This design comes from an exercise in tuning for small area on the open sky130 flow, not from production work. RTL that was checked went through simulation tests only; none was proved equivalent to the original. Some runs may be left out. An edit can pass the tests and still lose a function that they never use. Only the layout flow was run in run 12; the RTL was not checked for function there. Power and IR drop assume default switching activity.

`run.sh`:
```
#!/bin/bash
# synth_recipe.tcl (not shown) runs the flow's synth.tcl, then flattens the netlist and writes it again
# the make line also repeats each setting of config.mk as NAME=value (left out here)
make -C /OpenROAD-flow-scripts/flow DESIGN_CONFIG=/design/flow/config.mk WORK_HOME=/design/flow/orfs CLKGATE_MAP_FILE= SYNTH_SCRIPT=/design/flow/synth_recipe.tcl finish
```
`config.mk`:
```
export PLATFORM = sky130hd
export DESIGN_NAME = URATE
export DESIGN_NICKNAME = URATE
export VERILOG_FILES = /design/flow/design.v
export SDC_FILE = /design/flow/constraint.sdc
export NUM_CORES = 4
export LEC_CHECK = 0
export CAP_MARGIN = 20
export CORE_MARGIN = 2
export CORE_UTILIZATION = 40
export SLEW_MARGIN = 20
```
`constraint.sdc`:
```
create_clock -name core_clock -period 14.0 [get_ports {clk}]
set_input_delay 2.8000 -clock core_clock [delete_from_list [all_inputs] [get_ports {clk}]]
set_output_delay 2.8000 -clock core_clock [all_outputs]
set_load 0.01 [all_outputs]
```
`design.v`:
```
module URATE (
    input clk,
    input rst,
    input signed [15:0] in,
    output signed [15:0] out
);
reg [4:0] cnt;
reg [15:0] x0, x1, x2, x3;
reg [30:0] r0;
reg [28:0] r1;
reg [25:0] r2;
reg [22:0] r3;
reg [20:0] r4;
wire smp = (cnt == 5'd19);    
wire [15:0] s3 = smp ? in : x3;    
reg k0d0a;
reg k0d0b;
reg k0d0n;
reg k0d1a;
reg k0d1b;
reg k0d1n;
reg k1d0a;
reg k1d0b;
reg k1d0n;
reg k1d1a;
reg k1d1b;
reg k1d1n;
reg k2d0a;
reg k2d0b;
reg k2d0n;
reg k2d1a;
reg k2d1b;
reg k2d1n;
reg k3d0a;
reg k3d0b;
reg k3d0n;
reg k3d1a;
reg k3d1n;
reg kc0;
reg kc1;
reg kc2;
reg kc3;
always @* begin
	k0d0a = 1'b0;
	k0d0b = 1'b0;
	k0d0n = 1'b0;
	k0d1a = 1'b0;
	k0d1b = 1'b0;
	k0d1n = 1'b0;
	k1d0a = 1'b0;
	k1d0b = 1'b0;
	k1d0n = 1'b0;
	k1d1a = 1'b0;
	k1d1b = 1'b0;
	k1d1n = 1'b0;
	k2d0a = 1'b0;
	k2d0b = 1'b0;
	k2d0n = 1'b0;
	k2d1a = 1'b0;
	k2d1b = 1'b0;
	k2d1n = 1'b0;
	k3d0a = 1'b0;
	k3d0b = 1'b0;
	k3d0n = 1'b0;
	k3d1a = 1'b0;
	k3d1n = 1'b0;
	kc0 = 1'b0;
	kc1 = 1'b0;
	kc2 = 1'b0;
	kc3 = 1'b0;
	case (cnt)
	5'd0: begin
		k0d0a = 1'b1;
		k0d0n = 1'b1;
		k1d0b = 1'b1;
		k1d0n = 1'b1;
		k1d1a = 1'b1;
		k1d1n = 1'b1;
		k2d0a = 1'b1;
		k2d1a = 1'b1;
		k2d1n = 1'b1;
		k3d0b = 1'b1;
		k3d1a = 1'b1;
		kc1 = 1'b1;
		kc3 = 1'b1;
	end
	5'd1: begin
		k1d1a = 1'b1;
		k2d0b = 1'b1;
		k2d0n = 1'b1;
		k3d0a = 1'b1;
		k3d1a = 1'b1;
		k3d1n = 1'b1;
		kc0 = 1'b1;
		kc2 = 1'b1;
	end
	5'd2: begin
		k0d0a = 1'b1;
		k1d0a = 1'b1;
		k2d0a = 1'b1;
		k2d0n = 1'b1;
		k3d0a = 1'b1;
		k3d0n = 1'b1;
		kc1 = 1'b1;
	end
	5'd3: begin
		k0d0a = 1'b1;
		k0d0n = 1'b1;
		k0d1a = 1'b1;
		k1d0b = 1'b1;
		k2d1a = 1'b1;
		k2d1n = 1'b1;
		kc0 = 1'b1;
		kc2 = 1'b1;
	end
	5'd4: begin
		k0d0b = 1'b1;
		k0d0n = 1'b1;
		k0d1a = 1'b1;
		k0d1n = 1'b1;
		k1d0a = 1'b1;
		k1d0n = 1'b1;
		k1d1a = 1'b1;
		k2d0b = 1'b1;
		k2d1a = 1'b1;
		k3d0a = 1'b1;
		kc1 = 1'b1;
		kc2 = 1'b1;
	end
	5'd5: begin
		k0d0a = 1'b1;
		k0d0n = 1'b1;
		k0d1b = 1'b1;
		k1d0b = 1'b1;
		k1d1a = 1'b1;
		k2d1a = 1'b1;
		k2d1n = 1'b1;
		k3d0a = 1'b1;
		k3d0n = 1'b1;
		kc1 = 1'b1;
		kc2 = 1'b1;
	end
	5'd6: begin
		k0d0b = 1'b1;
		k0d0n = 1'b1;
		k1d0a = 1'b1;
		k2d0a = 1'b1;
		k2d0n = 1'b1;
		k2d1a = 1'b1;
		kc1 = 1'b1;
	end
	5'd7: begin
		k0d0a = 1'b1;
		k0d1a = 1'b1;
		k0d1n = 1'b1;
		k1d0a = 1'b1;
		k1d1b = 1'b1;
		k2d1a = 1'b1;
		kc2 = 1'b1;
	end
	5'd8: begin
		k0d0b = 1'b1;
		k0d1a = 1'b1;
		k1d0a = 1'b1;
		k1d1a = 1'b1;
		k1d1n = 1'b1;
		k2d0b = 1'b1;
		k2d0n = 1'b1;
		kc0 = 1'b1;
		kc2 = 1'b1;
	end
	5'd9: begin
		k0d1a = 1'b1;
		k0d1n = 1'b1;
		k1d0a = 1'b1;
		k1d1b = 1'b1;
		k2d0a = 1'b1;
		k2d0n = 1'b1;
		k2d1b = 1'b1;
		kc0 = 1'b1;
		kc2 = 1'b1;
	end
	5'd10: begin
		k1d0a = 1'b1;
		k2d0a = 1'b1;
		k2d1a = 1'b1;
		k2d1n = 1'b1;
		kc2 = 1'b1;
	end
	5'd11: begin
		k0d0a = 1'b1;
		k0d0n = 1'b1;
		k2d0b = 1'b1;
		k2d1a = 1'b1;
		kc0 = 1'b1;
	end
	5'd12: begin
		k0d0a = 1'b1;
		k2d0a = 1'b1;
		k2d0n = 1'b1;
		kc0 = 1'b1;
	end
	5'd13: begin
		k0d0b = 1'b1;
		k0d0n = 1'b1;
		k0d1a = 1'b1;
		k0d1n = 1'b1;
		k2d0a = 1'b1;
		kc0 = 1'b1;
		kc2 = 1'b1;
	end
	5'd14: begin
		k0d0a = 1'b1;
		k0d0n = 1'b1;
		k0d1a = 1'b1;
		k1d0a = 1'b1;
		k1d0n = 1'b1;
		kc1 = 1'b1;
	end
	5'd15: begin
		k0d0a = 1'b1;
		k0d1b = 1'b1;
		k0d1n = 1'b1;
		k1d0a = 1'b1;
		k1d0n = 1'b1;
		k1d1b = 1'b1;
		k1d1n = 1'b1;
		k2d1a = 1'b1;
		kc0 = 1'b1;
		kc3 = 1'b1;
	end
	5'd16: begin
		k0d0b = 1'b1;
		k1d0a = 1'b1;
		k1d0n = 1'b1;
		k1d1a = 1'b1;
		k2d0b = 1'b1;
		k2d0n = 1'b1;
		k2d1a = 1'b1;
		k2d1n = 1'b1;
		kc1 = 1'b1;
		kc2 = 1'b1;
	end
	5'd17: begin
		k0d1a = 1'b1;
		k0d1n = 1'b1;
		k1d0a = 1'b1;
		k1d0n = 1'b1;
		k1d1b = 1'b1;
		k1d1n = 1'b1;
		k2d0a = 1'b1;
		k2d0n = 1'b1;
		k2d1a = 1'b1;
		kc1 = 1'b1;
		kc3 = 1'b1;
	end
	5'd18: begin
		k0d0a = 1'b1;
		k0d1a = 1'b1;
		k0d1n = 1'b1;
		k1d0a = 1'b1;
		k1d0n = 1'b1;
		k2d0b = 1'b1;
		kc0 = 1'b1;
		kc2 = 1'b1;
	end
	5'd19: begin
		k0d1a = 1'b1;
		k1d0b = 1'b1;
		k1d0n = 1'b1;
		k1d1a = 1'b1;
		k1d1n = 1'b1;
		k2d0a = 1'b1;
		k2d1b = 1'b1;
		k2d1n = 1'b1;
		k3d0a = 1'b1;
		kc0 = 1'b1;
		kc3 = 1'b1;
	end
	default: ;
	endcase
end
wire k0d0_0 = ((k0d0a & x0[0])) ^ k0d0n;
wire k0d0_1 = ((k0d0a & x0[1]) | (k0d0b & x0[0])) ^ k0d0n;
wire k0d0_2 = ((k0d0a & x0[2]) | (k0d0b & x0[1])) ^ k0d0n;
wire k0d0_3 = ((k0d0a & x0[3]) | (k0d0b & x0[2])) ^ k0d0n;
wire k0d0_4 = ((k0d0a & x0[4]) | (k0d0b & x0[3])) ^ k0d0n;
wire k0d0_5 = ((k0d0a & x0[5]) | (k0d0b & x0[4])) ^ k0d0n;
wire k0d0_6 = ((k0d0a & x0[6]) | (k0d0b & x0[5])) ^ k0d0n;
wire k0d0_7 = ((k0d0a & x0[7]) | (k0d0b & x0[6])) ^ k0d0n;
wire k0d0_8 = ((k0d0a & x0[8]) | (k0d0b & x0[7])) ^ k0d0n;
wire k0d0_9 = ((k0d0a & x0[9]) | (k0d0b & x0[8])) ^ k0d0n;
wire k0d0_10 = ((k0d0a & x0[10]) | (k0d0b & x0[9])) ^ k0d0n;
wire k0d0_11 = ((k0d0a & x0[11]) | (k0d0b & x0[10])) ^ k0d0n;
wire k0d0_12 = ((k0d0a & x0[12]) | (k0d0b & x0[11])) ^ k0d0n;
wire k0d0_13 = ((k0d0a & x0[13]) | (k0d0b & x0[12])) ^ k0d0n;
wire k0d0_14 = ((k0d0a & x0[14]) | (k0d0b & x0[13])) ^ k0d0n;
wire k0d0_15 = ((k0d0a & x0[15]) | (k0d0b & x0[14])) ^ k0d0n;
wire k0d0_16 = ~(((k0d0a & x0[15]) | (k0d0b & x0[15])) ^ k0d0n);
wire k0d1_0 = ((k0d1a & x0[0])) ^ k0d1n;
wire k0d1_1 = ((k0d1a & x0[1]) | (k0d1b & x0[0])) ^ k0d1n;
wire k0d1_2 = ((k0d1a & x0[2]) | (k0d1b & x0[1])) ^ k0d1n;
wire k0d1_3 = ((k0d1a & x0[3]) | (k0d1b & x0[2])) ^ k0d1n;
wire k0d1_4 = ((k0d1a & x0[4]) | (k0d1b & x0[3])) ^ k0d1n;
wire k0d1_5 = ((k0d1a & x0[5]) | (k0d1b & x0[4])) ^ k0d1n;
wire k0d1_6 = ((k0d1a & x0[6]) | (k0d1b & x0[5])) ^ k0d1n;
wire k0d1_7 = ((k0d1a & x0[7]) | (k0d1b & x0[6])) ^ k0d1n;
wire k0d1_8 = ((k0d1a & x0[8]) | (k0d1b & x0[7])) ^ k0d1n;
wire k0d1_9 = ((k0d1a & x0[9]) | (k0d1b & x0[8])) ^ k0d1n;
wire k0d1_10 = ((k0d1a & x0[10]) | (k0d1b & x0[9])) ^ k0d1n;
wire k0d1_11 = ((k0d1a & x0[11]) | (k0d1b & x0[10])) ^ k0d1n;
wire k0d1_12 = ((k0d1a & x0[12]) | (k0d1b & x0[11])) ^ k0d1n;
wire k0d1_13 = ((k0d1a & x0[13]) | (k0d1b & x0[12])) ^ k0d1n;
wire k0d1_14 = ((k0d1a & x0[14]) | (k0d1b & x0[13])) ^ k0d1n;
wire k0d1_15 = ((k0d1a & x0[15]) | (k0d1b & x0[14])) ^ k0d1n;
wire k0d1_16 = ~(((k0d1a & x0[15]) | (k0d1b & x0[15])) ^ k0d1n);
wire k1d0_0 = ((k1d0a & x1[0])) ^ k1d0n;
wire k1d0_1 = ((k1d0a & x1[1]) | (k1d0b & x1[0])) ^ k1d0n;
wire k1d0_2 = ((k1d0a & x1[2]) | (k1d0b & x1[1])) ^ k1d0n;
wire k1d0_3 = ((k1d0a & x1[3]) | (k1d0b & x1[2])) ^ k1d0n;
wire k1d0_4 = ((k1d0a & x1[4]) | (k1d0b & x1[3])) ^ k1d0n;
wire k1d0_5 = ((k1d0a & x1[5]) | (k1d0b & x1[4])) ^ k1d0n;
wire k1d0_6 = ((k1d0a & x1[6]) | (k1d0b & x1[5])) ^ k1d0n;
wire k1d0_7 = ((k1d0a & x1[7]) | (k1d0b & x1[6])) ^ k1d0n;
wire k1d0_8 = ((k1d0a & x1[8]) | (k1d0b & x1[7])) ^ k1d0n;
wire k1d0_9 = ((k1d0a & x1[9]) | (k1d0b & x1[8])) ^ k1d0n;
wire k1d0_10 = ((k1d0a & x1[10]) | (k1d0b & x1[9])) ^ k1d0n;
wire k1d0_11 = ((k1d0a & x1[11]) | (k1d0b & x1[10])) ^ k1d0n;
wire k1d0_12 = ((k1d0a & x1[12]) | (k1d0b & x1[11])) ^ k1d0n;
wire k1d0_13 = ((k1d0a & x1[13]) | (k1d0b & x1[12])) ^ k1d0n;
wire k1d0_14 = ((k1d0a & x1[14]) | (k1d0b & x1[13])) ^ k1d0n;
wire k1d0_15 = ((k1d0a & x1[15]) | (k1d0b & x1[14])) ^ k1d0n;
wire k1d0_16 = ~(((k1d0a & x1[15]) | (k1d0b & x1[15])) ^ k1d0n);
wire k1d1_0 = ((k1d1a & x1[0])) ^ k1d1n;
wire k1d1_1 = ((k1d1a & x1[1]) | (k1d1b & x1[0])) ^ k1d1n;
wire k1d1_2 = ((k1d1a & x1[2]) | (k1d1b & x1[1])) ^ k1d1n;
wire k1d1_3 = ((k1d1a & x1[3]) | (k1d1b & x1[2])) ^ k1d1n;
wire k1d1_4 = ((k1d1a & x1[4]) | (k1d1b & x1[3])) ^ k1d1n;
wire k1d1_5 = ((k1d1a & x1[5]) | (k1d1b & x1[4])) ^ k1d1n;
wire k1d1_6 = ((k1d1a & x1[6]) | (k1d1b & x1[5])) ^ k1d1n;
wire k1d1_7 = ((k1d1a & x1[7]) | (k1d1b & x1[6])) ^ k1d1n;
wire k1d1_8 = ((k1d1a & x1[8]) | (k1d1b & x1[7])) ^ k1d1n;
wire k1d1_9 = ((k1d1a & x1[9]) | (k1d1b & x1[8])) ^ k1d1n;
wire k1d1_10 = ((k1d1a & x1[10]) | (k1d1b & x1[9])) ^ k1d1n;
wire k1d1_11 = ((k1d1a & x1[11]) | (k1d1b & x1[10])) ^ k1d1n;
wire k1d1_12 = ((k1d1a & x1[12]) | (k1d1b & x1[11])) ^ k1d1n;
wire k1d1_13 = ((k1d1a & x1[13]) | (k1d1b & x1[12])) ^ k1d1n;
wire k1d1_14 = ((k1d1a & x1[14]) | (k1d1b & x1[13])) ^ k1d1n;
wire k1d1_15 = ((k1d1a & x1[15]) | (k1d1b & x1[14])) ^ k1d1n;
wire k1d1_16 = ~(((k1d1a & x1[15]) | (k1d1b & x1[15])) ^ k1d1n);
wire k2d0_0 = ((k2d0a & x2[0])) ^ k2d0n;
wire k2d0_1 = ((k2d0a & x2[1]) | (k2d0b & x2[0])) ^ k2d0n;
wire k2d0_2 = ((k2d0a & x2[2]) | (k2d0b & x2[1])) ^ k2d0n;
wire k2d0_3 = ((k2d0a & x2[3]) | (k2d0b & x2[2])) ^ k2d0n;
wire k2d0_4 = ((k2d0a & x2[4]) | (k2d0b & x2[3])) ^ k2d0n;
wire k2d0_5 = ((k2d0a & x2[5]) | (k2d0b & x2[4])) ^ k2d0n;
wire k2d0_6 = ((k2d0a & x2[6]) | (k2d0b & x2[5])) ^ k2d0n;
wire k2d0_7 = ((k2d0a & x2[7]) | (k2d0b & x2[6])) ^ k2d0n;
wire k2d0_8 = ((k2d0a & x2[8]) | (k2d0b & x2[7])) ^ k2d0n;
wire k2d0_9 = ((k2d0a & x2[9]) | (k2d0b & x2[8])) ^ k2d0n;
wire k2d0_10 = ((k2d0a & x2[10]) | (k2d0b & x2[9])) ^ k2d0n;
wire k2d0_11 = ((k2d0a & x2[11]) | (k2d0b & x2[10])) ^ k2d0n;
wire k2d0_12 = ((k2d0a & x2[12]) | (k2d0b & x2[11])) ^ k2d0n;
wire k2d0_13 = ((k2d0a & x2[13]) | (k2d0b & x2[12])) ^ k2d0n;
wire k2d0_14 = ((k2d0a & x2[14]) | (k2d0b & x2[13])) ^ k2d0n;
wire k2d0_15 = ((k2d0a & x2[15]) | (k2d0b & x2[14])) ^ k2d0n;
wire k2d0_16 = ~(((k2d0a & x2[15]) | (k2d0b & x2[15])) ^ k2d0n);
wire k2d1_0 = ((k2d1a & x2[0])) ^ k2d1n;
wire k2d1_1 = ((k2d1a & x2[1]) | (k2d1b & x2[0])) ^ k2d1n;
wire k2d1_2 = ((k2d1a & x2[2]) | (k2d1b & x2[1])) ^ k2d1n;
wire k2d1_3 = ((k2d1a & x2[3]) | (k2d1b & x2[2])) ^ k2d1n;
wire k2d1_4 = ((k2d1a & x2[4]) | (k2d1b & x2[3])) ^ k2d1n;
wire k2d1_5 = ((k2d1a & x2[5]) | (k2d1b & x2[4])) ^ k2d1n;
wire k2d1_6 = ((k2d1a & x2[6]) | (k2d1b & x2[5])) ^ k2d1n;
wire k2d1_7 = ((k2d1a & x2[7]) | (k2d1b & x2[6])) ^ k2d1n;
wire k2d1_8 = ((k2d1a & x2[8]) | (k2d1b & x2[7])) ^ k2d1n;
wire k2d1_9 = ((k2d1a & x2[9]) | (k2d1b & x2[8])) ^ k2d1n;
wire k2d1_10 = ((k2d1a & x2[10]) | (k2d1b & x2[9])) ^ k2d1n;
wire k2d1_11 = ((k2d1a & x2[11]) | (k2d1b & x2[10])) ^ k2d1n;
wire k2d1_12 = ((k2d1a & x2[12]) | (k2d1b & x2[11])) ^ k2d1n;
wire k2d1_13 = ((k2d1a & x2[13]) | (k2d1b & x2[12])) ^ k2d1n;
wire k2d1_14 = ((k2d1a & x2[14]) | (k2d1b & x2[13])) ^ k2d1n;
wire k2d1_15 = ((k2d1a & x2[15]) | (k2d1b & x2[14])) ^ k2d1n;
wire k2d1_16 = ~(((k2d1a & x2[15]) | (k2d1b & x2[15])) ^ k2d1n);
wire k3d0_0 = ((k3d0a & s3[0])) ^ k3d0n;
wire k3d0_1 = ((k3d0a & s3[1]) | (k3d0b & s3[0])) ^ k3d0n;
wire k3d0_2 = ((k3d0a & s3[2]) | (k3d0b & s3[1])) ^ k3d0n;
wire k3d0_3 = ((k3d0a & s3[3]) | (k3d0b & s3[2])) ^ k3d0n;
wire k3d0_4 = ((k3d0a & s3[4]) | (k3d0b & s3[3])) ^ k3d0n;
wire k3d0_5 = ((k3d0a & s3[5]) | (k3d0b & s3[4])) ^ k3d0n;
wire k3d0_6 = ((k3d0a & s3[6]) | (k3d0b & s3[5])) ^ k3d0n;
wire k3d0_7 = ((k3d0a & s3[7]) | (k3d0b & s3[6])) ^ k3d0n;
wire k3d0_8 = ((k3d0a & s3[8]) | (k3d0b & s3[7])) ^ k3d0n;
wire k3d0_9 = ((k3d0a & s3[9]) | (k3d0b & s3[8])) ^ k3d0n;
wire k3d0_10 = ((k3d0a & s3[10]) | (k3d0b & s3[9])) ^ k3d0n;
wire k3d0_11 = ((k3d0a & s3[11]) | (k3d0b & s3[10])) ^ k3d0n;
wire k3d0_12 = ((k3d0a & s3[12]) | (k3d0b & s3[11])) ^ k3d0n;
wire k3d0_13 = ((k3d0a & s3[13]) | (k3d0b & s3[12])) ^ k3d0n;
wire k3d0_14 = ((k3d0a & s3[14]) | (k3d0b & s3[13])) ^ k3d0n;
wire k3d0_15 = ((k3d0a & s3[15]) | (k3d0b & s3[14])) ^ k3d0n;
wire k3d0_16 = ~(((k3d0a & s3[15]) | (k3d0b & s3[15])) ^ k3d0n);
wire k3d1_0 = ((k3d1a & s3[0])) ^ k3d1n;
wire k3d1_1 = ((k3d1a & s3[1])) ^ k3d1n;
wire k3d1_2 = ((k3d1a & s3[2])) ^ k3d1n;
wire k3d1_3 = ((k3d1a & s3[3])) ^ k3d1n;
wire k3d1_4 = ((k3d1a & s3[4])) ^ k3d1n;
wire k3d1_5 = ((k3d1a & s3[5])) ^ k3d1n;
wire k3d1_6 = ((k3d1a & s3[6])) ^ k3d1n;
wire k3d1_7 = ((k3d1a & s3[7])) ^ k3d1n;
wire k3d1_8 = ((k3d1a & s3[8])) ^ k3d1n;
wire k3d1_9 = ((k3d1a & s3[9])) ^ k3d1n;
wire k3d1_10 = ((k3d1a & s3[10])) ^ k3d1n;
wire k3d1_11 = ((k3d1a & s3[11])) ^ k3d1n;
wire k3d1_12 = ((k3d1a & s3[12])) ^ k3d1n;
wire k3d1_13 = ((k3d1a & s3[13])) ^ k3d1n;
wire k3d1_14 = ((k3d1a & s3[14])) ^ k3d1n;
wire k3d1_15 = ((k3d1a & s3[15])) ^ k3d1n;
wire k3d1_16 = ~(((k3d1a & s3[15])) ^ k3d1n);
wire fs_1 = r4[0] ^ k0d0_0 ^ k1d0_0;
wire fc_2 = (r4[0] & k0d0_0) | (r4[0] & k1d0_0) | (k0d0_0 & k1d0_0);
wire fs_3 = k2d0_0 ^ k3d0_0 ^ kc0;
wire fc_4 = (k2d0_0 & k3d0_0) | (k2d0_0 & kc0) | (k3d0_0 & kc0);
wire fs_5 = r4[1] ^ k0d0_1 ^ k1d0_1;
wire fc_6 = (r4[1] & k0d0_1) | (r4[1] & k1d0_1) | (k0d0_1 & k1d0_1);
wire fs_7 = k2d0_1 ^ k3d0_1 ^ kc1;
wire fc_8 = (k2d0_1 & k3d0_1) | (k2d0_1 & kc1) | (k3d0_1 & kc1);
wire fs_9 = r4[2] ^ k0d0_2 ^ k0d1_0;
wire fc_10 = (r4[2] & k0d0_2) | (r4[2] & k0d1_0) | (k0d0_2 & k0d1_0);
wire fs_11 = k1d0_2 ^ k1d1_0 ^ k2d0_2;
wire fc_12 = (k1d0_2 & k1d1_0) | (k1d0_2 & k2d0_2) | (k1d1_0 & k2d0_2);
wire fs_13 = k2d1_0 ^ k3d0_2 ^ k3d1_0;
wire fc_14 = (k2d1_0 & k3d0_2) | (k2d1_0 & k3d1_0) | (k3d0_2 & k3d1_0);
wire fs_15 = r4[3] ^ k0d0_3 ^ k0d1_1;
wire fc_16 = (r4[3] & k0d0_3) | (r4[3] & k0d1_1) | (k0d0_3 & k0d1_1);
wire fs_17 = k1d0_3 ^ k1d1_1 ^ k2d0_3;
wire fc_18 = (k1d0_3 & k1d1_1) | (k1d0_3 & k2d0_3) | (k1d1_1 & k2d0_3);
wire fs_19 = k2d1_1 ^ k3d0_3 ^ k3d1_1;
wire fc_20 = (k2d1_1 & k3d0_3) | (k2d1_1 & k3d1_1) | (k3d0_3 & k3d1_1);
wire fs_21 = r4[4] ^ k0d0_4 ^ k0d1_2;
wire fc_22 = (r4[4] & k0d0_4) | (r4[4] & k0d1_2) | (k0d0_4 & k0d1_2);
wire fs_23 = k1d0_4 ^ k1d1_2 ^ k2d0_4;
wire fc_24 = (k1d0_4 & k1d1_2) | (k1d0_4 & k2d0_4) | (k1d1_2 & k2d0_4);
wire fs_25 = k2d1_2 ^ k3d0_4 ^ k3d1_2;
wire fc_26 = (k2d1_2 & k3d0_4) | (k2d1_2 & k3d1_2) | (k3d0_4 & k3d1_2);
wire fs_27 = r4[5] ^ k0d0_5 ^ k0d1_3;
wire fc_28 = (r4[5] & k0d0_5) | (r4[5] & k0d1_3) | (k0d0_5 & k0d1_3);
wire fs_29 = k1d0_5 ^ k1d1_3 ^ k2d0_5;
wire fc_30 = (k1d0_5 & k1d1_3) | (k1d0_5 & k2d0_5) | (k1d1_3 & k2d0_5);
wire fs_31 = k2d1_3 ^ k3d0_5 ^ k3d1_3;
wire fc_32 = (k2d1_3 & k3d0_5) | (k2d1_3 & k3d1_3) | (k3d0_5 & k3d1_3);
wire fs_33 = r4[6] ^ k0d0_6 ^ k0d1_4;
wire fc_34 = (r4[6] & k0d0_6) | (r4[6] & k0d1_4) | (k0d0_6 & k0d1_4);
wire fs_35 = k1d0_6 ^ k1d1_4 ^ k2d0_6;
wire fc_36 = (k1d0_6 & k1d1_4) | (k1d0_6 & k2d0_6) | (k1d1_4 & k2d0_6);
wire fs_37 = k2d1_4 ^ k3d0_6 ^ k3d1_4;
wire fc_38 = (k2d1_4 & k3d0_6) | (k2d1_4 & k3d1_4) | (k3d0_6 & k3d1_4);
wire fs_39 = r4[7] ^ k0d0_7 ^ k0d1_5;
wire fc_40 = (r4[7] & k0d0_7) | (r4[7] & k0d1_5) | (k0d0_7 & k0d1_5);
wire fs_41 = k1d0_7 ^ k1d1_5 ^ k2d0_7;
wire fc_42 = (k1d0_7 & k1d1_5) | (k1d0_7 & k2d0_7) | (k1d1_5 & k2d0_7);
wire fs_43 = k2d1_5 ^ k3d0_7 ^ k3d1_5;
wire fc_44 = (k2d1_5 & k3d0_7) | (k2d1_5 & k3d1_5) | (k3d0_7 & k3d1_5);
wire fs_45 = r4[8] ^ k0d0_8 ^ k0d1_6;
wire fc_46 = (r4[8] & k0d0_8) | (r4[8] & k0d1_6) | (k0d0_8 & k0d1_6);
wire fs_47 = k1d0_8 ^ k1d1_6 ^ k2d0_8;
wire fc_48 = (k1d0_8 & k1d1_6) | (k1d0_8 & k2d0_8) | (k1d1_6 & k2d0_8);
wire fs_49 = k2d1_6 ^ k3d0_8 ^ k3d1_6;
wire fc_50 = (k2d1_6 & k3d0_8) | (k2d1_6 & k3d1_6) | (k3d0_8 & k3d1_6);
wire fs_51 = r4[9] ^ k0d0_9 ^ k0d1_7;
wire fc_52 = (r4[9] & k0d0_9) | (r4[9] & k0d1_7) | (k0d0_9 & k0d1_7);
wire fs_53 = k1d0_9 ^ k1d1_7 ^ k2d0_9;
wire fc_54 = (k1d0_9 & k1d1_7) | (k1d0_9 & k2d0_9) | (k1d1_7 & k2d0_9);
wire fs_55 = k2d1_7 ^ k3d0_9 ^ k3d1_7;
wire fc_56 = (k2d1_7 & k3d0_9) | (k2d1_7 & k3d1_7) | (k3d0_9 & k3d1_7);
wire fs_57 = r4[10] ^ k0d0_10 ^ k0d1_8;
wire fc_58 = (r4[10] & k0d0_10) | (r4[10] & k0d1_8) | (k0d0_10 & k0d1_8);
wire fs_59 = k1d0_10 ^ k1d1_8 ^ k2d0_10;
wire fc_60 = (k1d0_10 & k1d1_8) | (k1d0_10 & k2d0_10) | (k1d1_8 & k2d0_10);
wire fs_61 = k2d1_8 ^ k3d0_10 ^ k3d1_8;
wire fc_62 = (k2d1_8 & k3d0_10) | (k2d1_8 & k3d1_8) | (k3d0_10 & k3d1_8);
wire fs_63 = r4[11] ^ k0d0_11 ^ k0d1_9;
wire fc_64 = (r4[11] & k0d0_11) | (r4[11] & k0d1_9) | (k0d0_11 & k0d1_9);
wire fs_65 = k1d0_11 ^ k1d1_9 ^ k2d0_11;
wire fc_66 = (k1d0_11 & k1d1_9) | (k1d0_11 & k2d0_11) | (k1d1_9 & k2d0_11);
wire fs_67 = k2d1_9 ^ k3d0_11 ^ k3d1_9;
wire fc_68 = (k2d1_9 & k3d0_11) | (k2d1_9 & k3d1_9) | (k3d0_11 & k3d1_9);
wire fs_69 = r4[12] ^ k0d0_12 ^ k0d1_10;
wire fc_70 = (r4[12] & k0d0_12) | (r4[12] & k0d1_10) | (k0d0_12 & k0d1_10);
wire fs_71 = k1d0_12 ^ k1d1_10 ^ k2d0_12;
wire fc_72 = (k1d0_12 & k1d1_10) | (k1d0_12 & k2d0_12) | (k1d1_10 & k2d0_12);
wire fs_73 = k2d1_10 ^ k3d0_12 ^ k3d1_10;
wire fc_74 = (k2d1_10 & k3d0_12) | (k2d1_10 & k3d1_10) | (k3d0_12 & k3d1_10);
wire fs_75 = r4[13] ^ k0d0_13 ^ k0d1_11;
wire fc_76 = (r4[13] & k0d0_13) | (r4[13] & k0d1_11) | (k0d0_13 & k0d1_11);
wire fs_77 = k1d0_13 ^ k1d1_11 ^ k2d0_13;
wire fc_78 = (k1d0_13 & k1d1_11) | (k1d0_13 & k2d0_13) | (k1d1_11 & k2d0_13);
wire fs_79 = k2d1_11 ^ k3d0_13 ^ k3d1_11;
wire fc_80 = (k2d1_11 & k3d0_13) | (k2d1_11 & k3d1_11) | (k3d0_13 & k3d1_11);
wire fs_81 = r4[14] ^ k0d0_14 ^ k0d1_12;
wire fc_82 = (r4[14] & k0d0_14) | (r4[14] & k0d1_12) | (k0d0_14 & k0d1_12);
wire fs_83 = k1d0_14 ^ k1d1_12 ^ k2d0_14;
wire fc_84 = (k1d0_14 & k1d1_12) | (k1d0_14 & k2d0_14) | (k1d1_12 & k2d0_14);
wire fs_85 = k2d1_12 ^ k3d0_14 ^ k3d1_12;
wire fc_86 = (k2d1_12 & k3d0_14) | (k2d1_12 & k3d1_12) | (k3d0_14 & k3d1_12);
wire fs_87 = r4[15] ^ k0d0_15 ^ k0d1_13;
wire fc_88 = (r4[15] & k0d0_15) | (r4[15] & k0d1_13) | (k0d0_15 & k0d1_13);
wire fs_89 = k1d0_15 ^ k1d1_13 ^ k2d0_15;
wire fc_90 = (k1d0_15 & k1d1_13) | (k1d0_15 & k2d0_15) | (k1d1_13 & k2d0_15);
wire fs_91 = k2d1_13 ^ k3d0_15 ^ k3d1_13;
wire fc_92 = (k2d1_13 & k3d0_15) | (k2d1_13 & k3d1_13) | (k3d0_15 & k3d1_13);
wire fs_93 = r4[16] ^ k0d0_16 ^ k0d1_14;
wire fc_94 = (r4[16] & k0d0_16) | (r4[16] & k0d1_14) | (k0d0_16 & k0d1_14);
wire fs_95 = k1d0_16 ^ k1d1_14 ^ k2d0_16;
wire fc_96 = (k1d0_16 & k1d1_14) | (k1d0_16 & k2d0_16) | (k1d1_14 & k2d0_16);
wire fs_97 = k2d1_14 ^ k3d0_16 ^ k3d1_14;
wire fc_98 = (k2d1_14 & k3d0_16) | (k2d1_14 & k3d1_14) | (k3d0_16 & k3d1_14);
wire fs_99 = r4[17] ^ k0d1_15 ^ k1d1_15;
wire fc_100 = (r4[17] & k0d1_15) | (r4[17] & k1d1_15) | (k0d1_15 & k1d1_15);
wire fs_101 = r4[18] ^ k0d1_16 ^ k1d1_16;
wire fc_102 = (r4[18] & k0d1_16) | (r4[18] & k1d1_16) | (k0d1_16 & k1d1_16);
wire fs_103 = k2d1_16 ^ k3d1_16 ^ 1'b1;
wire fc_104 = (k2d1_16 & k3d1_16) | (k2d1_16 & 1'b1) | (k3d1_16 & 1'b1);
wire fs_105 = fc_2 ^ fc_4 ^ fs_5;
wire fc_106 = (fc_2 & fc_4) | (fc_2 & fs_5) | (fc_4 & fs_5);
wire fs_107 = fc_6 ^ fc_8 ^ fs_9;
wire fc_108 = (fc_6 & fc_8) | (fc_6 & fs_9) | (fc_8 & fs_9);
wire fs_109 = fs_11 ^ fs_13 ^ kc2;
wire fc_110 = (fs_11 & fs_13) | (fs_11 & kc2) | (fs_13 & kc2);
wire fs_111 = fc_10 ^ fc_12 ^ fc_14;
wire fc_112 = (fc_10 & fc_12) | (fc_10 & fc_14) | (fc_12 & fc_14);
wire fs_113 = fs_15 ^ fs_17 ^ fs_19;
wire fc_114 = (fs_15 & fs_17) | (fs_15 & fs_19) | (fs_17 & fs_19);
wire fs_115 = fc_16 ^ fc_18 ^ fc_20;
wire fc_116 = (fc_16 & fc_18) | (fc_16 & fc_20) | (fc_18 & fc_20);
wire fs_117 = fs_21 ^ fs_23 ^ fs_25;
wire fc_118 = (fs_21 & fs_23) | (fs_21 & fs_25) | (fs_23 & fs_25);
wire fs_119 = fc_22 ^ fc_24 ^ fc_26;
wire fc_120 = (fc_22 & fc_24) | (fc_22 & fc_26) | (fc_24 & fc_26);
wire fs_121 = fs_27 ^ fs_29 ^ fs_31;
wire fc_122 = (fs_27 & fs_29) | (fs_27 & fs_31) | (fs_29 & fs_31);
wire fs_123 = fc_28 ^ fc_30 ^ fc_32;
wire fc_124 = (fc_28 & fc_30) | (fc_28 & fc_32) | (fc_30 & fc_32);
wire fs_125 = fs_33 ^ fs_35 ^ fs_37;
wire fc_126 = (fs_33 & fs_35) | (fs_33 & fs_37) | (fs_35 & fs_37);
wire fs_127 = fc_34 ^ fc_36 ^ fc_38;
wire fc_128 = (fc_34 & fc_36) | (fc_34 & fc_38) | (fc_36 & fc_38);
wire fs_129 = fs_39 ^ fs_41 ^ fs_43;
wire fc_130 = (fs_39 & fs_41) | (fs_39 & fs_43) | (fs_41 & fs_43);
wire fs_131 = fc_40 ^ fc_42 ^ fc_44;
wire fc_132 = (fc_40 & fc_42) | (fc_40 & fc_44) | (fc_42 & fc_44);
wire fs_133 = fs_45 ^ fs_47 ^ fs_49;
wire fc_134 = (fs_45 & fs_47) | (fs_45 & fs_49) | (fs_47 & fs_49);
wire fs_135 = fc_46 ^ fc_48 ^ fc_50;
wire fc_136 = (fc_46 & fc_48) | (fc_46 & fc_50) | (fc_48 & fc_50);
wire fs_137 = fs_51 ^ fs_53 ^ fs_55;
wire fc_138 = (fs_51 & fs_53) | (fs_51 & fs_55) | (fs_53 & fs_55);
wire fs_139 = fc_52 ^ fc_54 ^ fc_56;
wire fc_140 = (fc_52 & fc_54) | (fc_52 & fc_56) | (fc_54 & fc_56);
wire fs_141 = fs_57 ^ fs_59 ^ fs_61;
wire fc_142 = (fs_57 & fs_59) | (fs_57 & fs_61) | (fs_59 & fs_61);
wire fs_143 = fc_58 ^ fc_60 ^ fc_62;
wire fc_144 = (fc_58 & fc_60) | (fc_58 & fc_62) | (fc_60 & fc_62);
wire fs_145 = fs_63 ^ fs_65 ^ fs_67;
wire fc_146 = (fs_63 & fs_65) | (fs_63 & fs_67) | (fs_65 & fs_67);
wire fs_147 = fc_64 ^ fc_66 ^ fc_68;
wire fc_148 = (fc_64 & fc_66) | (fc_64 & fc_68) | (fc_66 & fc_68);
wire fs_149 = fs_69 ^ fs_71 ^ fs_73;
wire fc_150 = (fs_69 & fs_71) | (fs_69 & fs_73) | (fs_71 & fs_73);
wire fs_151 = fc_70 ^ fc_72 ^ fc_74;
wire fc_152 = (fc_70 & fc_72) | (fc_70 & fc_74) | (fc_72 & fc_74);
wire fs_153 = fs_75 ^ fs_77 ^ fs_79;
wire fc_154 = (fs_75 & fs_77) | (fs_75 & fs_79) | (fs_77 & fs_79);
wire fs_155 = fc_76 ^ fc_78 ^ fc_80;
wire fc_156 = (fc_76 & fc_78) | (fc_76 & fc_80) | (fc_78 & fc_80);
wire fs_157 = fs_81 ^ fs_83 ^ fs_85;
wire fc_158 = (fs_81 & fs_83) | (fs_81 & fs_85) | (fs_83 & fs_85);
wire fs_159 = fc_82 ^ fc_84 ^ fc_86;
wire fc_160 = (fc_82 & fc_84) | (fc_82 & fc_86) | (fc_84 & fc_86);
wire fs_161 = fs_87 ^ fs_89 ^ fs_91;
wire fc_162 = (fs_87 & fs_89) | (fs_87 & fs_91) | (fs_89 & fs_91);
wire fs_163 = fc_88 ^ fc_90 ^ fc_92;
wire fc_164 = (fc_88 & fc_90) | (fc_88 & fc_92) | (fc_90 & fc_92);
wire fs_165 = fs_93 ^ fs_95 ^ fs_97;
wire fc_166 = (fs_93 & fs_95) | (fs_93 & fs_97) | (fs_95 & fs_97);
wire fs_167 = fc_94 ^ fc_96 ^ fc_98;
wire fc_168 = (fc_94 & fc_96) | (fc_94 & fc_98) | (fc_96 & fc_98);
wire fs_169 = fs_99 ^ k2d1_15 ^ k3d1_15;
wire fc_170 = (fs_99 & k2d1_15) | (fs_99 & k3d1_15) | (k2d1_15 & k3d1_15);
wire fs_171 = fc_100 ^ fs_101 ^ fs_103;
wire fc_172 = (fc_100 & fs_101) | (fc_100 & fs_103) | (fs_101 & fs_103);
wire fs_173 = fc_102 ^ fc_104 ^ r4[19];
wire fc_174 = (fc_102 & fc_104) | (fc_102 & r4[19]) | (fc_104 & r4[19]);
wire fs_175 = fc_106 ^ fs_107 ^ fs_109;
wire fc_176 = (fc_106 & fs_107) | (fc_106 & fs_109) | (fs_107 & fs_109);
wire fs_177 = fc_108 ^ fc_110 ^ fs_111;
wire fc_178 = (fc_108 & fc_110) | (fc_108 & fs_111) | (fc_110 & fs_111);
wire fs_179 = fc_112 ^ fc_114 ^ fs_115;
wire fc_180 = (fc_112 & fc_114) | (fc_112 & fs_115) | (fc_114 & fs_115);
wire fs_181 = fc_116 ^ fc_118 ^ fs_119;
wire fc_182 = (fc_116 & fc_118) | (fc_116 & fs_119) | (fc_118 & fs_119);
wire fs_183 = fc_120 ^ fc_122 ^ fs_123;
wire fc_184 = (fc_120 & fc_122) | (fc_120 & fs_123) | (fc_122 & fs_123);
wire fs_185 = fc_124 ^ fc_126 ^ fs_127;
wire fc_186 = (fc_124 & fc_126) | (fc_124 & fs_127) | (fc_126 & fs_127);
wire fs_187 = fc_128 ^ fc_130 ^ fs_131;
wire fc_188 = (fc_128 & fc_130) | (fc_128 & fs_131) | (fc_130 & fs_131);
wire fs_189 = fc_132 ^ fc_134 ^ fs_135;
wire fc_190 = (fc_132 & fc_134) | (fc_132 & fs_135) | (fc_134 & fs_135);
wire fs_191 = fc_136 ^ fc_138 ^ fs_139;
wire fc_192 = (fc_136 & fc_138) | (fc_136 & fs_139) | (fc_138 & fs_139);
wire fs_193 = fc_140 ^ fc_142 ^ fs_143;
wire fc_194 = (fc_140 & fc_142) | (fc_140 & fs_143) | (fc_142 & fs_143);
wire fs_195 = fc_144 ^ fc_146 ^ fs_147;
wire fc_196 = (fc_144 & fc_146) | (fc_144 & fs_147) | (fc_146 & fs_147);
wire fs_197 = fc_148 ^ fc_150 ^ fs_151;
wire fc_198 = (fc_148 & fc_150) | (fc_148 & fs_151) | (fc_150 & fs_151);
wire fs_199 = fc_152 ^ fc_154 ^ fs_155;
wire fc_200 = (fc_152 & fc_154) | (fc_152 & fs_155) | (fc_154 & fs_155);
wire fs_201 = fc_156 ^ fc_158 ^ fs_159;
wire fc_202 = (fc_156 & fc_158) | (fc_156 & fs_159) | (fc_158 & fs_159);
wire fs_203 = fc_160 ^ fc_162 ^ fs_163;
wire fc_204 = (fc_160 & fc_162) | (fc_160 & fs_163) | (fc_162 & fs_163);
wire fs_205 = fc_164 ^ fc_166 ^ fs_167;
wire fc_206 = (fc_164 & fc_166) | (fc_164 & fs_167) | (fc_166 & fs_167);
wire fs_207 = fc_168 ^ fc_170 ^ fs_171;
wire fc_208 = (fc_168 & fc_170) | (fc_168 & fs_171) | (fc_170 & fs_171);
wire fs_209 = fc_172 ^ fs_173 ^ 1'b1;
wire fc_210 = (fc_172 & fs_173) | (fc_172 & 1'b1) | (fs_173 & 1'b1);
wire fs_211 = fc_176 ^ fs_177 ^ fs_113;
wire fc_212 = (fc_176 & fs_177) | (fc_176 & fs_113) | (fs_177 & fs_113);
wire fs_213 = fc_178 ^ fs_179 ^ fs_117;
wire fc_214 = (fc_178 & fs_179) | (fc_178 & fs_117) | (fs_179 & fs_117);
wire fs_215 = fc_180 ^ fs_181 ^ fs_121;
wire fc_216 = (fc_180 & fs_181) | (fc_180 & fs_121) | (fs_181 & fs_121);
wire fs_217 = fc_182 ^ fs_183 ^ fs_125;
wire fc_218 = (fc_182 & fs_183) | (fc_182 & fs_125) | (fs_183 & fs_125);
wire fs_219 = fc_184 ^ fs_185 ^ fs_129;
wire fc_220 = (fc_184 & fs_185) | (fc_184 & fs_129) | (fs_185 & fs_129);
wire fs_221 = fc_186 ^ fs_187 ^ fs_133;
wire fc_222 = (fc_186 & fs_187) | (fc_186 & fs_133) | (fs_187 & fs_133);
wire fs_223 = fc_188 ^ fs_189 ^ fs_137;
wire fc_224 = (fc_188 & fs_189) | (fc_188 & fs_137) | (fs_189 & fs_137);
wire fs_225 = fc_190 ^ fs_191 ^ fs_141;
wire fc_226 = (fc_190 & fs_191) | (fc_190 & fs_141) | (fs_191 & fs_141);
wire fs_227 = fc_192 ^ fs_193 ^ fs_145;
wire fc_228 = (fc_192 & fs_193) | (fc_192 & fs_145) | (fs_193 & fs_145);
wire fs_229 = fc_194 ^ fs_195 ^ fs_149;
wire fc_230 = (fc_194 & fs_195) | (fc_194 & fs_149) | (fs_195 & fs_149);
wire fs_231 = fc_196 ^ fs_197 ^ fs_153;
wire fc_232 = (fc_196 & fs_197) | (fc_196 & fs_153) | (fs_197 & fs_153);
wire fs_233 = fc_198 ^ fs_199 ^ fs_157;
wire fc_234 = (fc_198 & fs_199) | (fc_198 & fs_157) | (fs_199 & fs_157);
wire fs_235 = fc_200 ^ fs_201 ^ fs_161;
wire fc_236 = (fc_200 & fs_201) | (fc_200 & fs_161) | (fs_201 & fs_161);
wire fs_237 = fc_202 ^ fs_203 ^ fs_165;
wire fc_238 = (fc_202 & fs_203) | (fc_202 & fs_165) | (fs_203 & fs_165);
wire fs_239 = fc_204 ^ fs_205 ^ fs_169;
wire fc_240 = (fc_204 & fs_205) | (fc_204 & fs_169) | (fs_205 & fs_169);
wire fs_241 = fc_210 ^ fc_174 ^ r4[20];
wire fc_242 = (fc_210 & fc_174) | (fc_210 & r4[20]) | (fc_174 & r4[20]);
wire fs_243 = fc_240 ^ fc_206 ^ fs_207;
wire fc_244 = (fc_240 & fc_206) | (fc_240 & fs_207) | (fc_206 & fs_207);
wire fs_245 = fc_244 ^ fc_208 ^ fs_209;
wire fc_246 = (fc_244 & fc_208) | (fc_244 & fs_209) | (fc_208 & fs_209);
wire fc_247 = fs_1 & fs_3;
wire fc_248 = (fs_105 & fs_7) | (fs_105 & fc_247) | (fs_7 & fc_247);
wire fc_249 = fs_175 & fc_248;
wire fc_250 = (fs_211 & kc3) | (fs_211 & fc_249) | (kc3 & fc_249);
wire fc_251 = (fc_212 & fs_213) | (fc_212 & fc_250) | (fs_213 & fc_250);
wire fc_252 = (fc_214 & fs_215) | (fc_214 & fc_251) | (fs_215 & fc_251);
wire fc_253 = (fc_216 & fs_217) | (fc_216 & fc_252) | (fs_217 & fc_252);
wire fc_254 = (fc_218 & fs_219) | (fc_218 & fc_253) | (fs_219 & fc_253);
wire fc_255 = (fc_220 & fs_221) | (fc_220 & fc_254) | (fs_221 & fc_254);
wire fc_256 = (fc_222 & fs_223) | (fc_222 & fc_255) | (fs_223 & fc_255);
wire fc_257 = (fc_224 & fs_225) | (fc_224 & fc_256) | (fs_225 & fc_256);
wire fc_258 = (fc_226 & fs_227) | (fc_226 & fc_257) | (fs_227 & fc_257);
wire fc_259 = (fc_228 & fs_229) | (fc_228 & fc_258) | (fs_229 & fc_258);
wire fc_260 = (fc_230 & fs_231) | (fc_230 & fc_259) | (fs_231 & fc_259);
wire fc_261 = (fc_232 & fs_233) | (fc_232 & fc_260) | (fs_233 & fc_260);
wire fc_262 = (fc_234 & fs_235) | (fc_234 & fc_261) | (fs_235 & fc_261);
wire fc_263 = (fc_236 & fs_237) | (fc_236 & fc_262) | (fs_237 & fc_262);
wire fc_264 = (fc_238 & fs_239) | (fc_238 & fc_263) | (fs_239 & fc_263);
wire fc_265 = fs_243 & fc_264;
wire fc_266 = fs_245 & fc_265;
wire [20:0] nx4 = {(fc_246 ^ fs_241 ^ fc_266), (fs_245 ^ fc_265), (fs_243 ^ fc_264), (fc_238 ^ fs_239 ^ fc_263), (fc_236 ^ fs_237 ^ fc_262), (fc_234 ^ fs_235 ^ fc_261), (fc_232 ^ fs_233 ^ fc_260), (fc_230 ^ fs_231 ^ fc_259), (fc_228 ^ fs_229 ^ fc_258), (fc_226 ^ fs_227 ^ fc_257), (fc_224 ^ fs_225 ^ fc_256), (fc_222 ^ fs_223 ^ fc_255), (fc_220 ^ fs_221 ^ fc_254), (fc_218 ^ fs_219 ^ fc_253), (fc_216 ^ fs_217 ^ fc_252), (fc_214 ^ fs_215 ^ fc_251), (fc_212 ^ fs_213 ^ fc_250), (fs_211 ^ kc3 ^ fc_249), (fs_175 ^ fc_248), (fs_105 ^ fs_7 ^ fc_247), (fs_1 ^ fs_3)};
wire fc_267 = r0[0] & r1[0];
wire fc_268 = (r0[1] & r1[1]) | (r0[1] & fc_267) | (r1[1] & fc_267);
wire fc_269 = (r0[2] & r1[2]) | (r0[2] & fc_268) | (r1[2] & fc_268);
wire fc_270 = (r0[3] & r1[3]) | (r0[3] & fc_269) | (r1[3] & fc_269);
wire fc_271 = (r0[4] & r1[4]) | (r0[4] & fc_270) | (r1[4] & fc_270);
wire fc_272 = (r0[5] & r1[5]) | (r0[5] & fc_271) | (r1[5] & fc_271);
wire fc_273 = (r0[6] & r1[6]) | (r0[6] & fc_272) | (r1[6] & fc_272);
wire fc_274 = (r0[7] & r1[7]) | (r0[7] & fc_273) | (r1[7] & fc_273);
wire fc_275 = (r0[8] & r1[8]) | (r0[8] & fc_274) | (r1[8] & fc_274);
wire fc_276 = (r0[9] & r1[9]) | (r0[9] & fc_275) | (r1[9] & fc_275);
wire fc_277 = (r0[10] & r1[10]) | (r0[10] & fc_276) | (r1[10] & fc_276);
wire fc_278 = (r0[11] & r1[11]) | (r0[11] & fc_277) | (r1[11] & fc_277);
wire fc_279 = (r0[12] & r1[12]) | (r0[12] & fc_278) | (r1[12] & fc_278);
wire fc_280 = (r0[13] & r1[13]) | (r0[13] & fc_279) | (r1[13] & fc_279);
wire fc_281 = (r0[14] & r1[14]) | (r0[14] & fc_280) | (r1[14] & fc_280);
wire fc_282 = (r0[15] & r1[15]) | (r0[15] & fc_281) | (r1[15] & fc_281);
wire fc_283 = (r0[16] & r1[16]) | (r0[16] & fc_282) | (r1[16] & fc_282);
wire fc_284 = (r0[17] & r1[17]) | (r0[17] & fc_283) | (r1[17] & fc_283);
wire fc_285 = (r0[18] & r1[18]) | (r0[18] & fc_284) | (r1[18] & fc_284);
wire fc_286 = (r0[19] & r1[19]) | (r0[19] & fc_285) | (r1[19] & fc_285);
wire fc_287 = (r0[20] & r1[20]) | (r0[20] & fc_286) | (r1[20] & fc_286);
wire fc_288 = (r0[21] & r1[21]) | (r0[21] & fc_287) | (r1[21] & fc_287);
wire fc_289 = (r0[22] & r1[22]) | (r0[22] & fc_288) | (r1[22] & fc_288);
wire fc_290 = (r0[23] & r1[23]) | (r0[23] & fc_289) | (r1[23] & fc_289);
wire fc_291 = (r0[24] & r1[24]) | (r0[24] & fc_290) | (r1[24] & fc_290);
wire fc_292 = (r0[25] & r1[25]) | (r0[25] & fc_291) | (r1[25] & fc_291);
wire fc_293 = (r0[26] & r1[26]) | (r0[26] & fc_292) | (r1[26] & fc_292);
wire fc_294 = (r0[27] & r1[27]) | (r0[27] & fc_293) | (r1[27] & fc_293);
wire fc_295 = (r0[28] & r1[28]) | (r0[28] & fc_294) | (r1[28] & fc_294);
wire fc_296 = (r0[29] & r1[28]) | (r0[29] & fc_295) | (r1[28] & fc_295);
wire [30:0] nx0 = {(r0[30] ^ r1[28] ^ fc_296), (r0[29] ^ r1[28] ^ fc_295), (r0[28] ^ r1[28] ^ fc_294), (r0[27] ^ r1[27] ^ fc_293), (r0[26] ^ r1[26] ^ fc_292), (r0[25] ^ r1[25] ^ fc_291), (r0[24] ^ r1[24] ^ fc_290), (r0[23] ^ r1[23] ^ fc_289), (r0[22] ^ r1[22] ^ fc_288), (r0[21] ^ r1[21] ^ fc_287), (r0[20] ^ r1[20] ^ fc_286), (r0[19] ^ r1[19] ^ fc_285), (r0[18] ^ r1[18] ^ fc_284), (r0[17] ^ r1[17] ^ fc_283), (r0[16] ^ r1[16] ^ fc_282), (r0[15] ^ r1[15] ^ fc_281), (r0[14] ^ r1[14] ^ fc_280), (r0[13] ^ r1[13] ^ fc_279), (r0[12] ^ r1[12] ^ fc_278), (r0[11] ^ r1[11] ^ fc_277), (r0[10] ^ r1[10] ^ fc_276), (r0[9] ^ r1[9] ^ fc_275), (r0[8] ^ r1[8] ^ fc_274), (r0[7] ^ r1[7] ^ fc_273), (r0[6] ^ r1[6] ^ fc_272), (r0[5] ^ r1[5] ^ fc_271), (r0[4] ^ r1[4] ^ fc_270), (r0[3] ^ r1[3] ^ fc_269), (r0[2] ^ r1[2] ^ fc_268), (r0[1] ^ r1[1] ^ fc_267), (r0[0] ^ r1[0])};
wire fc_297 = r1[0] & r2[0];
wire fc_298 = (r1[1] & r2[1]) | (r1[1] & fc_297) | (r2[1] & fc_297);
wire fc_299 = (r1[2] & r2[2]) | (r1[2] & fc_298) | (r2[2] & fc_298);
wire fc_300 = (r1[3] & r2[3]) | (r1[3] & fc_299) | (r2[3] & fc_299);
wire fc_301 = (r1[4] & r2[4]) | (r1[4] & fc_300) | (r2[4] & fc_300);
wire fc_302 = (r1[5] & r2[5]) | (r1[5] & fc_301) | (r2[5] & fc_301);
wire fc_303 = (r1[6] & r2[6]) | (r1[6] & fc_302) | (r2[6] & fc_302);
wire fc_304 = (r1[7] & r2[7]) | (r1[7] & fc_303) | (r2[7] & fc_303);
wire fc_305 = (r1[8] & r2[8]) | (r1[8] & fc_304) | (r2[8] & fc_304);
wire fc_306 = (r1[9] & r2[9]) | (r1[9] & fc_305) | (r2[9] & fc_305);
wire fc_307 = (r1[10] & r2[10]) | (r1[10] & fc_306) | (r2[10] & fc_306);
wire fc_308 = (r1[11] & r2[11]) | (r1[11] & fc_307) | (r2[11] & fc_307);
wire fc_309 = (r1[12] & r2[12]) | (r1[12] & fc_308) | (r2[12] & fc_308);
wire fc_310 = (r1[13] & r2[13]) | (r1[13] & fc_309) | (r2[13] & fc_309);
wire fc_311 = (r1[14] & r2[14]) | (r1[14] & fc_310) | (r2[14] & fc_310);
wire fc_312 = (r1[15] & r2[15]) | (r1[15] & fc_311) | (r2[15] & fc_311);
wire fc_313 = (r1[16] & r2[16]) | (r1[16] & fc_312) | (r2[16] & fc_312);
wire fc_314 = (r1[17] & r2[17]) | (r1[17] & fc_313) | (r2[17] & fc_313);
wire fc_315 = (r1[18] & r2[18]) | (r1[18] & fc_314) | (r2[18] & fc_314);
wire fc_316 = (r1[19] & r2[19]) | (r1[19] & fc_315) | (r2[19] & fc_315);
wire fc_317 = (r1[20] & r2[20]) | (r1[20] & fc_316) | (r2[20] & fc_316);
wire fc_318 = (r1[21] & r2[21]) | (r1[21] & fc_317) | (r2[21] & fc_317);
wire fc_319 = (r1[22] & r2[22]) | (r1[22] & fc_318) | (r2[22] & fc_318);
wire fc_320 = (r1[23] & r2[23]) | (r1[23] & fc_319) | (r2[23] & fc_319);
wire fc_321 = (r1[24] & r2[24]) | (r1[24] & fc_320) | (r2[24] & fc_320);
wire fc_322 = (r1[25] & r2[25]) | (r1[25] & fc_321) | (r2[25] & fc_321);
wire fc_323 = (r1[26] & r2[25]) | (r1[26] & fc_322) | (r2[25] & fc_322);
wire fc_324 = (r1[27] & r2[25]) | (r1[27] & fc_323) | (r2[25] & fc_323);
wire [28:0] nx1 = {(r1[28] ^ r2[25] ^ fc_324), (r1[27] ^ r2[25] ^ fc_323), (r1[26] ^ r2[25] ^ fc_322), (r1[25] ^ r2[25] ^ fc_321), (r1[24] ^ r2[24] ^ fc_320), (r1[23] ^ r2[23] ^ fc_319), (r1[22] ^ r2[22] ^ fc_318), (r1[21] ^ r2[21] ^ fc_317), (r1[20] ^ r2[20] ^ fc_316), (r1[19] ^ r2[19] ^ fc_315), (r1[18] ^ r2[18] ^ fc_314), (r1[17] ^ r2[17] ^ fc_313), (r1[16] ^ r2[16] ^ fc_312), (r1[15] ^ r2[15] ^ fc_311), (r1[14] ^ r2[14] ^ fc_310), (r1[13] ^ r2[13] ^ fc_309), (r1[12] ^ r2[12] ^ fc_308), (r1[11] ^ r2[11] ^ fc_307), (r1[10] ^ r2[10] ^ fc_306), (r1[9] ^ r2[9] ^ fc_305), (r1[8] ^ r2[8] ^ fc_304), (r1[7] ^ r2[7] ^ fc_303), (r1[6] ^ r2[6] ^ fc_302), (r1[5] ^ r2[5] ^ fc_301), (r1[4] ^ r2[4] ^ fc_300), (r1[3] ^ r2[3] ^ fc_299), (r1[2] ^ r2[2] ^ fc_298), (r1[1] ^ r2[1] ^ fc_297), (r1[0] ^ r2[0])};
wire fc_325 = r2[0] & r3[0];
wire fc_326 = (r2[1] & r3[1]) | (r2[1] & fc_325) | (r3[1] & fc_325);
wire fc_327 = (r2[2] & r3[2]) | (r2[2] & fc_326) | (r3[2] & fc_326);
wire fc_328 = (r2[3] & r3[3]) | (r2[3] & fc_327) | (r3[3] & fc_327);
wire fc_329 = (r2[4] & r3[4]) | (r2[4] & fc_328) | (r3[4] & fc_328);
wire fc_330 = (r2[5] & r3[5]) | (r2[5] & fc_329) | (r3[5] & fc_329);
wire fc_331 = (r2[6] & r3[6]) | (r2[6] & fc_330) | (r3[6] & fc_330);
wire fc_332 = (r2[7] & r3[7]) | (r2[7] & fc_331) | (r3[7] & fc_331);
wire fc_333 = (r2[8] & r3[8]) | (r2[8] & fc_332) | (r3[8] & fc_332);
wire fc_334 = (r2[9] & r3[9]) | (r2[9] & fc_333) | (r3[9] & fc_333);
wire fc_335 = (r2[10] & r3[10]) | (r2[10] & fc_334) | (r3[10] & fc_334);
wire fc_336 = (r2[11] & r3[11]) | (r2[11] & fc_335) | (r3[11] & fc_335);
wire fc_337 = (r2[12] & r3[12]) | (r2[12] & fc_336) | (r3[12] & fc_336);
wire fc_338 = (r2[13] & r3[13]) | (r2[13] & fc_337) | (r3[13] & fc_337);
wire fc_339 = (r2[14] & r3[14]) | (r2[14] & fc_338) | (r3[14] & fc_338);
wire fc_340 = (r2[15] & r3[15]) | (r2[15] & fc_339) | (r3[15] & fc_339);
wire fc_341 = (r2[16] & r3[16]) | (r2[16] & fc_340) | (r3[16] & fc_340);
wire fc_342 = (r2[17] & r3[17]) | (r2[17] & fc_341) | (r3[17] & fc_341);
wire fc_343 = (r2[18] & r3[18]) | (r2[18] & fc_342) | (r3[18] & fc_342);
wire fc_344 = (r2[19] & r3[19]) | (r2[19] & fc_343) | (r3[19] & fc_343);
wire fc_345 = (r2[20] & r3[20]) | (r2[20] & fc_344) | (r3[20] & fc_344);
wire fc_346 = (r2[21] & r3[21]) | (r2[21] & fc_345) | (r3[21] & fc_345);
wire fc_347 = (r2[22] & r3[22]) | (r2[22] & fc_346) | (r3[22] & fc_346);
wire fc_348 = (r2[23] & r3[22]) | (r2[23] & fc_347) | (r3[22] & fc_347);
wire fc_349 = (r2[24] & r3[22]) | (r2[24] & fc_348) | (r3[22] & fc_348);
wire [25:0] nx2 = {(r2[25] ^ r3[22] ^ fc_349), (r2[24] ^ r3[22] ^ fc_348), (r2[23] ^ r3[22] ^ fc_347), (r2[22] ^ r3[22] ^ fc_346), (r2[21] ^ r3[21] ^ fc_345), (r2[20] ^ r3[20] ^ fc_344), (r2[19] ^ r3[19] ^ fc_343), (r2[18] ^ r3[18] ^ fc_342), (r2[17] ^ r3[17] ^ fc_341), (r2[16] ^ r3[16] ^ fc_340), (r2[15] ^ r3[15] ^ fc_339), (r2[14] ^ r3[14] ^ fc_338), (r2[13] ^ r3[13] ^ fc_337), (r2[12] ^ r3[12] ^ fc_336), (r2[11] ^ r3[11] ^ fc_335), (r2[10] ^ r3[10] ^ fc_334), (r2[9] ^ r3[9] ^ fc_333), (r2[8] ^ r3[8] ^ fc_332), (r2[7] ^ r3[7] ^ fc_331), (r2[6] ^ r3[6] ^ fc_330), (r2[5] ^ r3[5] ^ fc_329), (r2[4] ^ r3[4] ^ fc_328), (r2[3] ^ r3[3] ^ fc_327), (r2[2] ^ r3[2] ^ fc_326), (r2[1] ^ r3[1] ^ fc_325), (r2[0] ^ r3[0])};
wire fc_350 = r3[0] & r4[0];
wire fc_351 = (r3[1] & r4[1]) | (r3[1] & fc_350) | (r4[1] & fc_350);
wire fc_352 = (r3[2] & r4[2]) | (r3[2] & fc_351) | (r4[2] & fc_351);
wire fc_353 = (r3[3] & r4[3]) | (r3[3] & fc_352) | (r4[3] & fc_352);
wire fc_354 = (r3[4] & r4[4]) | (r3[4] & fc_353) | (r4[4] & fc_353);
wire fc_355 = (r3[5] & r4[5]) | (r3[5] & fc_354) | (r4[5] & fc_354);
wire fc_356 = (r3[6] & r4[6]) | (r3[6] & fc_355) | (r4[6] & fc_355);
wire fc_357 = (r3[7] & r4[7]) | (r3[7] & fc_356) | (r4[7] & fc_356);
wire fc_358 = (r3[8] & r4[8]) | (r3[8] & fc_357) | (r4[8] & fc_357);
wire fc_359 = (r3[9] & r4[9]) | (r3[9] & fc_358) | (r4[9] & fc_358);
wire fc_360 = (r3[10] & r4[10]) | (r3[10] & fc_359) | (r4[10] & fc_359);
wire fc_361 = (r3[11] & r4[11]) | (r3[11] & fc_360) | (r4[11] & fc_360);
wire fc_362 = (r3[12] & r4[12]) | (r3[12] & fc_361) | (r4[12] & fc_361);
wire fc_363 = (r3[13] & r4[13]) | (r3[13] & fc_362) | (r4[13] & fc_362);
wire fc_364 = (r3[14] & r4[14]) | (r3[14] & fc_363) | (r4[14] & fc_363);
wire fc_365 = (r3[15] & r4[15]) | (r3[15] & fc_364) | (r4[15] & fc_364);
wire fc_366 = (r3[16] & r4[16]) | (r3[16] & fc_365) | (r4[16] & fc_365);
wire fc_367 = (r3[17] & r4[17]) | (r3[17] & fc_366) | (r4[17] & fc_366);
wire fc_368 = (r3[18] & r4[18]) | (r3[18] & fc_367) | (r4[18] & fc_367);
wire fc_369 = (r3[19] & r4[19]) | (r3[19] & fc_368) | (r4[19] & fc_368);
wire fc_370 = (r3[20] & r4[20]) | (r3[20] & fc_369) | (r4[20] & fc_369);
wire fc_371 = (r3[21] & r4[20]) | (r3[21] & fc_370) | (r4[20] & fc_370);
wire [22:0] nx3 = {(r3[22] ^ r4[20] ^ fc_371), (r3[21] ^ r4[20] ^ fc_370), (r3[20] ^ r4[20] ^ fc_369), (r3[19] ^ r4[19] ^ fc_368), (r3[18] ^ r4[18] ^ fc_367), (r3[17] ^ r4[17] ^ fc_366), (r3[16] ^ r4[16] ^ fc_365), (r3[15] ^ r4[15] ^ fc_364), (r3[14] ^ r4[14] ^ fc_363), (r3[13] ^ r4[13] ^ fc_362), (r3[12] ^ r4[12] ^ fc_361), (r3[11] ^ r4[11] ^ fc_360), (r3[10] ^ r4[10] ^ fc_359), (r3[9] ^ r4[9] ^ fc_358), (r3[8] ^ r4[8] ^ fc_357), (r3[7] ^ r4[7] ^ fc_356), (r3[6] ^ r4[6] ^ fc_355), (r3[5] ^ r4[5] ^ fc_354), (r3[4] ^ r4[4] ^ fc_353), (r3[3] ^ r4[3] ^ fc_352), (r3[2] ^ r4[2] ^ fc_351), (r3[1] ^ r4[1] ^ fc_350), (r3[0] ^ r4[0])};
always @(posedge clk or posedge rst) begin
	if (rst) begin
		cnt <= 5'd0;
		r0 <= 31'd0;
		r1 <= 29'd0;
		r2 <= 26'd0;
		r3 <= 23'd0;
		r4 <= 21'd0;
	end else begin
		cnt <= smp ? 5'd0 : cnt + 5'd1;
		r0 <= nx0;
		r1 <= nx1;
		r2 <= nx2;
		r3 <= nx3;
		r4 <= nx4;
	end
end
always @(posedge clk) begin
	if (smp | rst) begin
		x0 <= rst ? 16'd0 : in; x1 <= x0; x2 <= x1; x3 <= x2;
	end
end
assign out = r0[30:15];
endmodule
```
==> metrics.md, run 1 <==
| Metric | Value |
|---|---|
| Internal power summed over all cells | 1.97 mW |
| Initial core utilization | 40.8% |
| Power density over the cells | 210 nW/µm² |
| Critical path's largest stage delay | 0.52 ns |
| Worst Skew | 0.0160 ns |
| Post-DP HPWL | 22.8 mm |
| Pin count of the biggest net entering global routing | 74 |
| Via total after detailed routing | 8095 |
| Final TNS setup | 0 ns |
| Final GP Congestion | 0.857 |
| Horiz. Die Dim | 195 µm |
| Number of clock sinks seen by CTS | 199 |
| Number of synthesis warnings | 1 |
| Post-layout min period | 13.10 ns |
| Crit-path max FO | 2 |
| Number of resized instances in the post-cts repair step | 0 |
| Num CTS Buffers | 17 |
| Launch point of the worst path | in[1] |
| Count of input and output buffers | 33 |
| Total number of placement rows | 69 |
| Worst Hold Class | flip-flop to flip-flop |
| Area inside the core boundary | 35700 µm² |
| Part of the total power dissipated in the clock network | 15.6% |
| Antenna diodes | 0 |
| Final Hold Viols | 0 |
| Synth Register Bits | 199 |
| Worst ir drop on vdd | 0.0000916 V |
| I/O pin total | 34 |
| Arrival time at the worst endpoint | 13.48 ns |
| Number of hold-repair buffers added at the cts stage | 0 |
| DRT iter0 DRCs | 650 |
| Final ANT Viol Nets | 0 |
| Most frequent cell on the critical path | sky130_fd_sc_hd__fa_1 |
| Net switching power | 1.35 mW |
| Die outline area | 38000 µm² |
| Total congestion overflow after global routing | 0 |
| Clock latency at the later pin of the worst-skew pair | 0.46 ns |
| Slew @ Worst Pin | 0.994 ns |
| Number of global-route vias before repair | 8609 |
| Unrepaired setup endpoints after global routing | no |
| Post-Syn Area | 14600 µm² |
| Vias per cell | 5.08 |
| Master of the slowest instance on the critical path | sky130_fd_sc_hd__fa_1 |
| Final Max Slew Viols | 0 |
| Largest delay share family, worst path | adder cells |
| Gate count of the mapped netlist | 1112 |
| Root Driver | sky130_fd_sc_hd__clkbuf_16 |
| Post-synthesis sequential area ratio | 36.3% |
| Number of antenna violations at the first check in global routing | 0 |
| Overall power of the completed layout | 3.31 mW |
| Number of enable flip-flop cells after synthesis | 64 |
| Normalized max-slew margin | 33.7% |
| Post-Route WL | 29.2 mm |
| Sequential Power Share | 34.0% |
| Max-cap violations | 0 |
| Worst Path Class, Setup | primary input to flip-flop |
| # H-tree levels | 4 |
| Synth-to-layout area growth | 8.42% |
| Reported leakage power | 6.54 nW |
| Largest buffer count on any clock path | 2 |
| Switching share of total power | 40.7% |
| Ratio of cells with drive above 1 in the final layout | 7.95% |
| Post-CTS setup buffer count | 0 |
| Endpoints failing setup | 0 |
| Top cells by area, synth | sky130_fd_sc_hd__fa_1 (33%), sky130_fd_sc_hd__dfrtp_1 (23%), sky130_fd_sc_hd__edfxtp_1 (13%) |
| Max Fclk | 0.0763 GHz |
| # nets final | 1391 |
| Result of the run | timing/DRC/antenna clean |
| Startpoint kind of the worst setup timing path | primary input |
| CP required | 14.37 ns |
| Post-synthesis cell type count | 52 |
| Critical hold path startpoint | r0[0] |
| Power share of the combinational group | 50.3% |
| First-pass GRT wire length | 49.5 mm |
| Share of async-settable or async-resettable flops after synthesis | 67.8% |
| Clock transition at path regs | 0.08 ns |
| Reg-to-reg critical path startpoint | cnt[2] |
| Portion of synthesized cell area occupied by the leading cell type | 32.5% |
| Iteration count of the initial detailed-routing pass | 8 |
| Average cell area after synthesis | 13.1 µm² |
| Leading cell types in the layout, fill and taps excluded | sky130_fd_sc_hd__fa_1 (237), sky130_fd_sc_hd__inv_1 (157), sky130_fd_sc_hd__dfrtp_1 (135), sky130_fd_sc_hd__xnor2_1 (125), sky130_fd_sc_hd__a22oi_1 (81) |
| Commonest register cell after synthesis | sky130_fd_sc_hd__dfrtp_1 |
| Count of buffering cells on the critical path with inverters included | 4 |
| Worst setup EP type | flip-flop |
| Tcrit/Tclk final | 93.6% |
| Library cell with the largest summed area after synthesis | sky130_fd_sc_hd__fa_1 |
| Vertical die dimension | 195 µm |
| DRC | 0 |
| TritonCTS clock tree | yes |
run 1: registers in the layout (all words and copies together), names as in the netlist, 16 cells and up:
name,count
r0,31
r1,29
r2,26
r3,23
r4,21
x0,16
x1,16
x2,16
x3,16
run 1: stage by stage:
| stage | hold WS [ns] | setup WS, ns | cells | utilization [%] | cell area [µm²] |
|---|---|---|---|---|---|
| final | 0.493 | 0.896 | 1593 | 44.3 | 15800 |
| after detailed placement | 0.476 | 0.371 | 1561 | 42.5 | 15200 |
| after global routing | 0.526 | 0.455 | 1593 | 44.3 | 15800 |
| after CTS | 0.492 | 0.833 | 1593 | 44.3 | 15800 |
| after floorplan | 0.447 | 1.38 | 1112 | - | 14600 |
| after global placement | 0.464 | 0.423 | 1561 | 42.5 | 15200 |
run 1: area by class of cell:
| class | count | area [µm²] |
|---|---|---|
| clock buffers | 17 | 425 |
| fillers | 3303 | 19900 |
| flip-flops and latches | 199 | 5300 |
| multi-input cells | 692 | 8260 |
| clock inverters | 15 | 193 |
| repair buffers | 50 | 458 |
| well taps | 461 | 577 |
| inverters | 159 | 602 |
run 1: Yosys cell counts (all sizes together), types with 19 or more instances:
cell / n
o21ai: 37
a22oi: 92
edfxtp: 64
nand2: 22
a21oi: 28
nor2b: 23
buf: 51
fa: 237
inv: 159
mux2i: 19
dfrtp: 135
xnor2: 125
run 1: worst paths after layout:
check	end	slack, ns	cells after the start
worst max-delay path	r4[20]	0.90	31
min in group asynchronous	r4[4]	3.32	2
worst min register to register	r0[0]	0.49	1
worst min-delay path	r0[0]	0.49	1
worst max register to register	r4[20]	1.54	34
max in group asynchronous	r1[21]	9.39	3
run 1: cells by family (layout without fill, tap and decap cells):
logic type      count (synthesis)  in the layout  share of synthesized area, %
fa+ha+maj                     254            254                          34.0
mux                            20             20                          1.38
xor+xnor                      134            134                          8.04
compound gates                192            192                          9.56
simple gates                   92             92                          3.52
buf+inv                       221            241                          7.19
flops                         199            199                          36.3
run 1: layer usage:
metal / global-route usage [%] / share of wire (%) / vias to the layer above
li1: - / - / 3616
met1: 26.3 / 50 / 4265
met2: 23.8 / 44 / 184
met3: 2.73 / 4.0 / 30
met4: 4.18 / 1.2 / 0
met5: 0 / 0 / -
run 1: power groups by stage:
| stage | Sequential, mW | Combinational, mW | Clock [mW] |
|---|---|---|---|
| after global placement | 1.15 | 1.62 | 0 |
| after floorplan | 1.10 | 1.28 | 0 |
| after CTS | 1.14 | 1.73 | 0.533 |
| final | 1.13 | 1.67 | 0.518 |
| after detailed placement | 1.15 | 1.72 | 0 |
| after global routing | 1.18 | 2.02 | 0.556 |
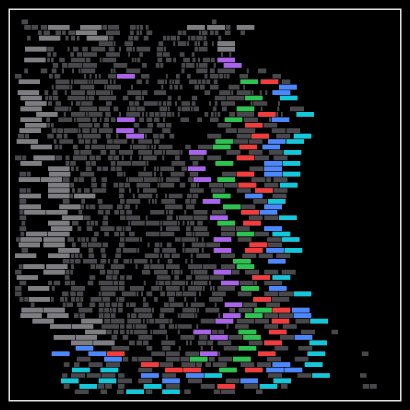
Figure 1: run 1, sequential cells coloured by netlist name.
Drawn at 2 px/µm. Other sequential cells in the stronger grey, the rest of the logic in the fainter grey.
r1 -> blue  # placed flops 29
r4 -> purple  # placed flops 21
r2 -> red  # placed flops 26
r0 -> cyan  # placed flops 31
r3 -> green  # placed flops 23
not coloured = 69
proportion of cell area occupied by registers: 33.5%
area occupied by registers: 5300 µm²
core occupancy in the finished layout: 44.3%
Power Sequential: 1.13 mW

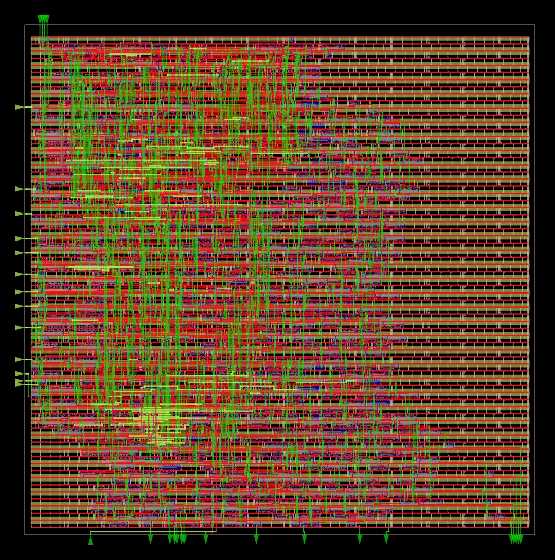
Figure 2: run 1, wires after detailed routing.
Detail Route met3 WL: 1.17 mm
highest metal layer with signal wires: met4
met2 WL post-DR: 13.0 mm
combined global-route utilization of all metal layers: 16.6%
average detailed-routed wire length per instance: 18.4 µm

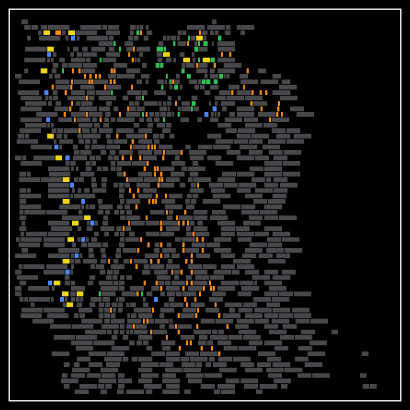
Figure 3: run 1, gate families picked out.
Drawn at 2 px/µm.
AND and OR gates -> blue  # cells 17
multiplexers -> yellow  # cells 20
inverters -> orange  # cells 159
NAND gates -> green  # cells 36, where top centre
most common cell after layout, fill and taps aside: sky130_fd_sc_hd__fa_1
number of standard cells in the final layout excluding fillers: 1593

## Run 2: files that changed since run 1, shown whole
==> design.v <==
module URATE (
    input clk,
    input rst,
    input signed [15:0] in,
    output signed [15:0] out
);
reg [4:0] cnt;
reg [15:0] x0, x1, x2, x3;
reg [30:0] r0;
reg [28:0] r1;
reg [25:0] r2;
reg [22:0] r3;
reg [20:0] r4;
wire smp = (cnt == 5'd19);    
wire [15:0] s3 = smp ? in : x3;    
reg k0d0a;
reg k0d0b;
reg k0d0n;
reg k0d1a;
reg k0d1b;
reg k0d1n;
reg k1d0a;
reg k1d0b;
reg k1d0n;
reg k1d1a;
reg k1d1b;
reg k1d1n;
reg k2d0a;
reg k2d0b;
reg k2d0n;
reg k2d1a;
reg k2d1b;
reg k2d1n;
reg k3d0a;
reg k3d0b;
reg k3d0n;
reg k3d1a;
reg k3d1n;
reg kc0;
reg kc1;
reg kc2;
reg kc3;
always @* begin
	k0d0a = 1'b0;
	k0d0b = 1'b0;
	k0d0n = 1'b0;
	k0d1a = 1'b0;
	k0d1b = 1'b0;
	k0d1n = 1'b0;
	k1d0a = 1'b0;
	k1d0b = 1'b0;
	k1d0n = 1'b0;
	k1d1a = 1'b0;
	k1d1b = 1'b0;
	k1d1n = 1'b0;
	k2d0a = 1'b0;
	k2d0b = 1'b0;
	k2d0n = 1'b0;
	k2d1a = 1'b0;
	k2d1b = 1'b0;
	k2d1n = 1'b0;
	k3d0a = 1'b0;
	k3d0b = 1'b0;
	k3d0n = 1'b0;
	k3d1a = 1'b0;
	k3d1n = 1'b0;
	kc0 = 1'b0;
	kc1 = 1'b0;
	kc2 = 1'b0;
	kc3 = 1'b0;
	case (cnt)
	5'd0: begin
		k0d0a = 1'b1;
		k0d0n = 1'b1;
		k1d0b = 1'b1;
		k1d0n = 1'b1;
		k1d1a = 1'b1;
		k1d1n = 1'b1;
		k2d0a = 1'b1;
		k2d1a = 1'b1;
		k2d1n = 1'b1;
		k3d0b = 1'b1;
		k3d1a = 1'b1;
		kc1 = 1'b1;
		kc3 = 1'b1;
	end
	5'd1: begin
		k1d1a = 1'b1;
		k2d0b = 1'b1;
		k2d0n = 1'b1;
		k3d0a = 1'b1;
		k3d1a = 1'b1;
		k3d1n = 1'b1;
		kc0 = 1'b1;
		kc2 = 1'b1;
	end
	5'd2: begin
		k0d0a = 1'b1;
		k1d0a = 1'b1;
		k2d0a = 1'b1;
		k2d0n = 1'b1;
		k3d0a = 1'b1;
		k3d0n = 1'b1;
		kc1 = 1'b1;
	end
	5'd3: begin
		k0d0a = 1'b1;
		k0d0n = 1'b1;
		k0d1a = 1'b1;
		k1d0b = 1'b1;
		k2d1a = 1'b1;
		k2d1n = 1'b1;
		kc0 = 1'b1;
		kc2 = 1'b1;
	end
	5'd4: begin
		k0d0b = 1'b1;
		k0d0n = 1'b1;
		k0d1a = 1'b1;
		k0d1n = 1'b1;
		k1d0a = 1'b1;
		k1d0n = 1'b1;
		k1d1a = 1'b1;
		k2d0b = 1'b1;
		k2d1a = 1'b1;
		k3d0a = 1'b1;
		kc1 = 1'b1;
		kc2 = 1'b1;
	end
	5'd5: begin
		k0d0a = 1'b1;
		k0d0n = 1'b1;
		k0d1b = 1'b1;
		k1d0b = 1'b1;
		k1d1a = 1'b1;
		k2d1a = 1'b1;
		k2d1n = 1'b1;
		k3d0a = 1'b1;
		k3d0n = 1'b1;
		kc1 = 1'b1;
		kc2 = 1'b1;
	end
	5'd6: begin
		k0d0b = 1'b1;
		k0d0n = 1'b1;
		k1d0a = 1'b1;
		k2d0a = 1'b1;
		k2d0n = 1'b1;
		k2d1a = 1'b1;
		kc1 = 1'b1;
	end
	5'd7: begin
		k0d0a = 1'b1;
		k0d1a = 1'b1;
		k0d1n = 1'b1;
		k1d0a = 1'b1;
		k1d1b = 1'b1;
		k2d1a = 1'b1;
		kc2 = 1'b1;
	end
	5'd8: begin
		k0d0b = 1'b1;
		k0d1a = 1'b1;
		k1d0a = 1'b1;
		k1d1a = 1'b1;
		k1d1n = 1'b1;
		k2d0b = 1'b1;
		k2d0n = 1'b1;
		kc0 = 1'b1;
		kc2 = 1'b1;
	end
	5'd9: begin
		k0d1a = 1'b1;
		k0d1n = 1'b1;
		k1d0a = 1'b1;
		k1d1b = 1'b1;
		k2d0a = 1'b1;
		k2d0n = 1'b1;
		k2d1b = 1'b1;
		kc0 = 1'b1;
		kc2 = 1'b1;
	end
	5'd10: begin
		k1d0a = 1'b1;
		k2d0a = 1'b1;
		k2d1a = 1'b1;
		k2d1n = 1'b1;
		kc2 = 1'b1;
	end
	5'd11: begin
		k0d0a = 1'b1;
		k0d0n = 1'b1;
		k2d0b = 1'b1;
		k2d1a = 1'b1;
		kc0 = 1'b1;
	end
	5'd12: begin
		k0d0a = 1'b1;
		k2d0a = 1'b1;
		k2d0n = 1'b1;
		kc0 = 1'b1;
	end
	5'd13: begin
		k0d0b = 1'b1;
		k0d0n = 1'b1;
		k0d1a = 1'b1;
		k0d1n = 1'b1;
		k2d0a = 1'b1;
		kc0 = 1'b1;
		kc2 = 1'b1;
	end
	5'd14: begin
		k0d0a = 1'b1;
		k0d0n = 1'b1;
		k0d1a = 1'b1;
		k1d0a = 1'b1;
		k1d0n = 1'b1;
		kc1 = 1'b1;
	end
	5'd15: begin
		k0d0a = 1'b1;
		k0d1b = 1'b1;
		k0d1n = 1'b1;
		k1d0a = 1'b1;
		k1d0n = 1'b1;
		k1d1b = 1'b1;
		k1d1n = 1'b1;
		k2d1a = 1'b1;
		kc0 = 1'b1;
		kc3 = 1'b1;
	end
	5'd16: begin
		k0d0b = 1'b1;
		k1d0a = 1'b1;
		k1d0n = 1'b1;
		k1d1a = 1'b1;
		k2d0b = 1'b1;
		k2d0n = 1'b1;
		k2d1a = 1'b1;
		k2d1n = 1'b1;
		kc1 = 1'b1;
		kc2 = 1'b1;
	end
	5'd17: begin
		k0d1a = 1'b1;
		k0d1n = 1'b1;
		k1d0a = 1'b1;
		k1d0n = 1'b1;
		k1d1b = 1'b1;
		k1d1n = 1'b1;
		k2d0a = 1'b1;
		k2d0n = 1'b1;
		k2d1a = 1'b1;
		kc1 = 1'b1;
		kc3 = 1'b1;
	end
	5'd18: begin
		k0d0a = 1'b1;
		k0d1a = 1'b1;
		k0d1n = 1'b1;
		k1d0a = 1'b1;
		k1d0n = 1'b1;
		k2d0b = 1'b1;
		kc0 = 1'b1;
		kc2 = 1'b1;
	end
	5'd19: begin
		k0d1a = 1'b1;
		k1d0b = 1'b1;
		k1d0n = 1'b1;
		k1d1a = 1'b1;
		k1d1n = 1'b1;
		k2d0a = 1'b1;
		k2d1b = 1'b1;
		k2d1n = 1'b1;
		k3d0a = 1'b1;
		kc0 = 1'b1;
		kc3 = 1'b1;
	end
	default: ;
	endcase
end
wire k0d0_0 = ((k0d0a & x0[0])) ^ k0d0n;
wire k0d0_1 = ((k0d0a & x0[1]) | (k0d0b & x0[0])) ^ k0d0n;
wire k0d0_2 = ((k0d0a & x0[2]) | (k0d0b & x0[1])) ^ k0d0n;
wire k0d0_3 = ((k0d0a & x0[3]) | (k0d0b & x0[2])) ^ k0d0n;
wire k0d0_4 = ((k0d0a & x0[4]) | (k0d0b & x0[3])) ^ k0d0n;
wire k0d0_5 = ((k0d0a & x0[5]) | (k0d0b & x0[4])) ^ k0d0n;
wire k0d0_6 = ((k0d0a & x0[6]) | (k0d0b & x0[5])) ^ k0d0n;
wire k0d0_7 = ((k0d0a & x0[7]) | (k0d0b & x0[6])) ^ k0d0n;
wire k0d0_8 = ((k0d0a & x0[8]) | (k0d0b & x0[7])) ^ k0d0n;
wire k0d0_9 = ((k0d0a & x0[9]) | (k0d0b & x0[8])) ^ k0d0n;
wire k0d0_10 = ((k0d0a & x0[10]) | (k0d0b & x0[9])) ^ k0d0n;
wire k0d0_11 = ((k0d0a & x0[11]) | (k0d0b & x0[10])) ^ k0d0n;
wire k0d0_12 = ((k0d0a & x0[12]) | (k0d0b & x0[11])) ^ k0d0n;
wire k0d0_13 = ((k0d0a & x0[13]) | (k0d0b & x0[12])) ^ k0d0n;
wire k0d0_14 = ((k0d0a & x0[14]) | (k0d0b & x0[13])) ^ k0d0n;
wire k0d0_15 = ((k0d0a & x0[15]) | (k0d0b & x0[14])) ^ k0d0n;
wire k0d0_16 = ~(((k0d0a & x0[15]) | (k0d0b & x0[15])) ^ k0d0n);
wire k0d1_0 = ((k0d1a & x0[0])) ^ k0d1n;
wire k0d1_1 = ((k0d1a & x0[1]) | (k0d1b & x0[0])) ^ k0d1n;
wire k0d1_2 = ((k0d1a & x0[2]) | (k0d1b & x0[1])) ^ k0d1n;
wire k0d1_3 = ((k0d1a & x0[3]) | (k0d1b & x0[2])) ^ k0d1n;
wire k0d1_4 = ((k0d1a & x0[4]) | (k0d1b & x0[3])) ^ k0d1n;
wire k0d1_5 = ((k0d1a & x0[5]) | (k0d1b & x0[4])) ^ k0d1n;
wire k0d1_6 = ((k0d1a & x0[6]) | (k0d1b & x0[5])) ^ k0d1n;
wire k0d1_7 = ((k0d1a & x0[7]) | (k0d1b & x0[6])) ^ k0d1n;
wire k0d1_8 = ((k0d1a & x0[8]) | (k0d1b & x0[7])) ^ k0d1n;
wire k0d1_9 = ((k0d1a & x0[9]) | (k0d1b & x0[8])) ^ k0d1n;
wire k0d1_10 = ((k0d1a & x0[10]) | (k0d1b & x0[9])) ^ k0d1n;
wire k0d1_11 = ((k0d1a & x0[11]) | (k0d1b & x0[10])) ^ k0d1n;
wire k0d1_12 = ((k0d1a & x0[12]) | (k0d1b & x0[11])) ^ k0d1n;
wire k0d1_13 = ((k0d1a & x0[13]) | (k0d1b & x0[12])) ^ k0d1n;
wire k0d1_14 = ((k0d1a & x0[14]) | (k0d1b & x0[13])) ^ k0d1n;
wire k0d1_15 = ((k0d1a & x0[15]) | (k0d1b & x0[14])) ^ k0d1n;
wire k0d1_16 = ~(((k0d1a & x0[15]) | (k0d1b & x0[15])) ^ k0d1n);
wire k1d0_0 = ((k1d0a & x1[0])) ^ k1d0n;
wire k1d0_1 = ((k1d0a & x1[1]) | (k1d0b & x1[0])) ^ k1d0n;
wire k1d0_2 = ((k1d0a & x1[2]) | (k1d0b & x1[1])) ^ k1d0n;
wire k1d0_3 = ((k1d0a & x1[3]) | (k1d0b & x1[2])) ^ k1d0n;
wire k1d0_4 = ((k1d0a & x1[4]) | (k1d0b & x1[3])) ^ k1d0n;
wire k1d0_5 = ((k1d0a & x1[5]) | (k1d0b & x1[4])) ^ k1d0n;
wire k1d0_6 = ((k1d0a & x1[6]) | (k1d0b & x1[5])) ^ k1d0n;
wire k1d0_7 = ((k1d0a & x1[7]) | (k1d0b & x1[6])) ^ k1d0n;
wire k1d0_8 = ((k1d0a & x1[8]) | (k1d0b & x1[7])) ^ k1d0n;
wire k1d0_9 = ((k1d0a & x1[9]) | (k1d0b & x1[8])) ^ k1d0n;
wire k1d0_10 = ((k1d0a & x1[10]) | (k1d0b & x1[9])) ^ k1d0n;
wire k1d0_11 = ((k1d0a & x1[11]) | (k1d0b & x1[10])) ^ k1d0n;
wire k1d0_12 = ((k1d0a & x1[12]) | (k1d0b & x1[11])) ^ k1d0n;
wire k1d0_13 = ((k1d0a & x1[13]) | (k1d0b & x1[12])) ^ k1d0n;
wire k1d0_14 = ((k1d0a & x1[14]) | (k1d0b & x1[13])) ^ k1d0n;
wire k1d0_15 = ((k1d0a & x1[15]) | (k1d0b & x1[14])) ^ k1d0n;
wire k1d0_16 = ~(((k1d0a & x1[15]) | (k1d0b & x1[15])) ^ k1d0n);
wire k1d1_0 = ((k1d1a & x1[0])) ^ k1d1n;
wire k1d1_1 = ((k1d1a & x1[1]) | (k1d1b & x1[0])) ^ k1d1n;
wire k1d1_2 = ((k1d1a & x1[2]) | (k1d1b & x1[1])) ^ k1d1n;
wire k1d1_3 = ((k1d1a & x1[3]) | (k1d1b & x1[2])) ^ k1d1n;
wire k1d1_4 = ((k1d1a & x1[4]) | (k1d1b & x1[3])) ^ k1d1n;
wire k1d1_5 = ((k1d1a & x1[5]) | (k1d1b & x1[4])) ^ k1d1n;
wire k1d1_6 = ((k1d1a & x1[6]) | (k1d1b & x1[5])) ^ k1d1n;
wire k1d1_7 = ((k1d1a & x1[7]) | (k1d1b & x1[6])) ^ k1d1n;
wire k1d1_8 = ((k1d1a & x1[8]) | (k1d1b & x1[7])) ^ k1d1n;
wire k1d1_9 = ((k1d1a & x1[9]) | (k1d1b & x1[8])) ^ k1d1n;
wire k1d1_10 = ((k1d1a & x1[10]) | (k1d1b & x1[9])) ^ k1d1n;
wire k1d1_11 = ((k1d1a & x1[11]) | (k1d1b & x1[10])) ^ k1d1n;
wire k1d1_12 = ((k1d1a & x1[12]) | (k1d1b & x1[11])) ^ k1d1n;
wire k1d1_13 = ((k1d1a & x1[13]) | (k1d1b & x1[12])) ^ k1d1n;
wire k1d1_14 = ((k1d1a & x1[14]) | (k1d1b & x1[13])) ^ k1d1n;
wire k1d1_15 = ((k1d1a & x1[15]) | (k1d1b & x1[14])) ^ k1d1n;
wire k1d1_16 = ~(((k1d1a & x1[15]) | (k1d1b & x1[15])) ^ k1d1n);
wire k2d0_0 = ((k2d0a & x2[0])) ^ k2d0n;
wire k2d0_1 = ((k2d0a & x2[1]) | (k2d0b & x2[0])) ^ k2d0n;
wire k2d0_2 = ((k2d0a & x2[2]) | (k2d0b & x2[1])) ^ k2d0n;
wire k2d0_3 = ((k2d0a & x2[3]) | (k2d0b & x2[2])) ^ k2d0n;
wire k2d0_4 = ((k2d0a & x2[4]) | (k2d0b & x2[3])) ^ k2d0n;
wire k2d0_5 = ((k2d0a & x2[5]) | (k2d0b & x2[4])) ^ k2d0n;
wire k2d0_6 = ((k2d0a & x2[6]) | (k2d0b & x2[5])) ^ k2d0n;
wire k2d0_7 = ((k2d0a & x2[7]) | (k2d0b & x2[6])) ^ k2d0n;
wire k2d0_8 = ((k2d0a & x2[8]) | (k2d0b & x2[7])) ^ k2d0n;
wire k2d0_9 = ((k2d0a & x2[9]) | (k2d0b & x2[8])) ^ k2d0n;
wire k2d0_10 = ((k2d0a & x2[10]) | (k2d0b & x2[9])) ^ k2d0n;
wire k2d0_11 = ((k2d0a & x2[11]) | (k2d0b & x2[10])) ^ k2d0n;
wire k2d0_12 = ((k2d0a & x2[12]) | (k2d0b & x2[11])) ^ k2d0n;
wire k2d0_13 = ((k2d0a & x2[13]) | (k2d0b & x2[12])) ^ k2d0n;
wire k2d0_14 = ((k2d0a & x2[14]) | (k2d0b & x2[13])) ^ k2d0n;
wire k2d0_15 = ((k2d0a & x2[15]) | (k2d0b & x2[14])) ^ k2d0n;
wire k2d0_16 = ~(((k2d0a & x2[15]) | (k2d0b & x2[15])) ^ k2d0n);
wire k2d1_0 = ((k2d1a & x2[0])) ^ k2d1n;
wire k2d1_1 = ((k2d1a & x2[1]) | (k2d1b & x2[0])) ^ k2d1n;
wire k2d1_2 = ((k2d1a & x2[2]) | (k2d1b & x2[1])) ^ k2d1n;
wire k2d1_3 = ((k2d1a & x2[3]) | (k2d1b & x2[2])) ^ k2d1n;
wire k2d1_4 = ((k2d1a & x2[4]) | (k2d1b & x2[3])) ^ k2d1n;
wire k2d1_5 = ((k2d1a & x2[5]) | (k2d1b & x2[4])) ^ k2d1n;
wire k2d1_6 = ((k2d1a & x2[6]) | (k2d1b & x2[5])) ^ k2d1n;
wire k2d1_7 = ((k2d1a & x2[7]) | (k2d1b & x2[6])) ^ k2d1n;
wire k2d1_8 = ((k2d1a & x2[8]) | (k2d1b & x2[7])) ^ k2d1n;
wire k2d1_9 = ((k2d1a & x2[9]) | (k2d1b & x2[8])) ^ k2d1n;
wire k2d1_10 = ((k2d1a & x2[10]) | (k2d1b & x2[9])) ^ k2d1n;
wire k2d1_11 = ((k2d1a & x2[11]) | (k2d1b & x2[10])) ^ k2d1n;
wire k2d1_12 = ((k2d1a & x2[12]) | (k2d1b & x2[11])) ^ k2d1n;
wire k2d1_13 = ((k2d1a & x2[13]) | (k2d1b & x2[12])) ^ k2d1n;
wire k2d1_14 = ((k2d1a & x2[14]) | (k2d1b & x2[13])) ^ k2d1n;
wire k2d1_15 = ((k2d1a & x2[15]) | (k2d1b & x2[14])) ^ k2d1n;
wire k2d1_16 = ~(((k2d1a & x2[15]) | (k2d1b & x2[15])) ^ k2d1n);
wire k3d0_0 = ((k3d0a & s3[0])) ^ k3d0n;
wire k3d0_1 = ((k3d0a & s3[1]) | (k3d0b & s3[0])) ^ k3d0n;
wire k3d0_2 = ((k3d0a & s3[2]) | (k3d0b & s3[1])) ^ k3d0n;
wire k3d0_3 = ((k3d0a & s3[3]) | (k3d0b & s3[2])) ^ k3d0n;
wire k3d0_4 = ((k3d0a & s3[4]) | (k3d0b & s3[3])) ^ k3d0n;
wire k3d0_5 = ((k3d0a & s3[5]) | (k3d0b & s3[4])) ^ k3d0n;
wire k3d0_6 = ((k3d0a & s3[6]) | (k3d0b & s3[5])) ^ k3d0n;
wire k3d0_7 = ((k3d0a & s3[7]) | (k3d0b & s3[6])) ^ k3d0n;
wire k3d0_8 = ((k3d0a & s3[8]) | (k3d0b & s3[7])) ^ k3d0n;
wire k3d0_9 = ((k3d0a & s3[9]) | (k3d0b & s3[8])) ^ k3d0n;
wire k3d0_10 = ((k3d0a & s3[10]) | (k3d0b & s3[9])) ^ k3d0n;
wire k3d0_11 = ((k3d0a & s3[11]) | (k3d0b & s3[10])) ^ k3d0n;
wire k3d0_12 = ((k3d0a & s3[12]) | (k3d0b & s3[11])) ^ k3d0n;
wire k3d0_13 = ((k3d0a & s3[13]) | (k3d0b & s3[12])) ^ k3d0n;
wire k3d0_14 = ((k3d0a & s3[14]) | (k3d0b & s3[13])) ^ k3d0n;
wire k3d0_15 = ((k3d0a & s3[15]) | (k3d0b & s3[14])) ^ k3d0n;
wire k3d0_16 = ~(((k3d0a & s3[15]) | (k3d0b & s3[15])) ^ k3d0n);
wire k3d1_0 = ((k3d1a & s3[0])) ^ k3d1n;
wire k3d1_1 = ((k3d1a & s3[1])) ^ k3d1n;
wire k3d1_2 = ((k3d1a & s3[2])) ^ k3d1n;
wire k3d1_3 = ((k3d1a & s3[3])) ^ k3d1n;
wire k3d1_4 = ((k3d1a & s3[4])) ^ k3d1n;
wire k3d1_5 = ((k3d1a & s3[5])) ^ k3d1n;
wire k3d1_6 = ((k3d1a & s3[6])) ^ k3d1n;
wire k3d1_7 = ((k3d1a & s3[7])) ^ k3d1n;
wire k3d1_8 = ((k3d1a & s3[8])) ^ k3d1n;
wire k3d1_9 = ((k3d1a & s3[9])) ^ k3d1n;
wire k3d1_10 = ((k3d1a & s3[10])) ^ k3d1n;
wire k3d1_11 = ((k3d1a & s3[11])) ^ k3d1n;
wire k3d1_12 = ((k3d1a & s3[12])) ^ k3d1n;
wire k3d1_13 = ((k3d1a & s3[13])) ^ k3d1n;
wire k3d1_14 = ((k3d1a & s3[14])) ^ k3d1n;
wire k3d1_15 = ((k3d1a & s3[15])) ^ k3d1n;
wire k3d1_16 = ~(((k3d1a & s3[15])) ^ k3d1n);
wire fs_1, fc_2;
FA ufs_1 (.a(r4[0]), .b(k0d0_0), .c(k1d0_0), .s(fs_1), .co(fc_2));
wire fs_3, fc_4;
FA ufs_3 (.a(k2d0_0), .b(k3d0_0), .c(kc0), .s(fs_3), .co(fc_4));
wire fs_5, fc_6;
FA ufs_5 (.a(r4[1]), .b(k0d0_1), .c(k1d0_1), .s(fs_5), .co(fc_6));
wire fs_7, fc_8;
FA ufs_7 (.a(k2d0_1), .b(k3d0_1), .c(kc1), .s(fs_7), .co(fc_8));
wire fs_9, fc_10;
FA ufs_9 (.a(r4[2]), .b(k0d0_2), .c(k0d1_0), .s(fs_9), .co(fc_10));
wire fs_11, fc_12;
FA ufs_11 (.a(k1d0_2), .b(k1d1_0), .c(k2d0_2), .s(fs_11), .co(fc_12));
wire fs_13, fc_14;
FA ufs_13 (.a(k2d1_0), .b(k3d0_2), .c(k3d1_0), .s(fs_13), .co(fc_14));
wire fs_15, fc_16;
FA ufs_15 (.a(r4[3]), .b(k0d0_3), .c(k0d1_1), .s(fs_15), .co(fc_16));
wire fs_17, fc_18;
FA ufs_17 (.a(k1d0_3), .b(k1d1_1), .c(k2d0_3), .s(fs_17), .co(fc_18));
wire fs_19, fc_20;
FA ufs_19 (.a(k2d1_1), .b(k3d0_3), .c(k3d1_1), .s(fs_19), .co(fc_20));
wire fs_21, fc_22;
FA ufs_21 (.a(r4[4]), .b(k0d0_4), .c(k0d1_2), .s(fs_21), .co(fc_22));
wire fs_23, fc_24;
FA ufs_23 (.a(k1d0_4), .b(k1d1_2), .c(k2d0_4), .s(fs_23), .co(fc_24));
wire fs_25, fc_26;
FA ufs_25 (.a(k2d1_2), .b(k3d0_4), .c(k3d1_2), .s(fs_25), .co(fc_26));
wire fs_27, fc_28;
FA ufs_27 (.a(r4[5]), .b(k0d0_5), .c(k0d1_3), .s(fs_27), .co(fc_28));
wire fs_29, fc_30;
FA ufs_29 (.a(k1d0_5), .b(k1d1_3), .c(k2d0_5), .s(fs_29), .co(fc_30));
wire fs_31, fc_32;
FA ufs_31 (.a(k2d1_3), .b(k3d0_5), .c(k3d1_3), .s(fs_31), .co(fc_32));
wire fs_33, fc_34;
FA ufs_33 (.a(r4[6]), .b(k0d0_6), .c(k0d1_4), .s(fs_33), .co(fc_34));
wire fs_35, fc_36;
FA ufs_35 (.a(k1d0_6), .b(k1d1_4), .c(k2d0_6), .s(fs_35), .co(fc_36));
wire fs_37, fc_38;
FA ufs_37 (.a(k2d1_4), .b(k3d0_6), .c(k3d1_4), .s(fs_37), .co(fc_38));
wire fs_39, fc_40;
FA ufs_39 (.a(r4[7]), .b(k0d0_7), .c(k0d1_5), .s(fs_39), .co(fc_40));
wire fs_41, fc_42;
FA ufs_41 (.a(k1d0_7), .b(k1d1_5), .c(k2d0_7), .s(fs_41), .co(fc_42));
wire fs_43, fc_44;
FA ufs_43 (.a(k2d1_5), .b(k3d0_7), .c(k3d1_5), .s(fs_43), .co(fc_44));
wire fs_45, fc_46;
FA ufs_45 (.a(r4[8]), .b(k0d0_8), .c(k0d1_6), .s(fs_45), .co(fc_46));
wire fs_47, fc_48;
FA ufs_47 (.a(k1d0_8), .b(k1d1_6), .c(k2d0_8), .s(fs_47), .co(fc_48));
wire fs_49, fc_50;
FA ufs_49 (.a(k2d1_6), .b(k3d0_8), .c(k3d1_6), .s(fs_49), .co(fc_50));
wire fs_51, fc_52;
FA ufs_51 (.a(r4[9]), .b(k0d0_9), .c(k0d1_7), .s(fs_51), .co(fc_52));
wire fs_53, fc_54;
FA ufs_53 (.a(k1d0_9), .b(k1d1_7), .c(k2d0_9), .s(fs_53), .co(fc_54));
wire fs_55, fc_56;
FA ufs_55 (.a(k2d1_7), .b(k3d0_9), .c(k3d1_7), .s(fs_55), .co(fc_56));
wire fs_57, fc_58;
FA ufs_57 (.a(r4[10]), .b(k0d0_10), .c(k0d1_8), .s(fs_57), .co(fc_58));
wire fs_59, fc_60;
FA ufs_59 (.a(k1d0_10), .b(k1d1_8), .c(k2d0_10), .s(fs_59), .co(fc_60));
wire fs_61, fc_62;
FA ufs_61 (.a(k2d1_8), .b(k3d0_10), .c(k3d1_8), .s(fs_61), .co(fc_62));
wire fs_63, fc_64;
FA ufs_63 (.a(r4[11]), .b(k0d0_11), .c(k0d1_9), .s(fs_63), .co(fc_64));
wire fs_65, fc_66;
FA ufs_65 (.a(k1d0_11), .b(k1d1_9), .c(k2d0_11), .s(fs_65), .co(fc_66));
wire fs_67, fc_68;
FA ufs_67 (.a(k2d1_9), .b(k3d0_11), .c(k3d1_9), .s(fs_67), .co(fc_68));
wire fs_69, fc_70;
FA ufs_69 (.a(r4[12]), .b(k0d0_12), .c(k0d1_10), .s(fs_69), .co(fc_70));
wire fs_71, fc_72;
FA ufs_71 (.a(k1d0_12), .b(k1d1_10), .c(k2d0_12), .s(fs_71), .co(fc_72));
wire fs_73, fc_74;
FA ufs_73 (.a(k2d1_10), .b(k3d0_12), .c(k3d1_10), .s(fs_73), .co(fc_74));
wire fs_75, fc_76;
FA ufs_75 (.a(r4[13]), .b(k0d0_13), .c(k0d1_11), .s(fs_75), .co(fc_76));
wire fs_77, fc_78;
FA ufs_77 (.a(k1d0_13), .b(k1d1_11), .c(k2d0_13), .s(fs_77), .co(fc_78));
wire fs_79, fc_80;
FA ufs_79 (.a(k2d1_11), .b(k3d0_13), .c(k3d1_11), .s(fs_79), .co(fc_80));
wire fs_81, fc_82;
FA ufs_81 (.a(r4[14]), .b(k0d0_14), .c(k0d1_12), .s(fs_81), .co(fc_82));
wire fs_83, fc_84;
FA ufs_83 (.a(k1d0_14), .b(k1d1_12), .c(k2d0_14), .s(fs_83), .co(fc_84));
wire fs_85, fc_86;
FA ufs_85 (.a(k2d1_12), .b(k3d0_14), .c(k3d1_12), .s(fs_85), .co(fc_86));
wire fs_87, fc_88;
FA ufs_87 (.a(r4[15]), .b(k0d0_15), .c(k0d1_13), .s(fs_87), .co(fc_88));
wire fs_89, fc_90;
FA ufs_89 (.a(k1d0_15), .b(k1d1_13), .c(k2d0_15), .s(fs_89), .co(fc_90));
wire fs_91, fc_92;
FA ufs_91 (.a(k2d1_13), .b(k3d0_15), .c(k3d1_13), .s(fs_91), .co(fc_92));
wire fs_93, fc_94;
FA ufs_93 (.a(r4[16]), .b(k0d0_16), .c(k0d1_14), .s(fs_93), .co(fc_94));
wire fs_95, fc_96;
FA ufs_95 (.a(k1d0_16), .b(k1d1_14), .c(k2d0_16), .s(fs_95), .co(fc_96));
wire fs_97, fc_98;
FA ufs_97 (.a(k2d1_14), .b(k3d0_16), .c(k3d1_14), .s(fs_97), .co(fc_98));
wire fs_99, fc_100;
FA ufs_99 (.a(r4[17]), .b(k0d1_15), .c(k1d1_15), .s(fs_99), .co(fc_100));
wire fs_101, fc_102;
FA ufs_101 (.a(r4[18]), .b(k0d1_16), .c(k1d1_16), .s(fs_101), .co(fc_102));
wire fs_103, fc_104;
FA ufs_103 (.a(k2d1_16), .b(k3d1_16), .c(1'b1), .s(fs_103), .co(fc_104));
wire fs_105, fc_106;
FA ufs_105 (.a(fc_2), .b(fc_4), .c(fs_5), .s(fs_105), .co(fc_106));
wire fs_107, fc_108;
FA ufs_107 (.a(fc_6), .b(fc_8), .c(fs_9), .s(fs_107), .co(fc_108));
wire fs_109, fc_110;
FA ufs_109 (.a(fs_11), .b(fs_13), .c(kc2), .s(fs_109), .co(fc_110));
wire fs_111, fc_112;
FA ufs_111 (.a(fc_10), .b(fc_12), .c(fc_14), .s(fs_111), .co(fc_112));
wire fs_113, fc_114;
FA ufs_113 (.a(fs_15), .b(fs_17), .c(fs_19), .s(fs_113), .co(fc_114));
wire fs_115, fc_116;
FA ufs_115 (.a(fc_16), .b(fc_18), .c(fc_20), .s(fs_115), .co(fc_116));
wire fs_117, fc_118;
FA ufs_117 (.a(fs_21), .b(fs_23), .c(fs_25), .s(fs_117), .co(fc_118));
wire fs_119, fc_120;
FA ufs_119 (.a(fc_22), .b(fc_24), .c(fc_26), .s(fs_119), .co(fc_120));
wire fs_121, fc_122;
FA ufs_121 (.a(fs_27), .b(fs_29), .c(fs_31), .s(fs_121), .co(fc_122));
wire fs_123, fc_124;
FA ufs_123 (.a(fc_28), .b(fc_30), .c(fc_32), .s(fs_123), .co(fc_124));
wire fs_125, fc_126;
FA ufs_125 (.a(fs_33), .b(fs_35), .c(fs_37), .s(fs_125), .co(fc_126));
wire fs_127, fc_128;
FA ufs_127 (.a(fc_34), .b(fc_36), .c(fc_38), .s(fs_127), .co(fc_128));
wire fs_129, fc_130;
FA ufs_129 (.a(fs_39), .b(fs_41), .c(fs_43), .s(fs_129), .co(fc_130));
wire fs_131, fc_132;
FA ufs_131 (.a(fc_40), .b(fc_42), .c(fc_44), .s(fs_131), .co(fc_132));
wire fs_133, fc_134;
FA ufs_133 (.a(fs_45), .b(fs_47), .c(fs_49), .s(fs_133), .co(fc_134));
wire fs_135, fc_136;
FA ufs_135 (.a(fc_46), .b(fc_48), .c(fc_50), .s(fs_135), .co(fc_136));
wire fs_137, fc_138;
FA ufs_137 (.a(fs_51), .b(fs_53), .c(fs_55), .s(fs_137), .co(fc_138));
wire fs_139, fc_140;
FA ufs_139 (.a(fc_52), .b(fc_54), .c(fc_56), .s(fs_139), .co(fc_140));
wire fs_141, fc_142;
FA ufs_141 (.a(fs_57), .b(fs_59), .c(fs_61), .s(fs_141), .co(fc_142));
wire fs_143, fc_144;
FA ufs_143 (.a(fc_58), .b(fc_60), .c(fc_62), .s(fs_143), .co(fc_144));
wire fs_145, fc_146;
FA ufs_145 (.a(fs_63), .b(fs_65), .c(fs_67), .s(fs_145), .co(fc_146));
wire fs_147, fc_148;
FA ufs_147 (.a(fc_64), .b(fc_66), .c(fc_68), .s(fs_147), .co(fc_148));
wire fs_149, fc_150;
FA ufs_149 (.a(fs_69), .b(fs_71), .c(fs_73), .s(fs_149), .co(fc_150));
wire fs_151, fc_152;
FA ufs_151 (.a(fc_70), .b(fc_72), .c(fc_74), .s(fs_151), .co(fc_152));
wire fs_153, fc_154;
FA ufs_153 (.a(fs_75), .b(fs_77), .c(fs_79), .s(fs_153), .co(fc_154));
wire fs_155, fc_156;
FA ufs_155 (.a(fc_76), .b(fc_78), .c(fc_80), .s(fs_155), .co(fc_156));
wire fs_157, fc_158;
FA ufs_157 (.a(fs_81), .b(fs_83), .c(fs_85), .s(fs_157), .co(fc_158));
wire fs_159, fc_160;
FA ufs_159 (.a(fc_82), .b(fc_84), .c(fc_86), .s(fs_159), .co(fc_160));
wire fs_161, fc_162;
FA ufs_161 (.a(fs_87), .b(fs_89), .c(fs_91), .s(fs_161), .co(fc_162));
wire fs_163, fc_164;
FA ufs_163 (.a(fc_88), .b(fc_90), .c(fc_92), .s(fs_163), .co(fc_164));
wire fs_165, fc_166;
FA ufs_165 (.a(fs_93), .b(fs_95), .c(fs_97), .s(fs_165), .co(fc_166));
wire fs_167, fc_168;
FA ufs_167 (.a(fc_94), .b(fc_96), .c(fc_98), .s(fs_167), .co(fc_168));
wire fs_169, fc_170;
FA ufs_169 (.a(fs_99), .b(k2d1_15), .c(k3d1_15), .s(fs_169), .co(fc_170));
wire fs_171, fc_172;
FA ufs_171 (.a(fc_100), .b(fs_101), .c(fs_103), .s(fs_171), .co(fc_172));
wire fs_173, fc_174;
FA ufs_173 (.a(fc_102), .b(fc_104), .c(r4[19]), .s(fs_173), .co(fc_174));
wire fs_175, fc_176;
FA ufs_175 (.a(fc_106), .b(fs_107), .c(fs_109), .s(fs_175), .co(fc_176));
wire fs_177, fc_178;
FA ufs_177 (.a(fc_108), .b(fc_110), .c(fs_111), .s(fs_177), .co(fc_178));
wire fs_179, fc_180;
FA ufs_179 (.a(fc_112), .b(fc_114), .c(fs_115), .s(fs_179), .co(fc_180));
wire fs_181, fc_182;
FA ufs_181 (.a(fc_116), .b(fc_118), .c(fs_119), .s(fs_181), .co(fc_182));
wire fs_183, fc_184;
FA ufs_183 (.a(fc_120), .b(fc_122), .c(fs_123), .s(fs_183), .co(fc_184));
wire fs_185, fc_186;
FA ufs_185 (.a(fc_124), .b(fc_126), .c(fs_127), .s(fs_185), .co(fc_186));
wire fs_187, fc_188;
FA ufs_187 (.a(fc_128), .b(fc_130), .c(fs_131), .s(fs_187), .co(fc_188));
wire fs_189, fc_190;
FA ufs_189 (.a(fc_132), .b(fc_134), .c(fs_135), .s(fs_189), .co(fc_190));
wire fs_191, fc_192;
FA ufs_191 (.a(fc_136), .b(fc_138), .c(fs_139), .s(fs_191), .co(fc_192));
wire fs_193, fc_194;
FA ufs_193 (.a(fc_140), .b(fc_142), .c(fs_143), .s(fs_193), .co(fc_194));
wire fs_195, fc_196;
FA ufs_195 (.a(fc_144), .b(fc_146), .c(fs_147), .s(fs_195), .co(fc_196));
wire fs_197, fc_198;
FA ufs_197 (.a(fc_148), .b(fc_150), .c(fs_151), .s(fs_197), .co(fc_198));
wire fs_199, fc_200;
FA ufs_199 (.a(fc_152), .b(fc_154), .c(fs_155), .s(fs_199), .co(fc_200));
wire fs_201, fc_202;
FA ufs_201 (.a(fc_156), .b(fc_158), .c(fs_159), .s(fs_201), .co(fc_202));
wire fs_203, fc_204;
FA ufs_203 (.a(fc_160), .b(fc_162), .c(fs_163), .s(fs_203), .co(fc_204));
wire fs_205, fc_206;
FA ufs_205 (.a(fc_164), .b(fc_166), .c(fs_167), .s(fs_205), .co(fc_206));
wire fs_207, fc_208;
FA ufs_207 (.a(fc_168), .b(fc_170), .c(fs_171), .s(fs_207), .co(fc_208));
wire fs_209, fc_210;
FA ufs_209 (.a(fc_172), .b(fs_173), .c(1'b1), .s(fs_209), .co(fc_210));
wire fs_211, fc_212;
FA ufs_211 (.a(fc_176), .b(fs_177), .c(fs_113), .s(fs_211), .co(fc_212));
wire fs_213, fc_214;
FA ufs_213 (.a(fc_178), .b(fs_179), .c(fs_117), .s(fs_213), .co(fc_214));
wire fs_215, fc_216;
FA ufs_215 (.a(fc_180), .b(fs_181), .c(fs_121), .s(fs_215), .co(fc_216));
wire fs_217, fc_218;
FA ufs_217 (.a(fc_182), .b(fs_183), .c(fs_125), .s(fs_217), .co(fc_218));
wire fs_219, fc_220;
FA ufs_219 (.a(fc_184), .b(fs_185), .c(fs_129), .s(fs_219), .co(fc_220));
wire fs_221, fc_222;
FA ufs_221 (.a(fc_186), .b(fs_187), .c(fs_133), .s(fs_221), .co(fc_222));
wire fs_223, fc_224;
FA ufs_223 (.a(fc_188), .b(fs_189), .c(fs_137), .s(fs_223), .co(fc_224));
wire fs_225, fc_226;
FA ufs_225 (.a(fc_190), .b(fs_191), .c(fs_141), .s(fs_225), .co(fc_226));
wire fs_227, fc_228;
FA ufs_227 (.a(fc_192), .b(fs_193), .c(fs_145), .s(fs_227), .co(fc_228));
wire fs_229, fc_230;
FA ufs_229 (.a(fc_194), .b(fs_195), .c(fs_149), .s(fs_229), .co(fc_230));
wire fs_231, fc_232;
FA ufs_231 (.a(fc_196), .b(fs_197), .c(fs_153), .s(fs_231), .co(fc_232));
wire fs_233, fc_234;
FA ufs_233 (.a(fc_198), .b(fs_199), .c(fs_157), .s(fs_233), .co(fc_234));
wire fs_235, fc_236;
FA ufs_235 (.a(fc_200), .b(fs_201), .c(fs_161), .s(fs_235), .co(fc_236));
wire fs_237, fc_238;
FA ufs_237 (.a(fc_202), .b(fs_203), .c(fs_165), .s(fs_237), .co(fc_238));
wire fs_239, fc_240;
FA ufs_239 (.a(fc_204), .b(fs_205), .c(fs_169), .s(fs_239), .co(fc_240));
wire fs_241, fc_242;
FA ufs_241 (.a(fc_210), .b(fc_174), .c(r4[20]), .s(fs_241), .co(fc_242));
wire fs_243, fc_244;
FA ufs_243 (.a(fc_240), .b(fc_206), .c(fs_207), .s(fs_243), .co(fc_244));
wire fs_245, fc_246;
FA ufs_245 (.a(fc_244), .b(fc_208), .c(fs_209), .s(fs_245), .co(fc_246));
wire fs_247, fc_248;
HA ufs_247 (.a(fs_1), .b(fs_3), .s(fs_247), .co(fc_248));
wire fs_249, fc_250;
FA ufs_249 (.a(fs_105), .b(fs_7), .c(fc_248), .s(fs_249), .co(fc_250));
wire fs_251, fc_252;
HA ufs_251 (.a(fs_175), .b(fc_250), .s(fs_251), .co(fc_252));
wire fs_253, fc_254;
FA ufs_253 (.a(fs_211), .b(kc3), .c(fc_252), .s(fs_253), .co(fc_254));
wire fs_255, fc_256;
FA ufs_255 (.a(fc_212), .b(fs_213), .c(fc_254), .s(fs_255), .co(fc_256));
wire fs_257, fc_258;
FA ufs_257 (.a(fc_214), .b(fs_215), .c(fc_256), .s(fs_257), .co(fc_258));
wire fs_259, fc_260;
FA ufs_259 (.a(fc_216), .b(fs_217), .c(fc_258), .s(fs_259), .co(fc_260));
wire fs_261, fc_262;
FA ufs_261 (.a(fc_218), .b(fs_219), .c(fc_260), .s(fs_261), .co(fc_262));
wire fs_263, fc_264;
FA ufs_263 (.a(fc_220), .b(fs_221), .c(fc_262), .s(fs_263), .co(fc_264));
wire fs_265, fc_266;
FA ufs_265 (.a(fc_222), .b(fs_223), .c(fc_264), .s(fs_265), .co(fc_266));
wire fs_267, fc_268;
FA ufs_267 (.a(fc_224), .b(fs_225), .c(fc_266), .s(fs_267), .co(fc_268));
wire fs_269, fc_270;
FA ufs_269 (.a(fc_226), .b(fs_227), .c(fc_268), .s(fs_269), .co(fc_270));
wire fs_271, fc_272;
FA ufs_271 (.a(fc_228), .b(fs_229), .c(fc_270), .s(fs_271), .co(fc_272));
wire fs_273, fc_274;
FA ufs_273 (.a(fc_230), .b(fs_231), .c(fc_272), .s(fs_273), .co(fc_274));
wire fs_275, fc_276;
FA ufs_275 (.a(fc_232), .b(fs_233), .c(fc_274), .s(fs_275), .co(fc_276));
wire fs_277, fc_278;
FA ufs_277 (.a(fc_234), .b(fs_235), .c(fc_276), .s(fs_277), .co(fc_278));
wire fs_279, fc_280;
FA ufs_279 (.a(fc_236), .b(fs_237), .c(fc_278), .s(fs_279), .co(fc_280));
wire fs_281, fc_282;
FA ufs_281 (.a(fc_238), .b(fs_239), .c(fc_280), .s(fs_281), .co(fc_282));
wire fs_283, fc_284;
HA ufs_283 (.a(fs_243), .b(fc_282), .s(fs_283), .co(fc_284));
wire fs_285, fc_286;
HA ufs_285 (.a(fs_245), .b(fc_284), .s(fs_285), .co(fc_286));
wire [20:0] nx4 = {(fc_246 ^ fs_241 ^ fc_286), fs_285, fs_283, fs_281, fs_279, fs_277, fs_275, fs_273, fs_271, fs_269, fs_267, fs_265, fs_263, fs_261, fs_259, fs_257, fs_255, fs_253, fs_251, fs_249, fs_247};
wire fs_287, fc_288;
HA ufs_287 (.a(r0[0]), .b(r1[0]), .s(fs_287), .co(fc_288));
wire fs_289, fc_290;
FA ufs_289 (.a(r0[1]), .b(r1[1]), .c(fc_288), .s(fs_289), .co(fc_290));
wire fs_291, fc_292;
FA ufs_291 (.a(r0[2]), .b(r1[2]), .c(fc_290), .s(fs_291), .co(fc_292));
wire fs_293, fc_294;
FA ufs_293 (.a(r0[3]), .b(r1[3]), .c(fc_292), .s(fs_293), .co(fc_294));
wire fs_295, fc_296;
FA ufs_295 (.a(r0[4]), .b(r1[4]), .c(fc_294), .s(fs_295), .co(fc_296));
wire fs_297, fc_298;
FA ufs_297 (.a(r0[5]), .b(r1[5]), .c(fc_296), .s(fs_297), .co(fc_298));
wire fs_299, fc_300;
FA ufs_299 (.a(r0[6]), .b(r1[6]), .c(fc_298), .s(fs_299), .co(fc_300));
wire fs_301, fc_302;
FA ufs_301 (.a(r0[7]), .b(r1[7]), .c(fc_300), .s(fs_301), .co(fc_302));
wire fs_303, fc_304;
FA ufs_303 (.a(r0[8]), .b(r1[8]), .c(fc_302), .s(fs_303), .co(fc_304));
wire fs_305, fc_306;
FA ufs_305 (.a(r0[9]), .b(r1[9]), .c(fc_304), .s(fs_305), .co(fc_306));
wire fs_307, fc_308;
FA ufs_307 (.a(r0[10]), .b(r1[10]), .c(fc_306), .s(fs_307), .co(fc_308));
wire fs_309, fc_310;
FA ufs_309 (.a(r0[11]), .b(r1[11]), .c(fc_308), .s(fs_309), .co(fc_310));
wire fs_311, fc_312;
FA ufs_311 (.a(r0[12]), .b(r1[12]), .c(fc_310), .s(fs_311), .co(fc_312));
wire fs_313, fc_314;
FA ufs_313 (.a(r0[13]), .b(r1[13]), .c(fc_312), .s(fs_313), .co(fc_314));
wire fs_315, fc_316;
FA ufs_315 (.a(r0[14]), .b(r1[14]), .c(fc_314), .s(fs_315), .co(fc_316));
wire fs_317, fc_318;
FA ufs_317 (.a(r0[15]), .b(r1[15]), .c(fc_316), .s(fs_317), .co(fc_318));
wire fs_319, fc_320;
FA ufs_319 (.a(r0[16]), .b(r1[16]), .c(fc_318), .s(fs_319), .co(fc_320));
wire fs_321, fc_322;
FA ufs_321 (.a(r0[17]), .b(r1[17]), .c(fc_320), .s(fs_321), .co(fc_322));
wire fs_323, fc_324;
FA ufs_323 (.a(r0[18]), .b(r1[18]), .c(fc_322), .s(fs_323), .co(fc_324));
wire fs_325, fc_326;
FA ufs_325 (.a(r0[19]), .b(r1[19]), .c(fc_324), .s(fs_325), .co(fc_326));
wire fs_327, fc_328;
FA ufs_327 (.a(r0[20]), .b(r1[20]), .c(fc_326), .s(fs_327), .co(fc_328));
wire fs_329, fc_330;
FA ufs_329 (.a(r0[21]), .b(r1[21]), .c(fc_328), .s(fs_329), .co(fc_330));
wire fs_331, fc_332;
FA ufs_331 (.a(r0[22]), .b(r1[22]), .c(fc_330), .s(fs_331), .co(fc_332));
wire fs_333, fc_334;
FA ufs_333 (.a(r0[23]), .b(r1[23]), .c(fc_332), .s(fs_333), .co(fc_334));
wire fs_335, fc_336;
FA ufs_335 (.a(r0[24]), .b(r1[24]), .c(fc_334), .s(fs_335), .co(fc_336));
wire fs_337, fc_338;
FA ufs_337 (.a(r0[25]), .b(r1[25]), .c(fc_336), .s(fs_337), .co(fc_338));
wire fs_339, fc_340;
FA ufs_339 (.a(r0[26]), .b(r1[26]), .c(fc_338), .s(fs_339), .co(fc_340));
wire fs_341, fc_342;
FA ufs_341 (.a(r0[27]), .b(r1[27]), .c(fc_340), .s(fs_341), .co(fc_342));
wire fs_343, fc_344;
FA ufs_343 (.a(r0[28]), .b(r1[28]), .c(fc_342), .s(fs_343), .co(fc_344));
wire fs_345, fc_346;
FA ufs_345 (.a(r0[29]), .b(r1[28]), .c(fc_344), .s(fs_345), .co(fc_346));
wire [30:0] nx0 = {(r0[30] ^ r1[28] ^ fc_346), fs_345, fs_343, fs_341, fs_339, fs_337, fs_335, fs_333, fs_331, fs_329, fs_327, fs_325, fs_323, fs_321, fs_319, fs_317, fs_315, fs_313, fs_311, fs_309, fs_307, fs_305, fs_303, fs_301, fs_299, fs_297, fs_295, fs_293, fs_291, fs_289, fs_287};
wire fs_347, fc_348;
HA ufs_347 (.a(r1[0]), .b(r2[0]), .s(fs_347), .co(fc_348));
wire fs_349, fc_350;
FA ufs_349 (.a(r1[1]), .b(r2[1]), .c(fc_348), .s(fs_349), .co(fc_350));
wire fs_351, fc_352;
FA ufs_351 (.a(r1[2]), .b(r2[2]), .c(fc_350), .s(fs_351), .co(fc_352));
wire fs_353, fc_354;
FA ufs_353 (.a(r1[3]), .b(r2[3]), .c(fc_352), .s(fs_353), .co(fc_354));
wire fs_355, fc_356;
FA ufs_355 (.a(r1[4]), .b(r2[4]), .c(fc_354), .s(fs_355), .co(fc_356));
wire fs_357, fc_358;
FA ufs_357 (.a(r1[5]), .b(r2[5]), .c(fc_356), .s(fs_357), .co(fc_358));
wire fs_359, fc_360;
FA ufs_359 (.a(r1[6]), .b(r2[6]), .c(fc_358), .s(fs_359), .co(fc_360));
wire fs_361, fc_362;
FA ufs_361 (.a(r1[7]), .b(r2[7]), .c(fc_360), .s(fs_361), .co(fc_362));
wire fs_363, fc_364;
FA ufs_363 (.a(r1[8]), .b(r2[8]), .c(fc_362), .s(fs_363), .co(fc_364));
wire fs_365, fc_366;
FA ufs_365 (.a(r1[9]), .b(r2[9]), .c(fc_364), .s(fs_365), .co(fc_366));
wire fs_367, fc_368;
FA ufs_367 (.a(r1[10]), .b(r2[10]), .c(fc_366), .s(fs_367), .co(fc_368));
wire fs_369, fc_370;
FA ufs_369 (.a(r1[11]), .b(r2[11]), .c(fc_368), .s(fs_369), .co(fc_370));
wire fs_371, fc_372;
FA ufs_371 (.a(r1[12]), .b(r2[12]), .c(fc_370), .s(fs_371), .co(fc_372));
wire fs_373, fc_374;
FA ufs_373 (.a(r1[13]), .b(r2[13]), .c(fc_372), .s(fs_373), .co(fc_374));
wire fs_375, fc_376;
FA ufs_375 (.a(r1[14]), .b(r2[14]), .c(fc_374), .s(fs_375), .co(fc_376));
wire fs_377, fc_378;
FA ufs_377 (.a(r1[15]), .b(r2[15]), .c(fc_376), .s(fs_377), .co(fc_378));
wire fs_379, fc_380;
FA ufs_379 (.a(r1[16]), .b(r2[16]), .c(fc_378), .s(fs_379), .co(fc_380));
wire fs_381, fc_382;
FA ufs_381 (.a(r1[17]), .b(r2[17]), .c(fc_380), .s(fs_381), .co(fc_382));
wire fs_383, fc_384;
FA ufs_383 (.a(r1[18]), .b(r2[18]), .c(fc_382), .s(fs_383), .co(fc_384));
wire fs_385, fc_386;
FA ufs_385 (.a(r1[19]), .b(r2[19]), .c(fc_384), .s(fs_385), .co(fc_386));
wire fs_387, fc_388;
FA ufs_387 (.a(r1[20]), .b(r2[20]), .c(fc_386), .s(fs_387), .co(fc_388));
wire fs_389, fc_390;
FA ufs_389 (.a(r1[21]), .b(r2[21]), .c(fc_388), .s(fs_389), .co(fc_390));
wire fs_391, fc_392;
FA ufs_391 (.a(r1[22]), .b(r2[22]), .c(fc_390), .s(fs_391), .co(fc_392));
wire fs_393, fc_394;
FA ufs_393 (.a(r1[23]), .b(r2[23]), .c(fc_392), .s(fs_393), .co(fc_394));
wire fs_395, fc_396;
FA ufs_395 (.a(r1[24]), .b(r2[24]), .c(fc_394), .s(fs_395), .co(fc_396));
wire fs_397, fc_398;
FA ufs_397 (.a(r1[25]), .b(r2[25]), .c(fc_396), .s(fs_397), .co(fc_398));
wire fs_399, fc_400;
FA ufs_399 (.a(r1[26]), .b(r2[25]), .c(fc_398), .s(fs_399), .co(fc_400));
wire fs_401, fc_402;
FA ufs_401 (.a(r1[27]), .b(r2[25]), .c(fc_400), .s(fs_401), .co(fc_402));
wire [28:0] nx1 = {(r1[28] ^ r2[25] ^ fc_402), fs_401, fs_399, fs_397, fs_395, fs_393, fs_391, fs_389, fs_387, fs_385, fs_383, fs_381, fs_379, fs_377, fs_375, fs_373, fs_371, fs_369, fs_367, fs_365, fs_363, fs_361, fs_359, fs_357, fs_355, fs_353, fs_351, fs_349, fs_347};
wire fs_403, fc_404;
HA ufs_403 (.a(r2[0]), .b(r3[0]), .s(fs_403), .co(fc_404));
wire fs_405, fc_406;
FA ufs_405 (.a(r2[1]), .b(r3[1]), .c(fc_404), .s(fs_405), .co(fc_406));
wire fs_407, fc_408;
FA ufs_407 (.a(r2[2]), .b(r3[2]), .c(fc_406), .s(fs_407), .co(fc_408));
wire fs_409, fc_410;
FA ufs_409 (.a(r2[3]), .b(r3[3]), .c(fc_408), .s(fs_409), .co(fc_410));
wire fs_411, fc_412;
FA ufs_411 (.a(r2[4]), .b(r3[4]), .c(fc_410), .s(fs_411), .co(fc_412));
wire fs_413, fc_414;
FA ufs_413 (.a(r2[5]), .b(r3[5]), .c(fc_412), .s(fs_413), .co(fc_414));
wire fs_415, fc_416;
FA ufs_415 (.a(r2[6]), .b(r3[6]), .c(fc_414), .s(fs_415), .co(fc_416));
wire fs_417, fc_418;
FA ufs_417 (.a(r2[7]), .b(r3[7]), .c(fc_416), .s(fs_417), .co(fc_418));
wire fs_419, fc_420;
FA ufs_419 (.a(r2[8]), .b(r3[8]), .c(fc_418), .s(fs_419), .co(fc_420));
wire fs_421, fc_422;
FA ufs_421 (.a(r2[9]), .b(r3[9]), .c(fc_420), .s(fs_421), .co(fc_422));
wire fs_423, fc_424;
FA ufs_423 (.a(r2[10]), .b(r3[10]), .c(fc_422), .s(fs_423), .co(fc_424));
wire fs_425, fc_426;
FA ufs_425 (.a(r2[11]), .b(r3[11]), .c(fc_424), .s(fs_425), .co(fc_426));
wire fs_427, fc_428;
FA ufs_427 (.a(r2[12]), .b(r3[12]), .c(fc_426), .s(fs_427), .co(fc_428));
wire fs_429, fc_430;
FA ufs_429 (.a(r2[13]), .b(r3[13]), .c(fc_428), .s(fs_429), .co(fc_430));
wire fs_431, fc_432;
FA ufs_431 (.a(r2[14]), .b(r3[14]), .c(fc_430), .s(fs_431), .co(fc_432));
wire fs_433, fc_434;
FA ufs_433 (.a(r2[15]), .b(r3[15]), .c(fc_432), .s(fs_433), .co(fc_434));
wire fs_435, fc_436;
FA ufs_435 (.a(r2[16]), .b(r3[16]), .c(fc_434), .s(fs_435), .co(fc_436));
wire fs_437, fc_438;
FA ufs_437 (.a(r2[17]), .b(r3[17]), .c(fc_436), .s(fs_437), .co(fc_438));
wire fs_439, fc_440;
FA ufs_439 (.a(r2[18]), .b(r3[18]), .c(fc_438), .s(fs_439), .co(fc_440));
wire fs_441, fc_442;
FA ufs_441 (.a(r2[19]), .b(r3[19]), .c(fc_440), .s(fs_441), .co(fc_442));
wire fs_443, fc_444;
FA ufs_443 (.a(r2[20]), .b(r3[20]), .c(fc_442), .s(fs_443), .co(fc_444));
wire fs_445, fc_446;
FA ufs_445 (.a(r2[21]), .b(r3[21]), .c(fc_444), .s(fs_445), .co(fc_446));
wire fs_447, fc_448;
FA ufs_447 (.a(r2[22]), .b(r3[22]), .c(fc_446), .s(fs_447), .co(fc_448));
wire fs_449, fc_450;
FA ufs_449 (.a(r2[23]), .b(r3[22]), .c(fc_448), .s(fs_449), .co(fc_450));
wire fs_451, fc_452;
FA ufs_451 (.a(r2[24]), .b(r3[22]), .c(fc_450), .s(fs_451), .co(fc_452));
wire [25:0] nx2 = {(r2[25] ^ r3[22] ^ fc_452), fs_451, fs_449, fs_447, fs_445, fs_443, fs_441, fs_439, fs_437, fs_435, fs_433, fs_431, fs_429, fs_427, fs_425, fs_423, fs_421, fs_419, fs_417, fs_415, fs_413, fs_411, fs_409, fs_407, fs_405, fs_403};
wire fs_453, fc_454;
HA ufs_453 (.a(r3[0]), .b(r4[0]), .s(fs_453), .co(fc_454));
wire fs_455, fc_456;
FA ufs_455 (.a(r3[1]), .b(r4[1]), .c(fc_454), .s(fs_455), .co(fc_456));
wire fs_457, fc_458;
FA ufs_457 (.a(r3[2]), .b(r4[2]), .c(fc_456), .s(fs_457), .co(fc_458));
wire fs_459, fc_460;
FA ufs_459 (.a(r3[3]), .b(r4[3]), .c(fc_458), .s(fs_459), .co(fc_460));
wire fs_461, fc_462;
FA ufs_461 (.a(r3[4]), .b(r4[4]), .c(fc_460), .s(fs_461), .co(fc_462));
wire fs_463, fc_464;
FA ufs_463 (.a(r3[5]), .b(r4[5]), .c(fc_462), .s(fs_463), .co(fc_464));
wire fs_465, fc_466;
FA ufs_465 (.a(r3[6]), .b(r4[6]), .c(fc_464), .s(fs_465), .co(fc_466));
wire fs_467, fc_468;
FA ufs_467 (.a(r3[7]), .b(r4[7]), .c(fc_466), .s(fs_467), .co(fc_468));
wire fs_469, fc_470;
FA ufs_469 (.a(r3[8]), .b(r4[8]), .c(fc_468), .s(fs_469), .co(fc_470));
wire fs_471, fc_472;
FA ufs_471 (.a(r3[9]), .b(r4[9]), .c(fc_470), .s(fs_471), .co(fc_472));
wire fs_473, fc_474;
FA ufs_473 (.a(r3[10]), .b(r4[10]), .c(fc_472), .s(fs_473), .co(fc_474));
wire fs_475, fc_476;
FA ufs_475 (.a(r3[11]), .b(r4[11]), .c(fc_474), .s(fs_475), .co(fc_476));
wire fs_477, fc_478;
FA ufs_477 (.a(r3[12]), .b(r4[12]), .c(fc_476), .s(fs_477), .co(fc_478));
wire fs_479, fc_480;
FA ufs_479 (.a(r3[13]), .b(r4[13]), .c(fc_478), .s(fs_479), .co(fc_480));
wire fs_481, fc_482;
FA ufs_481 (.a(r3[14]), .b(r4[14]), .c(fc_480), .s(fs_481), .co(fc_482));
wire fs_483, fc_484;
FA ufs_483 (.a(r3[15]), .b(r4[15]), .c(fc_482), .s(fs_483), .co(fc_484));
wire fs_485, fc_486;
FA ufs_485 (.a(r3[16]), .b(r4[16]), .c(fc_484), .s(fs_485), .co(fc_486));
wire fs_487, fc_488;
FA ufs_487 (.a(r3[17]), .b(r4[17]), .c(fc_486), .s(fs_487), .co(fc_488));
wire fs_489, fc_490;
FA ufs_489 (.a(r3[18]), .b(r4[18]), .c(fc_488), .s(fs_489), .co(fc_490));
wire fs_491, fc_492;
FA ufs_491 (.a(r3[19]), .b(r4[19]), .c(fc_490), .s(fs_491), .co(fc_492));
wire fs_493, fc_494;
FA ufs_493 (.a(r3[20]), .b(r4[20]), .c(fc_492), .s(fs_493), .co(fc_494));
wire fs_495, fc_496;
FA ufs_495 (.a(r3[21]), .b(r4[20]), .c(fc_494), .s(fs_495), .co(fc_496));
wire [22:0] nx3 = {(r3[22] ^ r4[20] ^ fc_496), fs_495, fs_493, fs_491, fs_489, fs_487, fs_485, fs_483, fs_481, fs_479, fs_477, fs_475, fs_473, fs_471, fs_469, fs_467, fs_465, fs_463, fs_461, fs_459, fs_457, fs_455, fs_453};
always @(posedge clk or posedge rst) begin
	if (rst) begin
		cnt <= 5'd0;
		r0 <= 31'd0;
		r1 <= 29'd0;
		r2 <= 26'd0;
		r3 <= 23'd0;
		r4 <= 21'd0;
	end else begin
		cnt <= smp ? 5'd0 : cnt + 5'd1;
		r0 <= nx0;
		r1 <= nx1;
		r2 <= nx2;
		r3 <= nx3;
		r4 <= nx4;
	end
end
always @(posedge clk) begin
	if (smp | rst) begin
		x0 <= rst ? 16'd0 : in; x1 <= x0; x2 <= x1; x3 <= x2;
	end
end
assign out = r0[30:15];
endmodule
module FA (input a, input b, input c, output s, output co);
assign s = a ^ b ^ c;
assign co = (a & b) | (a & c) | (b & c);
endmodule
module HA (input a, input b, output s, output co);
assign s = a ^ b;
assign co = a & b;
endmodule
==> config.mk <==
export PLATFORM = sky130hd
export DESIGN_NAME = URATE
export DESIGN_NICKNAME = URATE
export VERILOG_FILES = /design/flow/design.v
export SDC_FILE = /design/flow/constraint.sdc
export NUM_CORES = 4
export LEC_CHECK = 0
export CAP_MARGIN = 20
export CORE_MARGIN = 2
export CORE_UTILIZATION = 40
export SLEW_MARGIN = 20
export SYNTH_HIERARCHICAL = 1
export SYNTH_MINIMUM_KEEP_SIZE = 0
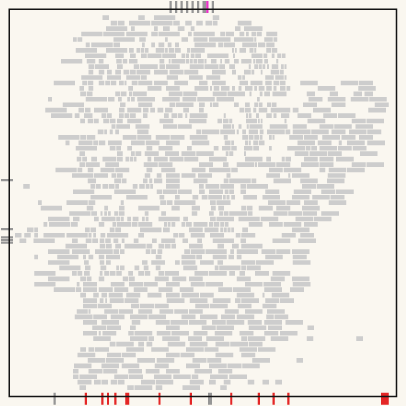
Figure 4: run 2, pin placement.
Drawn at 2 px/µm. Pins as bars across the die edge, other pins in grey.
rst -> magenta  # pins 1, direction input, edge top
out -> red  # pins 16, direction output, edge bottom
all pins by edge = 19 bottom, 10 top, 5 left

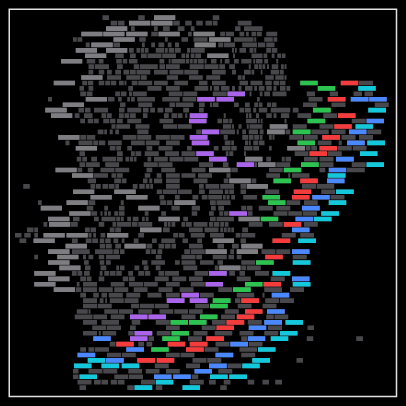
Figure 5: run 2, sequential cells coloured by netlist name.
Drawn at 2 px/µm. Other sequential cells in the stronger grey, the rest of the logic in the fainter grey.
r3 -> green  # placed flops 23
r2 -> red  # placed flops 26
r4 -> purple  # placed flops 21
r0 -> cyan  # placed flops 31, where spread over the die
r1 -> blue  # placed flops 29
not coloured = 69

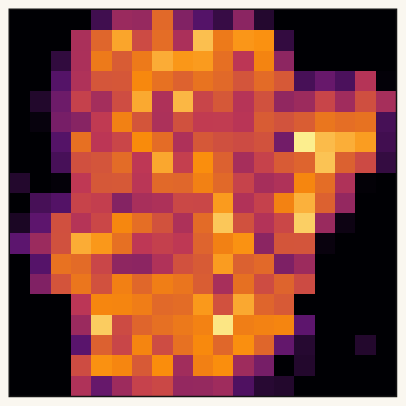
Figure 6: run 2, placement density heat map.
Drawn at 2 px/µm. 19 x 19 tiles, from black (low) to pale yellow (high), 0 to 100% covered.
fullest tile = 96%
mean over tiles = 40%
nearly empty tiles = 26%
emptiest ninth of the die = lower right

==> run 2 against run 1 <==
Effect of this change:
- sequential power about the same
- still clean on timing, DRC and antenna
- sequential share of layout area increased by 0.75 points
- global-route usage increased by 1.7 points
- synthesized area decreased by 2.2%
- via count decreased by 3.4%
- combinational power decreased by 7%
- power decreased by 4.1%
- critical path type is now flip-flop to flip-flop
- cell area decreased by 2.2%
- critical endpoint is now r0[30]
==> metrics.md, run 2 <==
| Metric | Value |
|---|---|
| Result of the run | timing/DRC/antenna clean |
| Iteration count of the initial detailed-routing pass | 5 |
| Top cells by area, synth | sky130_fd_sc_hd__fa_1 (34%), sky130_fd_sc_hd__dfrtp_1 (24%), sky130_fd_sc_hd__edfxtp_1 (13%) |
| Finished Cell Area | 15500 µm² |
| Area inside the core boundary | 35300 µm² |
| Number of synthesis warnings | 7 |
| Share of async-settable or async-resettable flops after synthesis | 67.8% |
| Total congestion overflow after global routing | 0 |
| Total number of placement rows | 69 |
| Final TNS setup | 0 ns |
| Final GP Congestion | 0.875 |
| Num CTS Buffers | 17 |
| Largest delay share family, worst path | adder cells |
| Clock transition at path regs | 0.07 ns |
| Number of clock sinks seen by CTS | 199 |
| Max Fclk | 0.0812 GHz |
| Post-DP HPWL | 22.5 mm |
| Worst Hold Class | flip-flop to flip-flop |
| Reported leakage power | 5.97 nW |
| Detail Route met3 WL | 1.81 mm |
| I/O pin total | 34 |
| DRC | 0 |
| Arrival time at the worst endpoint | 12.65 ns |
| Initial core utilization | 40.4% |
| Core occupancy in the finished layout | 43.8% |
| Number of resized instances in the post-cts repair step | 0 |
| Worst setup EP type | flip-flop |
| TritonCTS clock tree | yes |
| Tcrit/Tclk final | 88.0% |
| CP required | 14.33 ns |
| Internal power summed over all cells | 1.94 mW |
| Post-synthesis cell type count | 65 |
| Number of global-route vias before repair | 8427 |
| Post-synthesis sequential area ratio | 37.1% |
| Largest buffer count on any clock path | 2 |
| DRT iter0 DRCs | 647 |
| Sequential Power Share | 36.0% |
| Post-layout min period | 12.32 ns |
| Net switching power | 1.24 mW |
| Post-Route WL | 31.1 mm |
| Crit-path max FO | 2 |
| Most frequent cell on the critical path | sky130_fd_sc_hd__fa_1 |
| Post-Syn Area | 14300 µm² |
| Portion of synthesized cell area occupied by the leading cell type | 33.7% |
| Number of antenna violations at the first check in global routing | 0 |
| Commonest register cell after synthesis | sky130_fd_sc_hd__dfrtp_1 |
| Number of filler instances in the final layout | 3102 |
| Startpoint kind of the worst setup timing path | flip-flop |
| Worst-case setup slack after placement | 1.41 ns |
| Gate count of the mapped netlist | 975 |
| Horiz. Die Dim | 193 µm |
| Power density over the cells | 205 nW/µm² |
| Ratio of cells with drive above 1 in the final layout | 9.65% |
| Post-CTS setup buffer count | 0 |
| Routed length on met1 | 14.0 mm |
| Leading cell types in the layout, fill and taps excluded | sky130_fd_sc_hd__fa_1 (240), sky130_fd_sc_hd__dfrtp_1 (135), sky130_fd_sc_hd__xor2_1 (98), sky130_fd_sc_hd__a22oi_1 (80), sky130_fd_sc_hd__edfxtp_1 (64) |
| Average cell area after synthesis | 14.6 µm² |
| Library cell with the largest summed area after synthesis | sky130_fd_sc_hd__fa_1 |
| Number of enable flip-flop cells after synthesis | 64 |
| Area taken by multi-input logic gates | 8500 µm² |
| Power share of the combinational group | 48.8% |
==> run 2: Yosys stat by module, one instance, submodules excluded <==
module	copies in the design	area (µm²)
HA	8	12.5
URATE	1	9370
FA	240	20.0
==> run 2: kinds of logic after synthesis <==
logic type	Yosys count	synth area share [%]
other cells	1	0.0263
simple gates	90	3.74
fa+ha+maj	259	35.3
xor+xnor	134	8.28
mux	20	1.44
buf+inv	74	3.69
flops	199	37.1
compound gates	198	10.4
==> run 2: final timing paths <==
path	endpoint	slack, ns	start	cells past startpoint
worst max-delay path	r0[30]	1.68	r1[0]	32
worst min-delay path	r0[0]	0.48	r0[0]	1
worst max register to register	r0[30]	1.68	r1[0]	32
worst min register to register	r0[0]	0.48	r0[0]	1
max in group asynchronous	r0[7]	9.98	rst	4
min in group asynchronous	r4[12]	2.94	rst	3
==> run 2: through the flow <==
stage / instances / hold WS, ns
2_1_floorplan: 976 / 0.456
3_3_place_gp: 1424 / 0.465
3_5_place_dp: 1424 / 0.471
4_1_cts: 1456 / 0.490
5_1_grt: 1456 / 0.513
6_report: 1456 / 0.483
==> run 2: power groups by stage <==
stage / combinational (mW) / sequential [mW] / clock (mW)
2_1_floorplan: 1.21 / 1.10 / 0
3_5_place_dp: 1.60 / 1.17 / 0
3_3_place_gp: 1.51 / 1.16 / 0
5_1_grt: 1.88 / 1.20 / 0.519
4_1_cts: 1.62 / 1.16 / 0.499
6_report: 1.55 / 1.15 / 0.481
==> run 2: cell type report <==
cell class                      instances  area share (%)
Timing Repair Buffer                   55            3.23
Clock buffer                           19            2.80
Tap cell                              461            3.73
Inverter                                6           0.194
Sequential cell                       199            34.3
Clock inverter                         13           0.873
Multi-Input combinational cell        703            54.9
==> run 2: routing by layer <==
metal	track usage (%)	up-vias
met5	0	-
met4	6.40	0
met3	3.75	46
met2	27.2	263
met1	26.8	4148
li1	-	3364
==> inputs of run 3 (changes only) <==
--- a/config.mk
+++ b/config.mk
@@ -8,6 +8,9 @@
 export CAP_MARGIN = 20
 export CORE_MARGIN = 2
 export CORE_UTILIZATION = 40
+export CTS_BUF_LIST = sky130_fd_sc_hd__clkbuf_4 sky130_fd_sc_hd__clkbuf_8
+export CTS_CLUSTER_DIAMETER = 200
+export CTS_CLUSTER_SIZE = 50
 export SLEW_MARGIN = 20
 export SYNTH_HIERARCHICAL = 1
 export SYNTH_MINIMUM_KEEP_SIZE = 0
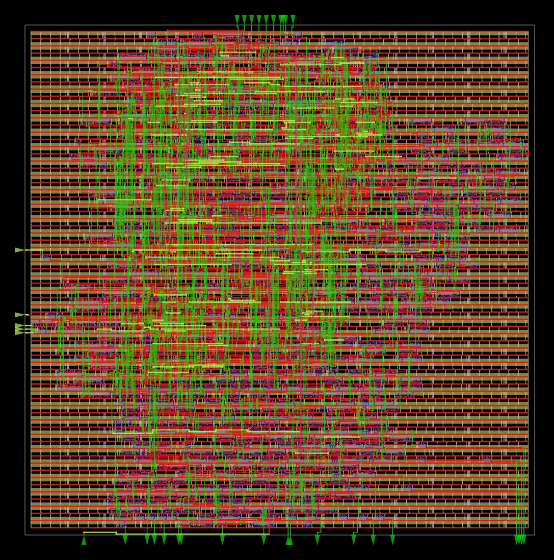
Figure 7: run 3, wires after detailed routing.
via total after detailed routing: 7835
met2 WL post-DR: 14.6 mm
routed length on met1: 14.1 mm
Post-Route WL: 31.0 mm
combined global-route utilization of all metal layers: 18.3%

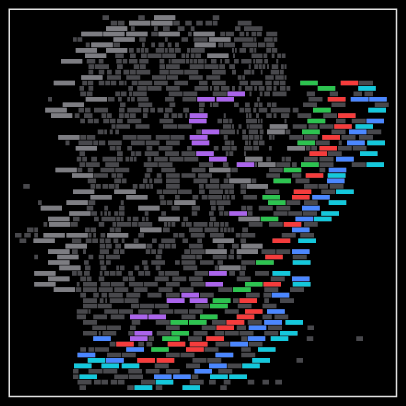
Figure 8: run 3, sequential cells coloured by netlist name.
Drawn at 2 px/µm. Other sequential cells in the stronger grey, the rest of the logic in the fainter grey.
r2 -> red  # placed flops 26
r0 -> cyan  # placed flops 31, where spread over the die
r4 -> purple  # placed flops 21
r3 -> green  # placed flops 23
r1 -> blue  # placed flops 29

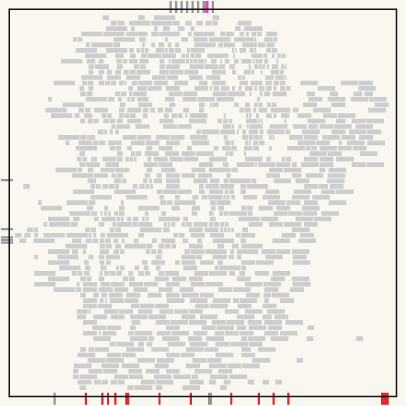
Figure 9: run 3, pin placement.
Drawn at 2 px/µm. Pins as bars across the die edge, other pins in grey.
rst -> magenta  # pins 1, direction input, edge top
out -> red  # pins 16, direction output, edge bottom
all pins by edge = 19 bottom, 10 top, 5 left

==> run 3 against run 2 <==
Effect of this change:
- critical path depth did not move
- synthesized area did not move
- final cell count did not move
- maximum frequency rose by 0.12%
- still clean on timing, DRC and antenna
- highest routed layer unchanged
- core utilization fell by 0.52 points
- clock skew rose by 0.0046 ns
- clock power fell by 24%
- register-to-register slack barely moved
- worst setup slack improved by 0.014 ns
- die area did not move
- wire length fell by 0.46%
==> metrics.md, run 3 <==
| Metric | Value |
|---|---|
| Max reg flops | 31 |
| Tcrit/Tclk final | 87.9% |
| Total congestion overflow after global routing | 0 |
| Worst Skew | 0.0183 ns |
| Portion of synthesized cell area occupied by the leading cell type | 33.7% |
| Horiz. Die Dim | 193 µm |
| Final Hold Viols | 0 |
| Internal power summed over all cells | 1.83 mW |
| Post-DP HPWL | 22.5 mm |
| I/O pin total | 34 |
| Number of synthesis warnings | 7 |
| Number of antenna violations at the first check in global routing | 0 |
| Internal reg-to-reg setup slack | 1.70 ns |
| Worst Hold Margin | 0.490 ns |
| Post-layout min period | 12.30 ns |
| Clock latency at the later pin of the worst-skew pair | 0.51 ns |
| Root Driver | sky130_fd_sc_hd__clkbuf_8 |
| Antenna diodes | 0 |
| # H-tree levels | 4 |
| Endpoints failing setup | 0 |
| Part of the total power dissipated in the clock network | 11.9% |
| Final ANT Viol Nets | 0 |
| Vias per cell | 5.38 |
| Post-synthesis sequential area ratio | 37.1% |
| Synth Register Bits | 199 |
| Register with the most flip-flops | r0 |
| DRT iter0 DRCs | 732 |
| Post-Syn Area | 14300 µm² |
| Leading cell types in the layout, fill and taps excluded | sky130_fd_sc_hd__fa_1 (240), sky130_fd_sc_hd__dfrtp_1 (135), sky130_fd_sc_hd__xor2_1 (98), sky130_fd_sc_hd__a22oi_1 (80), sky130_fd_sc_hd__edfxtp_1 (64) |
| Num CTS Buffers | 17 |
| Switching share of total power | 40.1% |
| Top cells by count, synth | sky130_fd_sc_hd__fa_1 (240), sky130_fd_sc_hd__dfrtp_1 (135), sky130_fd_sc_hd__xor2_1 (98) |
| Average detailed-routed wire length per instance | 21.3 µm |
| Vertical die dimension | 193 µm |
| Top Registers | r0 (31), r1 (29), r2 (26) |
| Pin count of the biggest net entering global routing | 83 |
| Max Fclk | 0.0813 GHz |
| Number of resized instances in the post-cts repair step | 0 |
| Final TNS setup | 0 ns |
| Worst setup EP type | flip-flop |
| Number of enable flip-flop cells after synthesis | 64 |
| Clock transition at path regs | 0.10 ns |
| Most numerous cell in the Yosys netlist | sky130_fd_sc_hd__fa_1 |
| Net switching power | 1.22 mW |
| DRC | 0 |
| Synth-to-layout area growth | 7.14% |
| Reported leakage power | 5.89 nW |
| Area inside the core boundary | 35300 µm² |
| Result of the run | timing/DRC/antenna clean |
| Gate count of the mapped netlist | 975 |
| Most common cell after layout, fill and taps aside | sky130_fd_sc_hd__fa_1 |
| Unrepaired setup endpoints after global routing | no |
| Master of the slowest instance on the critical path | sky130_fd_sc_hd__fa_1 |
| Normalized max-slew margin | 32.3% |
| Library cell with the largest summed area after synthesis | sky130_fd_sc_hd__fa_1 |
| Number of hold-repair buffers added at the cts stage | 0 |
| Top cells by area, synth | sky130_fd_sc_hd__fa_1 (34%), sky130_fd_sc_hd__dfrtp_1 (24%), sky130_fd_sc_hd__edfxtp_1 (13%) |
| Arrival time at the worst endpoint | 12.69 ns |
| Share of async-settable or async-resettable flops after synthesis | 67.8% |
| # nets final | 1259 |
| First-pass GRT wire length | 50.1 mm |
| Power density over the cells | 200 nW/µm² |
| Power share of the combinational group | 50.6% |
| Max-cap violations | 0 |
| Number of clock sinks seen by CTS | 199 |
| Commonest register cell after synthesis | sky130_fd_sc_hd__dfrtp_1 |
| Post-synthesis cell type count | 65 |
| Iteration count of the initial detailed-routing pass | 5 |
| Critical path's largest stage delay | 0.41 ns |
| Worst Path Class, Setup | flip-flop to flip-flop |
| Number of filler instances in the final layout | 3128 |
| Largest buffer count on any clock path | 2 |
| Number of global-route vias before repair | 8346 |
| CP required | 14.39 ns |
| Crit-path max FO | 2 |
| Hold Path Depth | 1 |
| Average cell area after synthesis | 14.6 µm² |
| Worst Reg-to-Reg Cells | 32 |
| Count of input and output buffers | 33 |
| Initial core utilization | 40.4% |
| Most frequent cell on the critical path | sky130_fd_sc_hd__fa_1 |
| Final GP Congestion | 0.875 |
| Final Max Slew Viols | 0 |
| Worst ir drop on vdd | 0.000124 V |
| TritonCTS clock tree | yes |
| Slew @ Worst Pin | 1.01 ns |
| Worst Hold Class | flip-flop to flip-flop |
| Total number of placement rows | 69 |
| Startpoint kind of the worst setup timing path | flip-flop |
| Sequential Power Share | 37.5% |
run 3: cell counts after synthesis:
No cell type changed its count.
run 3: worst paths after layout:
kind	start	to
max in group asynchronous	rst	r4[0]
hold reg to reg	r0[0]	r0[0]
hold / removal	r0[0]	r0[0]
setup reg to reg	r1[0]	r0[30]
setup / recovery	r1[0]	r0[30]
min in group asynchronous	rst	r4[12]
run 3: cells by family after synthesis:
group / after synthesis / share of synthesized area (%)
buffers and inverters: 74 / 3.69
adders and majority gates: 259 / 35.3
DFF: 199 / 37.1
other: 1 / 0.0263
xor gates and xnor gates: 134 / 8.28
muxes: 20 / 1.44
and+or+nand+nor: 90 / 3.74
AOI/OAI and AO/OA: 198 / 10.4
run 3: layer usage:
metal	routed length, µm	track usage [%]	vias up
met5	0	0	-
met2	14600	27.5	240
met3	1740	3.69	35
li1	-	-	3361
met4	560	5.46	0
met1	14100	26.8	4199
run 3: power by group through the flow:
stage / Clock [mW] / Combinational (mW) / Sequential [mW]
floorplan: 0 / 1.21 / 1.10
global placement: 0 / 1.51 / 1.16
detailed placement: 0 / 1.60 / 1.17
CTS: 0.383 / 1.61 / 1.16
global route: 0.402 / 1.87 / 1.20
finish: 0.364 / 1.54 / 1.15
run 3: modules after synthesis, one instance, submodules excluded:
module / cell area (µm²) / flops+latches / times used / cells inside
FA: 20.0 / 0 / 240 / 1
HA: 12.5 / 0 / 8 / 1
URATE: 9370 / 199 / 1 / 727
run 3: layout make-up:
class / instances / area (µm²) / share of cell area (%)
well taps: 461 / 577 / 3.77
multi-input cells: 703 / 8500 / 55.6
repair buffers: 55 / 499 / 3.27
clock buffers: 19 / 249 / 1.63
inverters: 6 / 30.0 / 0.196
clock inverters: 13 / 135 / 0.884
flip-flops and latches: 199 / 5300 / 34.7
run 3: through the flow:
step                setup slack [ns]  total power, mW  util [%]  instances  instance area, µm²
global placement                1.44             2.67      42.2       1424               14900
global route                    1.24             3.47      43.3       1456               15300
finish                          1.70             3.05      43.3       1456               15300
detailed placement              1.41             2.77      42.2       1424               14900
floorplan                       2.07             2.32         -        976               14300
CTS                             1.53             3.15      43.3       1456               15300
run 3: worst max-delay path, delay by kind of cell (launching register included):
kind,cells,cell delay [ns]
flip-flops,1,0.40
adder cells (fa/ha/maj),30,11.54
XOR/XNOR,2,0.26
==> inputs of run 4 (changes only) <==
--- a/config.mk
+++ b/config.mk
@@ -9,8 +9,7 @@
 export CORE_MARGIN = 2
 export CORE_UTILIZATION = 40
 export CTS_BUF_LIST = sky130_fd_sc_hd__clkbuf_4 sky130_fd_sc_hd__clkbuf_8
-export CTS_CLUSTER_DIAMETER = 200
-export CTS_CLUSTER_SIZE = 50
+export CTS_CLUSTER_SIZE = 30
 export SLEW_MARGIN = 20
 export SYNTH_HIERARCHICAL = 1
 export SYNTH_MINIMUM_KEEP_SIZE = 0
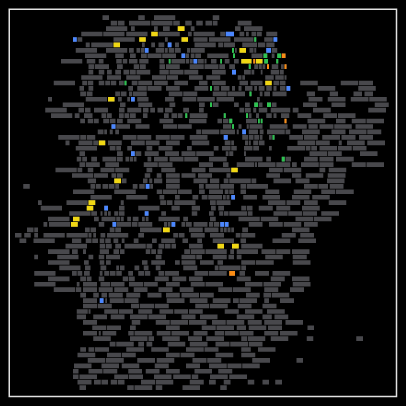
Figure 10: run 4, gate families picked out.
Drawn at 2 px/µm.
inverters -> orange  # cells 6
AND and OR gates -> blue  # cells 24
NAND gates -> green  # cells 25
multiplexers -> yellow  # cells 20
number of standard cells in the final layout excluding fillers: 1456
fraction of area in multi-input gates: 55.6%

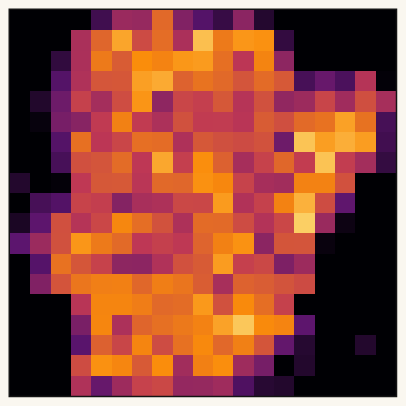
Figure 11: run 4, placement density heat map.
Drawn at 2 px/µm. 19 x 19 tiles, from black (low) to pale yellow (high), 0 to 100% covered.
nearly empty tiles = 26%
tiles over 75% full = 8.6%
emptiest ninth of the die = lower right
fullest tile = 90%
initial core utilization: 40.4%
core occupancy in the finished layout: 43.3%

==> run 4 against run 3 <==
Effect of this change:
- worst setup slack unchanged
- critical path type unchanged
- critical endpoint unchanged
- critical path depth unchanged
- die area unchanged
- largest power group unchanged
==> metrics.md, run 4 <==
| Metric | Value |
|---|---|
| Number of enable flip-flop cells after synthesis | 64 |
| Final TNS setup | 0 ns |
| Post-synthesis cell type count | 65 |
| Synth-to-layout area growth | 7.14% |
| Portion of synthesized cell area occupied by the leading cell type | 33.7% |
| Average detailed-routed wire length per instance | 21.3 µm |
| Arrival time at the worst endpoint | 12.69 ns |
| First-pass GRT wire length | 50.1 mm |
| Final Max Slew Viols | 0 |
| Slew @ Worst Pin | 1.01 ns |
| Num CTS Buffers | 17 |
| Clock transition at path regs | 0.10 ns |
| Post-DP HPWL | 22.5 mm |
| Most frequent cell on the critical path | sky130_fd_sc_hd__fa_1 |
| DRC | 0 |
| Normalized max-slew margin | 32.3% |
| # nets final | 1259 |
| Total congestion overflow after global routing | 0 |
| Post-CTS setup buffer count | 0 |
| Startpoint kind of the worst setup timing path | flip-flop |
| Final Hold Viols | 0 |
| Worst Skew | 0.0183 ns |
| Die outline area | 37200 µm² |
| Average cell area after synthesis | 14.6 µm² |
| Number of global-route vias before repair | 8346 |
| Number of clock sinks seen by CTS | 199 |
| Hold Path Depth | 1 |
| Count of input and output buffers | 33 |
| Final ANT Viol Nets | 0 |
| Horiz. Die Dim | 193 µm |
| Synth Register Bits | 199 |
| Worst Hold Class | flip-flop to flip-flop |
| Number of resized instances in the post-cts repair step | 0 |
| DRT iter0 DRCs | 732 |
| Power density over the cells | 200 nW/µm² |
| Post-synthesis sequential area ratio | 37.1% |
| Final worst slack | 1.70 ns |
| Crit-path max FO | 2 |
| Number of synthesis warnings | 7 |
| Worst hold path endpoint | r0[0] |
| Iteration count of the initial detailed-routing pass | 5 |
| Top Registers | r0 (31), r1 (29), r2 (26) |
| Vertical die dimension | 193 µm |
| Internal power summed over all cells | 1.83 mW |
| Worst Hold Margin | 0.490 ns |
| I/O pin total | 34 |
| Most numerous cell in the Yosys netlist | sky130_fd_sc_hd__fa_1 |
| Via total after detailed routing | 7835 |
| Critical hold path startpoint | r0[0] |
| Post-Route WL | 31.0 mm |
| Ratio of cells with drive above 1 in the final layout | 9.85% |
| Max reg flops | 31 |
| Clock latency at the later pin of the worst-skew pair | 0.51 ns |
| Net switching power | 1.22 mW |
| Pin count of the biggest net entering global routing | 83 |
| Post-Syn Area | 14300 µm² |
| Number of hold-repair buffers added at the cts stage | 0 |
| Worst-case setup slack after placement | 1.41 ns |
| Total number of placement rows | 69 |
| Register with the most flip-flops | r0 |
| Share of async-settable or async-resettable flops after synthesis | 67.8% |
| Combined global-route utilization of all metal layers | 18.3% |
| Final GP Congestion | 0.875 |
| Worst ir drop on vdd | 0.000124 V |
| Reg-to-reg critical path startpoint | r1[0] |
| Internal reg-to-reg setup slack | 1.70 ns |
| Reported leakage power | 5.89 nW |
| Sequential Power Share | 37.5% |
| TritonCTS clock tree | yes |
| Cell Area, Placed | 14900 µm² |
| Result of the run | timing/DRC/antenna clean |
| Worst r2r dst | r0[30] |
| Max-cap violations | 0 |
| Post-layout min period | 12.30 ns |
| Tcrit/Tclk final | 87.9% |
[run 4: metrics by stage]
step / power (mW) / std cells
2_1_floorplan: 2.32 / 976
3_3_place_gp: 2.67 / 1424
3_5_place_dp: 2.77 / 1424
4_1_cts: 3.15 / 1456
5_1_grt: 3.47 / 1456
6_report: 3.05 / 1456
[run 4: area by class of cell]
| type | instances | area, µm² |
|---|---|---|
| clock buffers | 19 | 249 |
| clock inverters | 13 | 135 |
| fillers | 3128 | 20000 |
| inverters | 6 | 30.0 |
| multi-input cells | 703 | 8500 |
| flip-flops and latches | 199 | 5300 |
| well taps | 461 | 577 |
| repair buffers | 55 | 499 |
[run 4: worst max-delay path: cells and delay by family, from the launching register on]
| kind | cells | cell delay, ns |
|---|---|---|
| DFF | 1 | 0.40 |
| xor gates and xnor gates | 2 | 0.26 |
| adders and majority gates | 30 | 11.54 |
[run 4: per-layer routing]
| layer | part of all wire, % | GRT usage [%] |
|---|---|---|
| met3 | 5.6 | 3.69 |
| met1 | 45 | 26.8 |
| met5 | 0 | 0 |
| met2 | 47 | 27.5 |
| met4 | 1.8 | 5.46 |
[run 4: modules after synthesis (local to each module, per instance)]
| module | flops+latches | times used | area [µm²] | cells |
|---|---|---|---|---|
| URATE | 199 | 1 | 9370 | 727 |
| HA | 0 | 8 | 12.5 | 1 |
| FA | 0 | 240 | 20.0 | 1 |
[run 4: power groups by stage]
| stage | registers (mW) | logic (mW) | clock network, mW |
|---|---|---|---|
| CTS | 1.16 | 1.61 | 0.383 |
| global placement | 1.16 | 1.51 | 0 |
| detailed placement | 1.17 | 1.60 | 0 |
| finish | 1.15 | 1.54 | 0.364 |
| global route | 1.20 | 1.87 | 0.402 |
| floorplan | 1.10 | 1.21 | 0 |
[run 4: worst max path at each step]
stage / startpoint / end / slack, ns / cells past startpoint
3_5_place_dp: in[0] / r4[20] / 1.41 / 27
5_1_grt: r1[0] / r0[30] / 1.24 / 32
3_3_place_gp: in[0] / r4[20] / 1.44 / 27
2_1_floorplan: r1[0] / r0[30] / 2.07 / 32
6_report: r1[0] / r0[30] / 1.70 / 32
4_1_cts: r1[0] / r0[30] / 1.53 / 32
[run 4: logic make-up after synthesis]
family                   count (synthesis)  share of synthesized area [%]
adder cells (fa/ha/maj)                259                           35.3
flip-flops                             199                           37.1
multiplexers                            20                           1.44
buffers and inverters                   74                           3.69
XOR/XNOR                               134                           8.28
AND/OR/NAND/NOR                         90                           3.74
AO/OA/AOI/OAI                          198                           10.4
other                                    1                         0.0263
==> inputs of run 5 (changes only) <==
==> flow/run.sh (new file) <==
#!/bin/bash
# Own flow: the standard layout (standard.sh, unchanged synthesis), with two changes:
# port buffers use the smallest buffer cell, and clock tree synthesis inserts no dummy loads.
set -euo pipefail
bash standard.sh \
  'BUFFER_PORTS_ARGS=-buffer_cell sky130_fd_sc_hd__buf_1' \
  'CTS_ARGS=-sink_clustering_enable -repair_clock_nets -dont_use_dummy_load -buf_list {sky130_fd_sc_hd__clkbuf_4 sky130_fd_sc_hd__clkbuf_8}' \
  finish > standard_flow.log 2>&1
==> standard.sh (new file) <==
#!/bin/bash
# synth_recipe.tcl (not shown) runs the flow's synth.tcl, then flattens the netlist and writes it again
# the make line also repeats each setting of config.mk as NAME=value (left out here)
make -C /OpenROAD-flow-scripts/flow DESIGN_CONFIG=/design/flow/config.mk WORK_HOME=/design/flow/orfs CLKGATE_MAP_FILE= SYNTH_SCRIPT=/design/flow/synth_recipe.tcl "${@:-finish}"
removed: run.sh
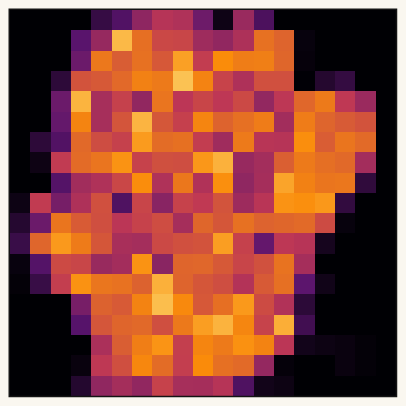
Figure 12: run 5, placement density heat map.
Drawn at 2 px/µm. 19 x 19 tiles, from black (low) to pale yellow (high), 0 to 100% covered.
tiles over 75% full = 7.8%
mean over tiles = 39%
nearly empty tiles = 26%
fullest tile = 87%
densest ninth of the die = bottom centre

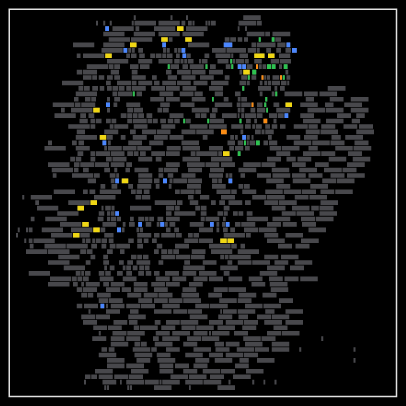
Figure 13: run 5, gate families picked out.
Drawn at 2 px/µm.
NAND gates -> green  # cells 25
inverters -> orange  # cells 6
AND and OR gates -> blue  # cells 24
multiplexers -> yellow  # cells 20
number of standard cells in the final layout excluding fillers: 1440
fraction of area in multi-input gates: 56.9%

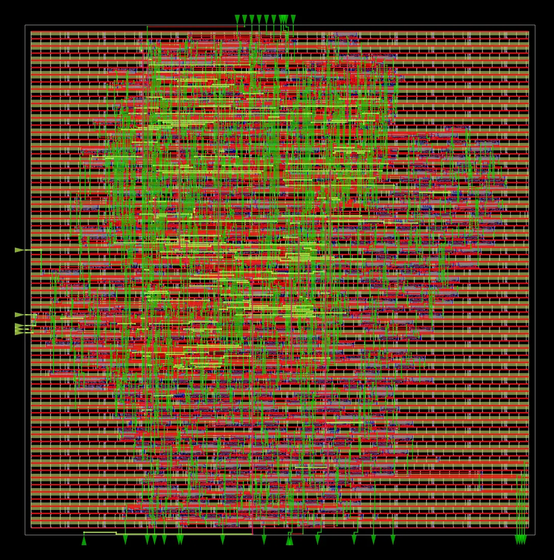
Figure 14: run 5, wires after detailed routing.
routed length on met1: 13.9 mm
via total after detailed routing: 7790

==> run 5 against run 4 <==
Effect of this change:
- still clean
- power decreased by 3.8%
- clock skew increased by 0.024 ns
- synthesized area unchanged
- critical path depth unchanged
- sequential share of layout area increased by 0.87 points
- register-to-register slack improved by 0.05 ns
- core utilization decreased by 1.1 points
- clock power decreased by about 20%
- non-clock buffer count decreased by 1
- critical endpoint unchanged
- largest power group unchanged
==> metrics.md, run 5 <==
| Metric | Value |
|---|---|
| Top cells by area, synth | sky130_fd_sc_hd__fa_1 (34%), sky130_fd_sc_hd__dfrtp_1 (24%), sky130_fd_sc_hd__edfxtp_1 (13%) |
| Dominant combinational cell family by area after synthesis | adder cells |
| Number of enable flip-flop cells after synthesis | 64 |
| Crit-path max FO | 2 |
| Worst setup EP type | flip-flop |
| Top cells by count, synth | sky130_fd_sc_hd__fa_1 (240), sky130_fd_sc_hd__dfrtp_1 (135), sky130_fd_sc_hd__xor2_1 (98) |
| Register with the most flip-flops | r0 |
| Synth Area in Compound Gates | 10.4% |
| Combined global-route utilization of all metal layers | 18.3% |
| Num CTS Buffers | 17 |
| Max-cap violations | 0 |
| Endpoints failing setup | 0 |
| I/O pin total | 34 |
| Critical path's largest stage delay | 0.40 ns |
| Worst Skew | 0.0423 ns |
| Most frequent cell on the critical path | sky130_fd_sc_hd__fa_1 |
| Synth Register Bits | 199 |
| Post-CTS setup buffer count | 0 |
| Root Driver | sky130_fd_sc_hd__clkbuf_8 |
| # H-tree levels | 4 |
| DRC | 0 |
| First-pass GRT wire length | 50.0 mm |
| Max Fclk | 0.0816 GHz |
| TritonCTS clock tree | yes |
| Horiz. Die Dim | 193 µm |
| Count of input and output buffers | 33 |
| Commonest register cell after synthesis | sky130_fd_sc_hd__dfrtp_1 |
| Area inside the core boundary | 35300 µm² |
| Gate count of the mapped netlist | 975 |
| Average cell area after synthesis | 14.6 µm² |
| Pin count of the biggest net entering global routing | 82 |
| Number of resized instances in the post-cts repair step | 0 |
| CP required | 14.35 ns |
| Number of hold-repair buffers added at the cts stage | 0 |
| Post-synthesis cell type count | 65 |
| Largest buffer count on any clock path | 2 |
| Reported leakage power | 5.72 nW |
| Net switching power | 1.17 mW |
| Most numerous cell in the Yosys netlist | sky130_fd_sc_hd__fa_1 |
| Power density over the cells | 197 nW/µm² |
| Top Registers | r0 (31), r1 (29), r2 (26) |
| Number of global-route vias before repair | 8353 |
| Number of clock sinks seen by CTS | 199 |
| Iteration count of the initial detailed-routing pass | 5 |
| Largest delay share family, worst path | adder cells |
| Slew @ Worst Pin | 1.06 ns |
| XOR/XNOR share of the synthesized area | 8.28% |
| Initial core utilization | 40.4% |
| Cell Area, Placed | 14700 µm² |
| Total number of placement rows | 69 |
| Proportion of synthesized area in mux cells | 1.44% |
| Die outline area | 37200 µm² |
| Most common cell after layout, fill and taps aside | sky130_fd_sc_hd__fa_1 |
| Clock transition at path regs | 0.08 ns |
| DRT iter0 DRCs | 685 |
| Switching share of total power | 39.9% |
| Tcrit/Tclk final | 87.5% |
| Final Hold Viols | 0 |
| Post-DP HPWL | 22.7 mm |
| Count of buffering cells on the critical path with inverters included | 0 |
| Leading cell types in the layout, fill and taps excluded | sky130_fd_sc_hd__fa_1 (240), sky130_fd_sc_hd__dfrtp_1 (135), sky130_fd_sc_hd__xor2_1 (98), sky130_fd_sc_hd__a22oi_1 (80), sky130_fd_sc_hd__edfxtp_1 (64) |
| Arrival time at the worst endpoint | 12.60 ns |
| Master of the slowest instance on the critical path | sky130_fd_sc_hd__fa_1 |
| Clock latency at the later pin of the worst-skew pair | 0.50 ns |
| Antenna diodes | 0 |
| Core occupancy in the finished layout | 42.2% |
| Max reg flops | 31 |
| Vertical die dimension | 193 µm |
| Adder-cell share of the synthesized area | 35.3% |
| Power share of the combinational group | 51.0% |
| Internal power summed over all cells | 1.76 mW |
| Final GP Congestion | 0.871 |
| Worst ir drop on vdd | 0.000108 V |
| Result of the run | timing/DRC/antenna clean |
| # nets final | 1258 |
| Part of the total power dissipated in the clock network | 10.0% |
| Total congestion overflow after global routing | 0 |
| Post-Syn Area | 14300 µm² |
| Vias per cell | 5.41 |
| Average detailed-routed wire length per instance | 21.5 µm |
| Post-Route WL | 31.0 mm |
| Share of async-settable or async-resettable flops after synthesis | 67.8% |
| Final ANT Viol Nets | 0 |
| Worst Path Class, Setup | flip-flop to flip-flop |
| Portion of synthesized cell area occupied by the leading cell type | 33.7% |
| Post-synthesis sequential area ratio | 37.1% |
| Finished Cell Area | 14900 µm² |
| Final TNS setup | 0 ns |
| Library cell with the largest summed area after synthesis | sky130_fd_sc_hd__fa_1 |
==> run 5: kinds of logic (layout without fill, tap and decap cells) <==
family | count (synthesis) | in the layout
adder cells (fa/ha/maj) | 259 | 259
flip-flops | 199 | 199
AO/OA/AOI/OAI | 198 | 198
XOR/XNOR | 134 | 134
AND/OR/NAND/NOR | 90 | 90
buffers and inverters | 74 | 77
multiplexers | 20 | 20
other | 1 | 2
==> run 5: area by class of cell <==
| class | instances | area [µm²] |
|---|---|---|
| clock buffer | 17 | 234 |
| inverter | 6 | 30.0 |
| tap | 461 | 577 |
| multi-input combinational | 703 | 8490 |
| timing repair buffer | 54 | 285 |
| fill | 3200 | 20400 |
| sequential | 199 | 5300 |
==> run 5: per-module statistics from Yosys, one instance, submodules excluded <==
module	copies in the design	area, µm²
URATE	1	9370
FA	240	20.0
HA	8	12.5
==> run 5: power by group through the flow <==
stage                     clock (mW)  sequential [mW]  combinational (mW)
after floorplan                    0             1.10                1.21
after global routing           0.326             1.20                1.81
after global placement             0             1.16                1.45
after detailed placement           0             1.17                1.56
final                          0.293             1.14                1.50
after CTS                      0.307             1.16                1.56
==> run 5: through the flow <==
stage	worst slack (ns)	hold slack, ns	cells	total power [mW]
6_report	1.75	0.485	1440	2.94
5_1_grt	1.30	0.510	1440	3.33
4_1_cts	1.66	0.491	1440	3.03
3_5_place_dp	1.68	0.471	1423	2.73
3_3_place_gp	1.77	0.464	1423	2.61
2_1_floorplan	2.07	0.456	976	2.32
==> run 5: metal layers <==
| layer | wire (µm) | vias up | global-route usage, % |
|---|---|---|---|
| met3 | 1980 | 37 | 3.04 |
| met1 | 13900 | 4125 | 26.8 |
| met4 | 678 | 0 | 6.25 |
| met5 | 0 | - | 0 |
| li1 | - | 3336 | - |
| met2 | 14500 | 292 | 27.7 |
==> run 5: final timing paths <==
path / startpoint / to / slack [ns] / cells past startpoint
max: r1[0] / r0[30] / 1.75 / 32
min: r0[0] / r0[0] / 0.48 / 1
max reg2reg: r1[0] / r0[30] / 1.75 / 32
min reg2reg: r0[0] / r0[0] / 0.48 / 1
max in group asynchronous: rst / r1[28] / 10.33 / 4
min in group asynchronous: rst / r4[11] / 2.55 / 3
==> run 6: too many edits to list; what changed since run 5 <==
design.v: 951 -> 989 lines; modules unchanged: 2
  URATE: edited, 943 -> 981 lines
--- a/flow/run.sh
+++ b/flow/run.sh
@@ -5,4 +5,4 @@
 bash standard.sh \
   'BUFFER_PORTS_ARGS=-buffer_cell sky130_fd_sc_hd__buf_1' \
-  'CTS_ARGS=-sink_clustering_enable -repair_clock_nets -dont_use_dummy_load -buf_list {sky130_fd_sc_hd__clkbuf_4 sky130_fd_sc_hd__clkbuf_8}' \
+  'CTS_ARGS=-sink_clustering_enable -repair_clock_nets -dont_use_dummy_load -buf_list {sky130_fd_sc_hd__clkbuf_8} -sink_clustering_size 10' \
   finish > standard_flow.log 2>&1
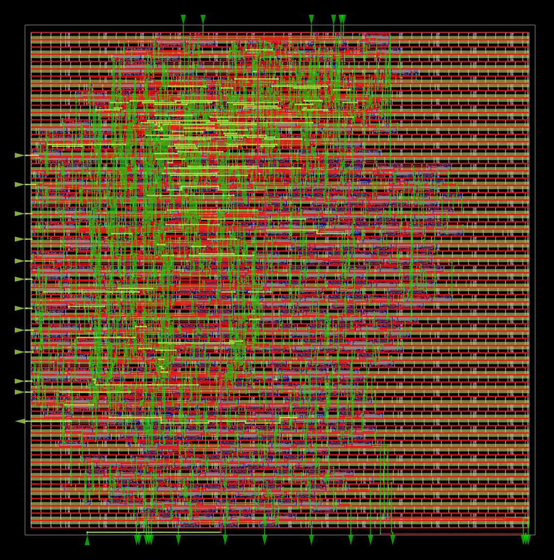
Figure 15: run 6, wires after detailed routing.
routed length on met1: 13.0 mm
Detail Route met3 WL: 1.50 mm
Post-Route WL: 27.4 mm
average detailed-routed wire length per instance: 19.7 µm
met2 WL post-DR: 12.7 mm

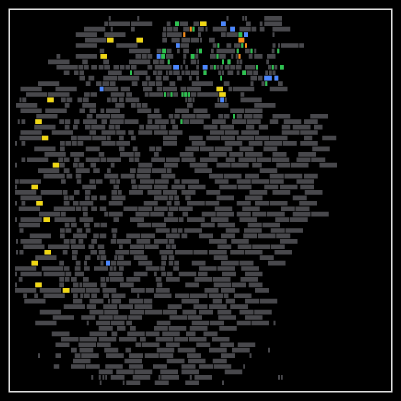
Figure 16: run 6, gate families picked out.
Drawn at 2 px/µm.
multiplexers -> yellow  # cells 17
inverters -> orange  # cells 5, where top centre
NAND gates -> green  # cells 32, where top centre
AND and OR gates -> blue  # cells 12, where top centre

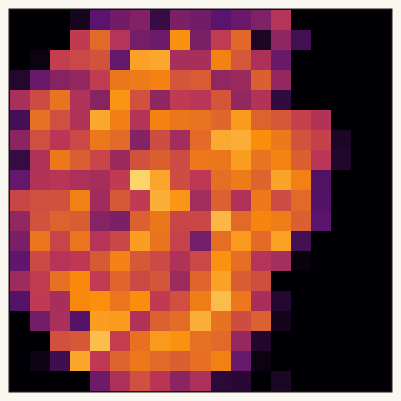
Figure 17: run 6, placement density heat map.
Drawn at 2 px/µm. 19 x 19 tiles, from black (low) to pale yellow (high), 0 to 100% covered.
nearly empty tiles = 27%
mean over tiles = 38%
fullest tile = 91%
densest ninth of the die = centre

==> run 6 against run 5 <==
Effect of this change:
- clock skew up 0.0016 ns
- worst hold slack better by 0.0011 ns
- first-iteration DRC count up 2.9%
- register-to-register slack worse by 0.04 ns
- final cell count down 3.6%
- critical endpoint unchanged
- highest routed layer unchanged
==> metrics.md, run 6 <==
| Metric | Value |
|---|---|
| Result of the run | timing/DRC/antenna clean |
| Vertical die dimension | 190 µm |
| Slew @ Worst Pin | 1.06 ns |
| Average cell area after synthesis | 14.8 µm² |
| Top cells by area, synth | sky130_fd_sc_hd__fa_1 (35%), sky130_fd_sc_hd__dfrtp_1 (24%), sky130_fd_sc_hd__edfxtp_1 (14%) |
| Clock latency at the later pin of the worst-skew pair | 0.48 ns |
| First-pass GRT wire length | 46.1 mm |
| Tcrit/Tclk final | 87.8% |
| Power density over the cells | 214 nW/µm² |
| Gate count of the mapped netlist | 939 |
| Synth-to-layout area growth | 4.29% |
| Number of filler instances in the final layout | 3153 |
| Number of global-route vias before repair | 8080 |
| Pin count of the biggest net entering global routing | 71 |
| Post-Syn Area | 13900 µm² |
| Horiz. Die Dim | 190 µm |
| I/O pin total | 34 |
| Post-DP HPWL | 21.6 mm |
| Worst-case setup slack after placement | 1.59 ns |
| Clock transition at path regs | 0.07 ns |
| Iteration count of the initial detailed-routing pass | 5 |
| Die outline area | 36300 µm² |
| CP required | 14.36 ns |
| Post-synthesis sequential area ratio | 38.1% |
| Worst setup EP type | flip-flop |
| Via total after detailed routing | 7548 |
| Most common cell after layout, fill and taps aside | sky130_fd_sc_hd__fa_1 |
| Top Registers | r0 (31), r1 (29), r2 (26) |
| Worst ir drop on vdd | 0.000101 V |
| Most numerous cell in the Yosys netlist | sky130_fd_sc_hd__fa_1 |
| Synth Register Bits | 199 |
| DRT iter0 DRCs | 705 |
| Initial core utilization | 40.5% |
| Library cell with the largest summed area after synthesis | sky130_fd_sc_hd__fa_1 |
| Num CTS Buffers | 17 |
| Ratio of cells with drive above 1 in the final layout | 5.25% |
| Worst Hold Class | flip-flop to flip-flop |
| Startpoint kind of the worst setup timing path | flip-flop |
| Final worst slack | 1.71 ns |
| Reported leakage power | 5.44 nW |
| Top cells by count, synth | sky130_fd_sc_hd__fa_1 (243), sky130_fd_sc_hd__dfrtp_1 (135), sky130_fd_sc_hd__a22oi_1 (76) |
| Unrepaired setup endpoints after global routing | no |
| Arrival time at the worst endpoint | 12.65 ns |
| Total number of placement rows | 68 |
| TritonCTS clock tree | yes |
| Final ANT Viol Nets | 0 |
run 6: cell type report:
cell class	count	area [µm²]	share of cell area, %
Clock buffer	17	234	1.61
Inverter	5	23.8	0.164
Multi-Input combinational cell	669	8180	56.4
Sequential cell	199	5300	36.5
Tap cell	455	569	3.92
Timing Repair Buffer	43	199	1.37
run 6: worst max-delay path, delay by kind of cell, from the launching register on:
family | cells | cell delay [ns]
fa+ha+maj | 30 | 11.49
flops | 1 | 0.39
xor+xnor | 2 | 0.32
run 6: metrics by stage:
stage / hold WS, ns / util, % / cells / cell area, µm² / power [mW]
2_1_floorplan: 0.456 / - / 941 / 13900 / 2.44
3_3_place_gp: 0.467 / 41.5 / 1371 / 14300 / 2.77
3_5_place_dp: 0.475 / 41.5 / 1371 / 14300 / 2.90
4_1_cts: 0.493 / 42.2 / 1388 / 14500 / 3.19
5_1_grt: 0.518 / 42.2 / 1388 / 14500 / 3.57
6_report: 0.486 / 42.2 / 1388 / 14500 / 3.10
run 6: path summary, 6_finish.rpt:
path / startpoint / end / slack (ns) / cells after the start
setup / recovery: r1[0] / r0[30] / 1.71 / 32
setup reg to reg: r1[0] / r0[30] / 1.71 / 32
min in group asynchronous: rst / r1[2] / 2.61 / 3
hold reg to reg: r0[0] / r0[0] / 0.49 / 1
hold / removal: r0[0] / r0[0] / 0.49 / 1
max in group asynchronous: rst / r0[29] / 10.08 / 4
run 6: report_power, final:
part	total (mW)	internal (mW)	switching, mW
combinational	1.67	0.843	0.825
sequential	1.15	0.906	0.239
clock	0.287	0.108	0.179
run 6: routing by layer:
layer / vias to the layer above / global-route usage (%) / part of all wire (%) / routed length [µm]
li1: 3259 / - / - / -
met2: 233 / 24.6 / 46 / 12700
met1: 4042 / 25.4 / 47 / 13000
met3: 14 / 2.67 / 5.5 / 1500
met4: 0 / 3.52 / 0.89 / 244
met5: - / 0 / 0 / 0
run 6: logic make-up after synthesis:
logic type | share of synthesized area (%)
other | 0.0270
muxes | 1.22
AOI/OAI and AO/OA | 11.3
adders and majority gates | 36.4
and+or+nand+nor | 3.44
DFF | 38.1
buffers and inverters | 3.38
xor gates and xnor gates | 6.11
run 6: Yosys stat by module, one instance, submodules excluded:
module | cell area, µm² | cells inside | flip-flops and latches
FA | 20.0 | 1 | 0
URATE | 8930 | 687 | 199
HA | 12.5 | 1 | 0
==> inputs of run 7 (changes only) <==
==> flow/run.sh (replaced) <==
#!/bin/bash
# Own flow: the standard layout (standard.sh, unchanged synthesis), with two changes:
# port buffers use the smallest buffer cell, and clock tree synthesis inserts no dummy loads.
set -euo pipefail
bash standard.sh \
  'BUFFER_PORTS_ARGS=-buffer_cell sky130_fd_sc_hd__buf_1' \
  'CTS_ARGS=-sink_clustering_enable -repair_clock_nets -dont_use_dummy_load -buf_list {sky130_fd_sc_hd__clkbuf_4 sky130_fd_sc_hd__clkbuf_8}' \
  finish > standard_flow.log 2>&1
--- a/config.mk
+++ b/config.mk
@@ -7,7 +7,7 @@
 export LEC_CHECK = 0
 export CAP_MARGIN = 20
 export CORE_MARGIN = 2
-export CORE_UTILIZATION = 40
+export CORE_UTILIZATION = 70
 export CTS_BUF_LIST = sky130_fd_sc_hd__clkbuf_4 sky130_fd_sc_hd__clkbuf_8
 export CTS_CLUSTER_SIZE = 30
 export SLEW_MARGIN = 20
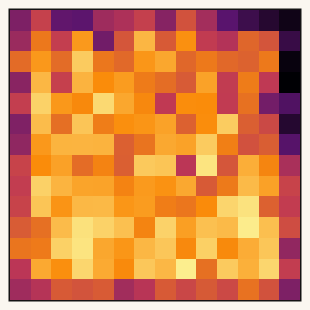
Figure 18: run 7, placement density heat map.
Drawn at 2 px/µm. 14 x 14 tiles, from black (low) to pale yellow (high), 0 to 100% covered.
mean over tiles = 66%
fullest tile = 96%
emptiest ninth of the die = upper right
nearly empty tiles = 0.50%

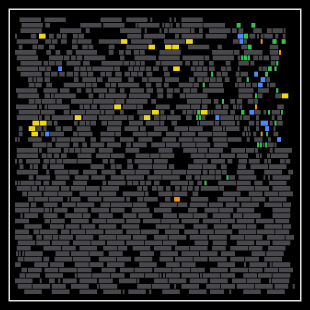
Figure 19: run 7, gate families picked out.
Drawn at 2 px/µm.
inverters -> orange  # cells 5
multiplexers -> yellow  # cells 17
NAND gates -> green  # cells 32
AND and OR gates -> blue  # cells 12

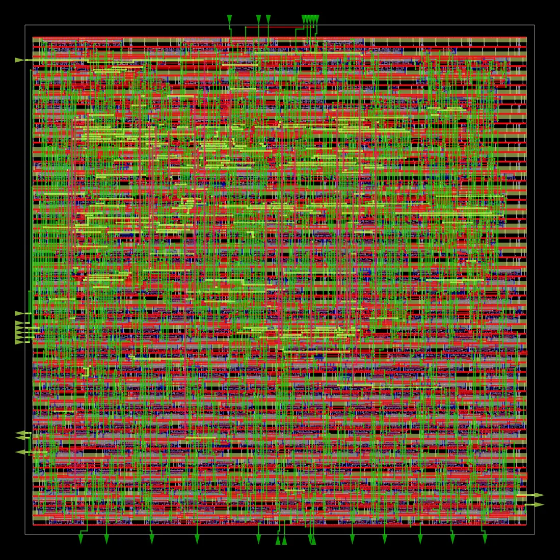
Figure 20: run 7, wires after detailed routing.
routed length on met1: 11.1 mm
met2 WL post-DR: 16.1 mm
Post-Route WL: 29.8 mm
combined global-route utilization of all metal layers: 30.8%
via total after detailed routing: 7973

==> run 7 against run 6 <==
Effect of this change:
- clock skew down 0.0044 ns
- power grew 3.5%
- via count up 5.6%
- clock power about the same
- cell area decreased by 1.5%
- largest cell class unchanged
- highest routed layer unchanged
==> metrics.md, run 7 <==
| Metric | Value |
|---|---|
| Largest buffer count on any clock path | 2 |
| Horiz. Die Dim | 145 µm |
| Number of antenna violations at the first check in global routing | 0 |
| Root Driver | sky130_fd_sc_hd__clkbuf_8 |
| Average cell area after synthesis | 14.8 µm² |
| Core occupancy in the finished layout | 73.4% |
| Initial core utilization | 71.5% |
| Worst setup EP type | flip-flop |
| Slew @ Worst Pin | 1.04 ns |
| Critical path's largest stage delay | 0.42 ns |
| Area inside the core boundary | 19500 µm² |
| Most frequent cell on the critical path | sky130_fd_sc_hd__fa_1 |
| Result of the run | timing/DRC/antenna clean |
| Number of resized instances in the post-cts repair step | 0 |
| Total congestion overflow after global routing | 0 |
| Tcrit/Tclk final | 88.6% |
| Number of global-route vias before repair | 8696 |
| Register with the most flip-flops | r0 |
| I/O pin total | 34 |
| Master of the slowest instance on the critical path | sky130_fd_sc_hd__fa_1 |
| Number of hold-repair buffers added at the cts stage | 0 |
| Post-CTS setup buffer count | 0 |
| Internal reg-to-reg setup slack | 1.59 ns |
| Number of synthesis warnings | 7 |
| Unrepaired setup endpoints after global routing | no |
| Normalized max-slew margin | 30.8% |
| CP required | 14.40 ns |
| Commonest register cell after synthesis | sky130_fd_sc_hd__dfrtp_1 |
| TritonCTS clock tree | yes |
| Final Max Slew Viols | 0 |
| Crit-path max FO | 1 |
| Reported leakage power | 5.43 nW |
| Number of clock sinks seen by CTS | 199 |
| Final GP Congestion | 0.935 |
| Critical hold path startpoint | r1[0] |
| Top cells by area, synth | sky130_fd_sc_hd__fa_1 (35%), sky130_fd_sc_hd__dfrtp_1 (24%), sky130_fd_sc_hd__edfxtp_1 (14%) |
| Synth Register Bits | 199 |
| Worst Reg-to-Reg Cells | 32 |
| Worst Path Class, Setup | flip-flop to flip-flop |
| Max-cap violations | 0 |
| Gate count of the mapped netlist | 939 |
| Post-DP HPWL | 23.1 mm |
| Cell Area, Placed | 14000 µm² |
| Final Hold Viols | 0 |
| Worst Hold Class | flip-flop to flip-flop |
| Final ANT Viol Nets | 0 |
| Finished Cell Area | 14300 µm² |
| Average detailed-routed wire length per instance | 24.8 µm |
| Antenna diodes | 0 |
| Post-synthesis cell type count | 62 |
| Number of enable flip-flop cells after synthesis | 64 |
| Startpoint kind of the worst setup timing path | flip-flop |
| First-pass GRT wire length | 48.9 mm |
| Worst r2r dst | r0[30] |
| Clock latency at the later pin of the worst-skew pair | 0.48 ns |
| Share of async-settable or async-resettable flops after synthesis | 67.8% |
| Most common cell after layout, fill and taps aside | sky130_fd_sc_hd__fa_1 |
| Synth-to-layout area growth | 2.70% |
| Most numerous cell in the Yosys netlist | sky130_fd_sc_hd__fa_1 |
| DRT iter0 DRCs | 924 |
| Num CTS Buffers | 17 |
| Die outline area | 21000 µm² |
| Final TNS setup | 0 ns |
| # nets final | 1214 |
| # H-tree levels | 4 |
| Worst ir drop on vdd | 0.000325 V |
| Count of input and output buffers | 33 |
| Post-synthesis sequential area ratio | 38.1% |
| Leading cell types in the layout, fill and taps excluded | sky130_fd_sc_hd__fa_1 (243), sky130_fd_sc_hd__dfrtp_1 (135), sky130_fd_sc_hd__a22oi_1 (76), sky130_fd_sc_hd__xor2_1 (66), sky130_fd_sc_hd__edfxtp_1 (64) |
| Library cell with the largest summed area after synthesis | sky130_fd_sc_hd__fa_1 |
| Worst Hold Margin | 0.474 ns |
| Pin count of the biggest net entering global routing | 86 |
| Hold Path Depth | 1 |
| Max Fclk | 0.0806 GHz |
| Top Registers | r0 (31), r1 (29), r2 (26) |
| Top cells by count, synth | sky130_fd_sc_hd__fa_1 (243), sky130_fd_sc_hd__dfrtp_1 (135), sky130_fd_sc_hd__a22oi_1 (76) |
| Portion of synthesized cell area occupied by the leading cell type | 35.0% |
| Max reg flops | 31 |
| Worst hold path endpoint | r0[0] |
| Vertical die dimension | 145 µm |
| Post-layout min period | 12.41 ns |
| Number of filler instances in the final layout | 1278 |
| DRC | 0 |
| Clock transition at path regs | 0.12 ns |
| Post-Syn Area | 13900 µm² |
| Vias per cell | 6.64 |
| Reg-to-reg critical path startpoint | r0[0] |
| Arrival time at the worst endpoint | 12.81 ns |
| Iteration count of the initial detailed-routing pass | 7 |
| Power density over the cells | 225 nW/µm² |
| Total number of placement rows | 51 |
| Endpoints failing setup | 0 |
| Ratio of cells with drive above 1 in the final layout | 5.45% |
| Worst Skew | 0.0395 ns |
==> run 7: layer usage <==
metal / global-route usage [%] / vias up / wire length [µm]
met5: 0 / - / 0
met4: 10.2 / 0 / 1040
met3: 3.71 / 68 / 1520
met2: 53.4 / 368 / 16100
met1: 41.5 / 4282 / 11100
li1: - / 3255 / -
==> run 7: through the flow <==
stage	power (mW)	std cells	setup slack, ns
2_1_floorplan	2.44	941	1.78
3_3_place_gp	2.75	1183	1.87
3_5_place_dp	3.00	1183	1.48
4_1_cts	3.30	1200	1.48
5_1_grt	3.62	1200	1.11
6_report	3.21	1200	1.59
==> run 7: cells by family after synthesis <==
group                    synth area share [%]
other                                  0.0270
buffers and inverters                    3.38
flip-flops                               38.1
multiplexers                             1.22
XOR/XNOR                                 6.11
AND/OR/NAND/NOR                          3.44
AO/OA/AOI/OAI                            11.3
adder cells (fa/ha/maj)                  36.4
==> run 7: per-module statistics from Yosys (local to each module, per instance) <==
module	flops+latches	cell area [µm²]	cells inside	times used
FA	0	20.0	1	243
HA	0	12.5	1	9
URATE	199	8930	687	1
==> run 7: report_power, final <==
group	internal [mW]	total (mW)	switching (mW)	leakage (nW)
clock network	0.108	0.289	0.181	0.122
logic	0.884	1.76	0.874	3.10
registers	0.906	1.16	0.257	2.21
==> run 7: critical path: cells and delay by family, from the launching register on <==
family                     cells  cell delay [ns]
xor gates and xnor gates       2             0.31
adders and majority gates     30            11.62
DFF                            1             0.39
==> run 7: cell type report <==
type                            instances  area, µm²  area share [%]
Sequential cell                       199       5300            37.1
Inverter                                5       23.8           0.166
Clock buffer                           17        234            1.64
Multi-Input combinational cell        669       8180            57.2
Timing Repair Buffer                   45        218            1.52
Tap cell                              265        332            2.32
==> run 7: worst max-delay path by stage <==
stage	start	endpoint	cells after the start	slack (ns)
global route	r0[0]	r0[30]	32	1.11
floorplan	rst	x0[0]	3	1.78
global placement	r1[0]	r0[30]	32	1.87
detailed placement	r1[0]	r0[30]	32	1.48
finish	r0[0]	r0[30]	32	1.59
CTS	r0[0]	r0[30]	32	1.48
==> inputs of run 8 (changes only) <==
--- a/config.mk
+++ b/config.mk
@@ -7,7 +7,7 @@
 export LEC_CHECK = 0
 export CAP_MARGIN = 20
 export CORE_MARGIN = 2
-export CORE_UTILIZATION = 70
+export CORE_UTILIZATION = 40
 export CTS_BUF_LIST = sky130_fd_sc_hd__clkbuf_4 sky130_fd_sc_hd__clkbuf_8
 export CTS_CLUSTER_SIZE = 30
 export SLEW_MARGIN = 20
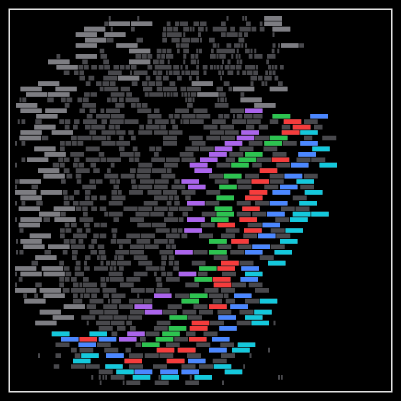
Figure 21: run 8, sequential cells coloured by netlist name.
Drawn at 2 px/µm. Other sequential cells in the stronger grey, the rest of the logic in the fainter grey.
r4 -> purple  # placed flops 21
r3 -> green  # placed flops 23
r0 -> cyan  # placed flops 31
r1 -> blue  # placed flops 29
r2 -> red  # placed flops 26
not coloured = 69
core occupancy in the finished layout: 42.2%
proportion of cell area occupied by registers: 36.5%
Power Sequential: 1.15 mW

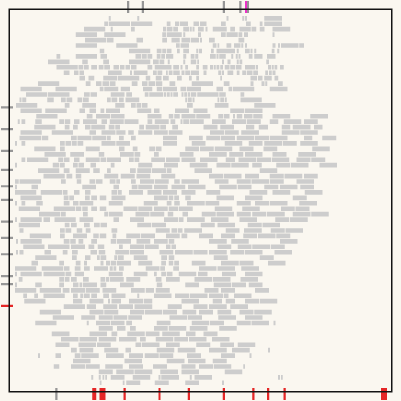
Figure 22: run 8, pin placement.
Drawn at 2 px/µm. Pins as bars across the die edge, other pins in grey.
out -> red  # pins 16, direction output, edge 15 bottom, 1 left
rst -> magenta  # pins 1, direction input, edge top
all pins by edge = 16 bottom, 12 left, 6 top

==> run 8 against run 7 <==
Effect of this change:
- worst setup slack better by 0.12 ns
- critical path type unchanged
- die area is 73% higher
- highest routed layer unchanged
- final cell count is 16% higher
- synthesized cell count stayed put
- critical path depth stayed put
==> metrics.md, run 8 <==
| Metric | Value |
|---|---|
| Result of the run | timing/DRC/antenna clean |
| Post-Syn Area | 13900 µm² |
| Total number of placement rows | 68 |
| Finished Cell Area | 14500 µm² |
| Combined global-route utilization of all metal layers | 16.5% |
| Initial core utilization | 40.5% |
| Gate count of the mapped netlist | 939 |
| Largest buffer count on any clock path | 2 |
| Num CTS Buffers | 17 |
| Max-cap violations | 0 |
| Register with the most flip-flops | r0 |
| Most numerous cell in the Yosys netlist | sky130_fd_sc_hd__fa_1 |
| Arrival time at the worst endpoint | 12.65 ns |
| Normalized max-slew margin | 29.1% |
| Worst hold path endpoint | r0[0] |
| Average cell area after synthesis | 14.8 µm² |
| Count of input and output buffers | 33 |
| Most common cell after layout, fill and taps aside | sky130_fd_sc_hd__fa_1 |
| Post-CTS setup buffer count | 0 |
| Overall power of the completed layout | 3.10 mW |
| Top Registers | r0 (31), r1 (29), r2 (26) |
| Final Hold Viols | 0 |
| Power density over the cells | 214 nW/µm² |
| Post-DP HPWL | 21.6 mm |
| Final TNS setup | 0 ns |
| Max reg flops | 31 |
| Number of filler instances in the final layout | 3153 |
| Slew @ Worst Pin | 1.06 ns |
| Vertical die dimension | 190 µm |
| Cell Area, Placed | 14300 µm² |
| Unrepaired setup endpoints after global routing | no |
| Number of resized instances in the post-cts repair step | 0 |
| Vias per cell | 5.44 |
| Final Max Slew Viols | 0 |
| Number of global-route vias before repair | 8080 |
| Largest delay share family, worst path | adder cells |
| Leading cell types in the layout, fill and taps excluded | sky130_fd_sc_hd__fa_1 (243), sky130_fd_sc_hd__dfrtp_1 (135), sky130_fd_sc_hd__a22oi_1 (76), sky130_fd_sc_hd__xor2_1 (66), sky130_fd_sc_hd__edfxtp_1 (64) |
| Number of antenna violations at the first check in global routing | 0 |
| # nets final | 1212 |
| Most frequent cell on the critical path | sky130_fd_sc_hd__fa_1 |
| Reported leakage power | 5.44 nW |
| Horiz. Die Dim | 190 µm |
| Clock transition at path regs | 0.07 ns |
| Die outline area | 36300 µm² |
| Tcrit/Tclk final | 87.8% |
| Post-layout min period | 12.29 ns |
| Number of hold-repair buffers added at the cts stage | 0 |
| Reg-to-reg critical path startpoint | r1[0] |
| Hold Path Depth | 1 |
| Share of async-settable or async-resettable flops after synthesis | 67.8% |
| Worst Skew | 0.0438 ns |
| Master of the slowest instance on the critical path | sky130_fd_sc_hd__fa_1 |
| Via total after detailed routing | 7548 |
| Max Fclk | 0.0813 GHz |
| Average detailed-routed wire length per instance | 19.7 µm |
| Worst setup EP type | flip-flop |
| Internal reg-to-reg setup slack | 1.71 ns |
| DRT iter0 DRCs | 705 |
| Post-Route WL | 27.4 mm |
| Worst r2r dst | r0[30] |
| Count of buffering cells on the critical path with inverters included | 0 |
| Ratio of cells with drive above 1 in the final layout | 5.25% |
| Top cells by count, synth | sky130_fd_sc_hd__fa_1 (243), sky130_fd_sc_hd__dfrtp_1 (135), sky130_fd_sc_hd__a22oi_1 (76) |
| Startpoint kind of the worst setup timing path | flip-flop |
| Number of synthesis warnings | 7 |
| TritonCTS clock tree | yes |
| Worst Path Class, Setup | flip-flop to flip-flop |
| Commonest register cell after synthesis | sky130_fd_sc_hd__dfrtp_1 |
| Crit-path max FO | 2 |
| Top cells by area, synth | sky130_fd_sc_hd__fa_1 (35%), sky130_fd_sc_hd__dfrtp_1 (24%), sky130_fd_sc_hd__edfxtp_1 (14%) |
| First-pass GRT wire length | 46.1 mm |
| Final ANT Viol Nets | 0 |
| Post-synthesis sequential area ratio | 38.1% |
| Number of standard cells in the final layout excluding fillers | 1388 |
| Area inside the core boundary | 34400 µm² |
| Worst Hold Margin | 0.486 ns |
| Root Driver | sky130_fd_sc_hd__clkbuf_8 |
| Worst Hold Class | flip-flop to flip-flop |
| DRC | 0 |
| Antenna diodes | 0 |
| Post-synthesis cell type count | 62 |
## run 8: cell counts after synthesis
Identical to the previous run, type by type.
## run 8: final cells by class
class / count / area [µm²] / area share, %
Timing Repair Buffer: 43 / 199 / 1.37
Clock buffer: 17 / 234 / 1.61
Inverter: 5 / 23.8 / 0.164
Sequential cell: 199 / 5300 / 36.5
Tap cell: 455 / 569 / 3.92
Multi-Input combinational cell: 669 / 8180 / 56.4
## run 8: worst reg2reg max path: cells and delay by family, from the launching register on
family / cells / cell delay, ns
adders and majority gates: 30 / 11.49
xor gates and xnor gates: 2 / 0.32
DFF: 1 / 0.39
## run 8: cells by family after synthesis
group / after synthesis / share of synthesized area, %
buf+inv: 73 / 3.38
compound gates: 206 / 11.3
simple gates: 87 / 3.44
flops: 199 / 38.1
mux: 17 / 1.22
fa+ha+maj: 259 / 36.4
other cells: 1 / 0.0270
xor+xnor: 97 / 6.11
## run 8: metal layers
metal | global-route usage (%) | up-vias | routed length [µm]
met4 | 3.52 | 0 | 244
li1 | - | 3259 | -
met2 | 24.6 | 233 | 12700
met5 | 0 | - | 0
met3 | 2.67 | 14 | 1500
met1 | 25.4 | 4042 | 13000
## run 8: how the worst max path moves through the flow
| stage | cells past startpoint | to | start | slack [ns] |
|---|---|---|---|---|
| 2_1_floorplan | 3 | x0[0] | rst | 1.78 |
| 3_3_place_gp | 32 | r0[30] | r1[0] | 1.73 |
| 3_5_place_dp | 32 | r0[30] | r1[0] | 1.59 |
| 4_1_cts | 32 | r0[30] | r1[0] | 1.55 |
| 5_1_grt | 32 | r0[30] | r1[0] | 1.32 |
| 6_report | 32 | r0[30] | r1[0] | 1.71 |
## run 8: per-module statistics from Yosys (local to each module, per instance)
module	cells inside	cell area (µm²)	copies in the design	flip-flops and latches
HA	1	12.5	9	0
FA	1	20.0	243	0
URATE	687	8930	1	199
## run 8: power breakdown
group | switching, mW | leakage [nW] | internal, mW
logic | 0.825 | 3.11 | 0.843
registers | 0.239 | 2.21 | 0.906
clock network | 0.179 | 0.122 | 0.108
==> inputs of run 9 (changes only) <==
==> flow/run.sh (replaced) <==
#!/bin/bash
# Own flow: the standard layout (standard.sh, unchanged synthesis), with two changes:
# port buffers use the smallest buffer cell, and clock tree synthesis inserts no dummy loads.
set -euo pipefail
bash standard.sh \
  'BUFFER_PORTS_ARGS=-buffer_cell sky130_fd_sc_hd__buf_1' \
  'CTS_ARGS=-sink_clustering_enable -repair_clock_nets -dont_use_dummy_load -buf_list {sky130_fd_sc_hd__clkbuf_8 sky130_fd_sc_hd__clkbuf_16}' \
  finish > standard_flow.log 2>&1
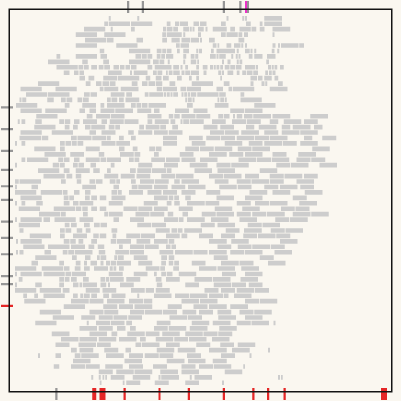
Figure 23: run 9, pin placement.
Drawn at 2 px/µm. Pins as bars across the die edge, other pins in grey.
out -> red  # pins 16, direction output, edge 15 bottom, 1 left
rst -> magenta  # pins 1, direction input, edge top
all pins by edge = 16 bottom, 12 left, 6 top
vertical die dimension: 190 µm
Horiz. Die Dim: 190 µm

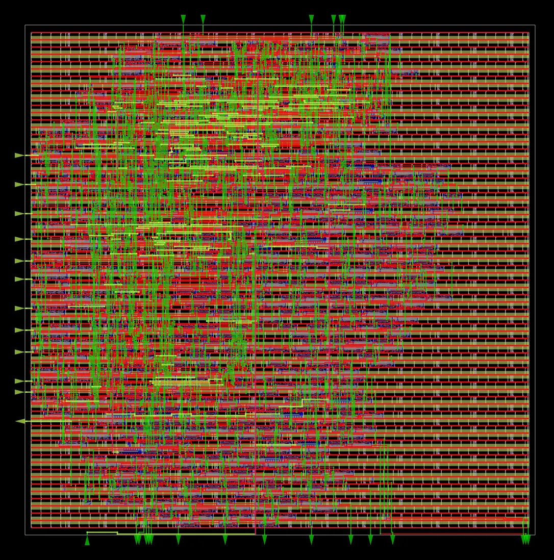
Figure 24: run 9, wires after detailed routing.
Detail Route met3 WL: 1.64 mm
combined global-route utilization of all metal layers: 16.6%
routed length on met1: 13.0 mm
met2 WL post-DR: 12.6 mm

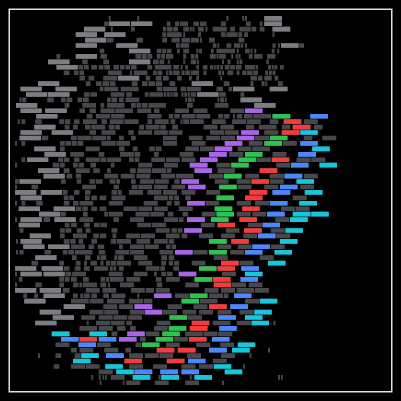
Figure 25: run 9, sequential cells coloured by netlist name.
Drawn at 2 px/µm. Other sequential cells in the stronger grey, the rest of the logic in the fainter grey.
r3 -> green  # placed flops 23
r0 -> cyan  # placed flops 31
r1 -> blue  # placed flops 29
r2 -> red  # placed flops 26
r4 -> purple  # placed flops 21
proportion of cell area occupied by registers: 36.1%
core occupancy in the finished layout: 42.8%

==> run 9 against run 8 <==
Effect of this change:
- global-route usage is 0.090 points higher
- sequential cell count stayed put
- wire length up 0.50%
- synthesized area unchanged
- first-iteration DRC count down 7.5%
- critical endpoint unchanged
- power increased by 4.1%
- via count increased by 0.41%
- count of clock-buffer cells in the layout unchanged
- register-to-register slack hardly changed
- sequential share of layout area fell by 0.48 points
==> metrics.md, run 9 <==
| Metric | Value |
|---|---|
| Via total after detailed routing | 7579 |
| Sequential Power Share | 35.5% |
| Top Registers | r0 (31), r1 (29), r2 (26) |
| Average cell area after synthesis | 14.8 µm² |
| Area inside the core boundary | 34400 µm² |
| Worst hold path endpoint | r0[0] |
| Root Driver | sky130_fd_sc_hd__clkbuf_16 |
| Worst setup EP type | flip-flop |
| Worst r2r dst | r0[30] |
| TritonCTS clock tree | yes |
| Endpoints failing setup | 0 |
| Final TNS setup | 0 ns |
| Largest delay share family, worst path | adder cells |
| Synth-to-layout area growth | 5.67% |
| DRC | 0 |
| Post-DP HPWL | 21.6 mm |
| Total number of placement rows | 68 |
| Result of the run | timing/DRC/antenna clean |
| Number of global-route vias before repair | 8087 |
| Number of synthesis warnings | 7 |
| I/O pin total | 34 |
| Unrepaired setup endpoints after global routing | no |
| Final GP Congestion | 0.850 |
| Post-synthesis cell type count | 62 |
| Hold Path Depth | 1 |
| Vias per cell | 5.46 |
| Pin count of the biggest net entering global routing | 71 |
| Clock transition at path regs | 0.06 ns |
| Ratio of cells with drive above 1 in the final layout | 5.25% |
| Normalized max-slew margin | 28.3% |
| Worst Path Class, Setup | flip-flop to flip-flop |
| Antenna diodes | 0 |
| Largest buffer count on any clock path | 2 |
| Initial core utilization | 40.5% |
| Share of async-settable or async-resettable flops after synthesis | 67.8% |
| Reg-to-reg critical path startpoint | r1[0] |
| Number of resized instances in the post-cts repair step | 0 |
| Number of hold-repair buffers added at the cts stage | 0 |
| Worst Hold Margin | 0.481 ns |
| Internal reg-to-reg setup slack | 1.71 ns |
| # H-tree levels | 4 |
| Reported leakage power | 5.53 nW |
| Busiest layer in global routing | met1 |
| Max reg flops | 31 |
| Top cells by area, synth | sky130_fd_sc_hd__fa_1 (35%), sky130_fd_sc_hd__dfrtp_1 (24%), sky130_fd_sc_hd__edfxtp_1 (14%) |
| Die outline area | 36300 µm² |
[run 9: area by class of cell]
| class | instances | area, µm² |
|---|---|---|
| fillers | 3132 | 19700 |
| flip-flops and latches | 199 | 5300 |
| inverters | 5 | 23.8 |
| multi-input cells | 669 | 8180 |
| clock buffers | 17 | 425 |
| repair buffers | 43 | 199 |
| well taps | 455 | 569 |
[run 9: stage by stage]
stage	instances	util (%)	setup slack (ns)
after global routing	1388	42.8	1.33
after floorplan	941	-	1.78
after global placement	1371	41.5	1.73
after CTS	1388	42.8	1.56
final	1388	42.8	1.71
after detailed placement	1371	41.5	1.59
[run 9: worst max path at each step]
stage,from,end,slack (ns)
after detailed placement,r1[0],r0[30],1.59
after global routing,r1[0],r0[30],1.33
after global placement,r1[0],r0[30],1.73
final,r1[0],r0[30],1.71
after floorplan,rst,x0[0],1.78
after CTS,r1[0],r0[30],1.56
[run 9: logic make-up (layout without fill, tap and decap cells)]
group	after synthesis	in the layout	synth area share, %
AOI/OAI and AO/OA	206	206	11.3
xor gates and xnor gates	97	97	6.11
adders and majority gates	259	259	36.4
buffers and inverters	73	65	3.38
DFF	199	199	38.1
muxes	17	17	1.22
other	1	3	0.0270
and+or+nand+nor	87	87	3.44
[run 9: power groups by stage]
stage / Sequential (mW) / Clock [mW] / Combinational (mW)
after floorplan: 1.11 / 0 / 1.33
after global placement: 1.16 / 0 / 1.61
after detailed placement: 1.17 / 0 / 1.73
after CTS: 1.16 / 0.422 / 1.74
after global routing: 1.20 / 0.446 / 2.04
final: 1.15 / 0.406 / 1.67
[run 9: Yosys stat by module, one instance, submodules excluded]
module | cells | area [µm²] | flops+latches | times used
URATE | 687 | 8930 | 199 | 1
FA | 1 | 20.0 | 0 | 243
HA | 1 | 12.5 | 0 | 9
[run 9: routing by layer]
metal | wire, µm | vias up
li1 | - | 3270
met1 | 13000 | 4039
met2 | 12600 | 254
met3 | 1640 | 16
met4 | 308 | 0
met5 | 0 | -
==> inputs of run 10 (changes only) <==
==> flow/run.sh (replaced) <==
#!/bin/bash
# Own flow: the standard layout (standard.sh) with three changes:
#  - synthesis is the standard synthesis script with one difference: the ABC
#    technology-mapping step uses an area-oriented script (flow/abc_area.script)
#    instead of ORFS's speed script; registers, flattening and renaming are unchanged;
#  - port buffers use the smallest buffer cell;
#  - clock tree synthesis inserts no dummy loads.
set -euo pipefail
here=$PWD
# ORFS's synth.tcl with only the ABC script replaced
sed 's|^\(\s*\)log_cmd abc {\*}\$abc_args$|\1set abc_args [lreplace $abc_args 1 1 '"$here"'/flow/abc_area.script]\n\1log_cmd abc {*}$abc_args|' \
  "$FLOW_HOME/scripts/synth.tcl" > "$here/synth_area.tcl"
grep -q 'flow/abc_area.script' "$here/synth_area.tcl"
# The standard flow's synthesis wrapper, sourcing that copy
sed 's|source \$::env(SCRIPTS_DIR)/synth.tcl|source '"$here"'/synth_area.tcl|' synth_recipe.tcl > "$here/synth_own.tcl"
grep -q 'synth_area.tcl' "$here/synth_own.tcl"
bash standard.sh \
  "SYNTH_SCRIPT=$here/synth_own.tcl" \
  'BUFFER_PORTS_ARGS=-buffer_cell sky130_fd_sc_hd__buf_1' \
  'CTS_ARGS=-sink_clustering_enable -repair_clock_nets -dont_use_dummy_load -buf_list {sky130_fd_sc_hd__clkbuf_4 sky130_fd_sc_hd__clkbuf_8}' \
  finish > standard_flow.log 2>&1
==> flow/abc_area.script (new file) <==
&get -n
&st
&dch -f
&nf -a -R 1000
&put
--- a/config.mk
+++ b/config.mk
@@ -5,11 +5,11 @@
 export SDC_FILE = /design/flow/constraint.sdc
 export NUM_CORES = 4
 export LEC_CHECK = 0
-export CAP_MARGIN = 20
+export CAP_MARGIN = 0
 export CORE_MARGIN = 2
 export CORE_UTILIZATION = 40
 export CTS_BUF_LIST = sky130_fd_sc_hd__clkbuf_4 sky130_fd_sc_hd__clkbuf_8
 export CTS_CLUSTER_SIZE = 30
-export SLEW_MARGIN = 20
+export SLEW_MARGIN = 0
 export SYNTH_HIERARCHICAL = 1
 export SYNTH_MINIMUM_KEEP_SIZE = 0
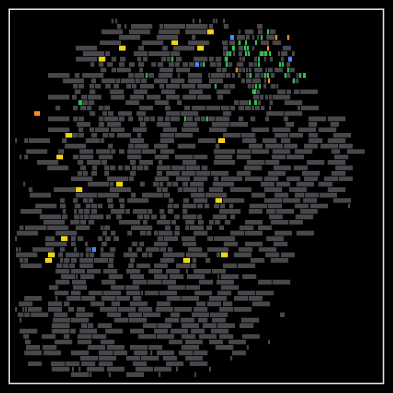
Figure 26: run 10, gate families picked out.
Drawn at 2 px/µm.
NAND gates -> green  # cells 41
multiplexers -> yellow  # cells 16
inverters -> orange  # cells 6
AND and OR gates -> blue  # cells 4
fraction of area in multi-input gates: 55.4%
number of standard cells in the final layout excluding fillers: 1369

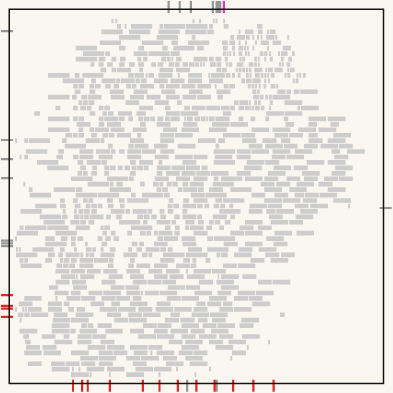
Figure 27: run 10, pin placement.
Drawn at 2 px/µm. Pins as bars across the die edge, other pins in grey.
rst -> magenta  # pins 1, direction input, edge top
out -> red  # pins 16, direction output, edge 12 bottom, 4 left

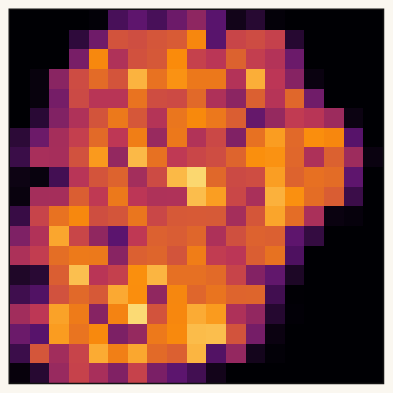
Figure 28: run 10, placement density heat map.
Drawn at 2 px/µm. 19 x 19 tiles, from black (low) to pale yellow (high), 0 to 100% covered.
tiles over 75% full = 9.1%
mean over tiles = 40%
emptiest ninth of the die = lower right

==> run 10 against run 9 <==
Effect of this change:
- sequential cell count did not move
- register-to-register slack about the same
- sequential share of layout area is 1.0 points higher
- critical path type unchanged
- critical endpoint unchanged
- largest power group unchanged
==> metrics.md, run 10 <==
| Metric | Value |
|---|---|
| Slew @ Worst Pin | 1.17 ns |
| DRT iter0 DRCs | 717 |
| Overall power of the completed layout | 3.08 mW |
| Worst ir drop on vdd | 0.000171 V |
| Arrival time at the worst endpoint | 12.64 ns |
| Worst-case setup slack after placement | 1.57 ns |
| Pin count of the biggest net entering global routing | 73 |
| Result of the run | timing/DRC/antenna clean |
| Power density over the cells | 216 nW/µm² |
| Register with the most flip-flops | r0 |
| Vias per cell | 5.50 |
| Clock latency at the later pin of the worst-skew pair | 0.50 ns |
| First-pass GRT wire length | 47.9 mm |
| Number of filler instances in the final layout | 2944 |
| Part of the total power dissipated in the clock network | 9.6% |
| Initial core utilization | 40.8% |
| Reported leakage power | 5.50 nW |
| Cell Area, Placed | 14100 µm² |
| Master of the slowest instance on the critical path | sky130_fd_sc_hd__dfrtp_1 |
| Root Driver | sky130_fd_sc_hd__clkbuf_8 |
| Iteration count of the initial detailed-routing pass | 6 |
| Post-DP HPWL | 20.9 mm |
| Worst Reg-to-Reg Cells | 32 |
| Area occupied by registers | 5300 µm² |
| Vertical die dimension | 186 µm |
| Number of hold-repair buffers added at the cts stage | 0 |
| Total number of placement rows | 66 |
| CP required | 14.36 ns |
| TritonCTS clock tree | yes |
| Final Hold Viols | 0 |
| Worst r2r dst | r0[30] |
| Endpoints failing setup | 0 |
| Clock transition at path regs | 0.09 ns |
| Power share of the combinational group | 53.2% |
| Post-Syn Area | 13300 µm² |
| Final worst slack | 1.71 ns |
| Post-synthesis cell type count | 34 |
| Portion of synthesized cell area occupied by the leading cell type | 36.6% |
| Combined global-route utilization of all metal layers | 18.1% |
| # nets final | 1206 |
| DRC | 0 |
| Share of async-settable or async-resettable flops after synthesis | 67.8% |
| I/O pin total | 34 |
| Post-synthesis sequential area ratio | 39.8% |
| Ratio of cells with drive above 1 in the final layout | 5.07% |
| Area taken by multi-input logic gates | 7920 µm² |
| Antenna diodes | 0 |
| Worst Hold Class | flip-flop to flip-flop |
| Gate count of the mapped netlist | 874 |
| Internal power summed over all cells | 1.85 mW |
| Leading cell types in the layout, fill and taps excluded | sky130_fd_sc_hd__fa_1 (243), sky130_fd_sc_hd__dfrtp_1 (135), sky130_fd_sc_hd__a22oi_1 (91), sky130_fd_sc_hd__xor2_1 (81), sky130_fd_sc_hd__edfxtp_1 (64) |
| Largest buffer count on any clock path | 2 |
| Hold Path Depth | 1 |
==> run 10: cell count changes after synthesis, moves of 6 or more <==
cell	before	now
sky130_fd_sc_hd__buf_4	25	16
sky130_fd_sc_hd__a221oi_1	15	0
sky130_fd_sc_hd__buf_2	25	0
sky130_fd_sc_hd__buf_6	9	0
sky130_fd_sc_hd__a22oi_1	76	91
sky130_fd_sc_hd__clkbuf_1	6	0
sky130_fd_sc_hd__clkinv_1	0	6
sky130_fd_sc_hd__xor2_1	66	81
sky130_fd_sc_hd__a221o_1	15	1
sky130_fd_sc_hd__nand2_1	21	34
==> run 10: cell type report <==
cell class / count / share of cell area (%)
clock buffers: 17 / 1.64
inverters: 6 / 0.193
multi-input cells: 655 / 55.4
flip-flops and latches: 199 / 37.1
well taps: 442 / 3.87
repair buffers: 50 / 1.76
==> run 10: layer usage <==
metal,routed length [µm],up-vias,track usage [%]
li1,-,3144,-
met1,13200,4054,27.3
met2,13400,310,27.0
met3,2000,27,3.57
met4,433,0,4.83
met5,0,-,0
==> run 10: cell families (layout without fill, tap and decap cells) <==
family | after synthesis | after routing | synth area share [%]
flip-flops | 199 | 199 | 39.8
AND/OR/NAND/NOR | 84 | 84 | 2.93
multiplexers | 16 | 16 | 1.20
XOR/XNOR | 112 | 112 | 7.37
adder cells (fa/ha/maj) | 259 | 259 | 38.1
other | 1 | 3 | 0.0282
buffers and inverters | 22 | 73 | 1.07
AO/OA/AOI/OAI | 181 | 181 | 9.48
==> run 10: modules after synthesis, one instance, submodules excluded <==
module | cells | flip-flops and latches | times used
URATE | 622 | 199 | 1
FA | 1 | 0 | 243
HA | 1 | 0 | 9
==> run 10: worst max-delay path: cells and delay by family (launching register included) <==
| family | cells | cell delay, ns |
|---|---|---|
| xor+xnor | 2 | 0.27 |
| flops | 1 | 0.40 |
| fa+ha+maj | 30 | 11.49 |
==> run 10: power groups by stage <==
stage	Sequential, mW	Clock [mW]	Combinational (mW)
after floorplan	1.11	0	1.33
after global placement	1.17	0	1.59
after detailed placement	1.17	0	1.72
after CTS	1.16	0.307	1.72
after global routing	1.20	0.330	2.00
final	1.15	0.295	1.64
==> run 10: how the worst max path moves through the flow <==
stage	from	endpoint	slack, ns
after floorplan	r1[0]	r0[30]	2.07
after global placement	r1[0]	r0[30]	1.72
after detailed placement	r1[0]	r0[30]	1.57
after CTS	r1[0]	r0[30]	1.55
after global routing	r1[0]	r0[30]	1.18
final	r1[0]	r0[30]	1.71
==> inputs of run 11 (changes only) <==
--- a/config.mk
+++ b/config.mk
@@ -5,11 +5,11 @@
 export SDC_FILE = /design/flow/constraint.sdc
 export NUM_CORES = 4
 export LEC_CHECK = 0
-export CAP_MARGIN = 0
+export CAP_MARGIN = 20
 export CORE_MARGIN = 2
 export CORE_UTILIZATION = 40
 export CTS_BUF_LIST = sky130_fd_sc_hd__clkbuf_4 sky130_fd_sc_hd__clkbuf_8
 export CTS_CLUSTER_SIZE = 30
-export SLEW_MARGIN = 0
+export SLEW_MARGIN = 20
 export SYNTH_HIERARCHICAL = 1
 export SYNTH_MINIMUM_KEEP_SIZE = 0
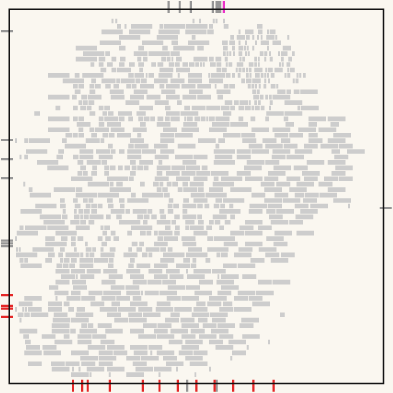
Figure 29: run 11, pin placement.
Drawn at 2 px/µm. Pins as bars across the die edge, other pins in grey.
out -> red  # pins 16, direction output, edge 12 bottom, 4 left
rst -> magenta  # pins 1, direction input, edge top
all pins by edge = 14 bottom, 11 left, 8 top, 1 right

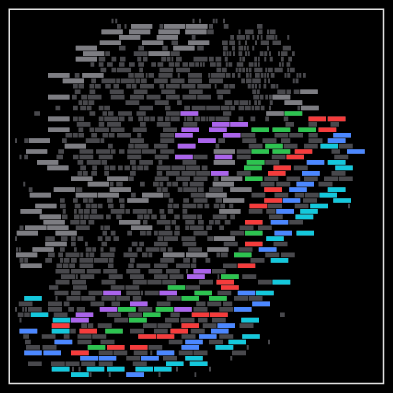
Figure 30: run 11, sequential cells coloured by netlist name.
Drawn at 2 px/µm. Other sequential cells in the stronger grey, the rest of the logic in the fainter grey.
r2 -> red  # placed flops 26
r1 -> blue  # placed flops 29
r0 -> cyan  # placed flops 31
r3 -> green  # placed flops 23
r4 -> purple  # placed flops 21
proportion of cell area occupied by registers: 37.1%
core occupancy in the finished layout: 43.8%

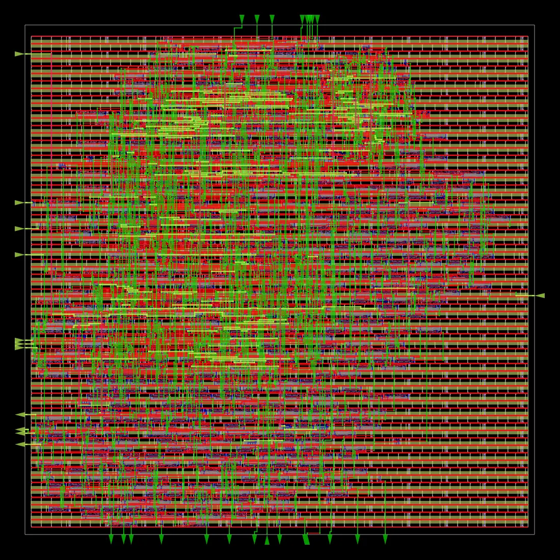
Figure 31: run 11, wires after detailed routing.
average detailed-routed wire length per instance: 21.2 µm
routed length on met1: 13.2 mm
Post-Route WL: 29.0 mm
met2 WL post-DR: 13.5 mm
combined global-route utilization of all metal layers: 18.1%

==> run 11 against run 10 <==
Effect of this change:
- still clean
- synthesized cell count is the same
- maximum frequency is essentially flat
- core utilization is essentially flat
- power is essentially flat
- die area is the same
- non-clock buffer count grew 1
- critical path type unchanged
- largest cell class unchanged
- largest power group unchanged
==> metrics.md, run 11 <==
| Metric | Value |
|---|---|
| Post-CTS setup buffer count | 0 |
| Vias per cell | 5.49 |
| Synth Register Bits | 199 |
| Critical path's largest stage delay | 0.40 ns |
| Max Fclk | 0.0814 GHz |
| First-pass GRT wire length | 47.9 mm |
| I/O pin total | 34 |
| CP required | 14.36 ns |
| Total number of placement rows | 66 |
| Final ANT Viol Nets | 0 |
| Number of global-route vias before repair | 8170 |
| Switching share of total power | 40.2% |
| Post-Syn Area | 13300 µm² |
| Number of hold-repair buffers added at the cts stage | 0 |
| Library cell with the largest summed area after synthesis | sky130_fd_sc_hd__fa_1 |
| Post-layout min period | 12.28 ns |
| Max reg flops | 31 |
| Worst setup EP type | flip-flop |
| Tcrit/Tclk final | 87.7% |
| Part of the total power dissipated in the clock network | 9.5% |
| Worst Hold Class | flip-flop to flip-flop |
| Post-DP HPWL | 20.9 mm |
| Net switching power | 1.24 mW |
| TritonCTS clock tree | yes |
| Count of input and output buffers | 33 |
| Master of the slowest instance on the critical path | sky130_fd_sc_hd__dfrtp_1 |
| Iteration count of the initial detailed-routing pass | 5 |
| Gate count of the mapped netlist | 874 |
| Post-synthesis cell type count | 34 |
| Number of synthesis warnings | 7 |
| Clock transition at path regs | 0.09 ns |
| Final Hold Viols | 0 |
| Share of async-settable or async-resettable flops after synthesis | 67.8% |
| Number of filler instances in the final layout | 2943 |
| Most common cell after layout, fill and taps aside | sky130_fd_sc_hd__fa_1 |
| Crit-path max FO | 2 |
| Most frequent cell on the critical path | sky130_fd_sc_hd__fa_1 |
| Power density over the cells | 216 nW/µm² |
| Final GP Congestion | 0.834 |
| Worst ir drop on vdd | 0.000171 V |
| Power share of the combinational group | 53.2% |
| Sequential Power Share | 37.3% |
| Portion of synthesized cell area occupied by the leading cell type | 36.6% |
| Commonest register cell after synthesis | sky130_fd_sc_hd__dfrtp_1 |
| Number of enable flip-flop cells after synthesis | 64 |
| Reported leakage power | 5.51 nW |
| Most numerous cell in the Yosys netlist | sky130_fd_sc_hd__fa_1 |
| Total congestion overflow after global routing | 0 |
| Slew @ Worst Pin | 1.07 ns |
| DRT iter0 DRCs | 699 |
| Final Max Slew Viols | 0 |
| Number of resized instances in the post-cts repair step | 0 |
| Pin count of the biggest net entering global routing | 73 |
| Via total after detailed routing | 7521 |
| Leading cell types in the layout, fill and taps excluded | sky130_fd_sc_hd__fa_1 (243), sky130_fd_sc_hd__dfrtp_1 (135), sky130_fd_sc_hd__a22oi_1 (91), sky130_fd_sc_hd__xor2_1 (81), sky130_fd_sc_hd__edfxtp_1 (64) |
| # H-tree levels | 4 |
| Antenna diodes | 0 |
| Worst Path Class, Setup | flip-flop to flip-flop |
| Top cells by count, synth | sky130_fd_sc_hd__fa_1 (243), sky130_fd_sc_hd__dfrtp_1 (135), sky130_fd_sc_hd__a22oi_1 (91) |
| Max-cap violations | 0 |
| Horiz. Die Dim | 186 µm |
| Normalized max-slew margin | 28.6% |
| Post-synthesis sequential area ratio | 39.8% |
| Area inside the core boundary | 32600 µm² |
| Hold Path Depth | 1 |
| Final TNS setup | 0 ns |
| Ratio of cells with drive above 1 in the final layout | 5.17% |
| Result of the run | timing/DRC/antenna clean |
| Number of clock sinks seen by CTS | 199 |
| Worst Reg-to-Reg Cells | 32 |
| Root Driver | sky130_fd_sc_hd__clkbuf_8 |
| Startpoint kind of the worst setup timing path | flip-flop |
| Vertical die dimension | 186 µm |
| Average cell area after synthesis | 15.2 µm² |
| Top Registers | r0 (31), r1 (29), r2 (26) |
| Die outline area | 34700 µm² |
==> run 11: metrics by stage <==
| step | setup WS [ns] | cells | total power [mW] | hold slack [ns] | instance area (µm²) |
|---|---|---|---|---|---|
| after detailed placement | 1.57 | 1352 | 2.89 | 0.462 | 14100 |
| after CTS | 1.55 | 1369 | 3.19 | 0.477 | 14300 |
| final | 1.72 | 1370 | 3.08 | 0.478 | 14300 |
| after floorplan | 2.07 | 876 | 2.44 | 0.447 | 13300 |
| after global routing | 1.18 | 1370 | 3.53 | 0.505 | 14300 |
| after global placement | 1.72 | 1352 | 2.76 | 0.470 | 14100 |
==> run 11: cells by family (layout without fill, tap and decap cells) <==
| logic type | count (synthesis) | after routing | share of synthesized area, % |
|---|---|---|---|
| simple gates | 84 | 84 | 2.93 |
| compound gates | 181 | 181 | 9.48 |
| other cells | 1 | 3 | 0.0282 |
| flops | 199 | 199 | 39.8 |
| mux | 16 | 16 | 1.20 |
| buf+inv | 22 | 74 | 1.07 |
| xor+xnor | 112 | 112 | 7.37 |
| fa+ha+maj | 259 | 259 | 38.1 |
==> run 11: power by group through the flow <==
stage	logic, mW	clock network (mW)	registers, mW
floorplan	1.33	0	1.11
global placement	1.59	0	1.17
detailed placement	1.72	0	1.17
CTS	1.72	0.307	1.16
global route	2.00	0.330	1.20
finish	1.64	0.294	1.15
==> run 11: final timing paths <==
kind,start,endpoint,slack (ns)
min reg2reg,r0[30],r0[30],0.48
max,r1[0],r0[30],1.72
min,r0[30],r0[30],0.48
max reg2reg,r1[0],r0[30],1.72
min in group asynchronous,rst,r0[28],2.64
max in group asynchronous,rst,r4[20],10.00
==> run 11: layout make-up <==
class | count | area, µm² | share of cell area, %
Clock buffer | 17 | 234 | 1.64
Inverter | 6 | 27.5 | 0.193
Multi-Input combinational cell | 655 | 7920 | 55.4
Sequential cell | 199 | 5300 | 37.1
Tap cell | 442 | 553 | 3.87
Timing Repair Buffer | 51 | 263 | 1.84
==> run 11: worst max-delay path: cells and delay by family (launching register included) <==
| family | cells | cell delay (ns) |
|---|---|---|
| xor+xnor | 2 | 0.27 |
| flops | 1 | 0.40 |
| fa+ha+maj | 30 | 11.48 |
==> run 11: Yosys stat by module (local to each module, per instance) <==
module / copies in the design / cell area [µm²]
FA: 243 / 20.0
HA: 9 / 12.5
URATE: 1 / 8330
==> run 11: routing by layer <==
metal  routed length [µm]  global-route usage, %  part of all wire, %  up-vias
met5                    0                      0                    0        -
met4                  435                   4.83                  1.5        0
met3                 1880                   3.57                  6.5       29
met2                13500                   27.0                   46      288
met1                13200                   27.3                   46     4060
li1                     -                      -                    -     3144
==> inputs of run 12 (changes only) <==
--- a/design.v
+++ b/design.v
@@ -32,10 +32,10 @@
 reg k2r1_s2;
 reg k2r1_s3;
 reg k2r1_n;
-reg k3r0_s1;
-reg k3r0_s2;
-reg k3r1_s0;
-reg k3r1_s3;
+reg k3r0_m1;
+reg k3r0_m2;
+reg k3r1_p0;
+reg k3r1_p3;
 reg kc0;
 reg kc1;
 reg kc2;
@@ -60,10 +60,10 @@
 	k2r1_s2 = 1'b0;
 	k2r1_s3 = 1'b0;
 	k2r1_n = 1'b0;
-	k3r0_s1 = 1'b0;
-	k3r0_s2 = 1'b0;
-	k3r1_s0 = 1'b0;
-	k3r1_s3 = 1'b0;
+	k3r0_m1 = 1'b0;
+	k3r0_m2 = 1'b0;
+	k3r1_p0 = 1'b0;
+	k3r1_p3 = 1'b0;
 	kc0 = 1'b0;
 	kc1 = 1'b0;
 	kc2 = 1'b0;
@@ -74,37 +74,40 @@
 		k0r0_s0 = 1'b1;
 		k0r0_n = 1'b1;
 		k1r0_s1 = 1'b1;
-		k1r1_s3 = 1'b1;
+		k1r0_n = 1'b1;
+		k1r1_s2 = 1'b1;
 		k1r1_n = 1'b1;
 		k2r0_s0 = 1'b1;
 		k2r1_s2 = 1'b1;
 		k2r1_n = 1'b1;
-		k3r0_s1 = 1'b1;
-		k3r1_s3 = 1'b1;
-		kc0 = 1'b1;
-		kc1 = 1'b1;
+		k3r0_m1 = 1'b1;
+		k3r1_p3 = 1'b1;
+		kc2 = 1'b1;
 		kc3 = 1'b1;
 	end
 	5'd1: begin
 		cnt_nx = 5'd2;
+		k1r0_n = 1'b1;
 		k1r1_s2 = 1'b1;
 		k2r0_s1 = 1'b1;
 		k2r0_n = 1'b1;
-		k3r0_s2 = 1'b1;
-		k3r1_s0 = 1'b1;
-		kc0 = 1'b1;
-		kc1 = 1'b1;
+		k2r1_n = 1'b1;
+		k3r0_m2 = 1'b1;
+		k3r1_p0 = 1'b1;
+		kc3 = 1'b1;
 	end
 	5'd2: begin
 		cnt_nx = 5'd3;
 		k0r0_s0 = 1'b1;
 		k1r0_s0 = 1'b1;
+		k1r1_n = 1'b1;
 		k2r0_s0 = 1'b1;
 		k2r0_n = 1'b1;
-		k3r0_s1 = 1'b1;
-		k3r1_s0 = 1'b1;
+		k3r0_m1 = 1'b1;
+		k3r1_p0 = 1'b1;
 		kc0 = 1'b1;
 		kc1 = 1'b1;
+		kc2 = 1'b1;
 	end
 	5'd3: begin
 		cnt_nx = 5'd4;
@@ -112,26 +115,26 @@
 		k0r0_n = 1'b1;
 		k0r1_s2 = 1'b1;
 		k1r0_s1 = 1'b1;
+		k1r1_n = 1'b1;
 		k2r1_s2 = 1'b1;
 		k2r1_n = 1'b1;
 		kc0 = 1'b1;
 		kc1 = 1'b1;
-		kc2 = 1'b1;
+		kc3 = 1'b1;
 	end
 	5'd4: begin
 		cnt_nx = 5'd5;
 		k0r0_s1 = 1'b1;
-		k0r1_s3 = 1'b1;
+		k0r0_n = 1'b1;
+		k0r1_s2 = 1'b1;
 		k0r1_n = 1'b1;
 		k1r0_s0 = 1'b1;
 		k1r0_n = 1'b1;
 		k1r1_s2 = 1'b1;
 		k2r0_s1 = 1'b1;
 		k2r1_s2 = 1'b1;
-		k3r1_s0 = 1'b1;
-		kc0 = 1'b1;
-		kc1 = 1'b1;
-		kc2 = 1'b1;
+		k3r1_p0 = 1'b1;
+		kc3 = 1'b1;
 	end
 	5'd5: begin
 		cnt_nx = 5'd6;
@@ -139,24 +142,26 @@
 		k0r0_n = 1'b1;
 		k0r1_s3 = 1'b1;
 		k1r0_s1 = 1'b1;
-		k1r1_s2 = 1'b1;
+		k1r0_n = 1'b1;
+		k1r1_s3 = 1'b1;
+		k2r0_n = 1'b1;
 		k2r1_s2 = 1'b1;
 		k2r1_n = 1'b1;
-		k3r0_s1 = 1'b1;
-		k3r1_s0 = 1'b1;
+		k3r0_m1 = 1'b1;
+		k3r1_p0 = 1'b1;
 		kc0 = 1'b1;
-		kc1 = 1'b1;
-		kc2 = 1'b1;
+		kc3 = 1'b1;
 	end
 	5'd6: begin
 		cnt_nx = 5'd7;
 		k0r0_s1 = 1'b1;
 		k0r0_n = 1'b1;
+		k0r1_n = 1'b1;
 		k1r0_s0 = 1'b1;
 		k2r0_s0 = 1'b1;
 		k2r0_n = 1'b1;
 		k2r1_s2 = 1'b1;
-		kc2 = 1'b1;
+		kc3 = 1'b1;
 	end
 	5'd7: begin
 		cnt_nx = 5'd8;
@@ -178,9 +183,10 @@
 		k1r1_n = 1'b1;
 		k2r0_s1 = 1'b1;
 		k2r0_n = 1'b1;
+		k2r1_n = 1'b1;
 		kc0 = 1'b1;
 		kc1 = 1'b1;
-		kc2 = 1'b1;
+		kc3 = 1'b1;
 	end
 	5'd9: begin
 		cnt_nx = 5'd10;
@@ -197,38 +203,52 @@
 	end
 	5'd10: begin
 		cnt_nx = 5'd11;
+		k0r1_n = 1'b1;
 		k1r0_s0 = 1'b1;
+		k1r1_n = 1'b1;
 		k2r0_s0 = 1'b1;
 		k2r1_s2 = 1'b1;
 		k2r1_n = 1'b1;
 		kc1 = 1'b1;
 		kc2 = 1'b1;
+		kc3 = 1'b1;
 	end
 	5'd11: begin
 		cnt_nx = 5'd12;
 		k0r0_s0 = 1'b1;
 		k0r0_n = 1'b1;
+		k0r1_n = 1'b1;
+		k1r1_n = 1'b1;
 		k2r0_s1 = 1'b1;
 		k2r1_s2 = 1'b1;
 		kc0 = 1'b1;
 		kc1 = 1'b1;
+		kc3 = 1'b1;
 	end
 	5'd12: begin
 		cnt_nx = 5'd13;
 		k0r0_s0 = 1'b1;
+		k0r1_n = 1'b1;
+		k1r1_n = 1'b1;
 		k2r0_s0 = 1'b1;
 		k2r0_n = 1'b1;
 		kc0 = 1'b1;
 		kc1 = 1'b1;
+		kc3 = 1'b1;
 	end
 	5'd13: begin
 		cnt_nx = 5'd14;
 		k0r0_s1 = 1'b1;
 		k0r1_s3 = 1'b1;
 		k0r1_n = 1'b1;
+		k1r0_n = 1'b1;
+		k1r1_n = 1'b1;
 		k2r0_s0 = 1'b1;
+		k2r1_n = 1'b1;
+		kc0 = 1'b1;
 		kc1 = 1'b1;
 		kc2 = 1'b1;
+		kc3 = 1'b1;
 	end
 	5'd14: begin
 		cnt_nx = 5'd15;
@@ -237,6 +257,8 @@
 		k0r1_s2 = 1'b1;
 		k1r0_s0 = 1'b1;
 		k1r0_n = 1'b1;
+		k2r0_n = 1'b1;
+		kc0 = 1'b1;
 		kc2 = 1'b1;
 	end
 	5'd15: begin
@@ -248,9 +270,9 @@
 		k1r0_n = 1'b1;
 		k1r1_s3 = 1'b1;
 		k1r1_n = 1'b1;
+		k2r0_n = 1'b1;
 		k2r1_s2 = 1'b1;
-		kc0 = 1'b1;
-		kc1 = 1'b1;
+		kc2 = 1'b1;
 		kc3 = 1'b1;
 	end
 	5'd16: begin
@@ -288,21 +310,24 @@
 		k1r0_s0 = 1'b1;
 		k1r0_n = 1'b1;
 		k2r0_s1 = 1'b1;
+		k2r1_n = 1'b1;
 		kc0 = 1'b1;
 		kc1 = 1'b1;
-		kc2 = 1'b1;
+		kc3 = 1'b1;
 	end
 	5'd19: begin
 		cnt_nx = 5'd0;
+		k0r0_n = 1'b1;
 		k0r1_s2 = 1'b1;
 		k1r0_s1 = 1'b1;
-		k1r1_s3 = 1'b1;
+		k1r0_n = 1'b1;
+		k1r1_s2 = 1'b1;
 		k1r1_n = 1'b1;
 		k2r0_s0 = 1'b1;
 		k2r1_s3 = 1'b1;
 		k2r1_n = 1'b1;
-		k3r1_s0 = 1'b1;
-		kc1 = 1'b1;
+		k3r1_p0 = 1'b1;
+		kc2 = 1'b1;
 		kc3 = 1'b1;
 	end
 	default: ;
@@ -410,42 +435,42 @@
 wire k2r1_16 = ((k2r1_s2 & x2[14]) | (k2r1_s3 & x2[13])) ^ k2r1_n;
 wire k2r1_17 = ((k2r1_s2 & x2[15]) | (k2r1_s3 & x2[14])) ^ k2r1_n;
 wire k2r1_18 = ~(((k2r1_s2 & x2[15]) | (k2r1_s3 & x2[15])) ^ k2r1_n);
-wire k3r0_1 = ~((k3r0_s1 & s3[0]));
-wire k3r0_2 = ~((k3r0_s1 & s3[1]) | (k3r0_s2 & s3[0]));
-wire k3r0_3 = ~((k3r0_s1 & s3[2]) | (k3r0_s2 & s3[1]));
-wire k3r0_4 = ~((k3r0_s1 & s3[3]) | (k3r0_s2 & s3[2]));
-wire k3r0_5 = ~((k3r0_s1 & s3[4]) | (k3r0_s2 & s3[3]));
-wire k3r0_6 = ~((k3r0_s1 & s3[5]) | (k3r0_s2 & s3[4]));
-wire k3r0_7 = ~((k3r0_s1 & s3[6]) | (k3r0_s2 & s3[5]));
-wire k3r0_8 = ~((k3r0_s1 & s3[7]) | (k3r0_s2 & s3[6]));
-wire k3r0_9 = ~((k3r0_s1 & s3[8]) | (k3r0_s2 & s3[7]));
-wire k3r0_10 = ~((k3r0_s1 & s3[9]) | (k3r0_s2 & s3[8]));
-wire k3r0_11 = ~((k3r0_s1 & s3[10]) | (k3r0_s2 & s3[9]));
-wire k3r0_12 = ~((k3r0_s1 & s3[11]) | (k3r0_s2 & s3[10]));
-wire k3r0_13 = ~((k3r0_s1 & s3[12]) | (k3r0_s2 & s3[11]));
-wire k3r0_14 = ~((k3r0_s1 & s3[13]) | (k3r0_s2 & s3[12]));
-wire k3r0_15 = ~((k3r0_s1 & s3[14]) | (k3r0_s2 & s3[13]));
-wire k3r0_16 = ~((k3r0_s1 & s3[15]) | (k3r0_s2 & s3[14]));
-wire k3r0_17 = (k3r0_s1 & s3[15]) | (k3r0_s2 & s3[15]);
-wire k3r1_0 = (k3r1_s0 & s3[0]);
-wire k3r1_1 = (k3r1_s0 & s3[1]);
-wire k3r1_2 = (k3r1_s0 & s3[2]);
-wire k3r1_3 = (k3r1_s0 & s3[3]) | (k3r1_s3 & s3[0]);
-wire k3r1_4 = (k3r1_s0 & s3[4]) | (k3r1_s3 & s3[1]);
-wire k3r1_5 = (k3r1_s0 & s3[5]) | (k3r1_s3 & s3[2]);
-wire k3r1_6 = (k3r1_s0 & s3[6]) | (k3r1_s3 & s3[3]);
-wire k3r1_7 = (k3r1_s0 & s3[7]) | (k3r1_s3 & s3[4]);
-wire k3r1_8 = (k3r1_s0 & s3[8]) | (k3r1_s3 & s3[5]);
-wire k3r1_9 = (k3r1_s0 & s3[9]) | (k3r1_s3 & s3[6]);
-wire k3r1_10 = (k3r1_s0 & s3[10]) | (k3r1_s3 & s3[7]);
-wire k3r1_11 = (k3r1_s0 & s3[11]) | (k3r1_s3 & s3[8]);
-wire k3r1_12 = (k3r1_s0 & s3[12]) | (k3r1_s3 & s3[9]);
-wire k3r1_13 = (k3r1_s0 & s3[13]) | (k3r1_s3 & s3[10]);
-wire k3r1_14 = (k3r1_s0 & s3[14]) | (k3r1_s3 & s3[11]);
-wire k3r1_15 = (k3r1_s0 & s3[15]) | (k3r1_s3 & s3[12]);
-wire k3r1_16 = (k3r1_s0 & s3[15]) | (k3r1_s3 & s3[13]);
-wire k3r1_17 = (k3r1_s0 & s3[15]) | (k3r1_s3 & s3[14]);
-wire k3r1_18 = ~((k3r1_s0 & s3[15]) | (k3r1_s3 & s3[15]));
+wire k3r0_1 = ~((k3r0_m1 & s3[0]));
+wire k3r0_2 = ~((k3r0_m1 & s3[1]) | (k3r0_m2 & s3[0]));
+wire k3r0_3 = ~((k3r0_m1 & s3[2]) | (k3r0_m2 & s3[1]));
+wire k3r0_4 = ~((k3r0_m1 & s3[3]) | (k3r0_m2 & s3[2]));
+wire k3r0_5 = ~((k3r0_m1 & s3[4]) | (k3r0_m2 & s3[3]));
+wire k3r0_6 = ~((k3r0_m1 & s3[5]) | (k3r0_m2 & s3[4]));
+wire k3r0_7 = ~((k3r0_m1 & s3[6]) | (k3r0_m2 & s3[5]));
+wire k3r0_8 = ~((k3r0_m1 & s3[7]) | (k3r0_m2 & s3[6]));
+wire k3r0_9 = ~((k3r0_m1 & s3[8]) | (k3r0_m2 & s3[7]));
+wire k3r0_10 = ~((k3r0_m1 & s3[9]) | (k3r0_m2 & s3[8]));
+wire k3r0_11 = ~((k3r0_m1 & s3[10]) | (k3r0_m2 & s3[9]));
+wire k3r0_12 = ~((k3r0_m1 & s3[11]) | (k3r0_m2 & s3[10]));
+wire k3r0_13 = ~((k3r0_m1 & s3[12]) | (k3r0_m2 & s3[11]));
+wire k3r0_14 = ~((k3r0_m1 & s3[13]) | (k3r0_m2 & s3[12]));
+wire k3r0_15 = ~((k3r0_m1 & s3[14]) | (k3r0_m2 & s3[13]));
+wire k3r0_16 = ~((k3r0_m1 & s3[15]) | (k3r0_m2 & s3[14]));
+wire k3r0_17 = (k3r0_m1 & s3[15]) | (k3r0_m2 & s3[15]);
+wire k3r1_0 = (k3r1_p0 & s3[0]);
+wire k3r1_1 = (k3r1_p0 & s3[1]);
+wire k3r1_2 = (k3r1_p0 & s3[2]);
+wire k3r1_3 = (k3r1_p0 & s3[3]) | (k3r1_p3 & s3[0]);
+wire k3r1_4 = (k3r1_p0 & s3[4]) | (k3r1_p3 & s3[1]);
+wire k3r1_5 = (k3r1_p0 & s3[5]) | (k3r1_p3 & s3[2]);
+wire k3r1_6 = (k3r1_p0 & s3[6]) | (k3r1_p3 & s3[3]);
+wire k3r1_7 = (k3r1_p0 & s3[7]) | (k3r1_p3 & s3[4]);
+wire k3r1_8 = (k3r1_p0 & s3[8]) | (k3r1_p3 & s3[5]);
+wire k3r1_9 = (k3r1_p0 & s3[9]) | (k3r1_p3 & s3[6]);
+wire k3r1_10 = (k3r1_p0 & s3[10]) | (k3r1_p3 & s3[7]);
+wire k3r1_11 = (k3r1_p0 & s3[11]) | (k3r1_p3 & s3[8]);
+wire k3r1_12 = (k3r1_p0 & s3[12]) | (k3r1_p3 & s3[9]);
+wire k3r1_13 = (k3r1_p0 & s3[13]) | (k3r1_p3 & s3[10]);
+wire k3r1_14 = (k3r1_p0 & s3[14]) | (k3r1_p3 & s3[11]);
+wire k3r1_15 = (k3r1_p0 & s3[15]) | (k3r1_p3 & s3[12]);
+wire k3r1_16 = (k3r1_p0 & s3[15]) | (k3r1_p3 & s3[13]);
+wire k3r1_17 = (k3r1_p0 & s3[15]) | (k3r1_p3 & s3[14]);
+wire k3r1_18 = ~((k3r1_p0 & s3[15]) | (k3r1_p3 & s3[15]));
 wire fs1, fc2;
 FA ufs1 (.a(r4[0]), .b(k0r0_0), .c(k1r0_0), .s(fs1), .co(fc2));
 wire fs3, fc4;
==> flow/run.sh (replaced) <==
#!/bin/bash
# Own flow: the standard layout (standard.sh, unchanged synthesis), with two changes:
# port buffers use the smallest buffer cell, and clock tree synthesis inserts no dummy loads.
set -euo pipefail
bash standard.sh \
  'BUFFER_PORTS_ARGS=-buffer_cell sky130_fd_sc_hd__buf_1' \
  'CTS_ARGS=-sink_clustering_enable -repair_clock_nets -dont_use_dummy_load -buf_list {sky130_fd_sc_hd__clkbuf_4 sky130_fd_sc_hd__clkbuf_8}' \
  finish > standard_flow.log 2>&1
removed: flow/abc_area.script
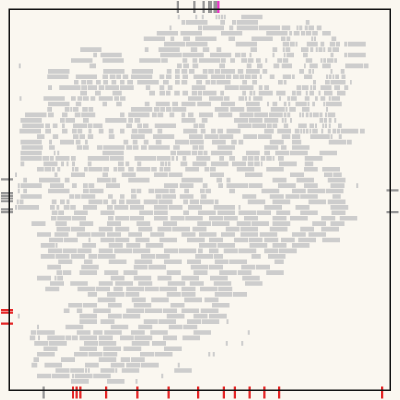
Figure 32: run 12, pin placement.
Drawn at 2 px/µm. Pins as bars across the die edge, other pins in grey.
out -> red  # pins 16, direction output, edge 13 bottom, 3 left
rst -> magenta  # pins 1, direction input, edge top
all pins by edge = 14 bottom, 10 left, 8 top, 2 right

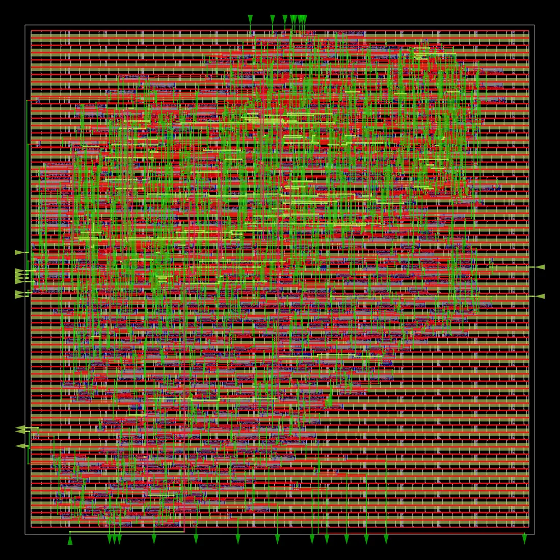
Figure 33: run 12, wires after detailed routing.
via total after detailed routing: 7624
average detailed-routed wire length per instance: 20.5 µm

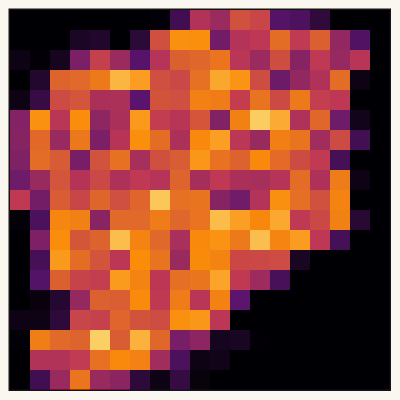
Figure 34: run 12, placement density heat map.
Drawn at 2 px/µm. 19 x 19 tiles, from black (low) to pale yellow (high), 0 to 100% covered.
emptiest ninth of the die = lower right
mean over tiles = 39%
fullest tile = 90%
core occupancy in the finished layout: 42.4%
area inside the core boundary: 34300 µm²

==> run 12 against run 11 <==
Effect of this change:
- wire length decreased by 0.79%
- cell area increased by 1.7%
- sequential power about the same
- via count increased by 1.4%
- clock power about the same
- register-to-register slack improved by 0.11 ns
- die area increased by 3.7%
- synthesized area increased by 3.8%
==> metrics.md, run 12 <==
| Metric | Value |
|---|---|
| # nets final | 1228 |
| Number of resized instances in the post-cts repair step | 0 |
| Max Fclk | 0.0822 GHz |
| Vias per cell | 5.43 |
| GR met2 Demand/Resource | 27.6% |
| Post-CTS setup buffer count | 0 |
| Horiz. Die Dim | 190 µm |
| Final Max Slew Viols | 0 |
| Count of input and output buffers | 33 |
| Busiest layer in global routing | met2 |
| Unrepaired setup endpoints after global routing | no |
| Combined global-route utilization of all metal layers | 17.6% |
| Largest buffer count on any clock path | 2 |
| Internal reg-to-reg setup slack | 1.83 ns |
| Worst Path Class, Setup | flip-flop to flip-flop |
| Power density over the cells | 210 nW/µm² |
| Post-Syn Area | 13800 µm² |
| Top cells by area, synth | sky130_fd_sc_hd__fa_1 (35%), sky130_fd_sc_hd__dfrtp_1 (24%), sky130_fd_sc_hd__edfxtp_1 (14%) |
| Post-synthesis sequential area ratio | 38.4% |
| CP required | 14.36 ns |
| Crit-path max FO | 2 |
| Critical path's largest stage delay | 0.41 ns |
| DRC | 0 |
| Number of global-route vias before repair | 8301 |
| Initial core utilization | 40.3% |
| Number of synthesis warnings | 7 |
| Max-cap violations | 0 |
| Commonest register cell after synthesis | sky130_fd_sc_hd__dfrtp_1 |
| Total number of placement rows | 68 |
| Clock transition at path regs | 0.10 ns |
| I/O pin total | 34 |
| Number of hold-repair buffers added at the cts stage | 0 |
| Number of antenna violations at the first check in global routing | 1 |
| Most common cell after layout, fill and taps aside | sky130_fd_sc_hd__fa_1 |
| Final Hold Viols | 0 |
| Die outline area | 36000 µm² |
| Average cell area after synthesis | 14.7 µm² |
| Post-layout min period | 12.17 ns |
| Max reg flops | 31 |
| Most frequent cell on the critical path | sky130_fd_sc_hd__fa_1 |
| Result of the run | timing/DRC/antenna clean |
| Top cells by count, synth | sky130_fd_sc_hd__fa_1 (243), sky130_fd_sc_hd__dfrtp_1 (135), sky130_fd_sc_hd__a22oi_1 (92) |
| Number of clock sinks seen by CTS | 199 |
| Worst Skew | 0.0369 ns |
| Endpoints failing setup | 0 |
| Post-Route WL | 28.8 mm |
| Total congestion overflow after global routing | 0 |
[run 12: cell families (layout without fill, tap and decap cells)]
kind of cell               count (synthesis)  after routing  synth area share (%)
adders and majority gates                260            260                  36.8
DFF                                      199            199                  38.4
AOI/OAI and AO/OA                        187            187                  9.89
xor gates and xnor gates                 114            114                  7.29
and+or+nand+nor                           86             86                  3.05
buffers and inverters                     70             78                  2.95
muxes                                     21             21                  1.64
other                                      1              4                0.0272
[run 12: worst paths after layout]
check / to / cells past startpoint
setup reg to reg: r0[30] / 32
min in group asynchronous: r2[4] / 3
hold reg to reg: r0[0] / 1
setup / recovery: r0[30] / 32
hold / removal: r0[0] / 1
max in group asynchronous: r3[20] / 4
[run 12: layout make-up]
type | count | area [µm²]
antenna | 1 | 2.50
clock buffer | 17 | 234
fill | 3109 | 19700
inverter | 10 | 42.5
multi-input combinational | 671 | 8140
sequential | 199 | 5300
tap | 455 | 569
timing repair buffer | 51 | 259
[run 12: modules after synthesis (local to each module, per instance)]
module	flops+latches	cells inside	copies in the design	cell area (µm²)
URATE	199	686	1	8830
FA	0	1	243	20.0
HA	0	1	9	12.5
[run 12: power breakdown]
group / total, mW / switching (mW) / internal [mW]
combinational: 1.62 / 0.793 / 0.825
sequential: 1.15 / 0.240 / 0.906
clock: 0.291 / 0.184 / 0.108
[run 12: worst reg2reg max path, delay by kind of cell, from the launching register on]
family | cells | cell delay (ns)
adders and majority gates | 30 | 11.34
xor gates and xnor gates | 2 | 0.26
DFF | 1 | 0.41
[run 12: stage by stage]
| step | util, % | hold WS (ns) | worst slack [ns] | instances | area [µm²] |
|---|---|---|---|---|---|
| 4_1_cts | 42.4 | 0.495 | 1.72 | 1403 | 14500 |
| 2_1_floorplan | - | 0.456 | 1.78 | 940 | 13800 |
| 6_report | 42.4 | 0.489 | 1.83 | 1404 | 14500 |
| 5_1_grt | 42.4 | 0.536 | 1.39 | 1403 | 14500 |
| 3_5_place_dp | 41.7 | 0.471 | 1.75 | 1386 | 14300 |
| 3_3_place_gp | 41.7 | 0.468 | 1.76 | 1386 | 14300 |
[run 12: routing by layer]
| layer | wire [µm] | share of wire (%) |
|---|---|---|
| met1 | 12600 | 44 |
| met2 | 14200 | 49 |
| met3 | 1180 | 4.1 |
| met4 | 787 | 2.7 |
| met5 | 0 | 0 |
==> inputs of run 13 (changes only) <==
--- a/design.v
+++ b/design.v
@@ -32,10 +32,10 @@
 reg k2r1_s2;
 reg k2r1_s3;
 reg k2r1_n;
-reg k3r0_m1;
-reg k3r0_m2;
-reg k3r1_p0;
-reg k3r1_p3;
+reg k3r0_s1s3;
+reg k3r0_s2s3;
+reg k3r1_s0s3;
+reg k3r1_s3s3;
 reg kc0;
 reg kc1;
 reg kc2;
@@ -60,10 +60,10 @@
 	k2r1_s2 = 1'b0;
 	k2r1_s3 = 1'b0;
 	k2r1_n = 1'b0;
-	k3r0_m1 = 1'b0;
-	k3r0_m2 = 1'b0;
-	k3r1_p0 = 1'b0;
-	k3r1_p3 = 1'b0;
+	k3r0_s1s3 = 1'b0;
+	k3r0_s2s3 = 1'b0;
+	k3r1_s0s3 = 1'b0;
+	k3r1_s3s3 = 1'b0;
 	kc0 = 1'b0;
 	kc1 = 1'b0;
 	kc2 = 1'b0;
@@ -74,40 +74,37 @@
 		k0r0_s0 = 1'b1;
 		k0r0_n = 1'b1;
 		k1r0_s1 = 1'b1;
-		k1r0_n = 1'b1;
-		k1r1_s2 = 1'b1;
+		k1r1_s3 = 1'b1;
 		k1r1_n = 1'b1;
 		k2r0_s0 = 1'b1;
 		k2r1_s2 = 1'b1;
 		k2r1_n = 1'b1;
-		k3r0_m1 = 1'b1;
-		k3r1_p3 = 1'b1;
-		kc2 = 1'b1;
+		k3r0_s1s3 = 1'b1;
+		k3r1_s3s3 = 1'b1;
+		kc0 = 1'b1;
+		kc1 = 1'b1;
 		kc3 = 1'b1;
 	end
 	5'd1: begin
 		cnt_nx = 5'd2;
-		k1r0_n = 1'b1;
 		k1r1_s2 = 1'b1;
 		k2r0_s1 = 1'b1;
 		k2r0_n = 1'b1;
-		k2r1_n = 1'b1;
-		k3r0_m2 = 1'b1;
-		k3r1_p0 = 1'b1;
-		kc3 = 1'b1;
+		k3r0_s2s3 = 1'b1;
+		k3r1_s0s3 = 1'b1;
+		kc0 = 1'b1;
+		kc1 = 1'b1;
 	end
 	5'd2: begin
 		cnt_nx = 5'd3;
 		k0r0_s0 = 1'b1;
 		k1r0_s0 = 1'b1;
-		k1r1_n = 1'b1;
 		k2r0_s0 = 1'b1;
 		k2r0_n = 1'b1;
-		k3r0_m1 = 1'b1;
-		k3r1_p0 = 1'b1;
+		k3r0_s1s3 = 1'b1;
+		k3r1_s0s3 = 1'b1;
 		kc0 = 1'b1;
 		kc1 = 1'b1;
-		kc2 = 1'b1;
 	end
 	5'd3: begin
 		cnt_nx = 5'd4;
@@ -115,53 +112,51 @@
 		k0r0_n = 1'b1;
 		k0r1_s2 = 1'b1;
 		k1r0_s1 = 1'b1;
-		k1r1_n = 1'b1;
 		k2r1_s2 = 1'b1;
 		k2r1_n = 1'b1;
 		kc0 = 1'b1;
 		kc1 = 1'b1;
-		kc3 = 1'b1;
+		kc2 = 1'b1;
 	end
 	5'd4: begin
 		cnt_nx = 5'd5;
 		k0r0_s1 = 1'b1;
-		k0r0_n = 1'b1;
-		k0r1_s2 = 1'b1;
+		k0r1_s3 = 1'b1;
 		k0r1_n = 1'b1;
 		k1r0_s0 = 1'b1;
 		k1r0_n = 1'b1;
 		k1r1_s2 = 1'b1;
 		k2r0_s1 = 1'b1;
 		k2r1_s2 = 1'b1;
-		k3r1_p0 = 1'b1;
-		kc3 = 1'b1;
+		k3r1_s0s3 = 1'b1;
+		kc0 = 1'b1;
+		kc1 = 1'b1;
+		kc2 = 1'b1;
 	end
 	5'd5: begin
-		cnt_nx = 5'd6;
+		cnt_nx = 5'd28;
 		k0r0_s0 = 1'b1;
 		k0r0_n = 1'b1;
 		k0r1_s3 = 1'b1;
 		k1r0_s1 = 1'b1;
-		k1r0_n = 1'b1;
-		k1r1_s3 = 1'b1;
-		k2r0_n = 1'b1;
+		k1r1_s2 = 1'b1;
 		k2r1_s2 = 1'b1;
 		k2r1_n = 1'b1;
-		k3r0_m1 = 1'b1;
-		k3r1_p0 = 1'b1;
+		k3r0_s1s3 = 1'b1;
+		k3r1_s0s3 = 1'b1;
 		kc0 = 1'b1;
-		kc3 = 1'b1;
+		kc1 = 1'b1;
+		kc2 = 1'b1;
 	end
-	5'd6: begin
+	5'd28: begin
 		cnt_nx = 5'd7;
 		k0r0_s1 = 1'b1;
 		k0r0_n = 1'b1;
-		k0r1_n = 1'b1;
 		k1r0_s0 = 1'b1;
 		k2r0_s0 = 1'b1;
 		k2r0_n = 1'b1;
 		k2r1_s2 = 1'b1;
-		kc3 = 1'b1;
+		kc2 = 1'b1;
 	end
 	5'd7: begin
 		cnt_nx = 5'd8;
@@ -183,10 +178,9 @@
 		k1r1_n = 1'b1;
 		k2r0_s1 = 1'b1;
 		k2r0_n = 1'b1;
-		k2r1_n = 1'b1;
 		kc0 = 1'b1;
 		kc1 = 1'b1;
-		kc3 = 1'b1;
+		kc2 = 1'b1;
 	end
 	5'd9: begin
 		cnt_nx = 5'd10;
@@ -203,52 +197,38 @@
 	end
 	5'd10: begin
 		cnt_nx = 5'd11;
-		k0r1_n = 1'b1;
 		k1r0_s0 = 1'b1;
-		k1r1_n = 1'b1;
 		k2r0_s0 = 1'b1;
 		k2r1_s2 = 1'b1;
 		k2r1_n = 1'b1;
 		kc1 = 1'b1;
 		kc2 = 1'b1;
-		kc3 = 1'b1;
 	end
 	5'd11: begin
 		cnt_nx = 5'd12;
 		k0r0_s0 = 1'b1;
 		k0r0_n = 1'b1;
-		k0r1_n = 1'b1;
-		k1r1_n = 1'b1;
 		k2r0_s1 = 1'b1;
 		k2r1_s2 = 1'b1;
 		kc0 = 1'b1;
 		kc1 = 1'b1;
-		kc3 = 1'b1;
 	end
 	5'd12: begin
 		cnt_nx = 5'd13;
 		k0r0_s0 = 1'b1;
-		k0r1_n = 1'b1;
-		k1r1_n = 1'b1;
 		k2r0_s0 = 1'b1;
 		k2r0_n = 1'b1;
 		kc0 = 1'b1;
 		kc1 = 1'b1;
-		kc3 = 1'b1;
 	end
 	5'd13: begin
 		cnt_nx = 5'd14;
 		k0r0_s1 = 1'b1;
 		k0r1_s3 = 1'b1;
 		k0r1_n = 1'b1;
-		k1r0_n = 1'b1;
-		k1r1_n = 1'b1;
 		k2r0_s0 = 1'b1;
-		k2r1_n = 1'b1;
-		kc0 = 1'b1;
 		kc1 = 1'b1;
 		kc2 = 1'b1;
-		kc3 = 1'b1;
 	end
 	5'd14: begin
 		cnt_nx = 5'd15;
@@ -257,8 +237,6 @@
 		k0r1_s2 = 1'b1;
 		k1r0_s0 = 1'b1;
 		k1r0_n = 1'b1;
-		k2r0_n = 1'b1;
-		kc0 = 1'b1;
 		kc2 = 1'b1;
 	end
 	5'd15: begin
@@ -270,9 +248,9 @@
 		k1r0_n = 1'b1;
 		k1r1_s3 = 1'b1;
 		k1r1_n = 1'b1;
-		k2r0_n = 1'b1;
 		k2r1_s2 = 1'b1;
-		kc2 = 1'b1;
+		kc0 = 1'b1;
+		kc1 = 1'b1;
 		kc3 = 1'b1;
 	end
 	5'd16: begin
@@ -310,24 +288,21 @@
 		k1r0_s0 = 1'b1;
 		k1r0_n = 1'b1;
 		k2r0_s1 = 1'b1;
-		k2r1_n = 1'b1;
 		kc0 = 1'b1;
 		kc1 = 1'b1;
-		kc3 = 1'b1;
+		kc2 = 1'b1;
 	end
 	5'd19: begin
 		cnt_nx = 5'd0;
-		k0r0_n = 1'b1;
 		k0r1_s2 = 1'b1;
 		k1r0_s1 = 1'b1;
-		k1r0_n = 1'b1;
-		k1r1_s2 = 1'b1;
+		k1r1_s3 = 1'b1;
 		k1r1_n = 1'b1;
 		k2r0_s0 = 1'b1;
 		k2r1_s3 = 1'b1;
 		k2r1_n = 1'b1;
-		k3r1_p0 = 1'b1;
-		kc2 = 1'b1;
+		k3r1_s0s3 = 1'b1;
+		kc1 = 1'b1;
 		kc3 = 1'b1;
 	end
 	default: ;
@@ -435,42 +410,42 @@
 wire k2r1_16 = ((k2r1_s2 & x2[14]) | (k2r1_s3 & x2[13])) ^ k2r1_n;
 wire k2r1_17 = ((k2r1_s2 & x2[15]) | (k2r1_s3 & x2[14])) ^ k2r1_n;
 wire k2r1_18 = ~(((k2r1_s2 & x2[15]) | (k2r1_s3 & x2[15])) ^ k2r1_n);
-wire k3r0_1 = ~((k3r0_m1 & s3[0]));
-wire k3r0_2 = ~((k3r0_m1 & s3[1]) | (k3r0_m2 & s3[0]));
-wire k3r0_3 = ~((k3r0_m1 & s3[2]) | (k3r0_m2 & s3[1]));
-wire k3r0_4 = ~((k3r0_m1 & s3[3]) | (k3r0_m2 & s3[2]));
-wire k3r0_5 = ~((k3r0_m1 & s3[4]) | (k3r0_m2 & s3[3]));
-wire k3r0_6 = ~((k3r0_m1 & s3[5]) | (k3r0_m2 & s3[4]));
-wire k3r0_7 = ~((k3r0_m1 & s3[6]) | (k3r0_m2 & s3[5]));
-wire k3r0_8 = ~((k3r0_m1 & s3[7]) | (k3r0_m2 & s3[6]));
-wire k3r0_9 = ~((k3r0_m1 & s3[8]) | (k3r0_m2 & s3[7]));
-wire k3r0_10 = ~((k3r0_m1 & s3[9]) | (k3r0_m2 & s3[8]));
-wire k3r0_11 = ~((k3r0_m1 & s3[10]) | (k3r0_m2 & s3[9]));
-wire k3r0_12 = ~((k3r0_m1 & s3[11]) | (k3r0_m2 & s3[10]));
-wire k3r0_13 = ~((k3r0_m1 & s3[12]) | (k3r0_m2 & s3[11]));
-wire k3r0_14 = ~((k3r0_m1 & s3[13]) | (k3r0_m2 & s3[12]));
-wire k3r0_15 = ~((k3r0_m1 & s3[14]) | (k3r0_m2 & s3[13]));
-wire k3r0_16 = ~((k3r0_m1 & s3[15]) | (k3r0_m2 & s3[14]));
-wire k3r0_17 = (k3r0_m1 & s3[15]) | (k3r0_m2 & s3[15]);
-wire k3r1_0 = (k3r1_p0 & s3[0]);
-wire k3r1_1 = (k3r1_p0 & s3[1]);
-wire k3r1_2 = (k3r1_p0 & s3[2]);
-wire k3r1_3 = (k3r1_p0 & s3[3]) | (k3r1_p3 & s3[0]);
-wire k3r1_4 = (k3r1_p0 & s3[4]) | (k3r1_p3 & s3[1]);
-wire k3r1_5 = (k3r1_p0 & s3[5]) | (k3r1_p3 & s3[2]);
-wire k3r1_6 = (k3r1_p0 & s3[6]) | (k3r1_p3 & s3[3]);
-wire k3r1_7 = (k3r1_p0 & s3[7]) | (k3r1_p3 & s3[4]);
-wire k3r1_8 = (k3r1_p0 & s3[8]) | (k3r1_p3 & s3[5]);
-wire k3r1_9 = (k3r1_p0 & s3[9]) | (k3r1_p3 & s3[6]);
-wire k3r1_10 = (k3r1_p0 & s3[10]) | (k3r1_p3 & s3[7]);
-wire k3r1_11 = (k3r1_p0 & s3[11]) | (k3r1_p3 & s3[8]);
-wire k3r1_12 = (k3r1_p0 & s3[12]) | (k3r1_p3 & s3[9]);
-wire k3r1_13 = (k3r1_p0 & s3[13]) | (k3r1_p3 & s3[10]);
-wire k3r1_14 = (k3r1_p0 & s3[14]) | (k3r1_p3 & s3[11]);
-wire k3r1_15 = (k3r1_p0 & s3[15]) | (k3r1_p3 & s3[12]);
-wire k3r1_16 = (k3r1_p0 & s3[15]) | (k3r1_p3 & s3[13]);
-wire k3r1_17 = (k3r1_p0 & s3[15]) | (k3r1_p3 & s3[14]);
-wire k3r1_18 = ~((k3r1_p0 & s3[15]) | (k3r1_p3 & s3[15]));
+wire k3r0_1 = ~((k3r0_s1s3 & s3[0]));
+wire k3r0_2 = ~((k3r0_s1s3 & s3[1]) | (k3r0_s2s3 & s3[0]));
+wire k3r0_3 = ~((k3r0_s1s3 & s3[2]) | (k3r0_s2s3 & s3[1]));
+wire k3r0_4 = ~((k3r0_s1s3 & s3[3]) | (k3r0_s2s3 & s3[2]));
+wire k3r0_5 = ~((k3r0_s1s3 & s3[4]) | (k3r0_s2s3 & s3[3]));
+wire k3r0_6 = ~((k3r0_s1s3 & s3[5]) | (k3r0_s2s3 & s3[4]));
+wire k3r0_7 = ~((k3r0_s1s3 & s3[6]) | (k3r0_s2s3 & s3[5]));
+wire k3r0_8 = ~((k3r0_s1s3 & s3[7]) | (k3r0_s2s3 & s3[6]));
+wire k3r0_9 = ~((k3r0_s1s3 & s3[8]) | (k3r0_s2s3 & s3[7]));
+wire k3r0_10 = ~((k3r0_s1s3 & s3[9]) | (k3r0_s2s3 & s3[8]));
+wire k3r0_11 = ~((k3r0_s1s3 & s3[10]) | (k3r0_s2s3 & s3[9]));
+wire k3r0_12 = ~((k3r0_s1s3 & s3[11]) | (k3r0_s2s3 & s3[10]));
+wire k3r0_13 = ~((k3r0_s1s3 & s3[12]) | (k3r0_s2s3 & s3[11]));
+wire k3r0_14 = ~((k3r0_s1s3 & s3[13]) | (k3r0_s2s3 & s3[12]));
+wire k3r0_15 = ~((k3r0_s1s3 & s3[14]) | (k3r0_s2s3 & s3[13]));
+wire k3r0_16 = ~((k3r0_s1s3 & s3[15]) | (k3r0_s2s3 & s3[14]));
+wire k3r0_17 = (k3r0_s1s3 & s3[15]) | (k3r0_s2s3 & s3[15]);
+wire k3r1_0 = (k3r1_s0s3 & s3[0]);
+wire k3r1_1 = (k3r1_s0s3 & s3[1]);
+wire k3r1_2 = (k3r1_s0s3 & s3[2]);
+wire k3r1_3 = (k3r1_s0s3 & s3[3]) | (k3r1_s3s3 & s3[0]);
+wire k3r1_4 = (k3r1_s0s3 & s3[4]) | (k3r1_s3s3 & s3[1]);
+wire k3r1_5 = (k3r1_s0s3 & s3[5]) | (k3r1_s3s3 & s3[2]);
+wire k3r1_6 = (k3r1_s0s3 & s3[6]) | (k3r1_s3s3 & s3[3]);
+wire k3r1_7 = (k3r1_s0s3 & s3[7]) | (k3r1_s3s3 & s3[4]);
+wire k3r1_8 = (k3r1_s0s3 & s3[8]) | (k3r1_s3s3 & s3[5]);
+wire k3r1_9 = (k3r1_s0s3 & s3[9]) | (k3r1_s3s3 & s3[6]);
+wire k3r1_10 = (k3r1_s0s3 & s3[10]) | (k3r1_s3s3 & s3[7]);
+wire k3r1_11 = (k3r1_s0s3 & s3[11]) | (k3r1_s3s3 & s3[8]);
+wire k3r1_12 = (k3r1_s0s3 & s3[12]) | (k3r1_s3s3 & s3[9]);
+wire k3r1_13 = (k3r1_s0s3 & s3[13]) | (k3r1_s3s3 & s3[10]);
+wire k3r1_14 = (k3r1_s0s3 & s3[14]) | (k3r1_s3s3 & s3[11]);
+wire k3r1_15 = (k3r1_s0s3 & s3[15]) | (k3r1_s3s3 & s3[12]);
+wire k3r1_16 = (k3r1_s0s3 & s3[15]) | (k3r1_s3s3 & s3[13]);
+wire k3r1_17 = (k3r1_s0s3 & s3[15]) | (k3r1_s3s3 & s3[14]);
+wire k3r1_18 = ~((k3r1_s0s3 & s3[15]) | (k3r1_s3s3 & s3[15]));
 wire fs1, fc2;
 FA ufs1 (.a(r4[0]), .b(k0r0_0), .c(k1r0_0), .s(fs1), .co(fc2));
 wire fs3, fc4;
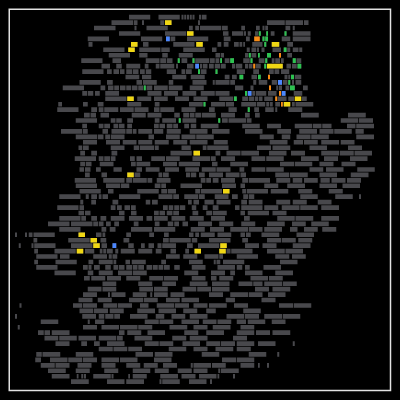
Figure 35: run 13, gate families picked out.
Drawn at 2 px/µm.
AND and OR gates -> blue  # cells 6
inverters -> orange  # cells 8
multiplexers -> yellow  # cells 20
NAND gates -> green  # cells 33

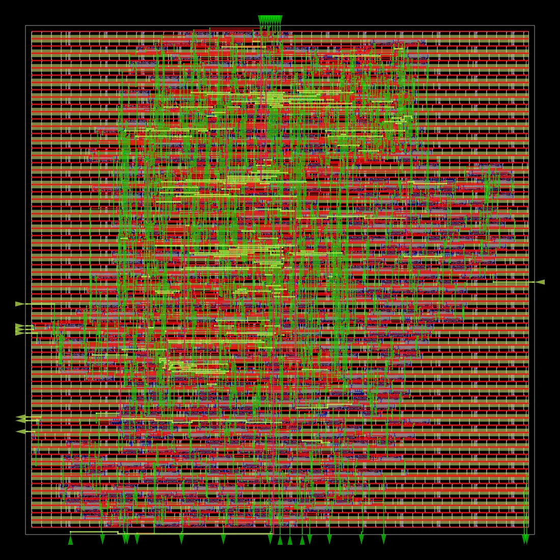
Figure 36: run 13, wires after detailed routing.
combined global-route utilization of all metal layers: 17.8%
routed length on met1: 13.5 mm
via total after detailed routing: 7645
met2 WL post-DR: 13.6 mm
average detailed-routed wire length per instance: 21.0 µm

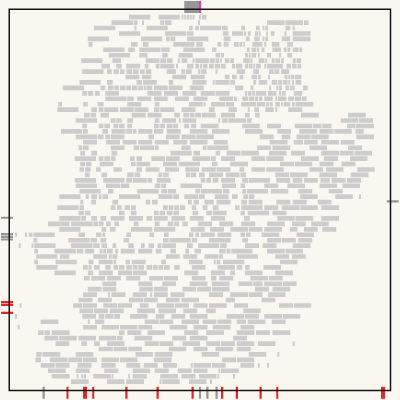
Figure 37: run 13, pin placement.
Drawn at 2 px/µm. Pins as bars across the die edge, other pins in grey.
rst -> magenta  # pins 1, direction input, edge top
out -> red  # pins 16, direction output, edge 13 bottom, 3 left
all pins by edge = 17 bottom, 9 top, 7 left, 1 right
count of input and output buffers: 33
Horiz. Die Dim: 190 µm
vertical die dimension: 190 µm

==> run 13 against run 12 <==
Effect of this change:
- global-route usage up 0.20 points
- still clean on timing, DRC and antenna
- count of clock-buffer cells in the layout unchanged
- register-to-register slack worse by 0.13 ns
==> metrics.md, run 13 <==
| Metric | Value |
|---|---|
| Largest delay share family, worst path | adder cells |
| Top cells by count, synth | sky130_fd_sc_hd__fa_1 (243), sky130_fd_sc_hd__dfrtp_1 (135), sky130_fd_sc_hd__a22oi_1 (87) |
| Most numerous cell in the Yosys netlist | sky130_fd_sc_hd__fa_1 |
| # H-tree levels | 4 |
| Most frequent cell on the critical path | sky130_fd_sc_hd__fa_1 |
| Library cell with the largest summed area after synthesis | sky130_fd_sc_hd__fa_1 |
| DRT iter0 DRCs | 786 |
| Worst r2r dst | r0[30] |
| Startpoint kind of the worst setup timing path | flip-flop |
| Portion of synthesized cell area occupied by the leading cell type | 35.2% |
| Number of global-route vias before repair | 8190 |
| Clock transition at path regs | 0.08 ns |
| Worst Path Class, Setup | flip-flop to flip-flop |
| Worst Hold Class | flip-flop to flip-flop |
| Post-CTS setup buffer count | 0 |
| Normalized max-slew margin | 23.0% |
| Number of enable flip-flop cells after synthesis | 64 |
| Reported leakage power | 5.49 nW |
| Vias per cell | 5.48 |
| Worst setup EP type | flip-flop |
| Worst Hold Margin | 0.492 ns |
| # nets final | 1220 |
| Max reg flops | 31 |
| Post-synthesis cell type count | 61 |
| Critical path's largest stage delay | 0.41 ns |
| Clock latency at the later pin of the worst-skew pair | 0.50 ns |
| Worst Skew | 0.0338 ns |
| Final Hold Viols | 0 |
| Final TNS setup | 0 ns |
| Worst Reg-to-Reg Cells | 32 |
| Post-layout min period | 12.30 ns |
| Number of antenna violations at the first check in global routing | 0 |
| End point of the critical path | r0[30] |
| TritonCTS clock tree | yes |
| Result of the run | timing/DRC/antenna clean |
| Launch point of the worst path | r1[0] |
| Antenna diodes | 0 |
==> run 13: cell count changes in the layout (fill, tap and decap cells not counted), sizes merged, moves of 5 or more <==
cell / before / now
xnor2: 46 / 33
xor2: 68 / 81
a21oi: 21 / 9
nor2: 22 / 14
nand2: 28 / 22
o21ai: 21 / 27
a32oi: 5 / 0
o22a: 10 / 15
==> run 13: cell families (layout without fill, tap and decap cells) <==
family	Yosys count	in the layout	synth area share, %
adders and majority gates	260	260	36.7
buffers and inverters	71	76	2.82
DFF	199	199	38.3
xor gates and xnor gates	114	114	7.22
muxes	20	20	1.55
other	1	3	0.0271
and+or+nand+nor	75	75	2.70
AOI/OAI and AO/OA	193	193	10.6
==> run 13: worst min-delay path by stage <==
stage                      from     to  cells after the start
final                     r0[0]  r0[0]                      1
after global routing      r0[0]  r0[0]                      1
after CTS                 r0[0]  r0[0]                      1
after detailed placement  r0[0]  r0[0]                      1
after global placement    r0[0]  r0[0]                      1
after floorplan           r0[0]  r0[0]                      1
==> run 13: Yosys stat by module (local to each module, per instance) <==
module	flops+latches	copies in the design	cell area, µm²	cells inside
FA	0	243	20.0	1
HA	0	9	12.5	1
URATE	199	1	8850	681
==> run 13: layout make-up <==
class | count | area [µm²]
multi-input cells | 665 | 8170
repair buffers | 51 | 263
flip-flops and latches | 199 | 5300
clock buffers | 17 | 234
inverters | 8 | 35.0
fillers | 3064 | 19700
well taps | 455 | 569
==> run 13: routing by layer <==
layer	part of all wire (%)	up-vias	track usage, %
li1	-	3220	-
met1	46	4116	26.9
met2	46	272	26.5
met3	5.7	37	3.19
met4	1.7	0	5.13
met5	0	-	0
==> run 13: power breakdown <==
part | total, mW | internal, mW | switching (mW)
clock | 0.294 | 0.108 | 0.186
sequential | 1.15 | 0.906 | 0.243
combinational | 1.67 | 0.842 | 0.824
total | 3.11 | 1.86 | 1.25

## Gallery

Pin placement.
shot_01.png
Drawn at 2 px/µm. Pins as bars across the die edge, other pins in grey.
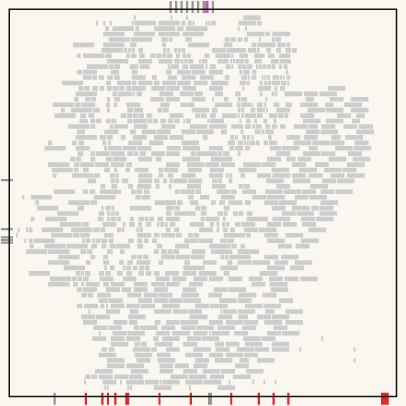
shot_02.png
Drawn at 3 px/µm. Pins as bars across the die edge, other pins in grey.
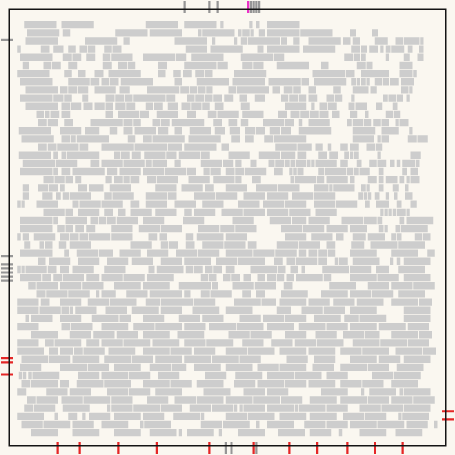
shot_03.png
Drawn at 2 px/µm. Pins as bars across the die edge, other pins in grey.
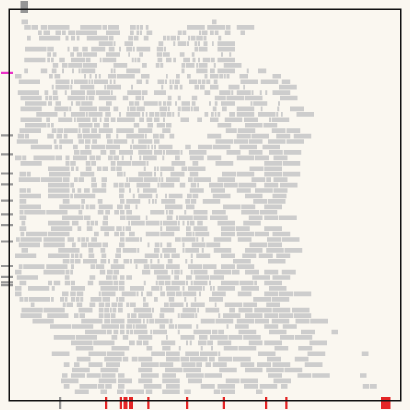
shot_01.png comes from run 5.
shot_02.png comes from run 7.
shot_03.png comes from run 1.
- smallest die: shot_02.png


==> screenshots <==
Sequential cells coloured by netlist name.
(a)
Drawn at 2 px/µm. Other sequential cells in the stronger grey, the rest of the logic in the fainter grey.
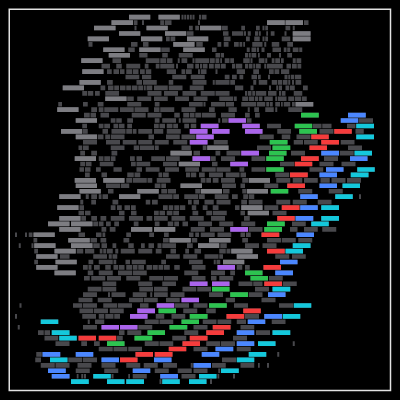
(b)
Drawn at 3 px/µm. Other sequential cells in the stronger grey, the rest of the logic in the fainter grey.
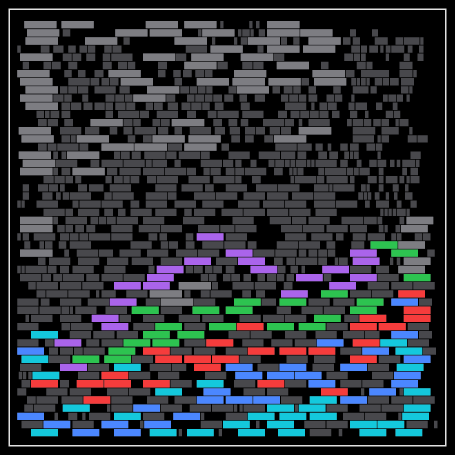
(c)
Drawn at 2 px/µm. Other sequential cells in the stronger grey, the rest of the logic in the fainter grey.
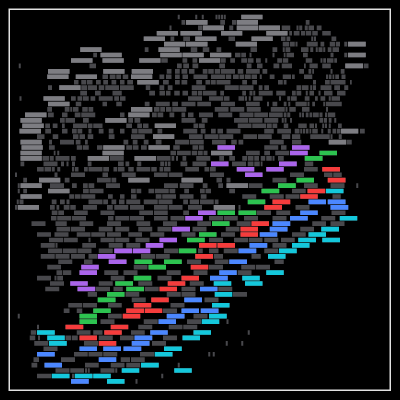
Run 7 is (b).
Run 12 is (c).
Run 13 is (a).
- smallest die: (b)
- fewest cells: (b)

-- re-timing with driven ports --
In the flow no input, the clock included, has a driving cell. The finished layouts below were timed again as built, in two steps. Step 1 (the two cells are an assumption about what drives the block):
set clk [get_ports {clk}]
set_driving_cell -lib_cell sky130_fd_sc_hd__clkbuf_16 $clk
set_driving_cell -lib_cell sky130_fd_sc_hd__buf_2 [delete_from_list [all_inputs] $clk]
Step 2 times the ports against the registers' clock, not the clock port: input delays grow and output delays shrink by t, the midpoint of the rising clock arrivals with the driver on. Slacks: ideal ports / drivers / drivers and shift; pairs: ideal ports / drivers.
run | t (ns) | slack for setup (ns) | slew at the worst register clock pin (ns)
run 1 | 0.495 | 0.896 / 0.917 / 0.421 | 0.09 / 0.09
run 2 | 0.499 | 1.682 / 1.682 / 1.431 | 0.08 / 0.08
run 3 | 0.546 | 1.696 / 1.696 / 1.437 | 0.12 / 0.12
run 4 | 0.546 | 1.696 / 1.696 / 1.437 | 0.12 / 0.12
run 5 | 0.528 | 1.751 / 1.751 / 1.751 | 0.12 / 0.12
run 6 | 0.496 | 1.706 / 1.706 / 1.706 | 0.12 / 0.12
run 7 | 0.500 | 1.590 / 1.590 / 1.590 | 0.12 / 0.12
run 8 | 0.496 | 1.706 / 1.706 / 1.706 | 0.12 / 0.12
run 9 | 0.478 | 1.708 / 1.708 / 1.708 | 0.08 / 0.08
run 10 | 0.532 | 1.714 / 1.714 / 1.714 | 0.12 / 0.12
run 11 | 0.533 | 1.718 / 1.718 / 1.718 | 0.12 / 0.12
run 12 | 0.524 | 1.829 / 1.829 / 1.829 | 0.12 / 0.12
run 13 | 0.529 | 1.699 / 1.699 / 1.699 | 0.11 / 0.11
After both steps every run listed still meets setup and hold. The setup slack of run 1, which loses most, moves by +0.021 ns with the drivers and by -0.475 ns with both steps.
